Context: an optimization exercise on an open-source flow, tuned for small area and a short achievable clock period. The choices shown serve that exercise and are no tape-out recipe.
Not every run is shown, and edits may drop behaviour that the tests do not exercise.
No functional check of the RTL was part of any run shown here.
Power is estimated from default activity; no workload was simulated.

### flow/run.sh
#!/bin/bash
# synth_recipe.tcl (not shown) runs the flow's synth.tcl, then flattens the netlist and writes it again
# the make line also repeats each setting of config.mk as NAME=value (left out here)
make -C /OpenROAD-flow-scripts/flow DESIGN_CONFIG=/design/flow/config.mk WORK_HOME=/design/flow/orfs CLKGATE_MAP_FILE= SYNTH_SCRIPT=/design/flow/synth_recipe.tcl finish
### flow/config.mk
export PLATFORM = sky130hd
export DESIGN_NAME = dsp_27x27u
export DESIGN_NICKNAME = dsp_27x27u
export VERILOG_FILES = /design/flow/design.v
export SDC_FILE = /design/flow/constraint.sdc
export NUM_CORES = 4
export LEC_CHECK = 0
export CAP_MARGIN = 20
export CORE_MARGIN = 2
export CORE_UTILIZATION = 45
export SETUP_SLACK_MARGIN = 4.6
export SLEW_MARGIN = 20
export SYNTH_HIERARCHICAL = 1
export SYNTH_MINIMUM_KEEP_SIZE = 0
### flow/constraint.sdc
create_clock -name core_clock -period 8.5 [get_ports {clock}]
set_input_delay 1.7000 -clock core_clock [delete_from_list [all_inputs] [get_ports {clock}]]
set_output_delay 1.7000 -clock core_clock [all_outputs]
set_load 0.01 [all_outputs]
### flow/design.v
module dsp_27x27u #(
    parameter LATENCY = 2,
    parameter AX_WIDTH = 27,
    parameter AY_WIDTH = 27,
    parameter RESULT_A_WIDTH = 54
) (
    input   clock,
    input   resetn,
    input   ivalid,
    input   iready,
    output  ovalid,
    output  oready,
    input [AX_WIDTH-1:0] ax,
    input [AY_WIDTH-1:0] ay,
    output [RESULT_A_WIDTH-1:0] resulta
);
    reg [26:0] xr;
    reg [28:0] x3r;
    reg [8:0] negr;
    reg [8:0] oner;
    reg [8:0] twor;
    reg [8:0] thrr;
    reg [8:0] fourr;
    reg ytop;
    reg [12:0] lowr;
    reg pr12;
    reg gr12;
    reg pr13;
    reg gr13;
    reg pr14;
    reg gr14;
    reg pr15;
    reg gr15;
    reg pr16;
    reg gr16;
    reg pr17;
    reg gr17;
    reg pr18;
    reg gr18;
    reg pr19;
    reg gr19;
    reg pr20;
    reg gr20;
    reg pr21;
    reg gr21;
    reg pr22;
    reg gr22;
    reg pr23;
    reg gr23;
    reg pr24;
    reg gr24;
    reg pr25;
    reg gr25;
    reg pr26;
    reg gr26;
    reg pr27;
    reg gr27;
    reg pr28;
    reg gr28;
    reg pr29;
    reg gr29;
    reg pr30;
    reg gr30;
    reg pr31;
    reg gr31;
    reg pr32;
    reg gr32;
    reg pr33;
    reg gr33;
    reg pr34;
    reg gr34;
    reg pr35;
    reg gr35;
    reg pr36;
    reg gr36;
    reg pr37;
    reg gr37;
    reg pr38;
    reg gr38;
    reg pr39;
    reg gr39;
    reg pr40;
    reg gr40;
    reg pr41;
    reg gr41;
    reg pr42;
    reg gr42;
    reg pr43;
    reg gr43;
    reg pr44;
    reg gr44;
    reg pr45;
    reg gr45;
    reg pr46;
    reg gr46;
    reg pr47;
    reg gr47;
    reg pr48;
    reg gr48;
    reg pr49;
    reg gr49;
    reg pr50;
    reg gr50;
    reg pr51;
    reg gr51;
    reg pr52;
    reg gr52;
    reg pr53;
    reg gr53;
    wire pp1;
    wire pp2;
    wire pp3;
    wire pp4;
    wire pp5;
    wire pp6;
    wire pp7;
    wire pp8;
    wire pp9;
    wire pp10;
    wire pp11;
    wire pp12;
    wire pp13;
    wire pp14;
    wire pp15;
    wire pp16;
    wire pp17;
    wire pp18;
    wire pp19;
    wire pp20;
    wire pp21;
    wire pp22;
    wire pp23;
    wire pp24;
    wire pp25;
    wire pp26;
    wire pp27;
    wire pp28;
    wire pp29;
    wire pp30;
    wire pp31;
    wire pp32;
    wire pp33;
    wire pp34;
    wire pp35;
    wire pp36;
    wire pp37;
    wire pp38;
    wire pp39;
    wire pp40;
    wire pp41;
    wire pp42;
    wire pp43;
    wire pp44;
    wire pp45;
    wire pp46;
    wire pp47;
    wire pp48;
    wire pp49;
    wire pp50;
    wire pp51;
    wire pp52;
    wire pp53;
    wire pp54;
    wire pp55;
    wire pp56;
    wire pp57;
    wire pp58;
    wire pp59;
    wire pp60;
    wire pp61;
    wire pp62;
    wire pp63;
    wire pp64;
    wire pp65;
    wire pp66;
    wire pp67;
    wire pp68;
    wire pp69;
    wire pp70;
    wire pp71;
    wire pp72;
    wire pp73;
    wire pp74;
    wire pp75;
    wire pp76;
    wire pp77;
    wire pp78;
    wire pp79;
    wire pp80;
    wire pp81;
    wire pp82;
    wire pp83;
    wire pp84;
    wire pp85;
    wire pp86;
    wire pp87;
    wire pp88;
    wire pp89;
    wire pp90;
    wire pp91;
    wire pp92;
    wire pp93;
    wire pp94;
    wire pp95;
    wire pp96;
    wire pp97;
    wire pp98;
    wire pp99;
    wire pp100;
    wire pp101;
    wire pp102;
    wire pp103;
    wire pp104;
    wire pp105;
    wire pp106;
    wire pp107;
    wire pp108;
    wire pp109;
    wire pp110;
    wire pp111;
    wire pp112;
    wire pp113;
    wire pp114;
    wire pp115;
    wire pp116;
    wire pp117;
    wire pp118;
    wire pp119;
    wire pp120;
    wire pp121;
    wire pp122;
    wire pp123;
    wire pp124;
    wire pp125;
    wire pp126;
    wire pp127;
    wire pp128;
    wire pp129;
    wire pp130;
    wire pp131;
    wire pp132;
    wire pp133;
    wire pp134;
    wire pp135;
    wire pp136;
    wire pp137;
    wire pp138;
    wire pp139;
    wire pp140;
    wire pp141;
    wire pp142;
    wire pp143;
    wire pp144;
    wire pp145;
    wire pp146;
    wire pp147;
    wire pp148;
    wire pp149;
    wire pp150;
    wire pp151;
    wire pp152;
    wire pp153;
    wire pp154;
    wire pp155;
    wire pp156;
    wire pp157;
    wire pp158;
    wire pp159;
    wire pp160;
    wire pp161;
    wire pp162;
    wire pp163;
    wire pp164;
    wire pp165;
    wire pp166;
    wire pp167;
    wire pp168;
    wire pp169;
    wire pp170;
    wire pp171;
    wire pp172;
    wire pp173;
    wire pp174;
    wire pp175;
    wire pp176;
    wire pp177;
    wire pp178;
    wire pp179;
    wire pp180;
    wire pp181;
    wire pp182;
    wire pp183;
    wire pp184;
    wire pp185;
    wire pp186;
    wire pp187;
    wire pp188;
    wire pp189;
    wire pp190;
    wire pp191;
    wire pp192;
    wire pp193;
    wire pp194;
    wire pp195;
    wire pp196;
    wire pp197;
    wire pp198;
    wire pp199;
    wire pp200;
    wire pp201;
    wire pp202;
    wire pp203;
    wire pp204;
    wire pp205;
    wire pp206;
    wire pp207;
    wire pp208;
    wire pp209;
    wire pp210;
    wire pp211;
    wire pp212;
    wire pp213;
    wire pp214;
    wire pp215;
    wire pp216;
    wire pp217;
    wire pp218;
    wire pp219;
    wire pp220;
    wire pp221;
    wire pp222;
    wire pp223;
    wire pp224;
    wire pp225;
    wire pp226;
    wire pp227;
    wire pp228;
    wire pp229;
    wire pp230;
    wire pp231;
    wire pp232;
    wire pp233;
    wire pp234;
    wire pp235;
    wire pp236;
    wire pp237;
    wire pp238;
    wire pp239;
    wire pp240;
    wire pp241;
    wire pp242;
    wire pp243;
    wire pp244;
    wire pp245;
    wire pp246;
    wire pp247;
    wire pp248;
    wire pp249;
    wire pp250;
    wire pp251;
    wire pp252;
    wire pp253;
    wire pp254;
    wire pp255;
    wire pp256;
    wire pp257;
    wire pp258;
    wire pp259;
    wire pp260;
    wire pp261;
    wire pp262;
    wire pp263;
    wire pp264;
    wire pp265;
    wire pp266;
    wire pp267;
    wire pp268;
    wire pp269;
    wire pp270;
    wire pp271;
    wire pp272;
    wire pp273;
    wire pp274;
    wire pp275;
    wire pp276;
    wire pp277;
    wire pp278;
    wire pp279;
    wire pp280;
    wire pp281;
    wire pp282;
    wire pp283;
    wire pp284;
    wire pp285;
    wire pp286;
    wire pp287;
    wire pp288;
    wire xp289;
    wire xg290;
    wire xp291;
    wire xg292;
    wire xp293;
    wire xg294;
    wire xp295;
    wire xg296;
    wire xp297;
    wire xg298;
    wire xp299;
    wire xg300;
    wire xp301;
    wire xg302;
    wire xp303;
    wire xg304;
    wire xp305;
    wire xg306;
    wire xp307;
    wire xg308;
    wire xp309;
    wire xg310;
    wire xp311;
    wire xg312;
    wire xp313;
    wire xg314;
    wire xp315;
    wire xg316;
    wire xp317;
    wire xg318;
    wire xp319;
    wire xg320;
    wire xp321;
    wire xg322;
    wire xp323;
    wire xg324;
    wire xp325;
    wire xg326;
    wire xp327;
    wire xg328;
    wire xp329;
    wire xg330;
    wire xp331;
    wire xg332;
    wire xp333;
    wire xg334;
    wire xp335;
    wire xg336;
    wire xp337;
    wire xg338;
    wire xp339;
    wire xg340;
    wire pg341;
    wire pp342;
    wire pg343;
    wire pp344;
    wire pg345;
    wire pp346;
    wire pg347;
    wire pp348;
    wire pg349;
    wire pp350;
    wire pg351;
    wire pp352;
    wire pg353;
    wire pp354;
    wire pg355;
    wire pp356;
    wire pg357;
    wire pp358;
    wire pg359;
    wire pp360;
    wire pg361;
    wire pp362;
    wire pg363;
    wire pp364;
    wire pg365;
    wire pp366;
    wire pg367;
    wire pp368;
    wire pg369;
    wire pp370;
    wire pg371;
    wire pp372;
    wire pg373;
    wire pp374;
    wire pg375;
    wire pp376;
    wire pg377;
    wire pp378;
    wire pg379;
    wire pp380;
    wire pg381;
    wire pp382;
    wire pg383;
    wire pp384;
    wire pg385;
    wire pp386;
    wire pg387;
    wire pp388;
    wire pg389;
    wire pp390;
    wire pg391;
    wire pg392;
    wire pg393;
    wire pg394;
    wire pg395;
    wire pp396;
    wire pg397;
    wire pp398;
    wire pg399;
    wire pp400;
    wire pg401;
    wire pp402;
    wire pg403;
    wire pp404;
    wire pg405;
    wire pp406;
    wire pg407;
    wire pp408;
    wire pg409;
    wire pp410;
    wire pg411;
    wire pp412;
    wire pg413;
    wire pg414;
    wire pg415;
    wire pg416;
    wire pg417;
    wire pg418;
    wire pg419;
    wire pg420;
    wire pg421;
    wire pp422;
    wire pg423;
    wire pp424;
    wire pg425;
    wire pp426;
    wire pg427;
    wire pp428;
    wire pg429;
    wire pp430;
    wire pg431;
    wire pg432;
    wire pg433;
    wire pg434;
    wire pg435;
    wire pg436;
    wire pg437;
    wire pg438;
    wire pg439;
    wire pg440;
    wire pg441;
    wire pg442;
    wire pg443;
    wire s444;
    wire c445;
    wire s446;
    wire c447;
    wire s448;
    wire c449;
    wire s450;
    wire c451;
    wire s452;
    wire c453;
    wire s454;
    wire c455;
    wire s456;
    wire c457;
    wire s458;
    wire c459;
    wire s460;
    wire c461;
    wire s462;
    wire c463;
    wire s464;
    wire c465;
    wire s466;
    wire c467;
    wire s468;
    wire c469;
    wire s470;
    wire c471;
    wire s472;
    wire c473;
    wire s474;
    wire c475;
    wire s476;
    wire c477;
    wire s478;
    wire c479;
    wire s480;
    wire c481;
    wire s482;
    wire c483;
    wire s484;
    wire c485;
    wire s486;
    wire c487;
    wire s488;
    wire c489;
    wire s490;
    wire c491;
    wire s492;
    wire c493;
    wire s494;
    wire c495;
    wire s496;
    wire c497;
    wire s498;
    wire c499;
    wire s500;
    wire c501;
    wire s502;
    wire c503;
    wire s504;
    wire c505;
    wire s506;
    wire c507;
    wire s508;
    wire c509;
    wire s510;
    wire c511;
    wire s512;
    wire c513;
    wire s514;
    wire c515;
    wire s516;
    wire c517;
    wire s518;
    wire c519;
    wire s520;
    wire c521;
    wire s522;
    wire c523;
    wire s524;
    wire c525;
    wire s526;
    wire c527;
    wire s528;
    wire c529;
    wire s530;
    wire c531;
    wire s532;
    wire c533;
    wire s534;
    wire c535;
    wire s536;
    wire c537;
    wire s538;
    wire c539;
    wire s540;
    wire c541;
    wire s542;
    wire c543;
    wire s544;
    wire c545;
    wire s546;
    wire c547;
    wire s548;
    wire c549;
    wire s550;
    wire c551;
    wire s552;
    wire c553;
    wire s554;
    wire c555;
    wire s556;
    wire c557;
    wire s558;
    wire c559;
    wire s560;
    wire c561;
    wire s562;
    wire c563;
    wire s564;
    wire c565;
    wire s566;
    wire c567;
    wire s568;
    wire c569;
    wire s570;
    wire c571;
    wire s572;
    wire c573;
    wire s574;
    wire c575;
    wire s576;
    wire c577;
    wire s578;
    wire c579;
    wire s580;
    wire c581;
    wire s582;
    wire c583;
    wire s584;
    wire c585;
    wire s586;
    wire c587;
    wire s588;
    wire c589;
    wire s590;
    wire c591;
    wire s592;
    wire c593;
    wire s594;
    wire c595;
    wire s596;
    wire c597;
    wire s598;
    wire c599;
    wire s600;
    wire c601;
    wire s602;
    wire c603;
    wire s604;
    wire c605;
    wire s606;
    wire c607;
    wire s608;
    wire c609;
    wire s610;
    wire c611;
    wire s612;
    wire c613;
    wire s614;
    wire c615;
    wire s616;
    wire c617;
    wire s618;
    wire c619;
    wire s620;
    wire c621;
    wire s622;
    wire c623;
    wire s624;
    wire c625;
    wire s626;
    wire c627;
    wire s628;
    wire c629;
    wire s630;
    wire c631;
    wire s632;
    wire c633;
    wire s634;
    wire c635;
    wire s636;
    wire c637;
    wire s638;
    wire c639;
    wire s640;
    wire c641;
    wire s642;
    wire c643;
    wire s644;
    wire c645;
    wire s646;
    wire c647;
    wire s648;
    wire c649;
    wire s650;
    wire c651;
    wire s652;
    wire c653;
    wire s654;
    wire c655;
    wire s656;
    wire c657;
    wire s658;
    wire c659;
    wire s660;
    wire c661;
    wire s662;
    wire c663;
    wire s664;
    wire c665;
    wire s666;
    wire c667;
    wire s668;
    wire c669;
    wire s670;
    wire c671;
    wire s672;
    wire c673;
    wire s674;
    wire c675;
    wire s676;
    wire c677;
    wire s678;
    wire c679;
    wire s680;
    wire c681;
    wire s682;
    wire c683;
    wire s684;
    wire c685;
    wire s686;
    wire c687;
    wire s688;
    wire c689;
    wire s690;
    wire c691;
    wire s692;
    wire c693;
    wire s694;
    wire c695;
    wire s696;
    wire c697;
    wire s698;
    wire c699;
    wire s700;
    wire c701;
    wire s702;
    wire c703;
    wire s704;
    wire c705;
    wire s706;
    wire c707;
    wire s708;
    wire c709;
    wire s710;
    wire c711;
    wire s712;
    wire c713;
    wire s714;
    wire c715;
    wire s716;
    wire c717;
    wire s718;
    wire c719;
    wire s720;
    wire c721;
    wire s722;
    wire c723;
    wire s724;
    wire c725;
    wire s726;
    wire c727;
    wire s728;
    wire c729;
    wire s730;
    wire c731;
    wire s732;
    wire c733;
    wire s734;
    wire c735;
    wire s736;
    wire c737;
    wire s738;
    wire c739;
    wire s740;
    wire c741;
    wire s742;
    wire c743;
    wire s744;
    wire c745;
    wire s746;
    wire c747;
    wire s748;
    wire c749;
    wire s750;
    wire c751;
    wire s752;
    wire c753;
    wire s754;
    wire c755;
    wire s756;
    wire c757;
    wire s758;
    wire c759;
    wire s760;
    wire c761;
    wire s762;
    wire c763;
    wire s764;
    wire c765;
    wire s766;
    wire c767;
    wire s768;
    wire c769;
    wire s770;
    wire c771;
    wire s772;
    wire c773;
    wire s774;
    wire c775;
    wire s776;
    wire c777;
    wire s778;
    wire c779;
    wire s780;
    wire c781;
    wire s782;
    wire c783;
    wire s784;
    wire c785;
    wire s786;
    wire c787;
    wire s788;
    wire c789;
    wire s790;
    wire c791;
    wire s792;
    wire c793;
    wire s794;
    wire c795;
    wire s796;
    wire c797;
    wire s798;
    wire c799;
    wire s800;
    wire c801;
    wire s802;
    wire c803;
    wire s804;
    wire c805;
    wire s806;
    wire c807;
    wire s808;
    wire c809;
    wire s810;
    wire c811;
    wire s812;
    wire c813;
    wire s814;
    wire c815;
    wire s816;
    wire c817;
    wire s818;
    wire c819;
    wire s820;
    wire c821;
    wire s822;
    wire c823;
    wire s824;
    wire c825;
    wire s826;
    wire c827;
    wire s828;
    wire c829;
    wire s830;
    wire c831;
    wire s832;
    wire c833;
    wire s834;
    wire c835;
    wire s836;
    wire c837;
    wire s838;
    wire c839;
    wire s840;
    wire c841;
    wire s842;
    wire c843;
    wire s844;
    wire c845;
    wire s846;
    wire c847;
    wire s848;
    wire c849;
    wire s850;
    wire c851;
    wire s852;
    wire c853;
    wire s854;
    wire c855;
    wire s856;
    wire c857;
    wire s858;
    wire c859;
    wire s860;
    wire c861;
    wire s862;
    wire c863;
    wire s864;
    wire c865;
    wire s866;
    wire c867;
    wire s868;
    wire c869;
    wire s870;
    wire c871;
    wire s872;
    wire c873;
    wire s874;
    wire c875;
    wire s876;
    wire c877;
    wire s878;
    wire c879;
    wire s880;
    wire c881;
    wire s882;
    wire c883;
    wire s884;
    wire c885;
    wire s886;
    wire c887;
    wire s888;
    wire c889;
    wire s890;
    wire c891;
    wire s892;
    wire c893;
    wire s894;
    wire c895;
    wire s896;
    wire c897;
    wire s898;
    wire c899;
    wire s900;
    wire c901;
    wire s902;
    wire c903;
    wire s904;
    wire c905;
    wire s906;
    wire c907;
    wire s908;
    wire c909;
    wire s910;
    wire c911;
    wire s912;
    wire c913;
    wire s914;
    wire c915;
    wire s916;
    wire c917;
    wire s918;
    wire c919;
    wire s920;
    wire c921;
    wire s922;
    wire c923;
    wire s924;
    wire c925;
    wire s926;
    wire c927;
    wire s928;
    wire c929;
    wire s930;
    wire c931;
    wire s932;
    wire c933;
    wire s934;
    wire c935;
    wire s936;
    wire c937;
    wire s938;
    wire c939;
    wire s940;
    wire c941;
    wire s942;
    wire c943;
    wire s944;
    wire c945;
    wire s946;
    wire c947;
    wire s948;
    wire c949;
    wire s950;
    wire c951;
    wire s952;
    wire c953;
    wire s954;
    wire c955;
    wire s956;
    wire c957;
    wire lp958;
    wire lg959;
    wire lp960;
    wire lg961;
    wire lp962;
    wire lg963;
    wire lp964;
    wire lg965;
    wire lp966;
    wire lg967;
    wire lp968;
    wire lg969;
    wire lp970;
    wire lg971;
    wire lp972;
    wire lg973;
    wire lp974;
    wire lg975;
    wire lp976;
    wire lg977;
    wire pp978;
    wire pg979;
    wire pp980;
    wire pg981;
    wire pp982;
    wire pg983;
    wire pp984;
    wire pg985;
    wire pp986;
    wire pg987;
    wire pg988;
    wire pg989;
    wire pp990;
    wire pg991;
    wire pp992;
    wire pg993;
    wire pp994;
    wire pg995;
    wire pp996;
    wire pg997;
    wire pg998;
    wire pg999;
    wire pg1000;
    wire pg1001;
    wire pp1002;
    wire pg1003;
    wire pg1004;
    wire pg1005;
    wire pg1006;
    wire pg1007;
    wire cp1008;
    wire cg1009;
    wire cp1010;
    wire cg1011;
    wire cp1012;
    wire cg1013;
    wire cp1014;
    wire cg1015;
    wire cp1016;
    wire cg1017;
    wire cp1018;
    wire cg1019;
    wire cp1020;
    wire cg1021;
    wire cp1022;
    wire cg1023;
    wire cp1024;
    wire cg1025;
    wire cp1026;
    wire cg1027;
    wire cp1028;
    wire cg1029;
    wire cp1030;
    wire cg1031;
    wire cp1032;
    wire cg1033;
    wire cp1034;
    wire cg1035;
    wire cp1036;
    wire cg1037;
    wire cp1038;
    wire cg1039;
    wire cp1040;
    wire cg1041;
    wire cp1042;
    wire cg1043;
    wire cp1044;
    wire cg1045;
    wire cp1046;
    wire cg1047;
    wire cp1048;
    wire cg1049;
    wire cp1050;
    wire cg1051;
    wire cp1052;
    wire cg1053;
    wire cp1054;
    wire cg1055;
    wire cp1056;
    wire cg1057;
    wire cp1058;
    wire cg1059;
    wire cp1060;
    wire cg1061;
    wire cp1062;
    wire cg1063;
    wire cp1064;
    wire cg1065;
    wire cp1066;
    wire cg1067;
    wire cp1068;
    wire cg1069;
    wire cp1070;
    wire cg1071;
    wire cp1072;
    wire cg1073;
    wire cp1074;
    wire cg1075;
    wire cp1076;
    wire cg1077;
    wire cp1078;
    wire cg1079;
    wire cp1080;
    wire cg1081;
    wire cp1082;
    wire cg1083;
    wire cp1084;
    wire cg1085;
    wire cp1086;
    wire cg1087;
    wire cp1088;
    wire cg1089;
    wire cp1090;
    wire cg1091;
    wire pg1092;
    wire pg1093;
    wire pp1094;
    wire pg1095;
    wire pp1096;
    wire pg1097;
    wire pp1098;
    wire pg1099;
    wire pp1100;
    wire pg1101;
    wire pp1102;
    wire pg1103;
    wire pp1104;
    wire pg1105;
    wire pp1106;
    wire pg1107;
    wire pp1108;
    wire pg1109;
    wire pp1110;
    wire pg1111;
    wire pp1112;
    wire pg1113;
    wire pp1114;
    wire pg1115;
    wire pp1116;
    wire pg1117;
    wire pp1118;
    wire pg1119;
    wire pp1120;
    wire pg1121;
    wire pp1122;
    wire pg1123;
    wire pp1124;
    wire pg1125;
    wire pp1126;
    wire pg1127;
    wire pp1128;
    wire pg1129;
    wire pp1130;
    wire pg1131;
    wire pp1132;
    wire pg1133;
    wire pg1134;
    wire pg1135;
    wire pp1136;
    wire pg1137;
    wire pp1138;
    wire pg1139;
    wire pp1140;
    wire pg1141;
    wire pp1142;
    wire pg1143;
    wire pp1144;
    wire pg1145;
    wire pp1146;
    wire pg1147;
    wire pp1148;
    wire pg1149;
    wire pp1150;
    wire pg1151;
    wire pp1152;
    wire pg1153;
    wire pp1154;
    wire pg1155;
    wire pp1156;
    wire pg1157;
    wire pp1158;
    wire pg1159;
    wire pp1160;
    wire pg1161;
    wire pp1162;
    wire pg1163;
    wire pp1164;
    wire pg1165;
    wire pp1166;
    wire pg1167;
    wire pp1168;
    wire pg1169;
    wire pp1170;
    wire pg1171;
    wire pp1172;
    wire pg1173;
    wire pg1174;
    wire pg1175;
    wire pg1176;
    wire pg1177;
    wire pp1178;
    wire pg1179;
    wire pp1180;
    wire pg1181;
    wire pp1182;
    wire pg1183;
    wire pp1184;
    wire pg1185;
    wire pp1186;
    wire pg1187;
    wire pp1188;
    wire pg1189;
    wire pp1190;
    wire pg1191;
    wire pp1192;
    wire pg1193;
    wire pp1194;
    wire pg1195;
    wire pp1196;
    wire pg1197;
    wire pp1198;
    wire pg1199;
    wire pp1200;
    wire pg1201;
    wire pp1202;
    wire pg1203;
    wire pp1204;
    wire pg1205;
    wire pp1206;
    wire pg1207;
    wire pp1208;
    wire pg1209;
    wire pg1210;
    wire pg1211;
    wire pg1212;
    wire pg1213;
    wire pg1214;
    wire pg1215;
    wire pg1216;
    wire pg1217;
    wire pp1218;
    wire pg1219;
    wire pp1220;
    wire pg1221;
    wire pp1222;
    wire pg1223;
    wire pp1224;
    wire pg1225;
    wire pp1226;
    wire pg1227;
    wire pp1228;
    wire pg1229;
    wire pp1230;
    wire pg1231;
    wire pp1232;
    wire pg1233;
    wire pp1234;
    wire pg1235;
    wire pp1236;
    wire pg1237;
    wire pp1238;
    wire pg1239;
    wire pg1240;
    wire pg1241;
    wire pg1242;
    wire pg1243;
    wire pg1244;
    wire pg1245;
    wire pg1246;
    wire pg1247;
    wire pg1248;
    wire pg1249;
    wire pg1250;
    wire pg1251;
    wire pg1252;
    wire pg1253;
    wire pg1254;
    wire pg1255;
    wire pg1256;
    wire pg1257;
    wire pg1258;
    wire pg1259;
    wire pg1260;
    wire pg1261;
    wire pg1262;
    wire pg1263;
    wire pg1264;
    wire pg1265;
    wire [29:0] yz = {3'b0, ay, 1'b0};
    wire [9:0] neg_d, one_d, two_d, thr_d, four_d;
    genvar gj;
    generate for (gj = 0; gj < 10; gj = gj + 1) begin : enc
        wire b0 = yz[3*gj], b1 = yz[3*gj+1], b2 = yz[3*gj+2], b3 = yz[3*gj+3];
        assign neg_d[gj] = b3;
        assign one_d[gj] = (b1 ^ b0) & ~(b3 ^ b2);
        assign two_d[gj] = (b1 & b0 & ~b2) | (~b1 & ~b0 & b2);
        assign thr_d[gj] = (b1 ^ b0) & (b3 ^ b2);
        assign four_d[gj] = (b3 & ~b2 & ~b1 & ~b0) | (~b3 & b2 & b1 & b0);
    end endgenerate
    assign pp1 = ((oner[0] & xr[0]) | (thrr[0] & x3r[0])) ^ negr[0];
    assign pp2 = ((oner[0] & xr[1]) | (twor[0] & xr[0]) | (thrr[0] & x3r[1])) ^ negr[0];
    assign pp3 = ((oner[0] & xr[2]) | (twor[0] & xr[1]) | (thrr[0] & x3r[2]) | (fourr[0] & xr[0])) ^ negr[0];
    assign pp4 = ((oner[0] & xr[3]) | (twor[0] & xr[2]) | (thrr[0] & x3r[3]) | (fourr[0] & xr[1])) ^ negr[0];
    assign pp5 = ((oner[0] & xr[4]) | (twor[0] & xr[3]) | (thrr[0] & x3r[4]) | (fourr[0] & xr[2])) ^ negr[0];
    assign pp6 = ((oner[0] & xr[5]) | (twor[0] & xr[4]) | (thrr[0] & x3r[5]) | (fourr[0] & xr[3])) ^ negr[0];
    assign pp7 = ((oner[0] & xr[6]) | (twor[0] & xr[5]) | (thrr[0] & x3r[6]) | (fourr[0] & xr[4])) ^ negr[0];
    assign pp8 = ((oner[0] & xr[7]) | (twor[0] & xr[6]) | (thrr[0] & x3r[7]) | (fourr[0] & xr[5])) ^ negr[0];
    assign pp9 = ((oner[0] & xr[8]) | (twor[0] & xr[7]) | (thrr[0] & x3r[8]) | (fourr[0] & xr[6])) ^ negr[0];
    assign pp10 = ((oner[0] & xr[9]) | (twor[0] & xr[8]) | (thrr[0] & x3r[9]) | (fourr[0] & xr[7])) ^ negr[0];
    assign pp11 = ((oner[0] & xr[10]) | (twor[0] & xr[9]) | (thrr[0] & x3r[10]) | (fourr[0] & xr[8])) ^ negr[0];
    assign pp12 = ((oner[0] & xr[11]) | (twor[0] & xr[10]) | (thrr[0] & x3r[11]) | (fourr[0] & xr[9])) ^ negr[0];
    assign pp13 = ((oner[0] & xr[12]) | (twor[0] & xr[11]) | (thrr[0] & x3r[12]) | (fourr[0] & xr[10])) ^ negr[0];
    assign pp14 = ((oner[0] & xr[13]) | (twor[0] & xr[12]) | (thrr[0] & x3r[13]) | (fourr[0] & xr[11])) ^ negr[0];
    assign pp15 = ((oner[0] & xr[14]) | (twor[0] & xr[13]) | (thrr[0] & x3r[14]) | (fourr[0] & xr[12])) ^ negr[0];
    assign pp16 = ((oner[0] & xr[15]) | (twor[0] & xr[14]) | (thrr[0] & x3r[15]) | (fourr[0] & xr[13])) ^ negr[0];
    assign pp17 = ((oner[0] & xr[16]) | (twor[0] & xr[15]) | (thrr[0] & x3r[16]) | (fourr[0] & xr[14])) ^ negr[0];
    assign pp18 = ((oner[0] & xr[17]) | (twor[0] & xr[16]) | (thrr[0] & x3r[17]) | (fourr[0] & xr[15])) ^ negr[0];
    assign pp19 = ((oner[0] & xr[18]) | (twor[0] & xr[17]) | (thrr[0] & x3r[18]) | (fourr[0] & xr[16])) ^ negr[0];
    assign pp20 = ((oner[0] & xr[19]) | (twor[0] & xr[18]) | (thrr[0] & x3r[19]) | (fourr[0] & xr[17])) ^ negr[0];
    assign pp21 = ((oner[0] & xr[20]) | (twor[0] & xr[19]) | (thrr[0] & x3r[20]) | (fourr[0] & xr[18])) ^ negr[0];
    assign pp22 = ((oner[0] & xr[21]) | (twor[0] & xr[20]) | (thrr[0] & x3r[21]) | (fourr[0] & xr[19])) ^ negr[0];
    assign pp23 = ((oner[0] & xr[22]) | (twor[0] & xr[21]) | (thrr[0] & x3r[22]) | (fourr[0] & xr[20])) ^ negr[0];
    assign pp24 = ((oner[0] & xr[23]) | (twor[0] & xr[22]) | (thrr[0] & x3r[23]) | (fourr[0] & xr[21])) ^ negr[0];
    assign pp25 = ((oner[0] & xr[24]) | (twor[0] & xr[23]) | (thrr[0] & x3r[24]) | (fourr[0] & xr[22])) ^ negr[0];
    assign pp26 = ((oner[0] & xr[25]) | (twor[0] & xr[24]) | (thrr[0] & x3r[25]) | (fourr[0] & xr[23])) ^ negr[0];
    assign pp27 = ((oner[0] & xr[26]) | (twor[0] & xr[25]) | (thrr[0] & x3r[26]) | (fourr[0] & xr[24])) ^ negr[0];
    assign pp28 = ((twor[0] & xr[26]) | (thrr[0] & x3r[27]) | (fourr[0] & xr[25])) ^ negr[0];
    assign pp29 = ((thrr[0] & x3r[28]) | (fourr[0] & xr[26])) ^ negr[0];
    assign pp30 = ((oner[1] & xr[0]) | (thrr[1] & x3r[0])) ^ negr[1];
    assign pp31 = ((oner[1] & xr[1]) | (twor[1] & xr[0]) | (thrr[1] & x3r[1])) ^ negr[1];
    assign pp32 = ((oner[1] & xr[2]) | (twor[1] & xr[1]) | (thrr[1] & x3r[2]) | (fourr[1] & xr[0])) ^ negr[1];
    assign pp33 = ((oner[1] & xr[3]) | (twor[1] & xr[2]) | (thrr[1] & x3r[3]) | (fourr[1] & xr[1])) ^ negr[1];
    assign pp34 = ((oner[1] & xr[4]) | (twor[1] & xr[3]) | (thrr[1] & x3r[4]) | (fourr[1] & xr[2])) ^ negr[1];
    assign pp35 = ((oner[1] & xr[5]) | (twor[1] & xr[4]) | (thrr[1] & x3r[5]) | (fourr[1] & xr[3])) ^ negr[1];
    assign pp36 = ((oner[1] & xr[6]) | (twor[1] & xr[5]) | (thrr[1] & x3r[6]) | (fourr[1] & xr[4])) ^ negr[1];
    assign pp37 = ((oner[1] & xr[7]) | (twor[1] & xr[6]) | (thrr[1] & x3r[7]) | (fourr[1] & xr[5])) ^ negr[1];
    assign pp38 = ((oner[1] & xr[8]) | (twor[1] & xr[7]) | (thrr[1] & x3r[8]) | (fourr[1] & xr[6])) ^ negr[1];
    assign pp39 = ((oner[1] & xr[9]) | (twor[1] & xr[8]) | (thrr[1] & x3r[9]) | (fourr[1] & xr[7])) ^ negr[1];
    assign pp40 = ((oner[1] & xr[10]) | (twor[1] & xr[9]) | (thrr[1] & x3r[10]) | (fourr[1] & xr[8])) ^ negr[1];
    assign pp41 = ((oner[1] & xr[11]) | (twor[1] & xr[10]) | (thrr[1] & x3r[11]) | (fourr[1] & xr[9])) ^ negr[1];
    assign pp42 = ((oner[1] & xr[12]) | (twor[1] & xr[11]) | (thrr[1] & x3r[12]) | (fourr[1] & xr[10])) ^ negr[1];
    assign pp43 = ((oner[1] & xr[13]) | (twor[1] & xr[12]) | (thrr[1] & x3r[13]) | (fourr[1] & xr[11])) ^ negr[1];
    assign pp44 = ((oner[1] & xr[14]) | (twor[1] & xr[13]) | (thrr[1] & x3r[14]) | (fourr[1] & xr[12])) ^ negr[1];
    assign pp45 = ((oner[1] & xr[15]) | (twor[1] & xr[14]) | (thrr[1] & x3r[15]) | (fourr[1] & xr[13])) ^ negr[1];
    assign pp46 = ((oner[1] & xr[16]) | (twor[1] & xr[15]) | (thrr[1] & x3r[16]) | (fourr[1] & xr[14])) ^ negr[1];
    assign pp47 = ((oner[1] & xr[17]) | (twor[1] & xr[16]) | (thrr[1] & x3r[17]) | (fourr[1] & xr[15])) ^ negr[1];
    assign pp48 = ((oner[1] & xr[18]) | (twor[1] & xr[17]) | (thrr[1] & x3r[18]) | (fourr[1] & xr[16])) ^ negr[1];
    assign pp49 = ((oner[1] & xr[19]) | (twor[1] & xr[18]) | (thrr[1] & x3r[19]) | (fourr[1] & xr[17])) ^ negr[1];
    assign pp50 = ((oner[1] & xr[20]) | (twor[1] & xr[19]) | (thrr[1] & x3r[20]) | (fourr[1] & xr[18])) ^ negr[1];
    assign pp51 = ((oner[1] & xr[21]) | (twor[1] & xr[20]) | (thrr[1] & x3r[21]) | (fourr[1] & xr[19])) ^ negr[1];
    assign pp52 = ((oner[1] & xr[22]) | (twor[1] & xr[21]) | (thrr[1] & x3r[22]) | (fourr[1] & xr[20])) ^ negr[1];
    assign pp53 = ((oner[1] & xr[23]) | (twor[1] & xr[22]) | (thrr[1] & x3r[23]) | (fourr[1] & xr[21])) ^ negr[1];
    assign pp54 = ((oner[1] & xr[24]) | (twor[1] & xr[23]) | (thrr[1] & x3r[24]) | (fourr[1] & xr[22])) ^ negr[1];
    assign pp55 = ((oner[1] & xr[25]) | (twor[1] & xr[24]) | (thrr[1] & x3r[25]) | (fourr[1] & xr[23])) ^ negr[1];
    assign pp56 = ((oner[1] & xr[26]) | (twor[1] & xr[25]) | (thrr[1] & x3r[26]) | (fourr[1] & xr[24])) ^ negr[1];
    assign pp57 = ((twor[1] & xr[26]) | (thrr[1] & x3r[27]) | (fourr[1] & xr[25])) ^ negr[1];
    assign pp58 = ((thrr[1] & x3r[28]) | (fourr[1] & xr[26])) ^ negr[1];
    assign pp59 = ((oner[2] & xr[0]) | (thrr[2] & x3r[0])) ^ negr[2];
    assign pp60 = ((oner[2] & xr[1]) | (twor[2] & xr[0]) | (thrr[2] & x3r[1])) ^ negr[2];
    assign pp61 = ((oner[2] & xr[2]) | (twor[2] & xr[1]) | (thrr[2] & x3r[2]) | (fourr[2] & xr[0])) ^ negr[2];
    assign pp62 = ((oner[2] & xr[3]) | (twor[2] & xr[2]) | (thrr[2] & x3r[3]) | (fourr[2] & xr[1])) ^ negr[2];
    assign pp63 = ((oner[2] & xr[4]) | (twor[2] & xr[3]) | (thrr[2] & x3r[4]) | (fourr[2] & xr[2])) ^ negr[2];
    assign pp64 = ((oner[2] & xr[5]) | (twor[2] & xr[4]) | (thrr[2] & x3r[5]) | (fourr[2] & xr[3])) ^ negr[2];
    assign pp65 = ((oner[2] & xr[6]) | (twor[2] & xr[5]) | (thrr[2] & x3r[6]) | (fourr[2] & xr[4])) ^ negr[2];
    assign pp66 = ((oner[2] & xr[7]) | (twor[2] & xr[6]) | (thrr[2] & x3r[7]) | (fourr[2] & xr[5])) ^ negr[2];
    assign pp67 = ((oner[2] & xr[8]) | (twor[2] & xr[7]) | (thrr[2] & x3r[8]) | (fourr[2] & xr[6])) ^ negr[2];
    assign pp68 = ((oner[2] & xr[9]) | (twor[2] & xr[8]) | (thrr[2] & x3r[9]) | (fourr[2] & xr[7])) ^ negr[2];
    assign pp69 = ((oner[2] & xr[10]) | (twor[2] & xr[9]) | (thrr[2] & x3r[10]) | (fourr[2] & xr[8])) ^ negr[2];
    assign pp70 = ((oner[2] & xr[11]) | (twor[2] & xr[10]) | (thrr[2] & x3r[11]) | (fourr[2] & xr[9])) ^ negr[2];
    assign pp71 = ((oner[2] & xr[12]) | (twor[2] & xr[11]) | (thrr[2] & x3r[12]) | (fourr[2] & xr[10])) ^ negr[2];
    assign pp72 = ((oner[2] & xr[13]) | (twor[2] & xr[12]) | (thrr[2] & x3r[13]) | (fourr[2] & xr[11])) ^ negr[2];
    assign pp73 = ((oner[2] & xr[14]) | (twor[2] & xr[13]) | (thrr[2] & x3r[14]) | (fourr[2] & xr[12])) ^ negr[2];
    assign pp74 = ((oner[2] & xr[15]) | (twor[2] & xr[14]) | (thrr[2] & x3r[15]) | (fourr[2] & xr[13])) ^ negr[2];
    assign pp75 = ((oner[2] & xr[16]) | (twor[2] & xr[15]) | (thrr[2] & x3r[16]) | (fourr[2] & xr[14])) ^ negr[2];
    assign pp76 = ((oner[2] & xr[17]) | (twor[2] & xr[16]) | (thrr[2] & x3r[17]) | (fourr[2] & xr[15])) ^ negr[2];
    assign pp77 = ((oner[2] & xr[18]) | (twor[2] & xr[17]) | (thrr[2] & x3r[18]) | (fourr[2] & xr[16])) ^ negr[2];
    assign pp78 = ((oner[2] & xr[19]) | (twor[2] & xr[18]) | (thrr[2] & x3r[19]) | (fourr[2] & xr[17])) ^ negr[2];
    assign pp79 = ((oner[2] & xr[20]) | (twor[2] & xr[19]) | (thrr[2] & x3r[20]) | (fourr[2] & xr[18])) ^ negr[2];
    assign pp80 = ((oner[2] & xr[21]) | (twor[2] & xr[20]) | (thrr[2] & x3r[21]) | (fourr[2] & xr[19])) ^ negr[2];
    assign pp81 = ((oner[2] & xr[22]) | (twor[2] & xr[21]) | (thrr[2] & x3r[22]) | (fourr[2] & xr[20])) ^ negr[2];
    assign pp82 = ((oner[2] & xr[23]) | (twor[2] & xr[22]) | (thrr[2] & x3r[23]) | (fourr[2] & xr[21])) ^ negr[2];
    assign pp83 = ((oner[2] & xr[24]) | (twor[2] & xr[23]) | (thrr[2] & x3r[24]) | (fourr[2] & xr[22])) ^ negr[2];
    assign pp84 = ((oner[2] & xr[25]) | (twor[2] & xr[24]) | (thrr[2] & x3r[25]) | (fourr[2] & xr[23])) ^ negr[2];
    assign pp85 = ((oner[2] & xr[26]) | (twor[2] & xr[25]) | (thrr[2] & x3r[26]) | (fourr[2] & xr[24])) ^ negr[2];
    assign pp86 = ((twor[2] & xr[26]) | (thrr[2] & x3r[27]) | (fourr[2] & xr[25])) ^ negr[2];
    assign pp87 = ((thrr[2] & x3r[28]) | (fourr[2] & xr[26])) ^ negr[2];
    assign pp88 = ((oner[3] & xr[0]) | (thrr[3] & x3r[0])) ^ negr[3];
    assign pp89 = ((oner[3] & xr[1]) | (twor[3] & xr[0]) | (thrr[3] & x3r[1])) ^ negr[3];
    assign pp90 = ((oner[3] & xr[2]) | (twor[3] & xr[1]) | (thrr[3] & x3r[2]) | (fourr[3] & xr[0])) ^ negr[3];
    assign pp91 = ((oner[3] & xr[3]) | (twor[3] & xr[2]) | (thrr[3] & x3r[3]) | (fourr[3] & xr[1])) ^ negr[3];
    assign pp92 = ((oner[3] & xr[4]) | (twor[3] & xr[3]) | (thrr[3] & x3r[4]) | (fourr[3] & xr[2])) ^ negr[3];
    assign pp93 = ((oner[3] & xr[5]) | (twor[3] & xr[4]) | (thrr[3] & x3r[5]) | (fourr[3] & xr[3])) ^ negr[3];
    assign pp94 = ((oner[3] & xr[6]) | (twor[3] & xr[5]) | (thrr[3] & x3r[6]) | (fourr[3] & xr[4])) ^ negr[3];
    assign pp95 = ((oner[3] & xr[7]) | (twor[3] & xr[6]) | (thrr[3] & x3r[7]) | (fourr[3] & xr[5])) ^ negr[3];
    assign pp96 = ((oner[3] & xr[8]) | (twor[3] & xr[7]) | (thrr[3] & x3r[8]) | (fourr[3] & xr[6])) ^ negr[3];
    assign pp97 = ((oner[3] & xr[9]) | (twor[3] & xr[8]) | (thrr[3] & x3r[9]) | (fourr[3] & xr[7])) ^ negr[3];
    assign pp98 = ((oner[3] & xr[10]) | (twor[3] & xr[9]) | (thrr[3] & x3r[10]) | (fourr[3] & xr[8])) ^ negr[3];
    assign pp99 = ((oner[3] & xr[11]) | (twor[3] & xr[10]) | (thrr[3] & x3r[11]) | (fourr[3] & xr[9])) ^ negr[3];
    assign pp100 = ((oner[3] & xr[12]) | (twor[3] & xr[11]) | (thrr[3] & x3r[12]) | (fourr[3] & xr[10])) ^ negr[3];
    assign pp101 = ((oner[3] & xr[13]) | (twor[3] & xr[12]) | (thrr[3] & x3r[13]) | (fourr[3] & xr[11])) ^ negr[3];
    assign pp102 = ((oner[3] & xr[14]) | (twor[3] & xr[13]) | (thrr[3] & x3r[14]) | (fourr[3] & xr[12])) ^ negr[3];
    assign pp103 = ((oner[3] & xr[15]) | (twor[3] & xr[14]) | (thrr[3] & x3r[15]) | (fourr[3] & xr[13])) ^ negr[3];
    assign pp104 = ((oner[3] & xr[16]) | (twor[3] & xr[15]) | (thrr[3] & x3r[16]) | (fourr[3] & xr[14])) ^ negr[3];
    assign pp105 = ((oner[3] & xr[17]) | (twor[3] & xr[16]) | (thrr[3] & x3r[17]) | (fourr[3] & xr[15])) ^ negr[3];
    assign pp106 = ((oner[3] & xr[18]) | (twor[3] & xr[17]) | (thrr[3] & x3r[18]) | (fourr[3] & xr[16])) ^ negr[3];
    assign pp107 = ((oner[3] & xr[19]) | (twor[3] & xr[18]) | (thrr[3] & x3r[19]) | (fourr[3] & xr[17])) ^ negr[3];
    assign pp108 = ((oner[3] & xr[20]) | (twor[3] & xr[19]) | (thrr[3] & x3r[20]) | (fourr[3] & xr[18])) ^ negr[3];
    assign pp109 = ((oner[3] & xr[21]) | (twor[3] & xr[20]) | (thrr[3] & x3r[21]) | (fourr[3] & xr[19])) ^ negr[3];
    assign pp110 = ((oner[3] & xr[22]) | (twor[3] & xr[21]) | (thrr[3] & x3r[22]) | (fourr[3] & xr[20])) ^ negr[3];
    assign pp111 = ((oner[3] & xr[23]) | (twor[3] & xr[22]) | (thrr[3] & x3r[23]) | (fourr[3] & xr[21])) ^ negr[3];
    assign pp112 = ((oner[3] & xr[24]) | (twor[3] & xr[23]) | (thrr[3] & x3r[24]) | (fourr[3] & xr[22])) ^ negr[3];
    assign pp113 = ((oner[3] & xr[25]) | (twor[3] & xr[24]) | (thrr[3] & x3r[25]) | (fourr[3] & xr[23])) ^ negr[3];
    assign pp114 = ((oner[3] & xr[26]) | (twor[3] & xr[25]) | (thrr[3] & x3r[26]) | (fourr[3] & xr[24])) ^ negr[3];
    assign pp115 = ((twor[3] & xr[26]) | (thrr[3] & x3r[27]) | (fourr[3] & xr[25])) ^ negr[3];
    assign pp116 = ((thrr[3] & x3r[28]) | (fourr[3] & xr[26])) ^ negr[3];
    assign pp117 = ((oner[4] & xr[0]) | (thrr[4] & x3r[0])) ^ negr[4];
    assign pp118 = ((oner[4] & xr[1]) | (twor[4] & xr[0]) | (thrr[4] & x3r[1])) ^ negr[4];
    assign pp119 = ((oner[4] & xr[2]) | (twor[4] & xr[1]) | (thrr[4] & x3r[2]) | (fourr[4] & xr[0])) ^ negr[4];
    assign pp120 = ((oner[4] & xr[3]) | (twor[4] & xr[2]) | (thrr[4] & x3r[3]) | (fourr[4] & xr[1])) ^ negr[4];
    assign pp121 = ((oner[4] & xr[4]) | (twor[4] & xr[3]) | (thrr[4] & x3r[4]) | (fourr[4] & xr[2])) ^ negr[4];
    assign pp122 = ((oner[4] & xr[5]) | (twor[4] & xr[4]) | (thrr[4] & x3r[5]) | (fourr[4] & xr[3])) ^ negr[4];
    assign pp123 = ((oner[4] & xr[6]) | (twor[4] & xr[5]) | (thrr[4] & x3r[6]) | (fourr[4] & xr[4])) ^ negr[4];
    assign pp124 = ((oner[4] & xr[7]) | (twor[4] & xr[6]) | (thrr[4] & x3r[7]) | (fourr[4] & xr[5])) ^ negr[4];
    assign pp125 = ((oner[4] & xr[8]) | (twor[4] & xr[7]) | (thrr[4] & x3r[8]) | (fourr[4] & xr[6])) ^ negr[4];
    assign pp126 = ((oner[4] & xr[9]) | (twor[4] & xr[8]) | (thrr[4] & x3r[9]) | (fourr[4] & xr[7])) ^ negr[4];
    assign pp127 = ((oner[4] & xr[10]) | (twor[4] & xr[9]) | (thrr[4] & x3r[10]) | (fourr[4] & xr[8])) ^ negr[4];
    assign pp128 = ((oner[4] & xr[11]) | (twor[4] & xr[10]) | (thrr[4] & x3r[11]) | (fourr[4] & xr[9])) ^ negr[4];
    assign pp129 = ((oner[4] & xr[12]) | (twor[4] & xr[11]) | (thrr[4] & x3r[12]) | (fourr[4] & xr[10])) ^ negr[4];
    assign pp130 = ((oner[4] & xr[13]) | (twor[4] & xr[12]) | (thrr[4] & x3r[13]) | (fourr[4] & xr[11])) ^ negr[4];
    assign pp131 = ((oner[4] & xr[14]) | (twor[4] & xr[13]) | (thrr[4] & x3r[14]) | (fourr[4] & xr[12])) ^ negr[4];
    assign pp132 = ((oner[4] & xr[15]) | (twor[4] & xr[14]) | (thrr[4] & x3r[15]) | (fourr[4] & xr[13])) ^ negr[4];
    assign pp133 = ((oner[4] & xr[16]) | (twor[4] & xr[15]) | (thrr[4] & x3r[16]) | (fourr[4] & xr[14])) ^ negr[4];
    assign pp134 = ((oner[4] & xr[17]) | (twor[4] & xr[16]) | (thrr[4] & x3r[17]) | (fourr[4] & xr[15])) ^ negr[4];
    assign pp135 = ((oner[4] & xr[18]) | (twor[4] & xr[17]) | (thrr[4] & x3r[18]) | (fourr[4] & xr[16])) ^ negr[4];
    assign pp136 = ((oner[4] & xr[19]) | (twor[4] & xr[18]) | (thrr[4] & x3r[19]) | (fourr[4] & xr[17])) ^ negr[4];
    assign pp137 = ((oner[4] & xr[20]) | (twor[4] & xr[19]) | (thrr[4] & x3r[20]) | (fourr[4] & xr[18])) ^ negr[4];
    assign pp138 = ((oner[4] & xr[21]) | (twor[4] & xr[20]) | (thrr[4] & x3r[21]) | (fourr[4] & xr[19])) ^ negr[4];
    assign pp139 = ((oner[4] & xr[22]) | (twor[4] & xr[21]) | (thrr[4] & x3r[22]) | (fourr[4] & xr[20])) ^ negr[4];
    assign pp140 = ((oner[4] & xr[23]) | (twor[4] & xr[22]) | (thrr[4] & x3r[23]) | (fourr[4] & xr[21])) ^ negr[4];
    assign pp141 = ((oner[4] & xr[24]) | (twor[4] & xr[23]) | (thrr[4] & x3r[24]) | (fourr[4] & xr[22])) ^ negr[4];
    assign pp142 = ((oner[4] & xr[25]) | (twor[4] & xr[24]) | (thrr[4] & x3r[25]) | (fourr[4] & xr[23])) ^ negr[4];
    assign pp143 = ((oner[4] & xr[26]) | (twor[4] & xr[25]) | (thrr[4] & x3r[26]) | (fourr[4] & xr[24])) ^ negr[4];
    assign pp144 = ((twor[4] & xr[26]) | (thrr[4] & x3r[27]) | (fourr[4] & xr[25])) ^ negr[4];
    assign pp145 = ((thrr[4] & x3r[28]) | (fourr[4] & xr[26])) ^ negr[4];
    assign pp146 = ((oner[5] & xr[0]) | (thrr[5] & x3r[0])) ^ negr[5];
    assign pp147 = ((oner[5] & xr[1]) | (twor[5] & xr[0]) | (thrr[5] & x3r[1])) ^ negr[5];
    assign pp148 = ((oner[5] & xr[2]) | (twor[5] & xr[1]) | (thrr[5] & x3r[2]) | (fourr[5] & xr[0])) ^ negr[5];
    assign pp149 = ((oner[5] & xr[3]) | (twor[5] & xr[2]) | (thrr[5] & x3r[3]) | (fourr[5] & xr[1])) ^ negr[5];
    assign pp150 = ((oner[5] & xr[4]) | (twor[5] & xr[3]) | (thrr[5] & x3r[4]) | (fourr[5] & xr[2])) ^ negr[5];
    assign pp151 = ((oner[5] & xr[5]) | (twor[5] & xr[4]) | (thrr[5] & x3r[5]) | (fourr[5] & xr[3])) ^ negr[5];
    assign pp152 = ((oner[5] & xr[6]) | (twor[5] & xr[5]) | (thrr[5] & x3r[6]) | (fourr[5] & xr[4])) ^ negr[5];
    assign pp153 = ((oner[5] & xr[7]) | (twor[5] & xr[6]) | (thrr[5] & x3r[7]) | (fourr[5] & xr[5])) ^ negr[5];
    assign pp154 = ((oner[5] & xr[8]) | (twor[5] & xr[7]) | (thrr[5] & x3r[8]) | (fourr[5] & xr[6])) ^ negr[5];
    assign pp155 = ((oner[5] & xr[9]) | (twor[5] & xr[8]) | (thrr[5] & x3r[9]) | (fourr[5] & xr[7])) ^ negr[5];
    assign pp156 = ((oner[5] & xr[10]) | (twor[5] & xr[9]) | (thrr[5] & x3r[10]) | (fourr[5] & xr[8])) ^ negr[5];
    assign pp157 = ((oner[5] & xr[11]) | (twor[5] & xr[10]) | (thrr[5] & x3r[11]) | (fourr[5] & xr[9])) ^ negr[5];
    assign pp158 = ((oner[5] & xr[12]) | (twor[5] & xr[11]) | (thrr[5] & x3r[12]) | (fourr[5] & xr[10])) ^ negr[5];
    assign pp159 = ((oner[5] & xr[13]) | (twor[5] & xr[12]) | (thrr[5] & x3r[13]) | (fourr[5] & xr[11])) ^ negr[5];
    assign pp160 = ((oner[5] & xr[14]) | (twor[5] & xr[13]) | (thrr[5] & x3r[14]) | (fourr[5] & xr[12])) ^ negr[5];
    assign pp161 = ((oner[5] & xr[15]) | (twor[5] & xr[14]) | (thrr[5] & x3r[15]) | (fourr[5] & xr[13])) ^ negr[5];
    assign pp162 = ((oner[5] & xr[16]) | (twor[5] & xr[15]) | (thrr[5] & x3r[16]) | (fourr[5] & xr[14])) ^ negr[5];
    assign pp163 = ((oner[5] & xr[17]) | (twor[5] & xr[16]) | (thrr[5] & x3r[17]) | (fourr[5] & xr[15])) ^ negr[5];
    assign pp164 = ((oner[5] & xr[18]) | (twor[5] & xr[17]) | (thrr[5] & x3r[18]) | (fourr[5] & xr[16])) ^ negr[5];
    assign pp165 = ((oner[5] & xr[19]) | (twor[5] & xr[18]) | (thrr[5] & x3r[19]) | (fourr[5] & xr[17])) ^ negr[5];
    assign pp166 = ((oner[5] & xr[20]) | (twor[5] & xr[19]) | (thrr[5] & x3r[20]) | (fourr[5] & xr[18])) ^ negr[5];
    assign pp167 = ((oner[5] & xr[21]) | (twor[5] & xr[20]) | (thrr[5] & x3r[21]) | (fourr[5] & xr[19])) ^ negr[5];
    assign pp168 = ((oner[5] & xr[22]) | (twor[5] & xr[21]) | (thrr[5] & x3r[22]) | (fourr[5] & xr[20])) ^ negr[5];
    assign pp169 = ((oner[5] & xr[23]) | (twor[5] & xr[22]) | (thrr[5] & x3r[23]) | (fourr[5] & xr[21])) ^ negr[5];
    assign pp170 = ((oner[5] & xr[24]) | (twor[5] & xr[23]) | (thrr[5] & x3r[24]) | (fourr[5] & xr[22])) ^ negr[5];
    assign pp171 = ((oner[5] & xr[25]) | (twor[5] & xr[24]) | (thrr[5] & x3r[25]) | (fourr[5] & xr[23])) ^ negr[5];
    assign pp172 = ((oner[5] & xr[26]) | (twor[5] & xr[25]) | (thrr[5] & x3r[26]) | (fourr[5] & xr[24])) ^ negr[5];
    assign pp173 = ((twor[5] & xr[26]) | (thrr[5] & x3r[27]) | (fourr[5] & xr[25])) ^ negr[5];
    assign pp174 = ((thrr[5] & x3r[28]) | (fourr[5] & xr[26])) ^ negr[5];
    assign pp175 = ((oner[6] & xr[0]) | (thrr[6] & x3r[0])) ^ negr[6];
    assign pp176 = ((oner[6] & xr[1]) | (twor[6] & xr[0]) | (thrr[6] & x3r[1])) ^ negr[6];
    assign pp177 = ((oner[6] & xr[2]) | (twor[6] & xr[1]) | (thrr[6] & x3r[2]) | (fourr[6] & xr[0])) ^ negr[6];
    assign pp178 = ((oner[6] & xr[3]) | (twor[6] & xr[2]) | (thrr[6] & x3r[3]) | (fourr[6] & xr[1])) ^ negr[6];
    assign pp179 = ((oner[6] & xr[4]) | (twor[6] & xr[3]) | (thrr[6] & x3r[4]) | (fourr[6] & xr[2])) ^ negr[6];
    assign pp180 = ((oner[6] & xr[5]) | (twor[6] & xr[4]) | (thrr[6] & x3r[5]) | (fourr[6] & xr[3])) ^ negr[6];
    assign pp181 = ((oner[6] & xr[6]) | (twor[6] & xr[5]) | (thrr[6] & x3r[6]) | (fourr[6] & xr[4])) ^ negr[6];
    assign pp182 = ((oner[6] & xr[7]) | (twor[6] & xr[6]) | (thrr[6] & x3r[7]) | (fourr[6] & xr[5])) ^ negr[6];
    assign pp183 = ((oner[6] & xr[8]) | (twor[6] & xr[7]) | (thrr[6] & x3r[8]) | (fourr[6] & xr[6])) ^ negr[6];
    assign pp184 = ((oner[6] & xr[9]) | (twor[6] & xr[8]) | (thrr[6] & x3r[9]) | (fourr[6] & xr[7])) ^ negr[6];
    assign pp185 = ((oner[6] & xr[10]) | (twor[6] & xr[9]) | (thrr[6] & x3r[10]) | (fourr[6] & xr[8])) ^ negr[6];
    assign pp186 = ((oner[6] & xr[11]) | (twor[6] & xr[10]) | (thrr[6] & x3r[11]) | (fourr[6] & xr[9])) ^ negr[6];
    assign pp187 = ((oner[6] & xr[12]) | (twor[6] & xr[11]) | (thrr[6] & x3r[12]) | (fourr[6] & xr[10])) ^ negr[6];
    assign pp188 = ((oner[6] & xr[13]) | (twor[6] & xr[12]) | (thrr[6] & x3r[13]) | (fourr[6] & xr[11])) ^ negr[6];
    assign pp189 = ((oner[6] & xr[14]) | (twor[6] & xr[13]) | (thrr[6] & x3r[14]) | (fourr[6] & xr[12])) ^ negr[6];
    assign pp190 = ((oner[6] & xr[15]) | (twor[6] & xr[14]) | (thrr[6] & x3r[15]) | (fourr[6] & xr[13])) ^ negr[6];
    assign pp191 = ((oner[6] & xr[16]) | (twor[6] & xr[15]) | (thrr[6] & x3r[16]) | (fourr[6] & xr[14])) ^ negr[6];
    assign pp192 = ((oner[6] & xr[17]) | (twor[6] & xr[16]) | (thrr[6] & x3r[17]) | (fourr[6] & xr[15])) ^ negr[6];
    assign pp193 = ((oner[6] & xr[18]) | (twor[6] & xr[17]) | (thrr[6] & x3r[18]) | (fourr[6] & xr[16])) ^ negr[6];
    assign pp194 = ((oner[6] & xr[19]) | (twor[6] & xr[18]) | (thrr[6] & x3r[19]) | (fourr[6] & xr[17])) ^ negr[6];
    assign pp195 = ((oner[6] & xr[20]) | (twor[6] & xr[19]) | (thrr[6] & x3r[20]) | (fourr[6] & xr[18])) ^ negr[6];
    assign pp196 = ((oner[6] & xr[21]) | (twor[6] & xr[20]) | (thrr[6] & x3r[21]) | (fourr[6] & xr[19])) ^ negr[6];
    assign pp197 = ((oner[6] & xr[22]) | (twor[6] & xr[21]) | (thrr[6] & x3r[22]) | (fourr[6] & xr[20])) ^ negr[6];
    assign pp198 = ((oner[6] & xr[23]) | (twor[6] & xr[22]) | (thrr[6] & x3r[23]) | (fourr[6] & xr[21])) ^ negr[6];
    assign pp199 = ((oner[6] & xr[24]) | (twor[6] & xr[23]) | (thrr[6] & x3r[24]) | (fourr[6] & xr[22])) ^ negr[6];
    assign pp200 = ((oner[6] & xr[25]) | (twor[6] & xr[24]) | (thrr[6] & x3r[25]) | (fourr[6] & xr[23])) ^ negr[6];
    assign pp201 = ((oner[6] & xr[26]) | (twor[6] & xr[25]) | (thrr[6] & x3r[26]) | (fourr[6] & xr[24])) ^ negr[6];
    assign pp202 = ((twor[6] & xr[26]) | (thrr[6] & x3r[27]) | (fourr[6] & xr[25])) ^ negr[6];
    assign pp203 = ((thrr[6] & x3r[28]) | (fourr[6] & xr[26])) ^ negr[6];
    assign pp204 = ((oner[7] & xr[0]) | (thrr[7] & x3r[0])) ^ negr[7];
    assign pp205 = ((oner[7] & xr[1]) | (twor[7] & xr[0]) | (thrr[7] & x3r[1])) ^ negr[7];
    assign pp206 = ((oner[7] & xr[2]) | (twor[7] & xr[1]) | (thrr[7] & x3r[2]) | (fourr[7] & xr[0])) ^ negr[7];
    assign pp207 = ((oner[7] & xr[3]) | (twor[7] & xr[2]) | (thrr[7] & x3r[3]) | (fourr[7] & xr[1])) ^ negr[7];
    assign pp208 = ((oner[7] & xr[4]) | (twor[7] & xr[3]) | (thrr[7] & x3r[4]) | (fourr[7] & xr[2])) ^ negr[7];
    assign pp209 = ((oner[7] & xr[5]) | (twor[7] & xr[4]) | (thrr[7] & x3r[5]) | (fourr[7] & xr[3])) ^ negr[7];
    assign pp210 = ((oner[7] & xr[6]) | (twor[7] & xr[5]) | (thrr[7] & x3r[6]) | (fourr[7] & xr[4])) ^ negr[7];
    assign pp211 = ((oner[7] & xr[7]) | (twor[7] & xr[6]) | (thrr[7] & x3r[7]) | (fourr[7] & xr[5])) ^ negr[7];
    assign pp212 = ((oner[7] & xr[8]) | (twor[7] & xr[7]) | (thrr[7] & x3r[8]) | (fourr[7] & xr[6])) ^ negr[7];
    assign pp213 = ((oner[7] & xr[9]) | (twor[7] & xr[8]) | (thrr[7] & x3r[9]) | (fourr[7] & xr[7])) ^ negr[7];
    assign pp214 = ((oner[7] & xr[10]) | (twor[7] & xr[9]) | (thrr[7] & x3r[10]) | (fourr[7] & xr[8])) ^ negr[7];
    assign pp215 = ((oner[7] & xr[11]) | (twor[7] & xr[10]) | (thrr[7] & x3r[11]) | (fourr[7] & xr[9])) ^ negr[7];
    assign pp216 = ((oner[7] & xr[12]) | (twor[7] & xr[11]) | (thrr[7] & x3r[12]) | (fourr[7] & xr[10])) ^ negr[7];
    assign pp217 = ((oner[7] & xr[13]) | (twor[7] & xr[12]) | (thrr[7] & x3r[13]) | (fourr[7] & xr[11])) ^ negr[7];
    assign pp218 = ((oner[7] & xr[14]) | (twor[7] & xr[13]) | (thrr[7] & x3r[14]) | (fourr[7] & xr[12])) ^ negr[7];
    assign pp219 = ((oner[7] & xr[15]) | (twor[7] & xr[14]) | (thrr[7] & x3r[15]) | (fourr[7] & xr[13])) ^ negr[7];
    assign pp220 = ((oner[7] & xr[16]) | (twor[7] & xr[15]) | (thrr[7] & x3r[16]) | (fourr[7] & xr[14])) ^ negr[7];
    assign pp221 = ((oner[7] & xr[17]) | (twor[7] & xr[16]) | (thrr[7] & x3r[17]) | (fourr[7] & xr[15])) ^ negr[7];
    assign pp222 = ((oner[7] & xr[18]) | (twor[7] & xr[17]) | (thrr[7] & x3r[18]) | (fourr[7] & xr[16])) ^ negr[7];
    assign pp223 = ((oner[7] & xr[19]) | (twor[7] & xr[18]) | (thrr[7] & x3r[19]) | (fourr[7] & xr[17])) ^ negr[7];
    assign pp224 = ((oner[7] & xr[20]) | (twor[7] & xr[19]) | (thrr[7] & x3r[20]) | (fourr[7] & xr[18])) ^ negr[7];
    assign pp225 = ((oner[7] & xr[21]) | (twor[7] & xr[20]) | (thrr[7] & x3r[21]) | (fourr[7] & xr[19])) ^ negr[7];
    assign pp226 = ((oner[7] & xr[22]) | (twor[7] & xr[21]) | (thrr[7] & x3r[22]) | (fourr[7] & xr[20])) ^ negr[7];
    assign pp227 = ((oner[7] & xr[23]) | (twor[7] & xr[22]) | (thrr[7] & x3r[23]) | (fourr[7] & xr[21])) ^ negr[7];
    assign pp228 = ((oner[7] & xr[24]) | (twor[7] & xr[23]) | (thrr[7] & x3r[24]) | (fourr[7] & xr[22])) ^ negr[7];
    assign pp229 = ((oner[7] & xr[25]) | (twor[7] & xr[24]) | (thrr[7] & x3r[25]) | (fourr[7] & xr[23])) ^ negr[7];
    assign pp230 = ((oner[7] & xr[26]) | (twor[7] & xr[25]) | (thrr[7] & x3r[26]) | (fourr[7] & xr[24])) ^ negr[7];
    assign pp231 = ((twor[7] & xr[26]) | (thrr[7] & x3r[27]) | (fourr[7] & xr[25])) ^ negr[7];
    assign pp232 = ((thrr[7] & x3r[28]) | (fourr[7] & xr[26])) ^ negr[7];
    assign pp233 = ((oner[8] & xr[0]) | (thrr[8] & x3r[0])) ^ negr[8];
    assign pp234 = ((oner[8] & xr[1]) | (twor[8] & xr[0]) | (thrr[8] & x3r[1])) ^ negr[8];
    assign pp235 = ((oner[8] & xr[2]) | (twor[8] & xr[1]) | (thrr[8] & x3r[2]) | (fourr[8] & xr[0])) ^ negr[8];
    assign pp236 = ((oner[8] & xr[3]) | (twor[8] & xr[2]) | (thrr[8] & x3r[3]) | (fourr[8] & xr[1])) ^ negr[8];
    assign pp237 = ((oner[8] & xr[4]) | (twor[8] & xr[3]) | (thrr[8] & x3r[4]) | (fourr[8] & xr[2])) ^ negr[8];
    assign pp238 = ((oner[8] & xr[5]) | (twor[8] & xr[4]) | (thrr[8] & x3r[5]) | (fourr[8] & xr[3])) ^ negr[8];
    assign pp239 = ((oner[8] & xr[6]) | (twor[8] & xr[5]) | (thrr[8] & x3r[6]) | (fourr[8] & xr[4])) ^ negr[8];
    assign pp240 = ((oner[8] & xr[7]) | (twor[8] & xr[6]) | (thrr[8] & x3r[7]) | (fourr[8] & xr[5])) ^ negr[8];
    assign pp241 = ((oner[8] & xr[8]) | (twor[8] & xr[7]) | (thrr[8] & x3r[8]) | (fourr[8] & xr[6])) ^ negr[8];
    assign pp242 = ((oner[8] & xr[9]) | (twor[8] & xr[8]) | (thrr[8] & x3r[9]) | (fourr[8] & xr[7])) ^ negr[8];
    assign pp243 = ((oner[8] & xr[10]) | (twor[8] & xr[9]) | (thrr[8] & x3r[10]) | (fourr[8] & xr[8])) ^ negr[8];
    assign pp244 = ((oner[8] & xr[11]) | (twor[8] & xr[10]) | (thrr[8] & x3r[11]) | (fourr[8] & xr[9])) ^ negr[8];
    assign pp245 = ((oner[8] & xr[12]) | (twor[8] & xr[11]) | (thrr[8] & x3r[12]) | (fourr[8] & xr[10])) ^ negr[8];
    assign pp246 = ((oner[8] & xr[13]) | (twor[8] & xr[12]) | (thrr[8] & x3r[13]) | (fourr[8] & xr[11])) ^ negr[8];
    assign pp247 = ((oner[8] & xr[14]) | (twor[8] & xr[13]) | (thrr[8] & x3r[14]) | (fourr[8] & xr[12])) ^ negr[8];
    assign pp248 = ((oner[8] & xr[15]) | (twor[8] & xr[14]) | (thrr[8] & x3r[15]) | (fourr[8] & xr[13])) ^ negr[8];
    assign pp249 = ((oner[8] & xr[16]) | (twor[8] & xr[15]) | (thrr[8] & x3r[16]) | (fourr[8] & xr[14])) ^ negr[8];
    assign pp250 = ((oner[8] & xr[17]) | (twor[8] & xr[16]) | (thrr[8] & x3r[17]) | (fourr[8] & xr[15])) ^ negr[8];
    assign pp251 = ((oner[8] & xr[18]) | (twor[8] & xr[17]) | (thrr[8] & x3r[18]) | (fourr[8] & xr[16])) ^ negr[8];
    assign pp252 = ((oner[8] & xr[19]) | (twor[8] & xr[18]) | (thrr[8] & x3r[19]) | (fourr[8] & xr[17])) ^ negr[8];
    assign pp253 = ((oner[8] & xr[20]) | (twor[8] & xr[19]) | (thrr[8] & x3r[20]) | (fourr[8] & xr[18])) ^ negr[8];
    assign pp254 = ((oner[8] & xr[21]) | (twor[8] & xr[20]) | (thrr[8] & x3r[21]) | (fourr[8] & xr[19])) ^ negr[8];
    assign pp255 = ((oner[8] & xr[22]) | (twor[8] & xr[21]) | (thrr[8] & x3r[22]) | (fourr[8] & xr[20])) ^ negr[8];
    assign pp256 = ((oner[8] & xr[23]) | (twor[8] & xr[22]) | (thrr[8] & x3r[23]) | (fourr[8] & xr[21])) ^ negr[8];
    assign pp257 = ((oner[8] & xr[24]) | (twor[8] & xr[23]) | (thrr[8] & x3r[24]) | (fourr[8] & xr[22])) ^ negr[8];
    assign pp258 = ((oner[8] & xr[25]) | (twor[8] & xr[24]) | (thrr[8] & x3r[25]) | (fourr[8] & xr[23])) ^ negr[8];
    assign pp259 = ((oner[8] & xr[26]) | (twor[8] & xr[25]) | (thrr[8] & x3r[26]) | (fourr[8] & xr[24])) ^ negr[8];
    assign pp260 = ((twor[8] & xr[26]) | (thrr[8] & x3r[27]) | (fourr[8] & xr[25])) ^ negr[8];
    assign pp261 = ((thrr[8] & x3r[28]) | (fourr[8] & xr[26])) ^ negr[8];
    assign pp262 = ytop & xr[0];
    assign pp263 = ytop & xr[1];
    assign pp264 = ytop & xr[2];
    assign pp265 = ytop & xr[3];
    assign pp266 = ytop & xr[4];
    assign pp267 = ytop & xr[5];
    assign pp268 = ytop & xr[6];
    assign pp269 = ytop & xr[7];
    assign pp270 = ytop & xr[8];
    assign pp271 = ytop & xr[9];
    assign pp272 = ytop & xr[10];
    assign pp273 = ytop & xr[11];
    assign pp274 = ytop & xr[12];
    assign pp275 = ytop & xr[13];
    assign pp276 = ytop & xr[14];
    assign pp277 = ytop & xr[15];
    assign pp278 = ytop & xr[16];
    assign pp279 = ytop & xr[17];
    assign pp280 = ytop & xr[18];
    assign pp281 = ytop & xr[19];
    assign pp282 = ytop & xr[20];
    assign pp283 = ytop & xr[21];
    assign pp284 = ytop & xr[22];
    assign pp285 = ytop & xr[23];
    assign pp286 = ytop & xr[24];
    assign pp287 = ytop & xr[25];
    assign pp288 = ytop & xr[26];
    assign xp289 = ax[1] ^ ax[0];
    assign xg290 = ax[1] & ax[0];
    assign xp291 = ax[2] ^ ax[1];
    assign xg292 = ax[2] & ax[1];
    assign xp293 = ax[3] ^ ax[2];
    assign xg294 = ax[3] & ax[2];
    assign xp295 = ax[4] ^ ax[3];
    assign xg296 = ax[4] & ax[3];
    assign xp297 = ax[5] ^ ax[4];
    assign xg298 = ax[5] & ax[4];
    assign xp299 = ax[6] ^ ax[5];
    assign xg300 = ax[6] & ax[5];
    assign xp301 = ax[7] ^ ax[6];
    assign xg302 = ax[7] & ax[6];
    assign xp303 = ax[8] ^ ax[7];
    assign xg304 = ax[8] & ax[7];
    assign xp305 = ax[9] ^ ax[8];
    assign xg306 = ax[9] & ax[8];
    assign xp307 = ax[10] ^ ax[9];
    assign xg308 = ax[10] & ax[9];
    assign xp309 = ax[11] ^ ax[10];
    assign xg310 = ax[11] & ax[10];
    assign xp311 = ax[12] ^ ax[11];
    assign xg312 = ax[12] & ax[11];
    assign xp313 = ax[13] ^ ax[12];
    assign xg314 = ax[13] & ax[12];
    assign xp315 = ax[14] ^ ax[13];
    assign xg316 = ax[14] & ax[13];
    assign xp317 = ax[15] ^ ax[14];
    assign xg318 = ax[15] & ax[14];
    assign xp319 = ax[16] ^ ax[15];
    assign xg320 = ax[16] & ax[15];
    assign xp321 = ax[17] ^ ax[16];
    assign xg322 = ax[17] & ax[16];
    assign xp323 = ax[18] ^ ax[17];
    assign xg324 = ax[18] & ax[17];
    assign xp325 = ax[19] ^ ax[18];
    assign xg326 = ax[19] & ax[18];
    assign xp327 = ax[20] ^ ax[19];
    assign xg328 = ax[20] & ax[19];
    assign xp329 = ax[21] ^ ax[20];
    assign xg330 = ax[21] & ax[20];
    assign xp331 = ax[22] ^ ax[21];
    assign xg332 = ax[22] & ax[21];
    assign xp333 = ax[23] ^ ax[22];
    assign xg334 = ax[23] & ax[22];
    assign xp335 = ax[24] ^ ax[23];
    assign xg336 = ax[24] & ax[23];
    assign xp337 = ax[25] ^ ax[24];
    assign xg338 = ax[25] & ax[24];
    assign xp339 = ax[26] ^ ax[25];
    assign xg340 = ax[26] & ax[25];
    mul_g0001 u_pg341 (.gh(xg292), .ph(xp291), .gl(xg290), .go(pg341));
    mul_p001 u_pp342 (.ph(xp291), .pl(xp289), .po(pp342));
    mul_g0001 u_pg343 (.gh(xg296), .ph(xp295), .gl(xg294), .go(pg343));
    mul_p001 u_pp344 (.ph(xp295), .pl(xp293), .po(pp344));
    mul_g0001 u_pg345 (.gh(xg300), .ph(xp299), .gl(xg298), .go(pg345));
    mul_p001 u_pp346 (.ph(xp299), .pl(xp297), .po(pp346));
    mul_g0001 u_pg347 (.gh(xg304), .ph(xp303), .gl(xg302), .go(pg347));
    mul_p001 u_pp348 (.ph(xp303), .pl(xp301), .po(pp348));
    mul_g0001 u_pg349 (.gh(xg308), .ph(xp307), .gl(xg306), .go(pg349));
    mul_p001 u_pp350 (.ph(xp307), .pl(xp305), .po(pp350));
    mul_g0001 u_pg351 (.gh(xg312), .ph(xp311), .gl(xg310), .go(pg351));
    mul_p001 u_pp352 (.ph(xp311), .pl(xp309), .po(pp352));
    mul_g0001 u_pg353 (.gh(xg316), .ph(xp315), .gl(xg314), .go(pg353));
    mul_p001 u_pp354 (.ph(xp315), .pl(xp313), .po(pp354));
    mul_g0001 u_pg355 (.gh(xg320), .ph(xp319), .gl(xg318), .go(pg355));
    mul_p001 u_pp356 (.ph(xp319), .pl(xp317), .po(pp356));
    mul_g0001 u_pg357 (.gh(xg324), .ph(xp323), .gl(xg322), .go(pg357));
    mul_p001 u_pp358 (.ph(xp323), .pl(xp321), .po(pp358));
    mul_g0001 u_pg359 (.gh(xg328), .ph(xp327), .gl(xg326), .go(pg359));
    mul_p001 u_pp360 (.ph(xp327), .pl(xp325), .po(pp360));
    mul_g0001 u_pg361 (.gh(xg332), .ph(xp331), .gl(xg330), .go(pg361));
    mul_p001 u_pp362 (.ph(xp331), .pl(xp329), .po(pp362));
    mul_g0001 u_pg363 (.gh(xg336), .ph(xp335), .gl(xg334), .go(pg363));
    mul_p001 u_pp364 (.ph(xp335), .pl(xp333), .po(pp364));
    mul_g0001 u_pg365 (.gh(xg340), .ph(xp339), .gl(xg338), .go(pg365));
    mul_p001 u_pp366 (.ph(xp339), .pl(xp337), .po(pp366));
    mul_g0010 u_pg367 (.gh(xg298), .ph(xp297), .gl(pg343), .go(pg367));
    mul_p010 u_pp368 (.ph(xp297), .pl(pp344), .po(pp368));
    mul_g1110 u_pg369 (.gh(pg345), .ph(pp346), .gl(pg343), .go(pg369));
    mul_p110 u_pp370 (.ph(pp346), .pl(pp344), .po(pp370));
    mul_g0010 u_pg371 (.gh(xg306), .ph(xp305), .gl(pg347), .go(pg371));
    mul_p010 u_pp372 (.ph(xp305), .pl(pp348), .po(pp372));
    mul_g1110 u_pg373 (.gh(pg349), .ph(pp350), .gl(pg347), .go(pg373));
    mul_p110 u_pp374 (.ph(pp350), .pl(pp348), .po(pp374));
    mul_g0010 u_pg375 (.gh(xg314), .ph(xp313), .gl(pg351), .go(pg375));
    mul_p010 u_pp376 (.ph(xp313), .pl(pp352), .po(pp376));
    mul_g1110 u_pg377 (.gh(pg353), .ph(pp354), .gl(pg351), .go(pg377));
    mul_p110 u_pp378 (.ph(pp354), .pl(pp352), .po(pp378));
    mul_g0010 u_pg379 (.gh(xg322), .ph(xp321), .gl(pg355), .go(pg379));
    mul_p010 u_pp380 (.ph(xp321), .pl(pp356), .po(pp380));
    mul_g1110 u_pg381 (.gh(pg357), .ph(pp358), .gl(pg355), .go(pg381));
    mul_p110 u_pp382 (.ph(pp358), .pl(pp356), .po(pp382));
    mul_g0010 u_pg383 (.gh(xg330), .ph(xp329), .gl(pg359), .go(pg383));
    mul_p010 u_pp384 (.ph(xp329), .pl(pp360), .po(pp384));
    mul_g1110 u_pg385 (.gh(pg361), .ph(pp362), .gl(pg359), .go(pg385));
    mul_p110 u_pp386 (.ph(pp362), .pl(pp360), .po(pp386));
    mul_g0010 u_pg387 (.gh(xg338), .ph(xp337), .gl(pg363), .go(pg387));
    mul_p010 u_pp388 (.ph(xp337), .pl(pp364), .po(pp388));
    mul_g1110 u_pg389 (.gh(pg365), .ph(pp366), .gl(pg363), .go(pg389));
    mul_p110 u_pp390 (.ph(pp366), .pl(pp364), .po(pp390));
    mul_g0010 u_pg391 (.gh(xg294), .ph(xp293), .gl(pg341), .go(pg391));
    mul_g1110 u_pg392 (.gh(pg343), .ph(pp344), .gl(pg341), .go(pg392));
    mul_g0010 u_pg393 (.gh(pg367), .ph(pp368), .gl(pg341), .go(pg393));
    mul_g0010 u_pg394 (.gh(pg369), .ph(pp370), .gl(pg341), .go(pg394));
    mul_g0001 u_pg395 (.gh(xg310), .ph(xp309), .gl(pg373), .go(pg395));
    mul_p001 u_pp396 (.ph(xp309), .pl(pp374), .po(pp396));
    mul_g1100 u_pg397 (.gh(pg351), .ph(pp352), .gl(pg373), .go(pg397));
    mul_p100 u_pp398 (.ph(pp352), .pl(pp374), .po(pp398));
    mul_g0001 u_pg399 (.gh(pg375), .ph(pp376), .gl(pg373), .go(pg399));
    mul_p001 u_pp400 (.ph(pp376), .pl(pp374), .po(pp400));
    mul_g0001 u_pg401 (.gh(pg377), .ph(pp378), .gl(pg373), .go(pg401));
    mul_p001 u_pp402 (.ph(pp378), .pl(pp374), .po(pp402));
    mul_g0001 u_pg403 (.gh(xg326), .ph(xp325), .gl(pg381), .go(pg403));
    mul_p001 u_pp404 (.ph(xp325), .pl(pp382), .po(pp404));
    mul_g1100 u_pg405 (.gh(pg359), .ph(pp360), .gl(pg381), .go(pg405));
    mul_p100 u_pp406 (.ph(pp360), .pl(pp382), .po(pp406));
    mul_g0001 u_pg407 (.gh(pg383), .ph(pp384), .gl(pg381), .go(pg407));
    mul_p001 u_pp408 (.ph(pp384), .pl(pp382), .po(pp408));
    mul_g0001 u_pg409 (.gh(pg385), .ph(pp386), .gl(pg381), .go(pg409));
    mul_p001 u_pp410 (.ph(pp386), .pl(pp382), .po(pp410));
    assign pg411 = ax[26] & pg389;
    assign pp412 = ax[26] & pp390;
    mul_g0001 u_pg413 (.gh(xg302), .ph(xp301), .gl(pg394), .go(pg413));
    mul_g1100 u_pg414 (.gh(pg347), .ph(pp348), .gl(pg394), .go(pg414));
    mul_g0001 u_pg415 (.gh(pg371), .ph(pp372), .gl(pg394), .go(pg415));
    mul_g0001 u_pg416 (.gh(pg373), .ph(pp374), .gl(pg394), .go(pg416));
    mul_g1100 u_pg417 (.gh(pg395), .ph(pp396), .gl(pg394), .go(pg417));
    mul_g0001 u_pg418 (.gh(pg397), .ph(pp398), .gl(pg394), .go(pg418));
    mul_g1100 u_pg419 (.gh(pg399), .ph(pp400), .gl(pg394), .go(pg419));
    mul_g1100 u_pg420 (.gh(pg401), .ph(pp402), .gl(pg394), .go(pg420));
    mul_g0010 u_pg421 (.gh(xg334), .ph(xp333), .gl(pg409), .go(pg421));
    mul_p010 u_pp422 (.ph(xp333), .pl(pp410), .po(pp422));
    mul_g1110 u_pg423 (.gh(pg363), .ph(pp364), .gl(pg409), .go(pg423));
    mul_p110 u_pp424 (.ph(pp364), .pl(pp410), .po(pp424));
    mul_g0010 u_pg425 (.gh(pg387), .ph(pp388), .gl(pg409), .go(pg425));
    mul_p010 u_pp426 (.ph(pp388), .pl(pp410), .po(pp426));
    mul_g0010 u_pg427 (.gh(pg389), .ph(pp390), .gl(pg409), .go(pg427));
    mul_p010 u_pp428 (.ph(pp390), .pl(pp410), .po(pp428));
    mul_g0010 u_pg429 (.gh(pg411), .ph(pp412), .gl(pg409), .go(pg429));
    mul_p010 u_pp430 (.ph(pp412), .pl(pp410), .po(pp430));
    mul_g0001 u_pg431 (.gh(xg318), .ph(xp317), .gl(pg420), .go(pg431));
    mul_g1100 u_pg432 (.gh(pg355), .ph(pp356), .gl(pg420), .go(pg432));
    mul_g0001 u_pg433 (.gh(pg379), .ph(pp380), .gl(pg420), .go(pg433));
    mul_g0001 u_pg434 (.gh(pg381), .ph(pp382), .gl(pg420), .go(pg434));
    mul_g1100 u_pg435 (.gh(pg403), .ph(pp404), .gl(pg420), .go(pg435));
    mul_g0001 u_pg436 (.gh(pg405), .ph(pp406), .gl(pg420), .go(pg436));
    mul_g1100 u_pg437 (.gh(pg407), .ph(pp408), .gl(pg420), .go(pg437));
    mul_g1100 u_pg438 (.gh(pg409), .ph(pp410), .gl(pg420), .go(pg438));
    mul_g0001 u_pg439 (.gh(pg421), .ph(pp422), .gl(pg420), .go(pg439));
    mul_g0001 u_pg440 (.gh(pg423), .ph(pp424), .gl(pg420), .go(pg440));
    mul_g0001 u_pg441 (.gh(pg425), .ph(pp426), .gl(pg420), .go(pg441));
    mul_g0001 u_pg442 (.gh(pg427), .ph(pp428), .gl(pg420), .go(pg442));
    mul_g0001 u_pg443 (.gh(pg429), .ph(pp430), .gl(pg420), .go(pg443));
    wire [28:0] x3_d;
    assign x3_d[0] = ax[0];
    assign x3_d[1] = xp289;
    assign x3_d[2] = xp291 ^ xg290;
    assign x3_d[3] = xp293 ^ ~pg341;
    assign x3_d[4] = xp295 ^ pg391;
    assign x3_d[5] = xp297 ^ pg392;
    assign x3_d[6] = xp299 ^ pg393;
    assign x3_d[7] = xp301 ^ pg394;
    assign x3_d[8] = xp303 ^ ~pg413;
    assign x3_d[9] = xp305 ^ pg414;
    assign x3_d[10] = xp307 ^ ~pg415;
    assign x3_d[11] = xp309 ^ ~pg416;
    assign x3_d[12] = xp311 ^ pg417;
    assign x3_d[13] = xp313 ^ ~pg418;
    assign x3_d[14] = xp315 ^ pg419;
    assign x3_d[15] = xp317 ^ pg420;
    assign x3_d[16] = xp319 ^ ~pg431;
    assign x3_d[17] = xp321 ^ pg432;
    assign x3_d[18] = xp323 ^ ~pg433;
    assign x3_d[19] = xp325 ^ ~pg434;
    assign x3_d[20] = xp327 ^ pg435;
    assign x3_d[21] = xp329 ^ ~pg436;
    assign x3_d[22] = xp331 ^ pg437;
    assign x3_d[23] = xp333 ^ pg438;
    assign x3_d[24] = xp335 ^ ~pg439;
    assign x3_d[25] = xp337 ^ ~pg440;
    assign x3_d[26] = xp339 ^ ~pg441;
    assign x3_d[27] = ax[26] ^ ~pg442;
    assign x3_d[28] = ~pg443;
    assign s444 = negr[1] ^ pp4;
    assign c445 = negr[1] & pp4;
    assign s446 = pp5 ^ pp31;
    assign c447 = pp5 & pp31;
    assign s448 = pp6 ^ pp32;
    assign c449 = pp6 & pp32;
    mul_fa u_s450 (.a(negr[2]), .b(pp7), .c(pp33), .s(s450), .co(c451));
    assign s452 = pp59 ^ c449;
    assign c453 = pp59 & c449;
    mul_fa u_s454 (.a(pp8), .b(pp34), .c(pp60), .s(s454), .co(c455));
    assign s456 = c451 ^ c453;
    assign c457 = c451 & c453;
    mul_fa u_s458 (.a(pp9), .b(pp35), .c(pp61), .s(s458), .co(c459));
    assign s460 = c455 ^ s458;
    assign c461 = c455 & s458;
    mul_fa u_s462 (.a(negr[3]), .b(pp10), .c(pp36), .s(s462), .co(c463));
    mul_fa u_s464 (.a(pp62), .b(pp88), .c(c459), .s(s464), .co(c465));
    assign s466 = s462 ^ c461;
    assign c467 = s462 & c461;
    mul_fa u_s468 (.a(pp11), .b(pp37), .c(pp63), .s(s468), .co(c469));
    mul_x3 ux_s470 (.a(pp89), .b(c463), .c(s468), .s(s470));
    mul_mj um_s470 (.a(pp89), .b(c463), .c(s468), .co(c471));
    assign s472 = s470 ^ c465;
    assign c473 = s470 & c465;
    mul_fa u_s474 (.a(pp12), .b(pp38), .c(pp64), .s(s474), .co(c475));
    mul_x3 ux_s476 (.a(pp90), .b(c469), .c(s474), .s(s476));
    mul_mj um_s476 (.a(pp90), .b(c469), .c(s474), .co(c477));
    assign s478 = s476 ^ c471;
    assign c479 = s476 & c471;
    mul_fa u_s480 (.a(negr[4]), .b(pp13), .c(pp39), .s(s480), .co(c481));
    mul_fa u_s482 (.a(pp65), .b(pp91), .c(pp117), .s(s482), .co(c483));
    mul_x3 ux_s484 (.a(c475), .b(s480), .c(s482), .s(s484));
    mul_mj um_s484 (.a(c475), .b(s480), .c(s482), .co(c485));
    assign s486 = s484 ^ c477;
    assign c487 = s484 & c477;
    mul_fa u_s488 (.a(pp14), .b(pp40), .c(pp66), .s(s488), .co(c489));
    mul_fa u_s490 (.a(pp92), .b(pp118), .c(c481), .s(s490), .co(c491));
    mul_x3 ux_s492 (.a(c483), .b(s488), .c(s490), .s(s492));
    mul_mj um_s492 (.a(c483), .b(s488), .c(s490), .co(c493));
    assign s494 = c485 ^ s492;
    assign c495 = c485 & s492;
    mul_fa u_s496 (.a(pp15), .b(pp41), .c(pp67), .s(s496), .co(c497));
    mul_fa u_s498 (.a(pp93), .b(pp119), .c(c489), .s(s498), .co(c499));
    mul_x3 ux_s500 (.a(s496), .b(c491), .c(s498), .s(s500));
    mul_mj um_s500 (.a(s496), .b(c491), .c(s498), .co(c501));
    assign s502 = s500 ^ c493;
    assign c503 = s500 & c493;
    mul_fa u_s504 (.a(negr[5]), .b(pp16), .c(pp42), .s(s504), .co(c505));
    mul_fa u_s506 (.a(pp68), .b(pp94), .c(pp120), .s(s506), .co(c507));
    mul_fa u_s508 (.a(pp146), .b(c497), .c(s504), .s(s508), .co(c509));
    mul_x3 ux_s510 (.a(s506), .b(c499), .c(s508), .s(s510));
    mul_mj um_s510 (.a(s506), .b(c499), .c(s508), .co(c511));
    assign s512 = s510 ^ c501;
    assign c513 = s510 & c501;
    mul_fa u_s514 (.a(pp17), .b(pp43), .c(pp69), .s(s514), .co(c515));
    mul_fa u_s516 (.a(pp95), .b(pp121), .c(pp147), .s(s516), .co(c517));
    mul_x3 ux_s518 (.a(c505), .b(c507), .c(s514), .s(s518));
    mul_mj um_s518 (.a(c505), .b(c507), .c(s514), .co(c519));
    mul_x3 ux_s520 (.a(s516), .b(s518), .c(c509), .s(s520));
    mul_mj um_s520 (.a(s516), .b(s518), .c(c509), .co(c521));
    assign s522 = s520 ^ c511;
    assign c523 = s520 & c511;
    mul_fa u_s524 (.a(pp18), .b(pp44), .c(pp70), .s(s524), .co(c525));
    mul_fa u_s526 (.a(pp96), .b(pp122), .c(pp148), .s(s526), .co(c527));
    mul_x3 ux_s528 (.a(c515), .b(c517), .c(s524), .s(s528));
    mul_mj um_s528 (.a(c515), .b(c517), .c(s524), .co(c529));
    mul_x3 ux_s530 (.a(s526), .b(s528), .c(c519), .s(s530));
    mul_mj um_s530 (.a(s526), .b(s528), .c(c519), .co(c531));
    assign s532 = s530 ^ c521;
    assign c533 = s530 & c521;
    mul_fa u_s534 (.a(negr[6]), .b(pp19), .c(pp45), .s(s534), .co(c535));
    mul_fa u_s536 (.a(pp71), .b(pp97), .c(pp123), .s(s536), .co(c537));
    mul_fa u_s538 (.a(pp149), .b(pp175), .c(c525), .s(s538), .co(c539));
    mul_x3 ux_s540 (.a(c527), .b(s534), .c(s536), .s(s540));
    mul_mj um_s540 (.a(c527), .b(s534), .c(s536), .co(c541));
    mul_x3 ux_s542 (.a(s540), .b(s538), .c(c529), .s(s542));
    mul_mj um_s542 (.a(s540), .b(s538), .c(c529), .co(c543));
    assign s544 = s542 ^ c531;
    assign c545 = s542 & c531;
    mul_fa u_s546 (.a(pp20), .b(pp46), .c(pp72), .s(s546), .co(c547));
    mul_fa u_s548 (.a(pp98), .b(pp124), .c(pp150), .s(s548), .co(c549));
    mul_fa u_s550 (.a(pp176), .b(c535), .c(c537), .s(s550), .co(c551));
    mul_x3 ux_s552 (.a(s546), .b(s548), .c(c539), .s(s552));
    mul_mj um_s552 (.a(s546), .b(s548), .c(c539), .co(c553));
    mul_x3 ux_s554 (.a(c541), .b(s550), .c(s552), .s(s554));
    mul_mj um_s554 (.a(c541), .b(s550), .c(s552), .co(c555));
    assign s556 = c543 ^ s554;
    assign c557 = c543 & s554;
    mul_fa u_s558 (.a(pp21), .b(pp47), .c(pp73), .s(s558), .co(c559));
    mul_fa u_s560 (.a(pp99), .b(pp125), .c(pp151), .s(s560), .co(c561));
    mul_fa u_s562 (.a(pp177), .b(c547), .c(c549), .s(s562), .co(c563));
    mul_x3 ux_s564 (.a(s558), .b(s560), .c(c551), .s(s564));
    mul_mj um_s564 (.a(s558), .b(s560), .c(c551), .co(c565));
    mul_x3 ux_s566 (.a(s562), .b(s564), .c(c553), .s(s566));
    mul_mj um_s566 (.a(s562), .b(s564), .c(c553), .co(c567));
    assign s568 = c555 ^ s566;
    assign c569 = c555 & s566;
    mul_fa u_s570 (.a(negr[7]), .b(pp22), .c(pp48), .s(s570), .co(c571));
    mul_fa u_s572 (.a(pp74), .b(pp100), .c(pp126), .s(s572), .co(c573));
    mul_fa u_s574 (.a(pp152), .b(pp178), .c(pp204), .s(s574), .co(c575));
    mul_fa u_s576 (.a(c559), .b(c561), .c(s570), .s(s576), .co(c577));
    mul_x3 ux_s578 (.a(s572), .b(s574), .c(c563), .s(s578));
    mul_mj um_s578 (.a(s572), .b(s574), .c(c563), .co(c579));
    mul_x3 ux_s580 (.a(s576), .b(s578), .c(c565), .s(s580));
    mul_mj um_s580 (.a(s576), .b(s578), .c(c565), .co(c581));
    assign s582 = s580 ^ c567;
    assign c583 = s580 & c567;
    mul_fa u_s584 (.a(pp23), .b(pp49), .c(pp75), .s(s584), .co(c585));
    mul_fa u_s586 (.a(pp101), .b(pp127), .c(pp153), .s(s586), .co(c587));
    mul_fa u_s588 (.a(pp179), .b(pp205), .c(c571), .s(s588), .co(c589));
    mul_x3 ux_s590 (.a(c573), .b(c575), .c(s584), .s(s590));
    mul_mj um_s590 (.a(c573), .b(c575), .c(s584), .co(c591));
    mul_x3 ux_s592 (.a(s586), .b(s590), .c(s588), .s(s592));
    mul_mj um_s592 (.a(s586), .b(s590), .c(s588), .co(c593));
    mul_x3 ux_s594 (.a(c577), .b(s592), .c(c579), .s(s594));
    mul_mj um_s594 (.a(c577), .b(s592), .c(c579), .co(c595));
    assign s596 = c581 ^ s594;
    assign c597 = c581 & s594;
    mul_fa u_s598 (.a(pp24), .b(pp50), .c(pp76), .s(s598), .co(c599));
    mul_fa u_s600 (.a(pp102), .b(pp128), .c(pp154), .s(s600), .co(c601));
    mul_fa u_s602 (.a(pp180), .b(pp206), .c(c585), .s(s602), .co(c603));
    mul_x3 ux_s604 (.a(c587), .b(s598), .c(s600), .s(s604));
    mul_mj um_s604 (.a(c587), .b(s598), .c(s600), .co(c605));
    mul_x3 ux_s606 (.a(c589), .b(s602), .c(c591), .s(s606));
    mul_mj um_s606 (.a(c589), .b(s602), .c(c591), .co(c607));
    mul_x3 ux_s608 (.a(s604), .b(c593), .c(s606), .s(s608));
    mul_mj um_s608 (.a(s604), .b(c593), .c(s606), .co(c609));
    assign s610 = c595 ^ s608;
    assign c611 = c595 & s608;
    mul_fa u_s612 (.a(negr[8]), .b(pp25), .c(pp51), .s(s612), .co(c613));
    mul_fa u_s614 (.a(pp77), .b(pp103), .c(pp129), .s(s614), .co(c615));
    mul_fa u_s616 (.a(pp155), .b(pp181), .c(pp207), .s(s616), .co(c617));
    mul_fa u_s618 (.a(pp233), .b(c599), .c(c601), .s(s618), .co(c619));
    mul_x3 ux_s620 (.a(s612), .b(s614), .c(s616), .s(s620));
    mul_mj um_s620 (.a(s612), .b(s614), .c(s616), .co(c621));
    mul_x3 ux_s622 (.a(c603), .b(c605), .c(s620), .s(s622));
    mul_mj um_s622 (.a(c603), .b(c605), .c(s620), .co(c623));
    mul_x3 ux_s624 (.a(s618), .b(c607), .c(s622), .s(s624));
    mul_mj um_s624 (.a(s618), .b(c607), .c(s622), .co(c625));
    assign s626 = c609 ^ s624;
    assign c627 = c609 & s624;
    mul_fa u_s628 (.a(pp26), .b(pp52), .c(pp78), .s(s628), .co(c629));
    mul_fa u_s630 (.a(pp104), .b(pp130), .c(pp156), .s(s630), .co(c631));
    mul_fa u_s632 (.a(pp182), .b(pp208), .c(pp234), .s(s632), .co(c633));
    mul_fa u_s634 (.a(c613), .b(c615), .c(c617), .s(s634), .co(c635));
    mul_x3 ux_s636 (.a(s628), .b(s630), .c(s632), .s(s636));
    mul_mj um_s636 (.a(s628), .b(s630), .c(s632), .co(c637));
    mul_x3 ux_s638 (.a(c619), .b(c621), .c(s636), .s(s638));
    mul_mj um_s638 (.a(c619), .b(c621), .c(s636), .co(c639));
    mul_x3 ux_s640 (.a(s634), .b(c623), .c(s638), .s(s640));
    mul_mj um_s640 (.a(s634), .b(c623), .c(s638), .co(c641));
    assign s642 = c625 ^ s640;
    assign c643 = c625 & s640;
    mul_fa u_s644 (.a(pp27), .b(pp53), .c(pp79), .s(s644), .co(c645));
    mul_fa u_s646 (.a(pp105), .b(pp131), .c(pp157), .s(s646), .co(c647));
    mul_fa u_s648 (.a(pp183), .b(pp209), .c(pp235), .s(s648), .co(c649));
    mul_fa u_s650 (.a(c629), .b(c631), .c(c633), .s(s650), .co(c651));
    mul_x3 ux_s652 (.a(s644), .b(s646), .c(s648), .s(s652));
    mul_mj um_s652 (.a(s644), .b(s646), .c(s648), .co(c653));
    mul_x3 ux_s654 (.a(c635), .b(c637), .c(s652), .s(s654));
    mul_mj um_s654 (.a(c635), .b(c637), .c(s652), .co(c655));
    mul_x3 ux_s656 (.a(s650), .b(s654), .c(c639), .s(s656));
    mul_mj um_s656 (.a(s650), .b(s654), .c(c639), .co(c657));
    assign s658 = c641 ^ s656;
    assign c659 = c641 & s656;
    mul_fa u_s660 (.a(pp262), .b(pp28), .c(pp54), .s(s660), .co(c661));
    mul_fa u_s662 (.a(pp80), .b(pp106), .c(pp132), .s(s662), .co(c663));
    mul_fa u_s664 (.a(pp158), .b(pp184), .c(pp210), .s(s664), .co(c665));
    mul_fa u_s666 (.a(pp236), .b(c645), .c(c647), .s(s666), .co(c667));
    mul_x3 ux_s668 (.a(c649), .b(s660), .c(s662), .s(s668));
    mul_mj um_s668 (.a(c649), .b(s660), .c(s662), .co(c669));
    mul_x3 ux_s670 (.a(s664), .b(c651), .c(s668), .s(s670));
    mul_mj um_s670 (.a(s664), .b(c651), .c(s668), .co(c671));
    mul_x3 ux_s672 (.a(c653), .b(s666), .c(s670), .s(s672));
    mul_mj um_s672 (.a(c653), .b(s666), .c(s670), .co(c673));
    mul_x3 ux_s674 (.a(c655), .b(s672), .c(c657), .s(s674));
    mul_mj um_s674 (.a(c655), .b(s672), .c(c657), .co(c675));
    mul_fa u_s676 (.a(pp263), .b(pp29), .c(pp55), .s(s676), .co(c677));
    mul_fa u_s678 (.a(pp81), .b(pp107), .c(pp133), .s(s678), .co(c679));
    mul_fa u_s680 (.a(pp159), .b(pp185), .c(pp211), .s(s680), .co(c681));
    mul_fa u_s682 (.a(pp237), .b(c661), .c(c663), .s(s682), .co(c683));
    mul_x3 ux_s684 (.a(c665), .b(s676), .c(s678), .s(s684));
    mul_mj um_s684 (.a(c665), .b(s676), .c(s678), .co(c685));
    mul_x3 ux_s686 (.a(s680), .b(c667), .c(s684), .s(s686));
    mul_mj um_s686 (.a(s680), .b(c667), .c(s684), .co(c687));
    mul_x3 ux_s688 (.a(c669), .b(s682), .c(s686), .s(s688));
    mul_mj um_s688 (.a(c669), .b(s682), .c(s686), .co(c689));
    mul_x3 ux_s690 (.a(c671), .b(s688), .c(c673), .s(s690));
    mul_mj um_s690 (.a(c671), .b(s688), .c(c673), .co(c691));
    assign s692 = ~(pp264 ^ ~negr[0]);
    assign c693 = pp264 | ~negr[0];
    mul_fa u_s694 (.a(pp56), .b(pp82), .c(pp108), .s(s694), .co(c695));
    mul_fa u_s696 (.a(pp134), .b(pp160), .c(pp186), .s(s696), .co(c697));
    mul_fa u_s698 (.a(pp212), .b(pp238), .c(s692), .s(s698), .co(c699));
    mul_fa u_s700 (.a(c677), .b(c679), .c(c681), .s(s700), .co(c701));
    mul_x3 ux_s702 (.a(s694), .b(s696), .c(s698), .s(s702));
    mul_mj um_s702 (.a(s694), .b(s696), .c(s698), .co(c703));
    mul_x3 ux_s704 (.a(c683), .b(c685), .c(s702), .s(s704));
    mul_mj um_s704 (.a(c683), .b(c685), .c(s702), .co(c705));
    mul_x3 ux_s706 (.a(s700), .b(c687), .c(s704), .s(s706));
    mul_mj um_s706 (.a(s700), .b(c687), .c(s704), .co(c707));
    assign s708 = c689 ^ s706;
    assign c709 = c689 & s706;
    assign s710 = ~(pp265 ^ pp57);
    assign c711 = pp265 | pp57;
    mul_fa u_s712 (.a(pp83), .b(pp109), .c(pp135), .s(s712), .co(c713));
    mul_fa u_s714 (.a(pp161), .b(pp187), .c(pp213), .s(s714), .co(c715));
    mul_fa u_s716 (.a(pp239), .b(c693), .c(s710), .s(s716), .co(c717));
    mul_fa u_s718 (.a(c695), .b(c697), .c(c699), .s(s718), .co(c719));
    mul_x3 ux_s720 (.a(s712), .b(s714), .c(s716), .s(s720));
    mul_mj um_s720 (.a(s712), .b(s714), .c(s716), .co(c721));
    mul_x3 ux_s722 (.a(c701), .b(c703), .c(s720), .s(s722));
    mul_mj um_s722 (.a(c701), .b(c703), .c(s720), .co(c723));
    mul_x3 ux_s724 (.a(s718), .b(s722), .c(c705), .s(s724));
    mul_mj um_s724 (.a(s718), .b(s722), .c(c705), .co(c725));
    assign s726 = c707 ^ s724;
    assign c727 = c707 & s724;
    assign s728 = ~(pp266 ^ pp58);
    assign c729 = pp266 | pp58;
    mul_fa u_s730 (.a(pp84), .b(pp110), .c(pp136), .s(s730), .co(c731));
    mul_fa u_s732 (.a(pp162), .b(pp188), .c(pp214), .s(s732), .co(c733));
    mul_fa u_s734 (.a(pp240), .b(c711), .c(s728), .s(s734), .co(c735));
    mul_x3 ux_s736 (.a(c713), .b(c715), .c(s730), .s(s736));
    mul_mj um_s736 (.a(c713), .b(c715), .c(s730), .co(c737));
    mul_x3 ux_s738 (.a(s732), .b(c717), .c(s734), .s(s738));
    mul_mj um_s738 (.a(s732), .b(c717), .c(s734), .co(c739));
    mul_x3 ux_s740 (.a(s736), .b(c719), .c(s738), .s(s740));
    mul_mj um_s740 (.a(s736), .b(c719), .c(s738), .co(c741));
    mul_x3 ux_s742 (.a(c721), .b(s740), .c(c723), .s(s742));
    mul_mj um_s742 (.a(c721), .b(s740), .c(c723), .co(c743));
    assign s744 = s742 ^ c725;
    assign c745 = s742 & c725;
    mul_fa u_s746 (.a(pp267), .b(~negr[1]), .c(pp85), .s(s746), .co(c747));
    mul_fa u_s748 (.a(pp111), .b(pp137), .c(pp163), .s(s748), .co(c749));
    mul_fa u_s750 (.a(pp189), .b(pp215), .c(pp241), .s(s750), .co(c751));
    mul_fa u_s752 (.a(c729), .b(c731), .c(c733), .s(s752), .co(c753));
    mul_x3 ux_s754 (.a(s746), .b(s748), .c(s750), .s(s754));
    mul_mj um_s754 (.a(s746), .b(s748), .c(s750), .co(c755));
    mul_x3 ux_s756 (.a(c735), .b(c737), .c(s754), .s(s756));
    mul_mj um_s756 (.a(c735), .b(c737), .c(s754), .co(c757));
    mul_x3 ux_s758 (.a(s752), .b(c739), .c(s756), .s(s758));
    mul_mj um_s758 (.a(s752), .b(c739), .c(s756), .co(c759));
    mul_x3 ux_s760 (.a(c741), .b(s758), .c(c743), .s(s760));
    mul_mj um_s760 (.a(c741), .b(s758), .c(c743), .co(c761));
    assign s762 = ~(pp268 ^ pp86);
    assign c763 = pp268 | pp86;
    mul_fa u_s764 (.a(pp112), .b(pp138), .c(pp164), .s(s764), .co(c765));
    mul_fa u_s766 (.a(pp190), .b(pp216), .c(pp242), .s(s766), .co(c767));
    mul_fa u_s768 (.a(s762), .b(c747), .c(c749), .s(s768), .co(c769));
    mul_x3 ux_s770 (.a(c751), .b(s764), .c(s766), .s(s770));
    mul_mj um_s770 (.a(c751), .b(s764), .c(s766), .co(c771));
    mul_x3 ux_s772 (.a(c753), .b(s768), .c(c755), .s(s772));
    mul_mj um_s772 (.a(c753), .b(s768), .c(c755), .co(c773));
    mul_x3 ux_s774 (.a(s770), .b(s772), .c(c757), .s(s774));
    mul_mj um_s774 (.a(s770), .b(s772), .c(c757), .co(c775));
    assign s776 = s774 ^ c759;
    assign c777 = s774 & c759;
    assign s778 = ~(pp269 ^ pp87);
    assign c779 = pp269 | pp87;
    mul_fa u_s780 (.a(pp113), .b(pp139), .c(pp165), .s(s780), .co(c781));
    mul_fa u_s782 (.a(pp191), .b(pp217), .c(pp243), .s(s782), .co(c783));
    mul_fa u_s784 (.a(c763), .b(s778), .c(c765), .s(s784), .co(c785));
    mul_x3 ux_s786 (.a(c767), .b(s780), .c(s782), .s(s786));
    mul_mj um_s786 (.a(c767), .b(s780), .c(s782), .co(c787));
    mul_x3 ux_s788 (.a(c769), .b(s784), .c(c771), .s(s788));
    mul_mj um_s788 (.a(c769), .b(s784), .c(c771), .co(c789));
    mul_x3 ux_s790 (.a(s786), .b(s788), .c(c773), .s(s790));
    mul_mj um_s790 (.a(s786), .b(s788), .c(c773), .co(c791));
    assign s792 = s790 ^ c775;
    assign c793 = s790 & c775;
    mul_fa u_s794 (.a(pp270), .b(~negr[2]), .c(pp114), .s(s794), .co(c795));
    mul_fa u_s796 (.a(pp140), .b(pp166), .c(pp192), .s(s796), .co(c797));
    mul_fa u_s798 (.a(pp218), .b(pp244), .c(c779), .s(s798), .co(c799));
    mul_fa u_s800 (.a(c781), .b(c783), .c(s794), .s(s800), .co(c801));
    mul_x3 ux_s802 (.a(s796), .b(s798), .c(c785), .s(s802));
    mul_mj um_s802 (.a(s796), .b(s798), .c(c785), .co(c803));
    mul_x3 ux_s804 (.a(c787), .b(s800), .c(s802), .s(s804));
    mul_mj um_s804 (.a(c787), .b(s800), .c(s802), .co(c805));
    mul_x3 ux_s806 (.a(c789), .b(s804), .c(c791), .s(s806));
    mul_mj um_s806 (.a(c789), .b(s804), .c(c791), .co(c807));
    assign s808 = ~(pp271 ^ pp115);
    assign c809 = pp271 | pp115;
    mul_fa u_s810 (.a(pp141), .b(pp167), .c(pp193), .s(s810), .co(c811));
    mul_fa u_s812 (.a(pp219), .b(pp245), .c(s808), .s(s812), .co(c813));
    mul_x3 ux_s814 (.a(c795), .b(c797), .c(s810), .s(s814));
    mul_mj um_s814 (.a(c795), .b(c797), .c(s810), .co(c815));
    mul_x3 ux_s816 (.a(c799), .b(s812), .c(s814), .s(s816));
    mul_mj um_s816 (.a(c799), .b(s812), .c(s814), .co(c817));
    mul_x3 ux_s818 (.a(c801), .b(s816), .c(c803), .s(s818));
    mul_mj um_s818 (.a(c801), .b(s816), .c(c803), .co(c819));
    assign s820 = c805 ^ s818;
    assign c821 = c805 & s818;
    assign s822 = ~(pp272 ^ pp116);
    assign c823 = pp272 | pp116;
    mul_fa u_s824 (.a(pp142), .b(pp168), .c(pp194), .s(s824), .co(c825));
    mul_fa u_s826 (.a(pp220), .b(pp246), .c(c809), .s(s826), .co(c827));
    mul_x3 ux_s828 (.a(s822), .b(c811), .c(s824), .s(s828));
    mul_mj um_s828 (.a(s822), .b(c811), .c(s824), .co(c829));
    mul_x3 ux_s830 (.a(c813), .b(s826), .c(s828), .s(s830));
    mul_mj um_s830 (.a(c813), .b(s826), .c(s828), .co(c831));
    mul_x3 ux_s832 (.a(c815), .b(s830), .c(c817), .s(s832));
    mul_mj um_s832 (.a(c815), .b(s830), .c(c817), .co(c833));
    assign s834 = s832 ^ c819;
    assign c835 = s832 & c819;
    mul_fa u_s836 (.a(pp273), .b(~negr[3]), .c(pp143), .s(s836), .co(c837));
    mul_fa u_s838 (.a(pp169), .b(pp195), .c(pp221), .s(s838), .co(c839));
    mul_fa u_s840 (.a(pp247), .b(c823), .c(c825), .s(s840), .co(c841));
    mul_x3 ux_s842 (.a(s836), .b(s838), .c(c827), .s(s842));
    mul_mj um_s842 (.a(s836), .b(s838), .c(c827), .co(c843));
    mul_x3 ux_s844 (.a(s840), .b(c829), .c(s842), .s(s844));
    mul_mj um_s844 (.a(s840), .b(c829), .c(s842), .co(c845));
    mul_x3 ux_s846 (.a(c831), .b(s844), .c(c833), .s(s846));
    mul_mj um_s846 (.a(c831), .b(s844), .c(c833), .co(c847));
    assign s848 = ~(pp274 ^ pp144);
    assign c849 = pp274 | pp144;
    mul_fa u_s850 (.a(pp170), .b(pp196), .c(pp222), .s(s850), .co(c851));
    mul_fa u_s852 (.a(pp248), .b(s848), .c(c837), .s(s852), .co(c853));
    mul_x3 ux_s854 (.a(c839), .b(s850), .c(c841), .s(s854));
    mul_mj um_s854 (.a(c839), .b(s850), .c(c841), .co(c855));
    mul_x3 ux_s856 (.a(s852), .b(c843), .c(s854), .s(s856));
    mul_mj um_s856 (.a(s852), .b(c843), .c(s854), .co(c857));
    assign s858 = c845 ^ s856;
    assign c859 = c845 & s856;
    assign s860 = ~(pp275 ^ pp145);
    assign c861 = pp275 | pp145;
    mul_fa u_s862 (.a(pp171), .b(pp197), .c(pp223), .s(s862), .co(c863));
    mul_fa u_s864 (.a(pp249), .b(c849), .c(s860), .s(s864), .co(c865));
    mul_x3 ux_s866 (.a(c851), .b(s862), .c(s864), .s(s866));
    mul_mj um_s866 (.a(c851), .b(s862), .c(s864), .co(c867));
    mul_x3 ux_s868 (.a(c853), .b(s866), .c(c855), .s(s868));
    mul_mj um_s868 (.a(c853), .b(s866), .c(c855), .co(c869));
    assign s870 = c857 ^ s868;
    assign c871 = c857 & s868;
    mul_fa u_s872 (.a(pp276), .b(~negr[4]), .c(pp172), .s(s872), .co(c873));
    mul_fa u_s874 (.a(pp198), .b(pp224), .c(pp250), .s(s874), .co(c875));
    mul_fa u_s876 (.a(c861), .b(c863), .c(s872), .s(s876), .co(c877));
    mul_x3 ux_s878 (.a(s874), .b(c865), .c(s876), .s(s878));
    mul_mj um_s878 (.a(s874), .b(c865), .c(s876), .co(c879));
    mul_x3 ux_s880 (.a(c867), .b(s878), .c(c869), .s(s880));
    mul_mj um_s880 (.a(c867), .b(s878), .c(c869), .co(c881));
    assign s882 = ~(pp277 ^ pp173);
    assign c883 = pp277 | pp173;
    mul_fa u_s884 (.a(pp199), .b(pp225), .c(pp251), .s(s884), .co(c885));
    mul_fa u_s886 (.a(s882), .b(c873), .c(c875), .s(s886), .co(c887));
    mul_x3 ux_s888 (.a(s884), .b(c877), .c(s886), .s(s888));
    mul_mj um_s888 (.a(s884), .b(c877), .c(s886), .co(c889));
    assign s890 = s888 ^ c879;
    assign c891 = s888 & c879;
    assign s892 = ~(pp278 ^ pp174);
    assign c893 = pp278 | pp174;
    mul_fa u_s894 (.a(pp200), .b(pp226), .c(pp252), .s(s894), .co(c895));
    mul_fa u_s896 (.a(c883), .b(s892), .c(c885), .s(s896), .co(c897));
    mul_x3 ux_s898 (.a(s894), .b(c887), .c(s896), .s(s898));
    mul_mj um_s898 (.a(s894), .b(c887), .c(s896), .co(c899));
    assign s900 = s898 ^ c889;
    assign c901 = s898 & c889;
    mul_fa u_s902 (.a(pp279), .b(~negr[5]), .c(pp201), .s(s902), .co(c903));
    mul_fa u_s904 (.a(pp227), .b(pp253), .c(c893), .s(s904), .co(c905));
    mul_x3 ux_s906 (.a(c895), .b(s902), .c(s904), .s(s906));
    mul_mj um_s906 (.a(c895), .b(s902), .c(s904), .co(c907));
    mul_x3 ux_s908 (.a(c897), .b(s906), .c(c899), .s(s908));
    mul_mj um_s908 (.a(c897), .b(s906), .c(c899), .co(c909));
    assign s910 = ~(pp280 ^ pp202);
    assign c911 = pp280 | pp202;
    mul_fa u_s912 (.a(pp228), .b(pp254), .c(s910), .s(s912), .co(c913));
    mul_x3 ux_s914 (.a(c903), .b(c905), .c(s912), .s(s914));
    mul_mj um_s914 (.a(c903), .b(c905), .c(s912), .co(c915));
    assign s916 = s914 ^ c907;
    assign c917 = s914 & c907;
    assign s918 = ~(pp281 ^ pp203);
    assign c919 = pp281 | pp203;
    mul_fa u_s920 (.a(pp229), .b(pp255), .c(c911), .s(s920), .co(c921));
    mul_x3 ux_s922 (.a(s918), .b(c913), .c(s920), .s(s922));
    mul_mj um_s922 (.a(s918), .b(c913), .c(s920), .co(c923));
    assign s924 = s922 ^ c915;
    assign c925 = s922 & c915;
    mul_fa u_s926 (.a(pp282), .b(~negr[6]), .c(pp230), .s(s926), .co(c927));
    mul_fa u_s928 (.a(pp256), .b(c919), .c(s926), .s(s928), .co(c929));
    mul_x3 ux_s930 (.a(c921), .b(s928), .c(c923), .s(s930));
    mul_mj um_s930 (.a(c921), .b(s928), .c(c923), .co(c931));
    assign s932 = ~(pp283 ^ pp231);
    assign c933 = pp283 | pp231;
    mul_fa u_s934 (.a(pp257), .b(s932), .c(c927), .s(s934), .co(c935));
    assign s936 = c929 ^ s934;
    assign c937 = c929 & s934;
    assign s938 = ~(pp284 ^ pp232);
    assign c939 = pp284 | pp232;
    mul_fa u_s940 (.a(pp258), .b(c933), .c(s938), .s(s940), .co(c941));
    assign s942 = s940 ^ c935;
    assign c943 = s940 & c935;
    mul_fa u_s944 (.a(pp285), .b(~negr[7]), .c(pp259), .s(s944), .co(c945));
    mul_x3 ux_s946 (.a(c939), .b(s944), .c(c941), .s(s946));
    mul_mj um_s946 (.a(c939), .b(s944), .c(c941), .co(c947));
    assign s948 = ~(pp286 ^ pp260);
    assign c949 = pp286 | pp260;
    assign s950 = s948 ^ c945;
    assign c951 = s948 & c945;
    assign s952 = ~(pp287 ^ pp261);
    assign c953 = pp287 | pp261;
    assign s954 = c949 ^ s952;
    assign c955 = c949 & s952;
    mul_fa u_s956 (.a(pp288), .b(~negr[8]), .c(c953), .s(s956), .co(c957));
    assign lp958 = pp1 ^ negr[0];
    assign lg959 = pp1 & negr[0];
    assign lp960 = pp30 ^ s444;
    assign lg961 = pp30 & s444;
    assign lp962 = c445 ^ s446;
    assign lg963 = c445 & s446;
    assign lp964 = c447 ^ s448;
    assign lg965 = c447 & s448;
    assign lp966 = s450 ^ s452;
    assign lg967 = s450 & s452;
    assign lp968 = s454 ^ s456;
    assign lg969 = s454 & s456;
    assign lp970 = c457 ^ s460;
    assign lg971 = c457 & s460;
    assign lp972 = s464 ^ s466;
    assign lg973 = s464 & s466;
    assign lp974 = c467 ^ s472;
    assign lg975 = c467 & s472;
    assign lp976 = c473 ^ s478;
    assign lg977 = c473 & s478;
    assign pp978 = pp3 & pp2;
    mul_g0001 u_pg979 (.gh(lg963), .ph(lp962), .gl(lg961), .go(pg979));
    mul_p001 u_pp980 (.ph(lp962), .pl(lp960), .po(pp980));
    mul_g0001 u_pg981 (.gh(lg967), .ph(lp966), .gl(lg965), .go(pg981));
    mul_p001 u_pp982 (.ph(lp966), .pl(lp964), .po(pp982));
    mul_g0001 u_pg983 (.gh(lg971), .ph(lp970), .gl(lg969), .go(pg983));
    mul_p001 u_pp984 (.ph(lp970), .pl(lp968), .po(pp984));
    mul_g0001 u_pg985 (.gh(lg975), .ph(lp974), .gl(lg973), .go(pg985));
    mul_p001 u_pp986 (.ph(lp974), .pl(lp972), .po(pp986));
    assign pg987 = pp2 & lg959;
    assign pg988 = pp978 & lg959;
    mul_g0010 u_pg989 (.gh(lg965), .ph(lp964), .gl(pg979), .go(pg989));
    mul_p010 u_pp990 (.ph(lp964), .pl(pp980), .po(pp990));
    mul_g1110 u_pg991 (.gh(pg981), .ph(pp982), .gl(pg979), .go(pg991));
    mul_p110 u_pp992 (.ph(pp982), .pl(pp980), .po(pp992));
    mul_g0010 u_pg993 (.gh(lg973), .ph(lp972), .gl(pg983), .go(pg993));
    mul_p010 u_pp994 (.ph(lp972), .pl(pp984), .po(pp994));
    mul_g1110 u_pg995 (.gh(pg985), .ph(pp986), .gl(pg983), .go(pg995));
    mul_p110 u_pp996 (.ph(pp986), .pl(pp984), .po(pp996));
    mul_g0001 u_pg997 (.gh(lg961), .ph(lp960), .gl(pg988), .go(pg997));
    mul_g1100 u_pg998 (.gh(pg979), .ph(pp980), .gl(pg988), .go(pg998));
    mul_g0001 u_pg999 (.gh(pg989), .ph(pp990), .gl(pg988), .go(pg999));
    mul_g0001 u_pg1000 (.gh(pg991), .ph(pp992), .gl(pg988), .go(pg1000));
    mul_g0001 u_pg1001 (.gh(lg977), .ph(lp976), .gl(pg995), .go(pg1001));
    mul_p001 u_pp1002 (.ph(lp976), .pl(pp996), .po(pp1002));
    mul_g0010 u_pg1003 (.gh(lg969), .ph(lp968), .gl(pg1000), .go(pg1003));
    mul_g1110 u_pg1004 (.gh(pg983), .ph(pp984), .gl(pg1000), .go(pg1004));
    mul_g0010 u_pg1005 (.gh(pg993), .ph(pp994), .gl(pg1000), .go(pg1005));
    mul_g0010 u_pg1006 (.gh(pg995), .ph(pp996), .gl(pg1000), .go(pg1006));
    mul_g1110 u_pg1007 (.gh(pg1001), .ph(pp1002), .gl(pg1000), .go(pg1007));
    wire [12:0] lowsum;
    assign lowsum[0] = lp958;
    assign lowsum[1] = pp2 ^ lg959;
    assign lowsum[2] = pp3 ^ pg987;
    assign lowsum[3] = lp960 ^ pg988;
    assign lowsum[4] = lp962 ^ ~pg997;
    assign lowsum[5] = lp964 ^ pg998;
    assign lowsum[6] = lp966 ^ ~pg999;
    assign lowsum[7] = lp968 ^ ~pg1000;
    assign lowsum[8] = lp970 ^ pg1003;
    assign lowsum[9] = lp972 ^ pg1004;
    assign lowsum[10] = lp974 ^ pg1005;
    assign lowsum[11] = lp976 ^ pg1006;
    assign lowsum[12] = pg1007;
    assign cp1008 = c479 ^ s486;
    assign cg1009 = c479 & s486;
    assign cp1010 = c487 ^ s494;
    assign cg1011 = c487 & s494;
    assign cp1012 = c495 ^ s502;
    assign cg1013 = c495 & s502;
    assign cp1014 = c503 ^ s512;
    assign cg1015 = c503 & s512;
    assign cp1016 = c513 ^ s522;
    assign cg1017 = c513 & s522;
    assign cp1018 = c523 ^ s532;
    assign cg1019 = c523 & s532;
    assign cp1020 = c533 ^ s544;
    assign cg1021 = c533 & s544;
    assign cp1022 = c545 ^ s556;
    assign cg1023 = c545 & s556;
    assign cp1024 = c557 ^ s568;
    assign cg1025 = c557 & s568;
    assign cp1026 = c569 ^ s582;
    assign cg1027 = c569 & s582;
    assign cp1028 = c583 ^ s596;
    assign cg1029 = c583 & s596;
    assign cp1030 = c597 ^ s610;
    assign cg1031 = c597 & s610;
    assign cp1032 = c611 ^ s626;
    assign cg1033 = c611 & s626;
    assign cp1034 = c627 ^ s642;
    assign cg1035 = c627 & s642;
    assign cp1036 = c643 ^ s658;
    assign cg1037 = c643 & s658;
    assign cp1038 = c659 ^ s674;
    assign cg1039 = c659 & s674;
    assign cp1040 = c675 ^ s690;
    assign cg1041 = c675 & s690;
    assign cp1042 = c691 ^ s708;
    assign cg1043 = c691 & s708;
    assign cp1044 = c709 ^ s726;
    assign cg1045 = c709 & s726;
    assign cp1046 = c727 ^ s744;
    assign cg1047 = c727 & s744;
    assign cp1048 = c745 ^ s760;
    assign cg1049 = c745 & s760;
    assign cp1050 = c761 ^ s776;
    assign cg1051 = c761 & s776;
    assign cp1052 = c777 ^ s792;
    assign cg1053 = c777 & s792;
    assign cp1054 = c793 ^ s806;
    assign cg1055 = c793 & s806;
    assign cp1056 = c807 ^ s820;
    assign cg1057 = c807 & s820;
    assign cp1058 = c821 ^ s834;
    assign cg1059 = c821 & s834;
    assign cp1060 = c835 ^ s846;
    assign cg1061 = c835 & s846;
    assign cp1062 = c847 ^ s858;
    assign cg1063 = c847 & s858;
    assign cp1064 = c859 ^ s870;
    assign cg1065 = c859 & s870;
    assign cp1066 = c871 ^ s880;
    assign cg1067 = c871 & s880;
    assign cp1068 = c881 ^ s890;
    assign cg1069 = c881 & s890;
    assign cp1070 = c891 ^ s900;
    assign cg1071 = c891 & s900;
    assign cp1072 = c901 ^ s908;
    assign cg1073 = c901 & s908;
    assign cp1074 = c909 ^ s916;
    assign cg1075 = c909 & s916;
    assign cp1076 = c917 ^ s924;
    assign cg1077 = c917 & s924;
    assign cp1078 = c925 ^ s930;
    assign cg1079 = c925 & s930;
    assign cp1080 = c931 ^ s936;
    assign cg1081 = c931 & s936;
    assign cp1082 = c937 ^ s942;
    assign cg1083 = c937 & s942;
    assign cp1084 = c943 ^ s946;
    assign cg1085 = c943 & s946;
    assign cp1086 = c947 ^ s950;
    assign cg1087 = c947 & s950;
    assign cp1088 = c951 ^ s954;
    assign cg1089 = c951 & s954;
    assign cp1090 = c955 ^ s956;
    assign cg1091 = c955 & s956;
    wire [41:0] fp = {pr53, pr52, pr51, pr50, pr49, pr48, pr47, pr46, pr45, pr44, pr43, pr42, pr41, pr40, pr39, pr38, pr37, pr36, pr35, pr34, pr33, pr32, pr31, pr30, pr29, pr28, pr27, pr26, pr25, pr24, pr23, pr22, pr21, pr20, pr19, pr18, pr17, pr16, pr15, pr14, pr13, pr12};
    wire [41:0] fg = {gr53, gr52, gr51, gr50, gr49, gr48, gr47, gr46, gr45, gr44, gr43, gr42, gr41, gr40, gr39, gr38, gr37, gr36, gr35, gr34, gr33, gr32, gr31, gr30, gr29, gr28, gr27, gr26, gr25, gr24, gr23, gr22, gr21, gr20, gr19, gr18, gr17, gr16, gr15, gr14, gr13, gr12};
    wire cin0 = lowr[12];
    mul_g0001 u_pg1092 (.gh(fg[0]), .ph(fp[0]), .gl(cin0), .go(pg1092));
    mul_g0001 u_pg1093 (.gh(fg[2]), .ph(fp[2]), .gl(fg[1]), .go(pg1093));
    mul_p001 u_pp1094 (.ph(fp[2]), .pl(fp[1]), .po(pp1094));
    mul_g0001 u_pg1095 (.gh(fg[4]), .ph(fp[4]), .gl(fg[3]), .go(pg1095));
    mul_p001 u_pp1096 (.ph(fp[4]), .pl(fp[3]), .po(pp1096));
    mul_g0001 u_pg1097 (.gh(fg[6]), .ph(fp[6]), .gl(fg[5]), .go(pg1097));
    mul_p001 u_pp1098 (.ph(fp[6]), .pl(fp[5]), .po(pp1098));
    mul_g0001 u_pg1099 (.gh(fg[8]), .ph(fp[8]), .gl(fg[7]), .go(pg1099));
    mul_p001 u_pp1100 (.ph(fp[8]), .pl(fp[7]), .po(pp1100));
    mul_g0001 u_pg1101 (.gh(fg[10]), .ph(fp[10]), .gl(fg[9]), .go(pg1101));
    mul_p001 u_pp1102 (.ph(fp[10]), .pl(fp[9]), .po(pp1102));
    mul_g0001 u_pg1103 (.gh(fg[12]), .ph(fp[12]), .gl(fg[11]), .go(pg1103));
    mul_p001 u_pp1104 (.ph(fp[12]), .pl(fp[11]), .po(pp1104));
    mul_g0001 u_pg1105 (.gh(fg[14]), .ph(fp[14]), .gl(fg[13]), .go(pg1105));
    mul_p001 u_pp1106 (.ph(fp[14]), .pl(fp[13]), .po(pp1106));
    mul_g0001 u_pg1107 (.gh(fg[16]), .ph(fp[16]), .gl(fg[15]), .go(pg1107));
    mul_p001 u_pp1108 (.ph(fp[16]), .pl(fp[15]), .po(pp1108));
    mul_g0001 u_pg1109 (.gh(fg[18]), .ph(fp[18]), .gl(fg[17]), .go(pg1109));
    mul_p001 u_pp1110 (.ph(fp[18]), .pl(fp[17]), .po(pp1110));
    mul_g0001 u_pg1111 (.gh(fg[20]), .ph(fp[20]), .gl(fg[19]), .go(pg1111));
    mul_p001 u_pp1112 (.ph(fp[20]), .pl(fp[19]), .po(pp1112));
    mul_g0001 u_pg1113 (.gh(fg[22]), .ph(fp[22]), .gl(fg[21]), .go(pg1113));
    mul_p001 u_pp1114 (.ph(fp[22]), .pl(fp[21]), .po(pp1114));
    mul_g0001 u_pg1115 (.gh(fg[24]), .ph(fp[24]), .gl(fg[23]), .go(pg1115));
    mul_p001 u_pp1116 (.ph(fp[24]), .pl(fp[23]), .po(pp1116));
    mul_g0001 u_pg1117 (.gh(fg[26]), .ph(fp[26]), .gl(fg[25]), .go(pg1117));
    mul_p001 u_pp1118 (.ph(fp[26]), .pl(fp[25]), .po(pp1118));
    mul_g0001 u_pg1119 (.gh(fg[28]), .ph(fp[28]), .gl(fg[27]), .go(pg1119));
    mul_p001 u_pp1120 (.ph(fp[28]), .pl(fp[27]), .po(pp1120));
    mul_g0001 u_pg1121 (.gh(fg[30]), .ph(fp[30]), .gl(fg[29]), .go(pg1121));
    mul_p001 u_pp1122 (.ph(fp[30]), .pl(fp[29]), .po(pp1122));
    mul_g0001 u_pg1123 (.gh(fg[32]), .ph(fp[32]), .gl(fg[31]), .go(pg1123));
    mul_p001 u_pp1124 (.ph(fp[32]), .pl(fp[31]), .po(pp1124));
    mul_g0001 u_pg1125 (.gh(fg[34]), .ph(fp[34]), .gl(fg[33]), .go(pg1125));
    mul_p001 u_pp1126 (.ph(fp[34]), .pl(fp[33]), .po(pp1126));
    mul_g0001 u_pg1127 (.gh(fg[36]), .ph(fp[36]), .gl(fg[35]), .go(pg1127));
    mul_p001 u_pp1128 (.ph(fp[36]), .pl(fp[35]), .po(pp1128));
    mul_g0001 u_pg1129 (.gh(fg[38]), .ph(fp[38]), .gl(fg[37]), .go(pg1129));
    mul_p001 u_pp1130 (.ph(fp[38]), .pl(fp[37]), .po(pp1130));
    mul_g0001 u_pg1131 (.gh(fg[40]), .ph(fp[40]), .gl(fg[39]), .go(pg1131));
    mul_p001 u_pp1132 (.ph(fp[40]), .pl(fp[39]), .po(pp1132));
    mul_g0010 u_pg1133 (.gh(fg[1]), .ph(fp[1]), .gl(pg1092), .go(pg1133));
    mul_g1110 u_pg1134 (.gh(pg1093), .ph(pp1094), .gl(pg1092), .go(pg1134));
    mul_g0010 u_pg1135 (.gh(fg[5]), .ph(fp[5]), .gl(pg1095), .go(pg1135));
    mul_p010 u_pp1136 (.ph(fp[5]), .pl(pp1096), .po(pp1136));
    mul_g1110 u_pg1137 (.gh(pg1097), .ph(pp1098), .gl(pg1095), .go(pg1137));
    mul_p110 u_pp1138 (.ph(pp1098), .pl(pp1096), .po(pp1138));
    mul_g0010 u_pg1139 (.gh(fg[9]), .ph(fp[9]), .gl(pg1099), .go(pg1139));
    mul_p010 u_pp1140 (.ph(fp[9]), .pl(pp1100), .po(pp1140));
    mul_g1110 u_pg1141 (.gh(pg1101), .ph(pp1102), .gl(pg1099), .go(pg1141));
    mul_p110 u_pp1142 (.ph(pp1102), .pl(pp1100), .po(pp1142));
    mul_g0010 u_pg1143 (.gh(fg[13]), .ph(fp[13]), .gl(pg1103), .go(pg1143));
    mul_p010 u_pp1144 (.ph(fp[13]), .pl(pp1104), .po(pp1144));
    mul_g1110 u_pg1145 (.gh(pg1105), .ph(pp1106), .gl(pg1103), .go(pg1145));
    mul_p110 u_pp1146 (.ph(pp1106), .pl(pp1104), .po(pp1146));
    mul_g0010 u_pg1147 (.gh(fg[17]), .ph(fp[17]), .gl(pg1107), .go(pg1147));
    mul_p010 u_pp1148 (.ph(fp[17]), .pl(pp1108), .po(pp1148));
    mul_g1110 u_pg1149 (.gh(pg1109), .ph(pp1110), .gl(pg1107), .go(pg1149));
    mul_p110 u_pp1150 (.ph(pp1110), .pl(pp1108), .po(pp1150));
    mul_g0010 u_pg1151 (.gh(fg[21]), .ph(fp[21]), .gl(pg1111), .go(pg1151));
    mul_p010 u_pp1152 (.ph(fp[21]), .pl(pp1112), .po(pp1152));
    mul_g1110 u_pg1153 (.gh(pg1113), .ph(pp1114), .gl(pg1111), .go(pg1153));
    mul_p110 u_pp1154 (.ph(pp1114), .pl(pp1112), .po(pp1154));
    mul_g0010 u_pg1155 (.gh(fg[25]), .ph(fp[25]), .gl(pg1115), .go(pg1155));
    mul_p010 u_pp1156 (.ph(fp[25]), .pl(pp1116), .po(pp1156));
    mul_g1110 u_pg1157 (.gh(pg1117), .ph(pp1118), .gl(pg1115), .go(pg1157));
    mul_p110 u_pp1158 (.ph(pp1118), .pl(pp1116), .po(pp1158));
    mul_g0010 u_pg1159 (.gh(fg[29]), .ph(fp[29]), .gl(pg1119), .go(pg1159));
    mul_p010 u_pp1160 (.ph(fp[29]), .pl(pp1120), .po(pp1160));
    mul_g1110 u_pg1161 (.gh(pg1121), .ph(pp1122), .gl(pg1119), .go(pg1161));
    mul_p110 u_pp1162 (.ph(pp1122), .pl(pp1120), .po(pp1162));
    mul_g0010 u_pg1163 (.gh(fg[33]), .ph(fp[33]), .gl(pg1123), .go(pg1163));
    mul_p010 u_pp1164 (.ph(fp[33]), .pl(pp1124), .po(pp1164));
    mul_g1110 u_pg1165 (.gh(pg1125), .ph(pp1126), .gl(pg1123), .go(pg1165));
    mul_p110 u_pp1166 (.ph(pp1126), .pl(pp1124), .po(pp1166));
    mul_g0010 u_pg1167 (.gh(fg[37]), .ph(fp[37]), .gl(pg1127), .go(pg1167));
    mul_p010 u_pp1168 (.ph(fp[37]), .pl(pp1128), .po(pp1168));
    mul_g1110 u_pg1169 (.gh(pg1129), .ph(pp1130), .gl(pg1127), .go(pg1169));
    mul_p110 u_pp1170 (.ph(pp1130), .pl(pp1128), .po(pp1170));
    mul_g0010 u_pg1171 (.gh(fg[41]), .ph(fp[41]), .gl(pg1131), .go(pg1171));
    mul_p010 u_pp1172 (.ph(fp[41]), .pl(pp1132), .po(pp1172));
    mul_g0001 u_pg1173 (.gh(fg[3]), .ph(fp[3]), .gl(pg1134), .go(pg1173));
    mul_g1100 u_pg1174 (.gh(pg1095), .ph(pp1096), .gl(pg1134), .go(pg1174));
    mul_g0001 u_pg1175 (.gh(pg1135), .ph(pp1136), .gl(pg1134), .go(pg1175));
    mul_g0001 u_pg1176 (.gh(pg1137), .ph(pp1138), .gl(pg1134), .go(pg1176));
    mul_g0001 u_pg1177 (.gh(fg[11]), .ph(fp[11]), .gl(pg1141), .go(pg1177));
    mul_p001 u_pp1178 (.ph(fp[11]), .pl(pp1142), .po(pp1178));
    mul_g1100 u_pg1179 (.gh(pg1103), .ph(pp1104), .gl(pg1141), .go(pg1179));
    mul_p100 u_pp1180 (.ph(pp1104), .pl(pp1142), .po(pp1180));
    mul_g0001 u_pg1181 (.gh(pg1143), .ph(pp1144), .gl(pg1141), .go(pg1181));
    mul_p001 u_pp1182 (.ph(pp1144), .pl(pp1142), .po(pp1182));
    mul_g0001 u_pg1183 (.gh(pg1145), .ph(pp1146), .gl(pg1141), .go(pg1183));
    mul_p001 u_pp1184 (.ph(pp1146), .pl(pp1142), .po(pp1184));
    mul_g0001 u_pg1185 (.gh(fg[19]), .ph(fp[19]), .gl(pg1149), .go(pg1185));
    mul_p001 u_pp1186 (.ph(fp[19]), .pl(pp1150), .po(pp1186));
    mul_g1100 u_pg1187 (.gh(pg1111), .ph(pp1112), .gl(pg1149), .go(pg1187));
    mul_p100 u_pp1188 (.ph(pp1112), .pl(pp1150), .po(pp1188));
    mul_g0001 u_pg1189 (.gh(pg1151), .ph(pp1152), .gl(pg1149), .go(pg1189));
    mul_p001 u_pp1190 (.ph(pp1152), .pl(pp1150), .po(pp1190));
    mul_g0001 u_pg1191 (.gh(pg1153), .ph(pp1154), .gl(pg1149), .go(pg1191));
    mul_p001 u_pp1192 (.ph(pp1154), .pl(pp1150), .po(pp1192));
    mul_g0001 u_pg1193 (.gh(fg[27]), .ph(fp[27]), .gl(pg1157), .go(pg1193));
    mul_p001 u_pp1194 (.ph(fp[27]), .pl(pp1158), .po(pp1194));
    mul_g1100 u_pg1195 (.gh(pg1119), .ph(pp1120), .gl(pg1157), .go(pg1195));
    mul_p100 u_pp1196 (.ph(pp1120), .pl(pp1158), .po(pp1196));
    mul_g0001 u_pg1197 (.gh(pg1159), .ph(pp1160), .gl(pg1157), .go(pg1197));
    mul_p001 u_pp1198 (.ph(pp1160), .pl(pp1158), .po(pp1198));
    mul_g0001 u_pg1199 (.gh(pg1161), .ph(pp1162), .gl(pg1157), .go(pg1199));
    mul_p001 u_pp1200 (.ph(pp1162), .pl(pp1158), .po(pp1200));
    mul_g0001 u_pg1201 (.gh(fg[35]), .ph(fp[35]), .gl(pg1165), .go(pg1201));
    mul_p001 u_pp1202 (.ph(fp[35]), .pl(pp1166), .po(pp1202));
    mul_g1100 u_pg1203 (.gh(pg1127), .ph(pp1128), .gl(pg1165), .go(pg1203));
    mul_p100 u_pp1204 (.ph(pp1128), .pl(pp1166), .po(pp1204));
    mul_g0001 u_pg1205 (.gh(pg1167), .ph(pp1168), .gl(pg1165), .go(pg1205));
    mul_p001 u_pp1206 (.ph(pp1168), .pl(pp1166), .po(pp1206));
    mul_g0001 u_pg1207 (.gh(pg1169), .ph(pp1170), .gl(pg1165), .go(pg1207));
    mul_p001 u_pp1208 (.ph(pp1170), .pl(pp1166), .po(pp1208));
    mul_g0010 u_pg1209 (.gh(fg[7]), .ph(fp[7]), .gl(pg1176), .go(pg1209));
    mul_g1110 u_pg1210 (.gh(pg1099), .ph(pp1100), .gl(pg1176), .go(pg1210));
    mul_g0010 u_pg1211 (.gh(pg1139), .ph(pp1140), .gl(pg1176), .go(pg1211));
    mul_g0010 u_pg1212 (.gh(pg1141), .ph(pp1142), .gl(pg1176), .go(pg1212));
    mul_g1110 u_pg1213 (.gh(pg1177), .ph(pp1178), .gl(pg1176), .go(pg1213));
    mul_g0010 u_pg1214 (.gh(pg1179), .ph(pp1180), .gl(pg1176), .go(pg1214));
    mul_g1110 u_pg1215 (.gh(pg1181), .ph(pp1182), .gl(pg1176), .go(pg1215));
    mul_g1110 u_pg1216 (.gh(pg1183), .ph(pp1184), .gl(pg1176), .go(pg1216));
    mul_g0010 u_pg1217 (.gh(fg[23]), .ph(fp[23]), .gl(pg1191), .go(pg1217));
    mul_p010 u_pp1218 (.ph(fp[23]), .pl(pp1192), .po(pp1218));
    mul_g1110 u_pg1219 (.gh(pg1115), .ph(pp1116), .gl(pg1191), .go(pg1219));
    mul_p110 u_pp1220 (.ph(pp1116), .pl(pp1192), .po(pp1220));
    mul_g0010 u_pg1221 (.gh(pg1155), .ph(pp1156), .gl(pg1191), .go(pg1221));
    mul_p010 u_pp1222 (.ph(pp1156), .pl(pp1192), .po(pp1222));
    mul_g0010 u_pg1223 (.gh(pg1157), .ph(pp1158), .gl(pg1191), .go(pg1223));
    mul_p010 u_pp1224 (.ph(pp1158), .pl(pp1192), .po(pp1224));
    mul_g1110 u_pg1225 (.gh(pg1193), .ph(pp1194), .gl(pg1191), .go(pg1225));
    mul_p110 u_pp1226 (.ph(pp1194), .pl(pp1192), .po(pp1226));
    mul_g0010 u_pg1227 (.gh(pg1195), .ph(pp1196), .gl(pg1191), .go(pg1227));
    mul_p010 u_pp1228 (.ph(pp1196), .pl(pp1192), .po(pp1228));
    mul_g1110 u_pg1229 (.gh(pg1197), .ph(pp1198), .gl(pg1191), .go(pg1229));
    mul_p110 u_pp1230 (.ph(pp1198), .pl(pp1192), .po(pp1230));
    mul_g1110 u_pg1231 (.gh(pg1199), .ph(pp1200), .gl(pg1191), .go(pg1231));
    mul_p110 u_pp1232 (.ph(pp1200), .pl(pp1192), .po(pp1232));
    mul_g0010 u_pg1233 (.gh(fg[39]), .ph(fp[39]), .gl(pg1207), .go(pg1233));
    mul_p010 u_pp1234 (.ph(fp[39]), .pl(pp1208), .po(pp1234));
    mul_g1110 u_pg1235 (.gh(pg1131), .ph(pp1132), .gl(pg1207), .go(pg1235));
    mul_p110 u_pp1236 (.ph(pp1132), .pl(pp1208), .po(pp1236));
    mul_g0010 u_pg1237 (.gh(pg1171), .ph(pp1172), .gl(pg1207), .go(pg1237));
    mul_p010 u_pp1238 (.ph(pp1172), .pl(pp1208), .po(pp1238));
    mul_g0001 u_pg1239 (.gh(fg[15]), .ph(fp[15]), .gl(pg1216), .go(pg1239));
    mul_g1100 u_pg1240 (.gh(pg1107), .ph(pp1108), .gl(pg1216), .go(pg1240));
    mul_g0001 u_pg1241 (.gh(pg1147), .ph(pp1148), .gl(pg1216), .go(pg1241));
    mul_g0001 u_pg1242 (.gh(pg1149), .ph(pp1150), .gl(pg1216), .go(pg1242));
    mul_g1100 u_pg1243 (.gh(pg1185), .ph(pp1186), .gl(pg1216), .go(pg1243));
    mul_g0001 u_pg1244 (.gh(pg1187), .ph(pp1188), .gl(pg1216), .go(pg1244));
    mul_g1100 u_pg1245 (.gh(pg1189), .ph(pp1190), .gl(pg1216), .go(pg1245));
    mul_g1100 u_pg1246 (.gh(pg1191), .ph(pp1192), .gl(pg1216), .go(pg1246));
    mul_g0001 u_pg1247 (.gh(pg1217), .ph(pp1218), .gl(pg1216), .go(pg1247));
    mul_g0001 u_pg1248 (.gh(pg1219), .ph(pp1220), .gl(pg1216), .go(pg1248));
    mul_g0001 u_pg1249 (.gh(pg1221), .ph(pp1222), .gl(pg1216), .go(pg1249));
    mul_g0001 u_pg1250 (.gh(pg1223), .ph(pp1224), .gl(pg1216), .go(pg1250));
    mul_g0001 u_pg1251 (.gh(pg1225), .ph(pp1226), .gl(pg1216), .go(pg1251));
    mul_g0001 u_pg1252 (.gh(pg1227), .ph(pp1228), .gl(pg1216), .go(pg1252));
    mul_g0001 u_pg1253 (.gh(pg1229), .ph(pp1230), .gl(pg1216), .go(pg1253));
    mul_g0001 u_pg1254 (.gh(pg1231), .ph(pp1232), .gl(pg1216), .go(pg1254));
    mul_g0010 u_pg1255 (.gh(fg[31]), .ph(fp[31]), .gl(pg1254), .go(pg1255));
    mul_g1110 u_pg1256 (.gh(pg1123), .ph(pp1124), .gl(pg1254), .go(pg1256));
    mul_g0010 u_pg1257 (.gh(pg1163), .ph(pp1164), .gl(pg1254), .go(pg1257));
    mul_g0010 u_pg1258 (.gh(pg1165), .ph(pp1166), .gl(pg1254), .go(pg1258));
    mul_g1110 u_pg1259 (.gh(pg1201), .ph(pp1202), .gl(pg1254), .go(pg1259));
    mul_g0010 u_pg1260 (.gh(pg1203), .ph(pp1204), .gl(pg1254), .go(pg1260));
    mul_g1110 u_pg1261 (.gh(pg1205), .ph(pp1206), .gl(pg1254), .go(pg1261));
    mul_g1110 u_pg1262 (.gh(pg1207), .ph(pp1208), .gl(pg1254), .go(pg1262));
    mul_g0010 u_pg1263 (.gh(pg1233), .ph(pp1234), .gl(pg1254), .go(pg1263));
    mul_g0010 u_pg1264 (.gh(pg1235), .ph(pp1236), .gl(pg1254), .go(pg1264));
    mul_g0010 u_pg1265 (.gh(pg1237), .ph(pp1238), .gl(pg1254), .go(pg1265));
    wire [41:0] hi = fp ^ {pg1264, pg1263, pg1262, pg1261, pg1260, pg1259, pg1258, pg1257, pg1256, pg1255, ~pg1254, ~pg1253, ~pg1252, ~pg1251, ~pg1250, ~pg1249, ~pg1248, ~pg1247, pg1246, pg1245, ~pg1244, pg1243, ~pg1242, ~pg1241, pg1240, ~pg1239, pg1216, pg1215, pg1214, pg1213, pg1212, pg1211, pg1210, pg1209, ~pg1176, ~pg1175, pg1174, ~pg1173, pg1134, pg1133, ~pg1092, cin0};
    assign resulta = {hi, lowr[11:0]};
    always @(posedge clock) begin
        xr <= ax;
        x3r <= x3_d;
        negr <= neg_d[8:0];
        oner <= one_d[8:0];
        twor <= two_d[8:0];
        thrr <= thr_d[8:0];
        fourr <= four_d[8:0];
        ytop <= ay[26];
        lowr <= lowsum;
        pr12 <= cp1008;
        gr12 <= cg1009;
        pr13 <= cp1010;
        gr13 <= cg1011;
        pr14 <= cp1012;
        gr14 <= cg1013;
        pr15 <= cp1014;
        gr15 <= cg1015;
        pr16 <= cp1016;
        gr16 <= cg1017;
        pr17 <= cp1018;
        gr17 <= cg1019;
        pr18 <= cp1020;
        gr18 <= cg1021;
        pr19 <= cp1022;
        gr19 <= cg1023;
        pr20 <= cp1024;
        gr20 <= cg1025;
        pr21 <= cp1026;
        gr21 <= cg1027;
        pr22 <= cp1028;
        gr22 <= cg1029;
        pr23 <= cp1030;
        gr23 <= cg1031;
        pr24 <= cp1032;
        gr24 <= cg1033;
        pr25 <= cp1034;
        gr25 <= cg1035;
        pr26 <= cp1036;
        gr26 <= cg1037;
        pr27 <= cp1038;
        gr27 <= cg1039;
        pr28 <= cp1040;
        gr28 <= cg1041;
        pr29 <= cp1042;
        gr29 <= cg1043;
        pr30 <= cp1044;
        gr30 <= cg1045;
        pr31 <= cp1046;
        gr31 <= cg1047;
        pr32 <= cp1048;
        gr32 <= cg1049;
        pr33 <= cp1050;
        gr33 <= cg1051;
        pr34 <= cp1052;
        gr34 <= cg1053;
        pr35 <= cp1054;
        gr35 <= cg1055;
        pr36 <= cp1056;
        gr36 <= cg1057;
        pr37 <= cp1058;
        gr37 <= cg1059;
        pr38 <= cp1060;
        gr38 <= cg1061;
        pr39 <= cp1062;
        gr39 <= cg1063;
        pr40 <= cp1064;
        gr40 <= cg1065;
        pr41 <= cp1066;
        gr41 <= cg1067;
        pr42 <= cp1068;
        gr42 <= cg1069;
        pr43 <= cp1070;
        gr43 <= cg1071;
        pr44 <= cp1072;
        gr44 <= cg1073;
        pr45 <= cp1074;
        gr45 <= cg1075;
        pr46 <= cp1076;
        gr46 <= cg1077;
        pr47 <= cp1078;
        gr47 <= cg1079;
        pr48 <= cp1080;
        gr48 <= cg1081;
        pr49 <= cp1082;
        gr49 <= cg1083;
        pr50 <= cp1084;
        gr50 <= cg1085;
        pr51 <= cp1086;
        gr51 <= cg1087;
        pr52 <= cp1088;
        gr52 <= cg1089;
        pr53 <= cp1090;
        gr53 <= cg1091;
    end
    assign  ovalid = 1'b1;
    assign  oready = 1'b1;
endmodule
module mul_fa (
    input a,
    input b,
    input c,
    output s,
    output co
);
    assign s = a ^ b ^ c;
    assign co = (a & b) | (a & c) | (b & c);
endmodule
module mul_g0001 (
    input gh,
    input ph,
    input gl,
    output go
);
    assign go = ~(gh | (ph & gl));
endmodule
module mul_g0010 (
    input gh,
    input ph,
    input gl,
    output go
);
    assign go = gh | (ph & ~gl);
endmodule
module mul_g1100 (
    input gh,
    input ph,
    input gl,
    output go
);
    assign go = ~gh | (~ph & gl);
endmodule
module mul_g1110 (
    input gh,
    input ph,
    input gl,
    output go
);
    assign go = ~gh | (~ph & ~gl);
endmodule
module mul_p001 (
    input ph,
    input pl,
    output po
);
    assign po = ~(ph & pl);
endmodule
module mul_p010 (
    input ph,
    input pl,
    output po
);
    assign po = ph & ~pl;
endmodule
module mul_p100 (
    input ph,
    input pl,
    output po
);
    assign po = ~ph & pl;
endmodule
module mul_p110 (
    input ph,
    input pl,
    output po
);
    assign po = ~ph & ~pl;
endmodule
module mul_x3 (
    input a,
    input b,
    input c,
    output s
);
    assign s = a ^ b ^ c;
endmodule
module mul_mj (
    input a,
    input b,
    input c,
    output co
);
    assign co = (a & b) | (a & c) | (b & c);
endmodule
==> out/qor.yml, run 1 <==
critical_path:
  cpMaxStageDelayCell: "dfxtp_2"
  critical_path_arrival_ps: 2460
  r2r_end: "pr33$_DFF_P_"
  critical_path_required_ps: 6800
  critPathCapture: "resulta[31]"
  startpoint_type: "register"
  reg2reg_depth: 9
  crit_cells: 11
  critPathTopFamily: "compound AO/OA/AOI/OAI gates"
  worstSetupEndpointType: "output port"
drt:
  wl_met2_um: 29900
  drt_iter0_drc: 2222
  drt-met1-wl_um: 29100
yosys:
  synth_top_area_share: 0.173
  yosys-top-cells-count: "xnor2_1 (294), a221oi_1 (224), a22o_1 (224)"
  synth_most_common_cell: "xnor2_1"
  synth_area_mm2: 0.0227
  ys_seq_area_frac: 0.173
  synth.distinct_cells: 34
  synthArstFlopShare: 0
  synth-xor-area-share: 0.222
  synth_ff_type: "dfxtp_1"
  synthTopCellsByArea: "dfxtp_1 (17%), xnor2_1 (11%), fa_1 (9.9%)"
  synth_edf_count: 0
  synthMuxAreaShare: 0.00397
  synth-simple-area-share: 0.0465
  postSynthAreaPerCell_um2: 10.2
  synth_top_family_by_area: "compound AO/OA/AOI/OAI gates"
power_and_ir_drop:
  pg_clk_uw: 815
  p_per_area_mw_per_mm2: 438
  switching_share: 0.405
  power.group.top: "combinational logic"
  clkPwrFrac: 0.073
  p_int_uw: 6640
layout:
  fin_area_mm2: 0.0255
  most-common-layout-cells: "xnor2_1 (289), a22o_1 (224), a221oi_1 (219)"
  syn2layout_area_growth_pct: 12.3
  final_common_cell: "xnor2_1"
  multi_input_area_share: 0.693
  fillers: 4521
  largest_registers: "x3r (29), xr (26), lowr (13)"
  largestClassByArea: "multi-input gates"
  buffers: 212
hold_path:
  hold_class: "register to register"
placed_design:
  pre_cts_slack_ps: 3540
  gp_congestion: 0.880
  place_area_mm2: 0.0242
  io_buffers: 108
floorplanning:
  ioPinCount: 114
  die_area_mm2: 0.0522
  die_x_um: 229
timing:
  final-max-slew-violation-count: 0
  fmax_mhz: 240
  slew_headroom: 0.455
  rsz0062_at_grt: "true"
  finalSetupTns_ps: 0
  skew_ps: 12.3
  finalCritPeriodShare: 0.489
grt:
  grt.overflow.total: 0
  grt_max_degree: 39
  grt_use_total: 0.260
clock_tree:
  cts_tree: "done"
run_status:
  status: "complete, no violations"
Figure 1. Sequential cells grouped by signal name (run 1).
Scale bar: 50 µm.
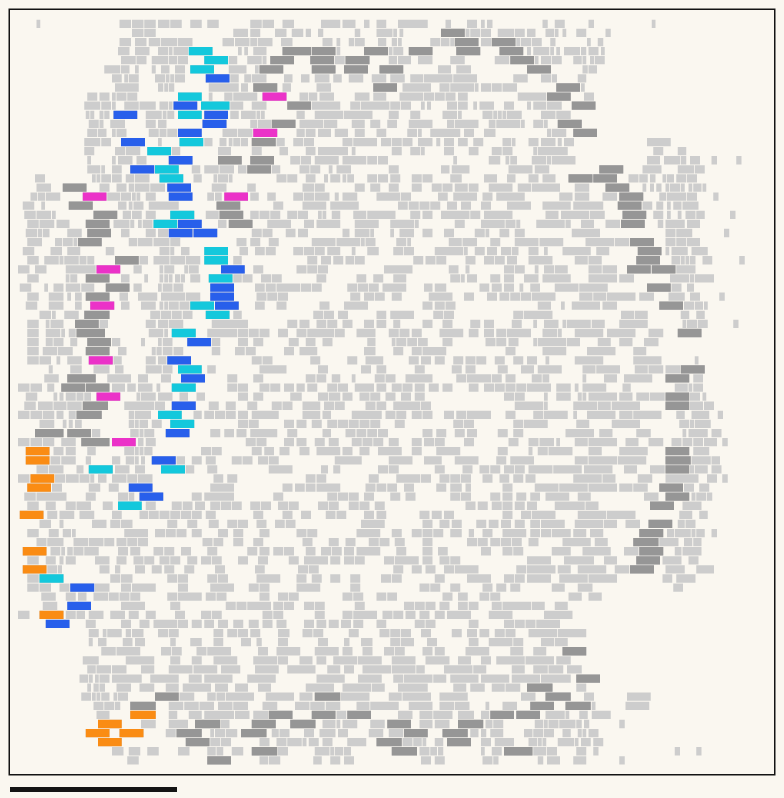
Orange shows lowr, sequential cells 13. Cyan shows xr, sequential cells 26. Magenta shows oner, sequential cells 9. Blue shows x3r, sequential cells 29.
sequential power: 1750 µW
sequential cell area share: 0.156
register area: 0.00398 mm²
final core utilization: 0.510

Figure 2. Routing congestion map (run 1).
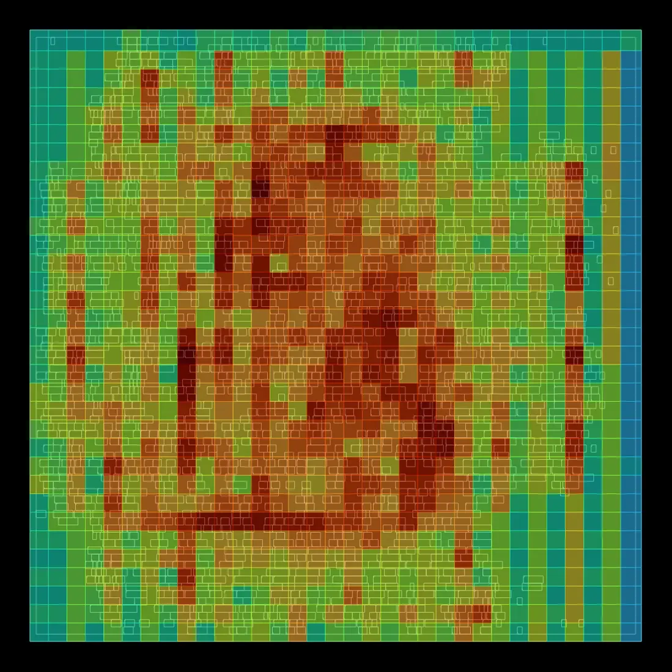
met1 GRT Util: 0.343
per-cell routed wire length: 23.8 µm
GRT Max-Usage Layer: met2
GRT met3 Usage: 0.0903

Figure 3. Metal 4 (run 1).
Supply wires on this layer in grey.
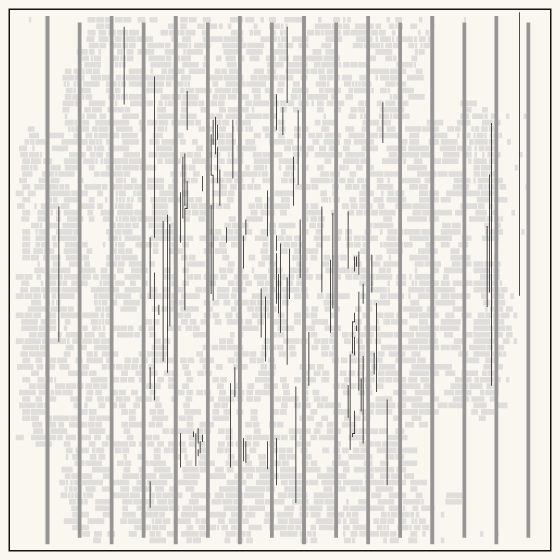
The wires run mostly vertical. The longest straight run is 120 µm. 57 nets have wire on it.
vias: 18371
final WL: 69000 µm

Figure 4. Floorplan with the power grid (run 1).
Scale bar: 50 µm. Pins as bars on the die edge.
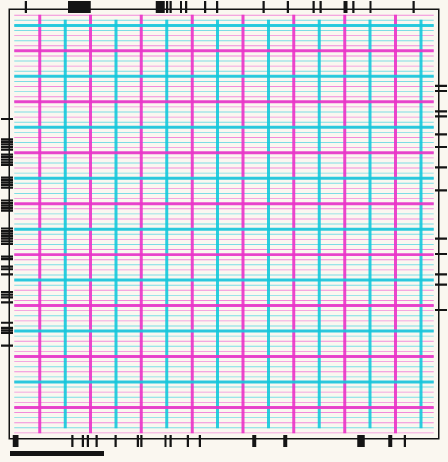

## Run 2: large edit since run 1, in outline
flow/design.v: 2771 -> 2821 lines; modules unchanged: 11
  dsp_27x27u: edited, 2685 -> 2719 lines
  mul_g0100: new, 8 lines
  mul_g1000: new, 8 lines
==> module mul_g1000 as of run 2 <==
module mul_g1000 (
    input gh,
    input ph,
    input gl,
    output go
);
    assign go = ~gh | (ph & gl);
endmodule
==> module mul_g0100 as of run 2 <==
module mul_g0100 (
    input gh,
    input ph,
    input gl,
    output go
);
    assign go = gh | (~ph & gl);
endmodule
Figure 5. Floorplan with the power grid (run 2).
Scale bar: 50 µm. Pins as bars on the die edge.
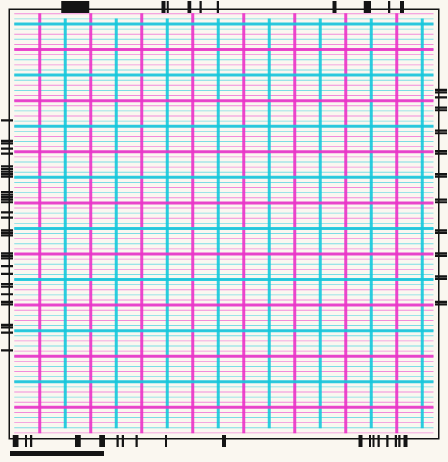
Magenta shows VSS. Cyan shows VDD.
The core has 82 rows. 16 straps on met4.
Die Wd: 228 µm
worst vdd ir: 269 µV
core area: 0.0498 mm²
Die Y: 228 µm

Figure 6. Routing congestion map (run 2).
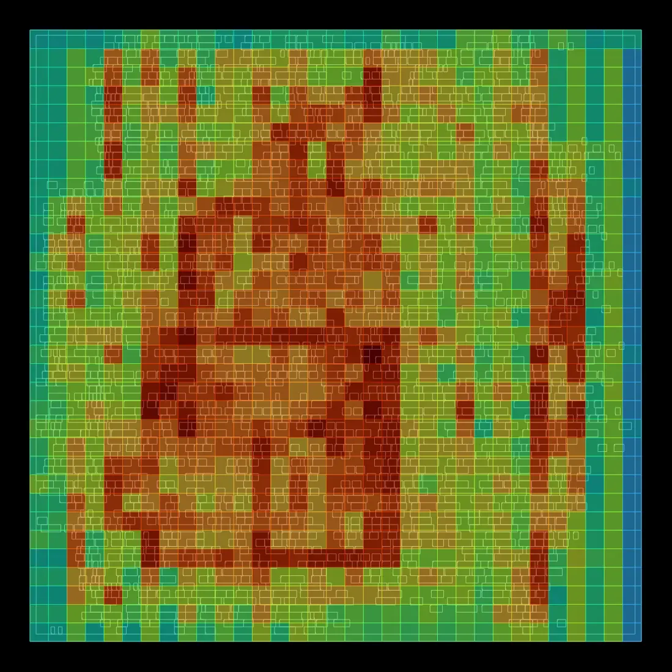
met1 GRT Util: 0.373
GRT met3 Usage: 0.0758
per-cell routed wire length: 25.5 µm

Figure 7. Sequential cells grouped by signal name (run 2).
Scale bar: 50 µm.
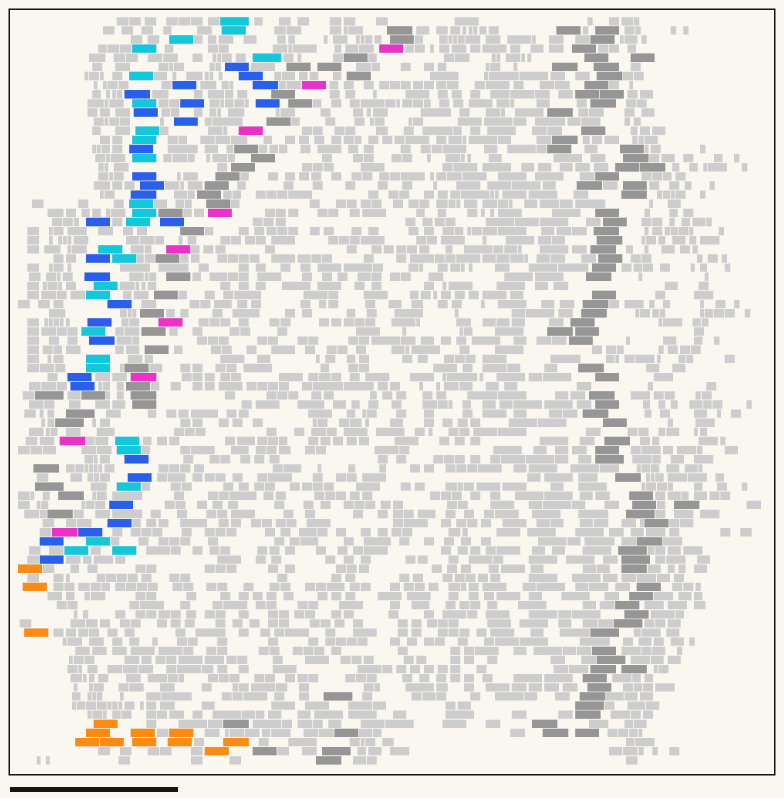
Magenta shows oner, sequential cells 9. Cyan shows xr, sequential cells 26. Orange shows lowr, sequential cells 13, where bottom left. Blue shows x3r, sequential cells 29.
sequential cell area share: 0.156
final core utilization: 0.521
register area: 0.00404 mm²
sequential power: 1810 µW

==> run 2 against run 1 <==
Critical path depth is 1 lower. Wire length is 8.0% higher. Critical endpoint is now resulta[52]. Largest power group unchanged. Critical path type unchanged. Area after synthesis is 0.69% lower. Still clean on timing, DRC and antenna.
==> out/qor.yml, run 2 <==
run_status:
  status: "complete, no violations"
placed_design:
  hpwl_um: 48900
  place_area_mm2: 0.0239  # -0.88%
  io_buffers: 108  # unchanged
  gp_congestion: 0.906  # +3.0%
  pre_cts_slack_ps: 3480  # -59.6 ps
critical_path:
  crit_cells: 10  # -1
  reg2reg_depth: 9  # unchanged
  critical_path_required_ps: 6800  # about the same
  cp-startpoint: "pr22$_DFF_P_"
  r2r_end: "pr28$_DFF_P_"
  cpMaxStageDelayCell: "dfxtp_4"
  rr_startpoint: "x3r[11]$_DFF_P_"
  worstSetupEndpointType: "output port"
  critPathCapture: "resulta[52]"
  crit_path_max_fanout: 3
  critPathTopFamily: "compound AO/OA/AOI/OAI gates"
  startpoint_type: "register"
  critical_path_class: "register to output port"
  critical_path_arrival_ps: 2360  # -100 ps
yosys:
  synth_top_family_by_area: "compound AO/OA/AOI/OAI gates"
  synthArstFlopShare: 0  # unchanged
  synth.distinct_cells: 34  # unchanged
  synthTopCellsByArea: "dfxtp_1 (17%), xnor2_1 (12%), fa_1 (10%)"
  synth-simple-area-share: 0.0400  # -0.00645
  synth_most_common_cell: "xnor2_1"
  synth_ff_type: "dfxtp_1"
  yosys-top-cells-count: "xnor2_1 (300), a221oi_1 (224), a22o_1 (224)"
  synth-compound-area-share: 0.258
  synth_edf_count: 0  # unchanged
  postSynthAreaPerCell_um2: 10.1  # -0.87%
  synth_area_mm2: 0.0225  # -0.69%
  ys_seq_area_frac: 0.174  # +0.00121
  synthMuxAreaShare: 0.00400  # +0.0000278
  synth_top_area_share: 0.174  # +0.00121
  synth-xor-area-share: 0.224  # +0.00156
timing:
  finalCritPeriodShare: 0.478  # -0.0113
  fmax_mhz: 246  # +2.4%
  finalSetupTns_ps: 0  # unchanged
  skew_ps: 15.7  # +3.45 ps
  setup_viol: 0
  slew_headroom: 0.428  # -0.0274
  rsz0062_at_grt: "true"
  final-max-slew-violation-count: 0  # unchanged
  finalCriticalPeriod_ps: 4060
grt:
  grt_use_total: 0.276  # +0.0157
  top_usage_layer: "met2"
  grt_pass1_vias: 18308
  grt_max_degree: 57  # +46%
  grt.overflow.total: 0  # unchanged
layout:
  buffers: 228  # +7.5%
  multi_input_area_share: 0.693  # about the same
  fin_area_mm2: 0.0259  # +1.8%
  fillers: 4484  # -0.82%
  largestClassByArea: "multi-input gates"
  regMostFlops: "x3r"
  nonClockInverterCount: 114
  largest_registers: "x3r (29), xr (26), lowr (13)"
  most-common-layout-cells: "xnor2_1 (298), a22o_1 (224), a221oi_1 (213)"
  syn2layout_area_growth_pct: 15.1
  nNetsFinal: 2574
  final_common_cell: "xnor2_1"
clock_tree:
  cts_root_buffer: "clkbuf_16"
  cts.sinks: 196
  cts_tree: "done"
  clk_pin_slew_ps: 80
drt:
  wl_met2_um: 31500  # +5.4%
  wirelength_um: 74600  # +8.0%
  firstDrtPassIters: 6
  drt_iter0_drc: 1889  # -15%
  via_count: 18441  # +0.38%
  drt-met1-wl_um: 31500  # +8.2%
power_and_ir_drop:
  p_int_uw: 6790  # +2.2%
  pg_clk_uw: 835  # +2.5%
  switching_share: 0.422  # +0.0170
  pwr-share-seq: 0.155
  power.group.top: "combinational logic"
  p_leak_uw: 0.0107
  p_per_area_mw_per_mm2: 453  # +3.3%
  clkPwrFrac: 0.071  # -0.002
  pwr-share-comb: 0.774
hold_path:
  holdPathEnd: "lowr[0]$_DFF_P_"
  min_path_cells: 2
  hold_class: "register to register"
floorplanning:
  die_area_mm2: 0.0519  # -0.68%
  start_util: 0.453
  ioPinCount: 114  # unchanged
flow_run:
  cap_viol_max_count: 0
Figure 8. Gate families picked out (run 2).
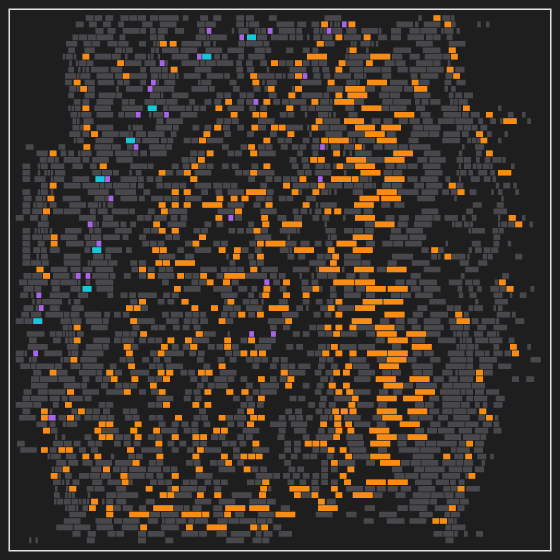

==> run 3, diff against run 2 <==
--- a/flow/config.mk
+++ b/flow/config.mk
@@ -8,7 +8,7 @@
 export CAP_MARGIN = 20
 export CORE_MARGIN = 2
 export CORE_UTILIZATION = 45
-export SETUP_SLACK_MARGIN = 4.6
+export SETUP_SLACK_MARGIN = 4.2
 export SLEW_MARGIN = 20
 export SYNTH_HIERARCHICAL = 1
 export SYNTH_MINIMUM_KEEP_SIZE = 0
Figure 9. Gate families picked out (run 3).
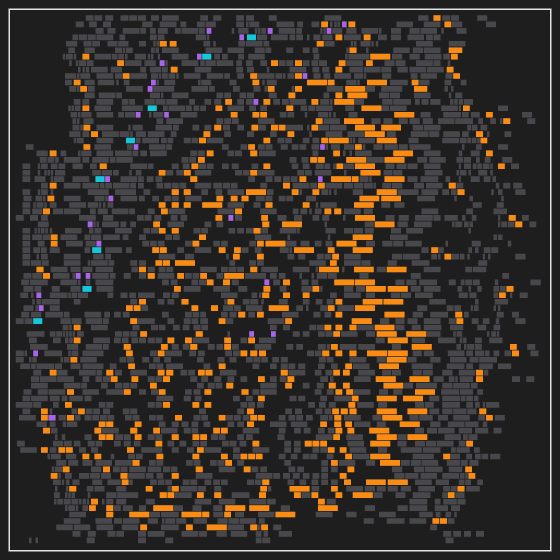
Cyan shows multiplexers, cells 8. Purple shows AND and OR gates, cells 30. Orange shows XOR/XNOR gates, cells 427.
most common cell after layout, fill and taps aside: xnor2_1
fraction of area in multi-input gates: 0.700
fin cells: 2879

Figure 10. Routing congestion map (run 3).
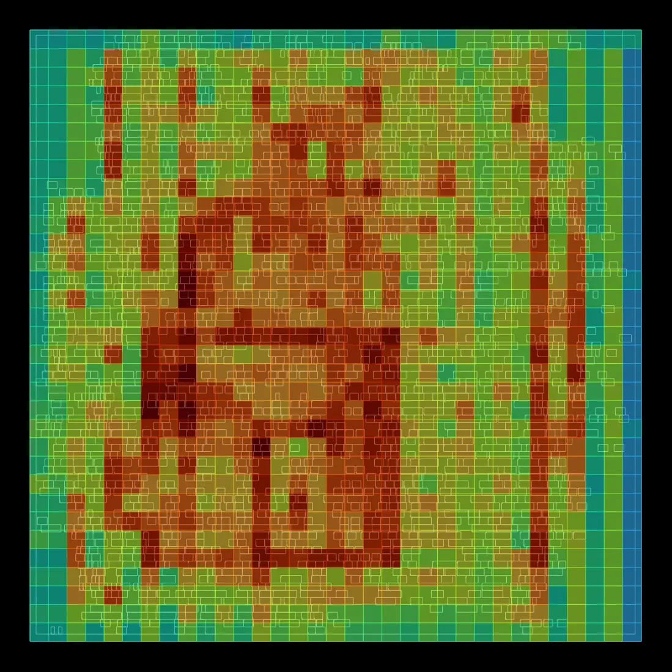
met1 GRT Util: 0.372
GRT met3 Usage: 0.0759
M2 GR Usage: 0.410

Figure 11. Metal 4 (run 3).
Supply wires on this layer in grey.
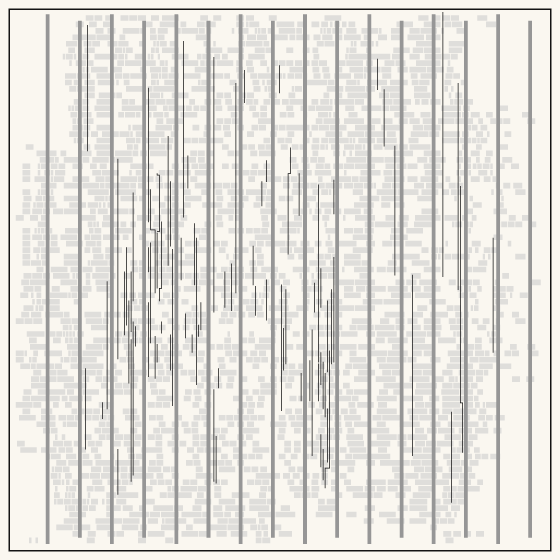
The wires run mostly vertical. 53 nets have wire on it.
vias: 18205
final WL: 73100 µm

==> run 3 against run 2 <==
Still clean. Worst setup slack worse by 280 ps. Clock-buffer cell count stayed put. Fmax down 6.4%. Via count is 1.3% lower. Sequential share of layout area up 0.16 points. Worst hold slack better by 0.86 ps. Utilization decreased by 1.4 points. Sequential cell count is the same. First-iteration DRC count is 3.5% lower.
==> out/qor.yml, run 3 <==
run_status:
  status: "complete, no violations"
yosys:
  synthMuxAreaShare: 0.00400  # unchanged
  yosys-top-cells-count: "xnor2_1 (300), a221oi_1 (224), a22o_1 (224)"
  synthTopCellsByArea: "dfxtp_1 (17%), xnor2_1 (12%), fa_1 (10%)"
  synth-compound-area-share: 0.258  # unchanged
  synth-simple-area-share: 0.0400  # unchanged
  synth_top_area_share: 0.174  # unchanged
  synthArstFlopShare: 0  # unchanged
  postSynthAreaPerCell_um2: 10.1  # unchanged
  yosysTopAreaCell: "dfxtp_1"
  synth_top_family_by_area: "compound AO/OA/AOI/OAI gates"
  synth-xor-area-share: 0.224  # unchanged
  ys_warn_count: 8
  synth_edf_count: 0  # unchanged
  synth_adder_area_share: 0.237
  ys_seq_area_frac: 0.174  # unchanged
  synth_area_mm2: 0.0225  # unchanged
  synth_most_common_cell: "xnor2_1"
  synth.distinct_cells: 34  # unchanged
  synth_ff_type: "dfxtp_1"
  syn_inst: 2236
  ys_ff_latch: 196
flow_run:
  cap_viol_max_count: 0  # unchanged
layout:
  sh_seq_area: 0.157  # +0.00160
  layout.nonclk_buf_frac: 0.0676
  multi_input_area_mm2: 0.0177
  buffers: 187  # -18%
  drive_above_1_share: 0.208
  nonClockInverterCount: 114  # unchanged
  regMostFlops: "x3r"
  fin_area_mm2: 0.0253  # -2.6%
  multi_input_comb_cells: 1678
  clock_area_frac: 0.0251
  design.seq.count: 196
  most-common-layout-cells: "xnor2_1 (300), a22o_1 (224), a221oi_1 (224)"
  seqCellArea_mm2: 0.00398  # -1.6%
  post-route-util: 0.508  # -0.0138
  fillers: 4520  # +0.80%
  diodes: 0
  largestClassByArea: "multi-input gates"
  largest_registers: "x3r (29), xr (26), lowr (13)"
  largest_reg_flops: 29
  nNetsFinal: 2533  # -1.6%
  syn2layout_area_growth_pct: 12.1
  clkbuf_count: 18
timing:
  hold_viol_final: 0
  fmax_mhz: 230  # -6.4%
  slew_headroom: 0.297  # -0.131
  finalCriticalPeriod_ps: 4340  # +276 ps
  final-max-slew-violation-count: 0  # unchanged
  skew_ps: 15.9  # +0.130 ps
  finalCritPeriodShare: 0.511  # +0.0325
  hold_slack_ps: 892
  rsz0062_at_grt: "true"
  worstMarginPinSlew_ps: 1050
  setup_slack_ps: 4160
  setup_viol: 0  # unchanged
  finalSetupTns_ps: 0  # unchanged
grt:
  grt_use_total: 0.275  # -0.000816
  grt.overflow.total: 0  # unchanged
  grt_pass1_wl_um: 111000
  grt_pass1_vias: 18229  # -0.43%
  antenna_found_initial: 0
  grt_max_degree: 57  # unchanged
  top_usage_layer: "met2"
drt:
  wl_met2_um: 30800  # -2.1%
  wl_per_cell_um: 25.4  # -0.55%
  drt_iter0_drc: 1822  # -3.5%
  top_layer_used: "met4"
  postRouteAntennaNets: 0
  drt-met1-wl_um: 31300  # -0.44%
  wl_met3_um: 8100
  drc: 0
  vias_per_cell: 6.32
  firstDrtPassIters: 9  # +3
power_and_ir_drop:
  total_power_uw: 11500
  p_per_area_mw_per_mm2: 455  # +0.53%
  ir_worst_vdd_uv: 260  # -3.1%
  pwr-share-seq: 0.154  # about the same
  clkPwrFrac: 0.073  # +0.002
  p_leak_uw: 0.0104  # -2.5%
  powerComb_uw: 8880
  switchingPower_uw: 4800
  power.group.top: "combinational logic"
  p_int_uw: 6690  # -1.5%
  pwr-share-comb: 0.773  # about the same
  switching_share: 0.418  # -0.00365
  p_seq_uw: 1770  # -2%
  pg_clk_uw: 836  # about the same
critical_path:
  startpoint_type: "register"
  critical_path_arrival_ps: 2640  # +280 ps
  reg2reg_depth: 8  # -1
  critPathCapture: "resulta[52]"
  cp-startpoint: "pr14$_DFF_P_"
  rr_startpoint: "oner[0]$_DFF_P_"
  critical_path_class: "register to output port"
  cpPeakStageDelay_ps: 550
  critical_path_required_ps: 6800  # about the same
  critPathBufInv: 3
  critPathTopFamily: "compound AO/OA/AOI/OAI gates"
  crit_cells: 9  # -1
  r2r_slack_ps: 4370
  worstSetupEndpointType: "output port"
  crit_path_max_fanout: 4  # +1
  cpMaxStageDelayCell: "clkdlybuf4s50_1"
  r2r_end: "pr27$_DFF_P_"
  path_cells: "a21oi_4 > o21ai_4 > a21oi_4 > buf_4 > buf_6 > o21ai_4 > a21oi_2 > xnor2_1 > clkdlybuf4s50_1"
hold_path:
  holdPathEnd: "lowr[0]$_DFF_P_"
  min_path_cells: 2  # unchanged
  min_from: "negr[0]$_DFF_P_"
  hold_class: "register to register"
placed_design:
  hpwl_um: 48900  # unchanged
  gp_congestion: 0.906  # unchanged
  pre_cts_slack_ps: 3480  # unchanged
  place_area_mm2: 0.0239  # unchanged
  placedCellCount: 2830
  io_buffers: 108  # unchanged
floorplanning:
  die_area_mm2: 0.0519  # unchanged
  num_tap_cells: 672
  ioPinCount: 114  # unchanged
  die_x_um: 228  # unchanged
  num_rows: 82
  core-area_mm2: 0.0498  # unchanged
  start_util: 0.453  # unchanged
  die_h_um: 228  # unchanged
clock_tree:
  cts_buffers: 17
  ctsHtreeMaxLevel: 4
  cts_root_buffer: "clkbuf_16"
  cts_tree: "done"
  cts.sinks: 196  # unchanged
  cts_buffer_depth: 2
  insertion_delay_ps: 480
  cts-hold-fix-buffers: 0
  ctsResizeCount: 61
  post_cts_buffers: 12
  clk_pin_slew_ps: 80  # about the same
Figure 12. Sequential cells grouped by signal name (run 3).
Scale bar: 50 µm.
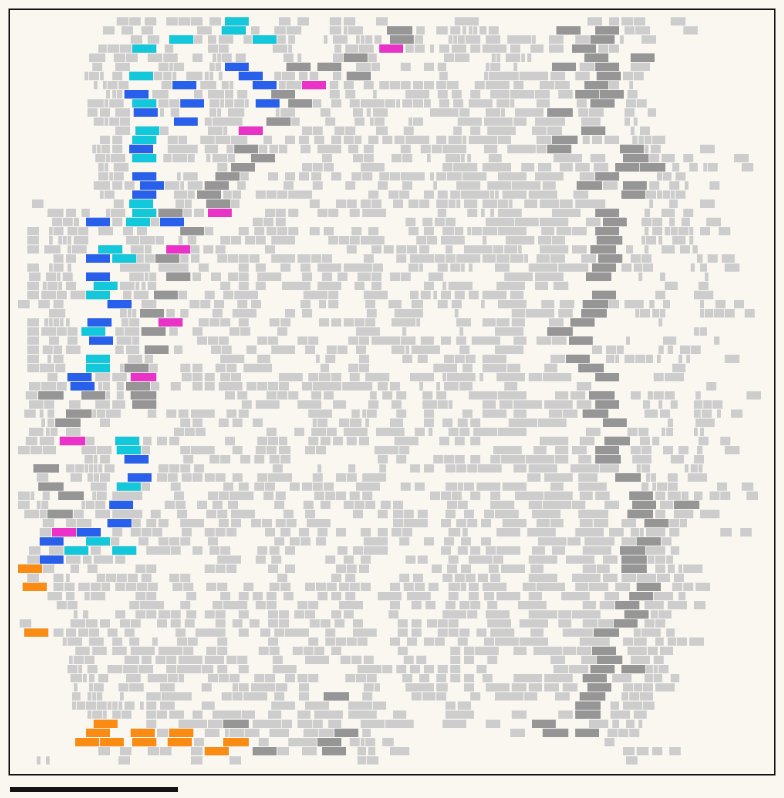

==> run 4, diff against run 3 <==
--- a/flow/config.mk
+++ b/flow/config.mk
@@ -8,7 +8,7 @@
 export CAP_MARGIN = 20
 export CORE_MARGIN = 2
 export CORE_UTILIZATION = 45
-export SETUP_SLACK_MARGIN = 4.2
+export SETUP_SLACK_MARGIN = 5.0
 export SLEW_MARGIN = 20
 export SYNTH_HIERARCHICAL = 1
 export SYNTH_MINIMUM_KEEP_SIZE = 0
Figure 13. Sequential cells grouped by signal name (run 4).
Scale bar: 50 µm.
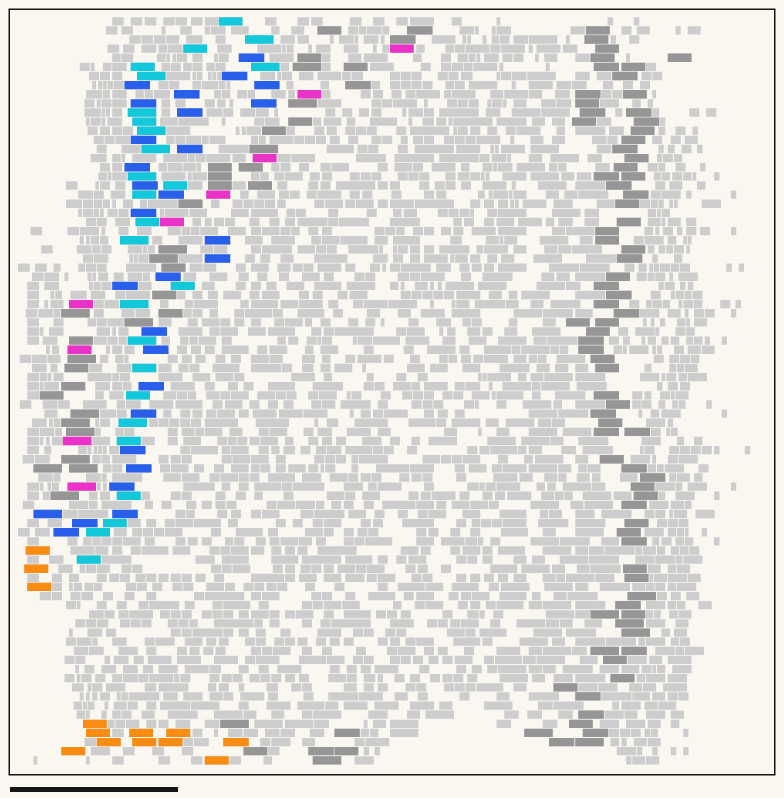
Magenta shows oner, sequential cells 9. Blue shows x3r, sequential cells 29. Cyan shows xr, sequential cells 26. Orange shows lowr, sequential cells 13, where bottom left.
Another 119 sequential cells are not coloured.

Figure 14. Routing congestion map (run 4).
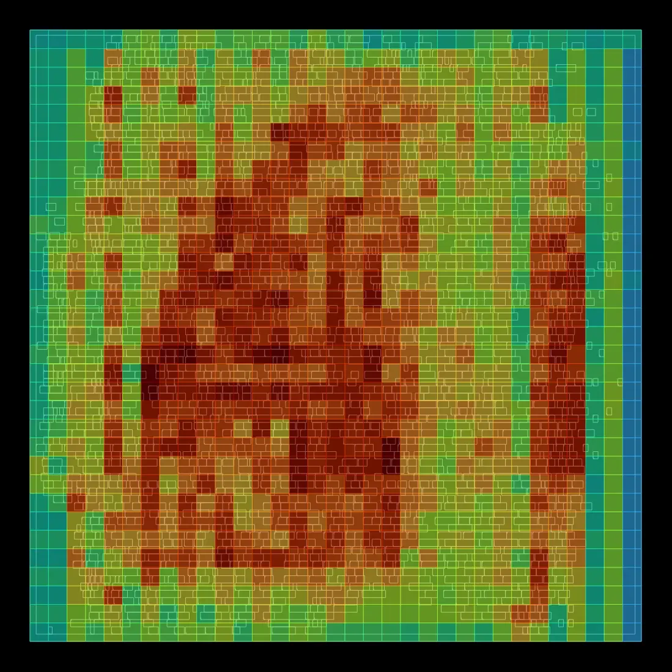
GRT met3 Usage: 0.0951
Overall Global Routing Usage: 0.303
M2 GR Usage: 0.451
met1 GRT Util: 0.389

==> run 4 against run 3 <==
Still clean. Total power rose by 22%. Non-clock buffer count grew 201. First-iteration DRC count up 16%. Clock power down 2.5%. Via count increased by 8.8%. Critical path depth up 1. Wire length is 14% higher. Clock skew grew 1.6 ps. Cell area increased by 17%. Global-route usage is 2.8 points higher. Utilization up 8.8 points. Die area unchanged. Critical endpoint is now resulta[38]. Largest power group unchanged. Highest routed layer unchanged.
==> out/qor.yml, run 4 <==
drt:
  wl_met3_um: 10100  # +25%
  wl_met2_um: 35600  # +15%
  firstDrtPassIters: 10  # +1
  vias_per_cell: 6.43  # +1.7%
  wl_per_cell_um: 27.1  # +6.7%
  drc: 0  # unchanged
  drt_iter0_drc: 2107  # +16%
critical_path:
  cpPeakStageDelay_ps: 360  # -190 ps
  startpoint_type: "register"
  r2r_end: "pr32$_DFF_P_"
  critPathCapture: "resulta[38]"
  crit_path_max_fanout: 4  # unchanged
  critical_path_arrival_ps: 2340  # -300 ps
  rr_startpoint: "xr[26]$_DFF_P_"
  cp-startpoint: "pr14$_DFF_P_"
  cpMaxStageDelayCell: "dfxtp_4"
  r2r_slack_ps: 4730  # +360 ps
  critical_path_class: "register to output port"
  worstSetupEndpointType: "output port"
  reg2reg_depth: 13  # +5
timing:
  slew_headroom: 0.570  # +0.273
  finalCritPeriodShare: 0.475  # -0.0356
  final-max-slew-violation-count: 0  # unchanged
  rsz0062_at_grt: "true"
  fmax_mhz: 248  # +7.5%
  finalCriticalPeriod_ps: 4040  # -302 ps
  setup_viol: 0  # unchanged
  hold_viol_final: 0  # unchanged
  worstMarginPinSlew_ps: 645  # -409 ps
  hold_slack_ps: 793  # -99.7 ps
  setup_slack_ps: 4460  # +302 ps
  finalSetupTns_ps: 0  # unchanged
  skew_ps: 17.5  # +1.62 ps
clock_tree:
  cts-hold-fix-buffers: 0  # unchanged
  cts_buffers: 17  # unchanged
  cts_root_buffer: "clkbuf_16"
  insertion_delay_ps: 480  # about the same
  cts_buffer_depth: 2  # unchanged
  cts.sinks: 196  # unchanged
  clk_pin_slew_ps: 80  # about the same
yosys:
  yosys-top-cells-count: "xnor2_1 (300), a221oi_1 (224), a22o_1 (224)"
  synth-compound-area-share: 0.258  # unchanged
  ys_warn_count: 8  # unchanged
  synth-simple-area-share: 0.0400  # unchanged
  synthArstFlopShare: 0  # unchanged
  synth.distinct_cells: 34  # unchanged
  yosysTopAreaCell: "dfxtp_1"
  synth_most_common_cell: "xnor2_1"
  synthMuxAreaShare: 0.00400  # unchanged
  synth_area_mm2: 0.0225  # unchanged
  ys_ff_latch: 196  # unchanged
  synth_top_area_share: 0.174  # unchanged
layout:
  nNetsFinal: 2735  # +8.0%
  multi_input_comb_cells: 1679  # +0.060%
  largest_registers: "x3r (29), xr (26), lowr (13)"
  final_common_cell: "xnor2_1"
  largestClassByArea: "multi-input gates"
  design.seq.count: 196  # unchanged
  regMostFlops: "x3r"
  drive_above_1_share: 0.422  # +0.215
  fillers: 4093  # -9.4%
  instances_no_fill: 3081  # +7.0%
  diodes: 0  # unchanged
  largest_reg_flops: 29  # unchanged
  post-route-util: 0.596  # +0.0883
  multi_input_area_mm2: 0.0193  # +9.3%
  layout.nonclk_buf_frac: 0.145  # +0.0775
  most-common-layout-cells: "xnor2_1 (286), a22o_1 (224), buf_4 (155)"
grt:
  antenna_found_initial: 0  # unchanged
  grt_max_degree: 34  # -40%
  grt.overflow.total: 0  # unchanged
  grt_pass1_wl_um: 121000  # +9.0%
power_and_ir_drop:
  powerComb_uw: 11400  # +28%
  pg_clk_uw: 815  # -2.5%
  switchingPower_uw: 5860  # +22%
  ir_worst_vdd_uv: 320  # +23%
  p_int_uw: 8150  # +22%
  p_seq_uw: 1830  # +3%
  p_leak_uw: 0.0121  # +16%
  power.group.top: "combinational logic"
floorplanning:
  die_area_mm2: 0.0519  # unchanged
  ioPinCount: 114  # unchanged
  num_rows: 82  # unchanged
  core-area_mm2: 0.0498  # unchanged
hold_path:
  hold_class: "register to register"
  holdPathEnd: "lowr[0]$_DFF_P_"
  min_from: "negr[0]$_DFF_P_"
flow_run:
  cap_viol_max_count: 0  # unchanged
placed_design:
  place_area_mm2: 0.0241  # +0.65%
  pre_cts_slack_ps: 3730  # +247 ps
  io_buffers: 108  # unchanged
  hpwl_um: 49100  # +0.42%
run_status:
  status: "complete, no violations"
Figure 15. Metal 4 (run 4).
Supply wires on this layer in grey.
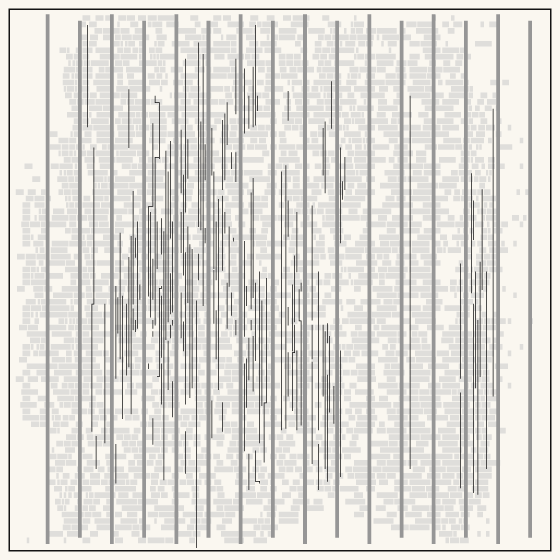
The wires run mostly vertical. The longest straight run is 157 µm. The layer holds 6.2% of the routed length. 101 nets have wire on it. The layer carries 5200 µm of wire.
vias: 19812
final WL: 83500 µm

Figure 16. Floorplan with the power grid (run 4).
Scale bar: 50 µm. Pins as bars on the die edge.
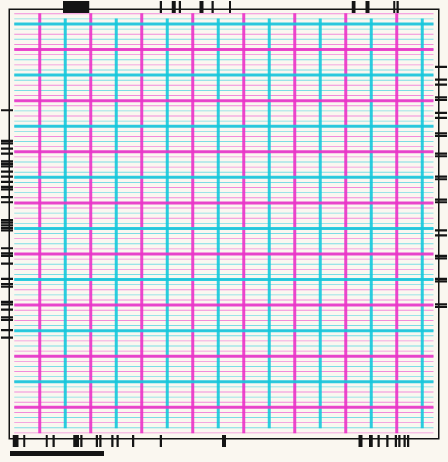

## Run 5: large edit since run 4, in outline
flow/design.v: 2821 -> 2780 lines; modules unchanged: 13
  dsp_27x27u: edited, 2719 -> 2678 lines
--- a/flow/config.mk
+++ b/flow/config.mk
@@ -9,5 +9,5 @@
 export CORE_MARGIN = 2
 export CORE_UTILIZATION = 45
-export SETUP_SLACK_MARGIN = 5.0
+export SETUP_SLACK_MARGIN = 4.8
 export SLEW_MARGIN = 20
 export SYNTH_HIERARCHICAL = 1
Figure 17. Floorplan with the power grid (run 5).
Scale bar: 50 µm. Pins as bars on the die edge.
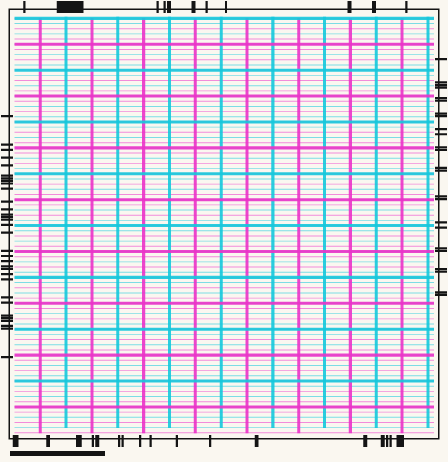
Magenta shows VSS. Cyan shows VDD.
The core has 80 rows. 16 straps on met4. 16 straps on met5. 114 signal pins sit on the boundary.
Die Wd: 225 µm
core area: 0.0479 mm²
Die Y: 225 µm

Figure 18. Metal 4 (run 5).
Supply wires on this layer in grey.
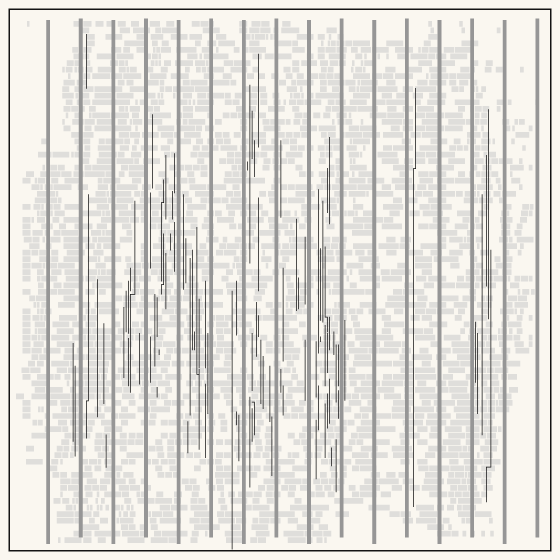
The layer holds 4.1% of the routed length. The layer carries 3100 µm of wire. 63 nets have wire on it. The wires run mostly vertical.
vias: 18435
final WL: 75100 µm

==> run 5 against run 4 <==
Utilization down 4.0 points. Critical path type unchanged. Via count is 7.0% lower. Register-to-register slack better by 90 ps. Still clean.
==> out/qor.yml, run 5 <==
yosys:
  synth_most_common_cell: "xnor2_1"
  synth-compound-area-share: 0.266  # +0.00721
  yosys-top-cells-count: "xnor2_1 (300), a221oi_1 (224), a22o_1 (224)"
  syn_inst: 2195
  synth-simple-area-share: 0.0412  # +0.00112
  ys_warn_count: 8  # unchanged
  synth_top_family_by_area: "compound AO/OA/AOI/OAI gates"
  yosysTopAreaCell: "dfxtp_1"
  synthArstFlopShare: 0  # unchanged
  synthMuxAreaShare: 0.00411  # +0.000112
  synth.distinct_cells: 34  # unchanged
  synth_area_mm2: 0.0219  # -2.7%
  synth_top_area_share: 0.179  # +0.00486
  ys_ff_latch: 196  # unchanged
power_and_ir_drop:
  power.group.top: "combinational logic"
  p_seq_uw: 1810  # about the same
  pg_clk_uw: 827  # +1%
  p_int_uw: 6500  # -20%
  pwr-share-comb: 0.769
  powerComb_uw: 8780  # -23%
  ir_worst_vdd_uv: 262  # -18%
  p_leak_uw: 0.0107  # -11%
  switchingPower_uw: 4910  # -16%
drt:
  drc: 0  # unchanged
  vias_per_cell: 6.45  # +0.24%
  firstDrtPassIters: 10  # unchanged
  wl_met3_um: 9660  # -4.4%
  wl_met2_um: 31600  # -11%
  drt_iter0_drc: 2209  # +4.8%
layout:
  layout.nonclk_buf_frac: 0.103  # -0.0424
  final_common_cell: "xnor2_1"
  seqCellArea_mm2: 0.00408
  fillers: 4217  # +3.0%
  largest_reg_flops: 29  # unchanged
  nNetsFinal: 2612  # -4.5%
  post-route-util: 0.556  # -0.0396
  design.seq.count: 196  # unchanged
  largestClassByArea: "multi-input gates"
  drive_above_1_share: 0.332  # -0.0903
  diodes: 0  # unchanged
  multi_input_area_mm2: 0.0180  # -6.7%
  multi_input_comb_cells: 1637  # -2.5%
  instances_no_fill: 2860  # -7.2%
  regMostFlops: "x3r"
  most-common-layout-cells: "xnor2_1 (289), a22o_1 (224), ha_1 (165)"
run_status:
  status: "complete, no violations"
clock_tree:
  cts_buffers: 17  # unchanged
  cts.sinks: 196  # unchanged
  cts-hold-fix-buffers: 0  # unchanged
  cts_buffer_depth: 2  # unchanged
  clk_pin_slew_ps: 80  # about the same
  cts_root_buffer: "clkbuf_16"
  insertion_delay_ps: 480  # about the same
timing:
  finalCritPeriodShare: 0.476  # +0.00112
  slew_headroom: 0.555  # -0.0151
  worstMarginPinSlew_ps: 667  # +21.8 ps
  rsz0062_at_grt: "true"
  setup_viol: 0  # unchanged
  final-max-slew-violation-count: 0  # unchanged
  finalSetupTns_ps: 0  # unchanged
  hold_slack_ps: 788  # -5.08 ps
  finalCriticalPeriod_ps: 4050  # +9.55 ps
  fmax_mhz: 247  # -0.24%
  setup_slack_ps: 4450  # -9.55 ps
  skew_ps: 14.9  # -2.58 ps
grt:
  grt_util_met2: 0.425  # -0.0269
  grt.overflow.total: 0  # unchanged
  use_met1: 0.390  # +0.00113
  grt_use_met3: 0.102  # +0.00716
  antenna_found_initial: 0  # unchanged
  grt_pass1_wl_um: 112000  # -7.5%
  top_usage_layer: "met2"
  grt_use_total: 0.291  # -0.0123
  grt_max_degree: 57  # +68%
floorplanning:
  ioPinCount: 114  # unchanged
  die_area_mm2: 0.0505  # -2.7%
critical_path:
  cpPeakStageDelay_ps: 340  # -20 ps
  r2r_slack_ps: 4820  # +90 ps
  crit_path_max_fanout: 3  # -1
  cpMaxStageDelayCell: "dfxtp_2"
  critical_path_class: "register to output port"
  worstSetupEndpointType: "output port"
  critPathCapture: "resulta[42]"
  critical_path_arrival_ps: 2350  # about the same
  rr_startpoint: "xr[10]$_DFF_P_"
  r2r_end: "pr26$_DFF_P_"
  cp-startpoint: "pr12$_DFF_P_"
  reg2reg_depth: 10  # -3
hold_path:
  hold_class: "register to register"
  holdPathEnd: "lowr[0]$_DFF_P_"
  min_from: "negr[0]$_DFF_P_"
placed_design:
  io_buffers: 108  # unchanged
  place_area_mm2: 0.0233  # -3.3%
  pre_cts_slack_ps: 3880  # +154 ps
  hpwl_um: 47700  # -2.8%
flow_run:
  cap_viol_max_count: 0  # unchanged
Figure 19. Gate families picked out (run 5).
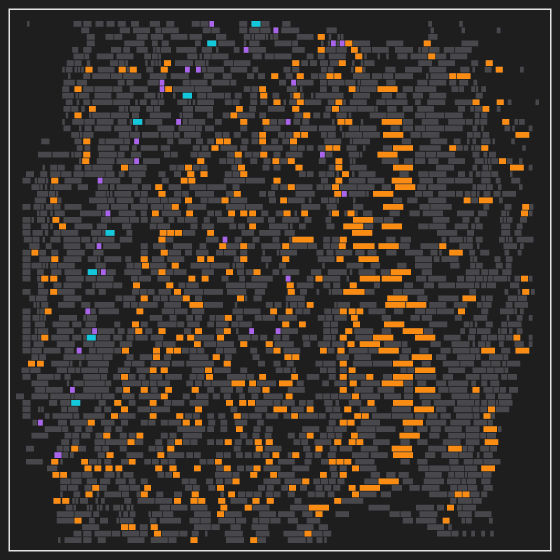
Cyan shows multiplexers, cells 8. Orange shows XOR/XNOR gates, cells 386. Purple shows AND and OR gates, cells 30.

==> what the ideal ports hide <==
The results above use ideal ports. As a check the final layouts listed here were re-extracted and re-timed, cells and wires unchanged. Step 1, drivers: a clkbuf_16 drives clock and a buf_2 each remaining input, both assumed. Step 2 times the ports against the registers' clock, not the clock port: input delays grow and output delays shrink by t, the midpoint of the rising clock arrivals with the driver on. a / b / c = ideal ports / drivers / drivers and shift; a / b = the first two.
run	t, ns	setup WS [ns]	clock arrival spread, ns	worst slew at a driven data input, ns
run 1	0.557	4.340 / 4.279 / 4.337	0.012 / 0.012	0.04
run 2	0.535	4.436 / 4.376 / 4.357	0.016 / 0.016	0.04
run 3	0.534	4.160 / 4.100 / 3.979	0.016 / 0.016	0.04
run 4	0.525	4.463 / 4.409 / 4.541	0.018 / 0.018	0.04
run 5	0.520	4.453 / 4.401 / 4.494	0.015 / 0.015	0.06
After both steps every run listed still meets setup and hold. The setup slack of run 3, which loses most, moves by -0.060 ns with the drivers and by -0.181 ns with both steps.
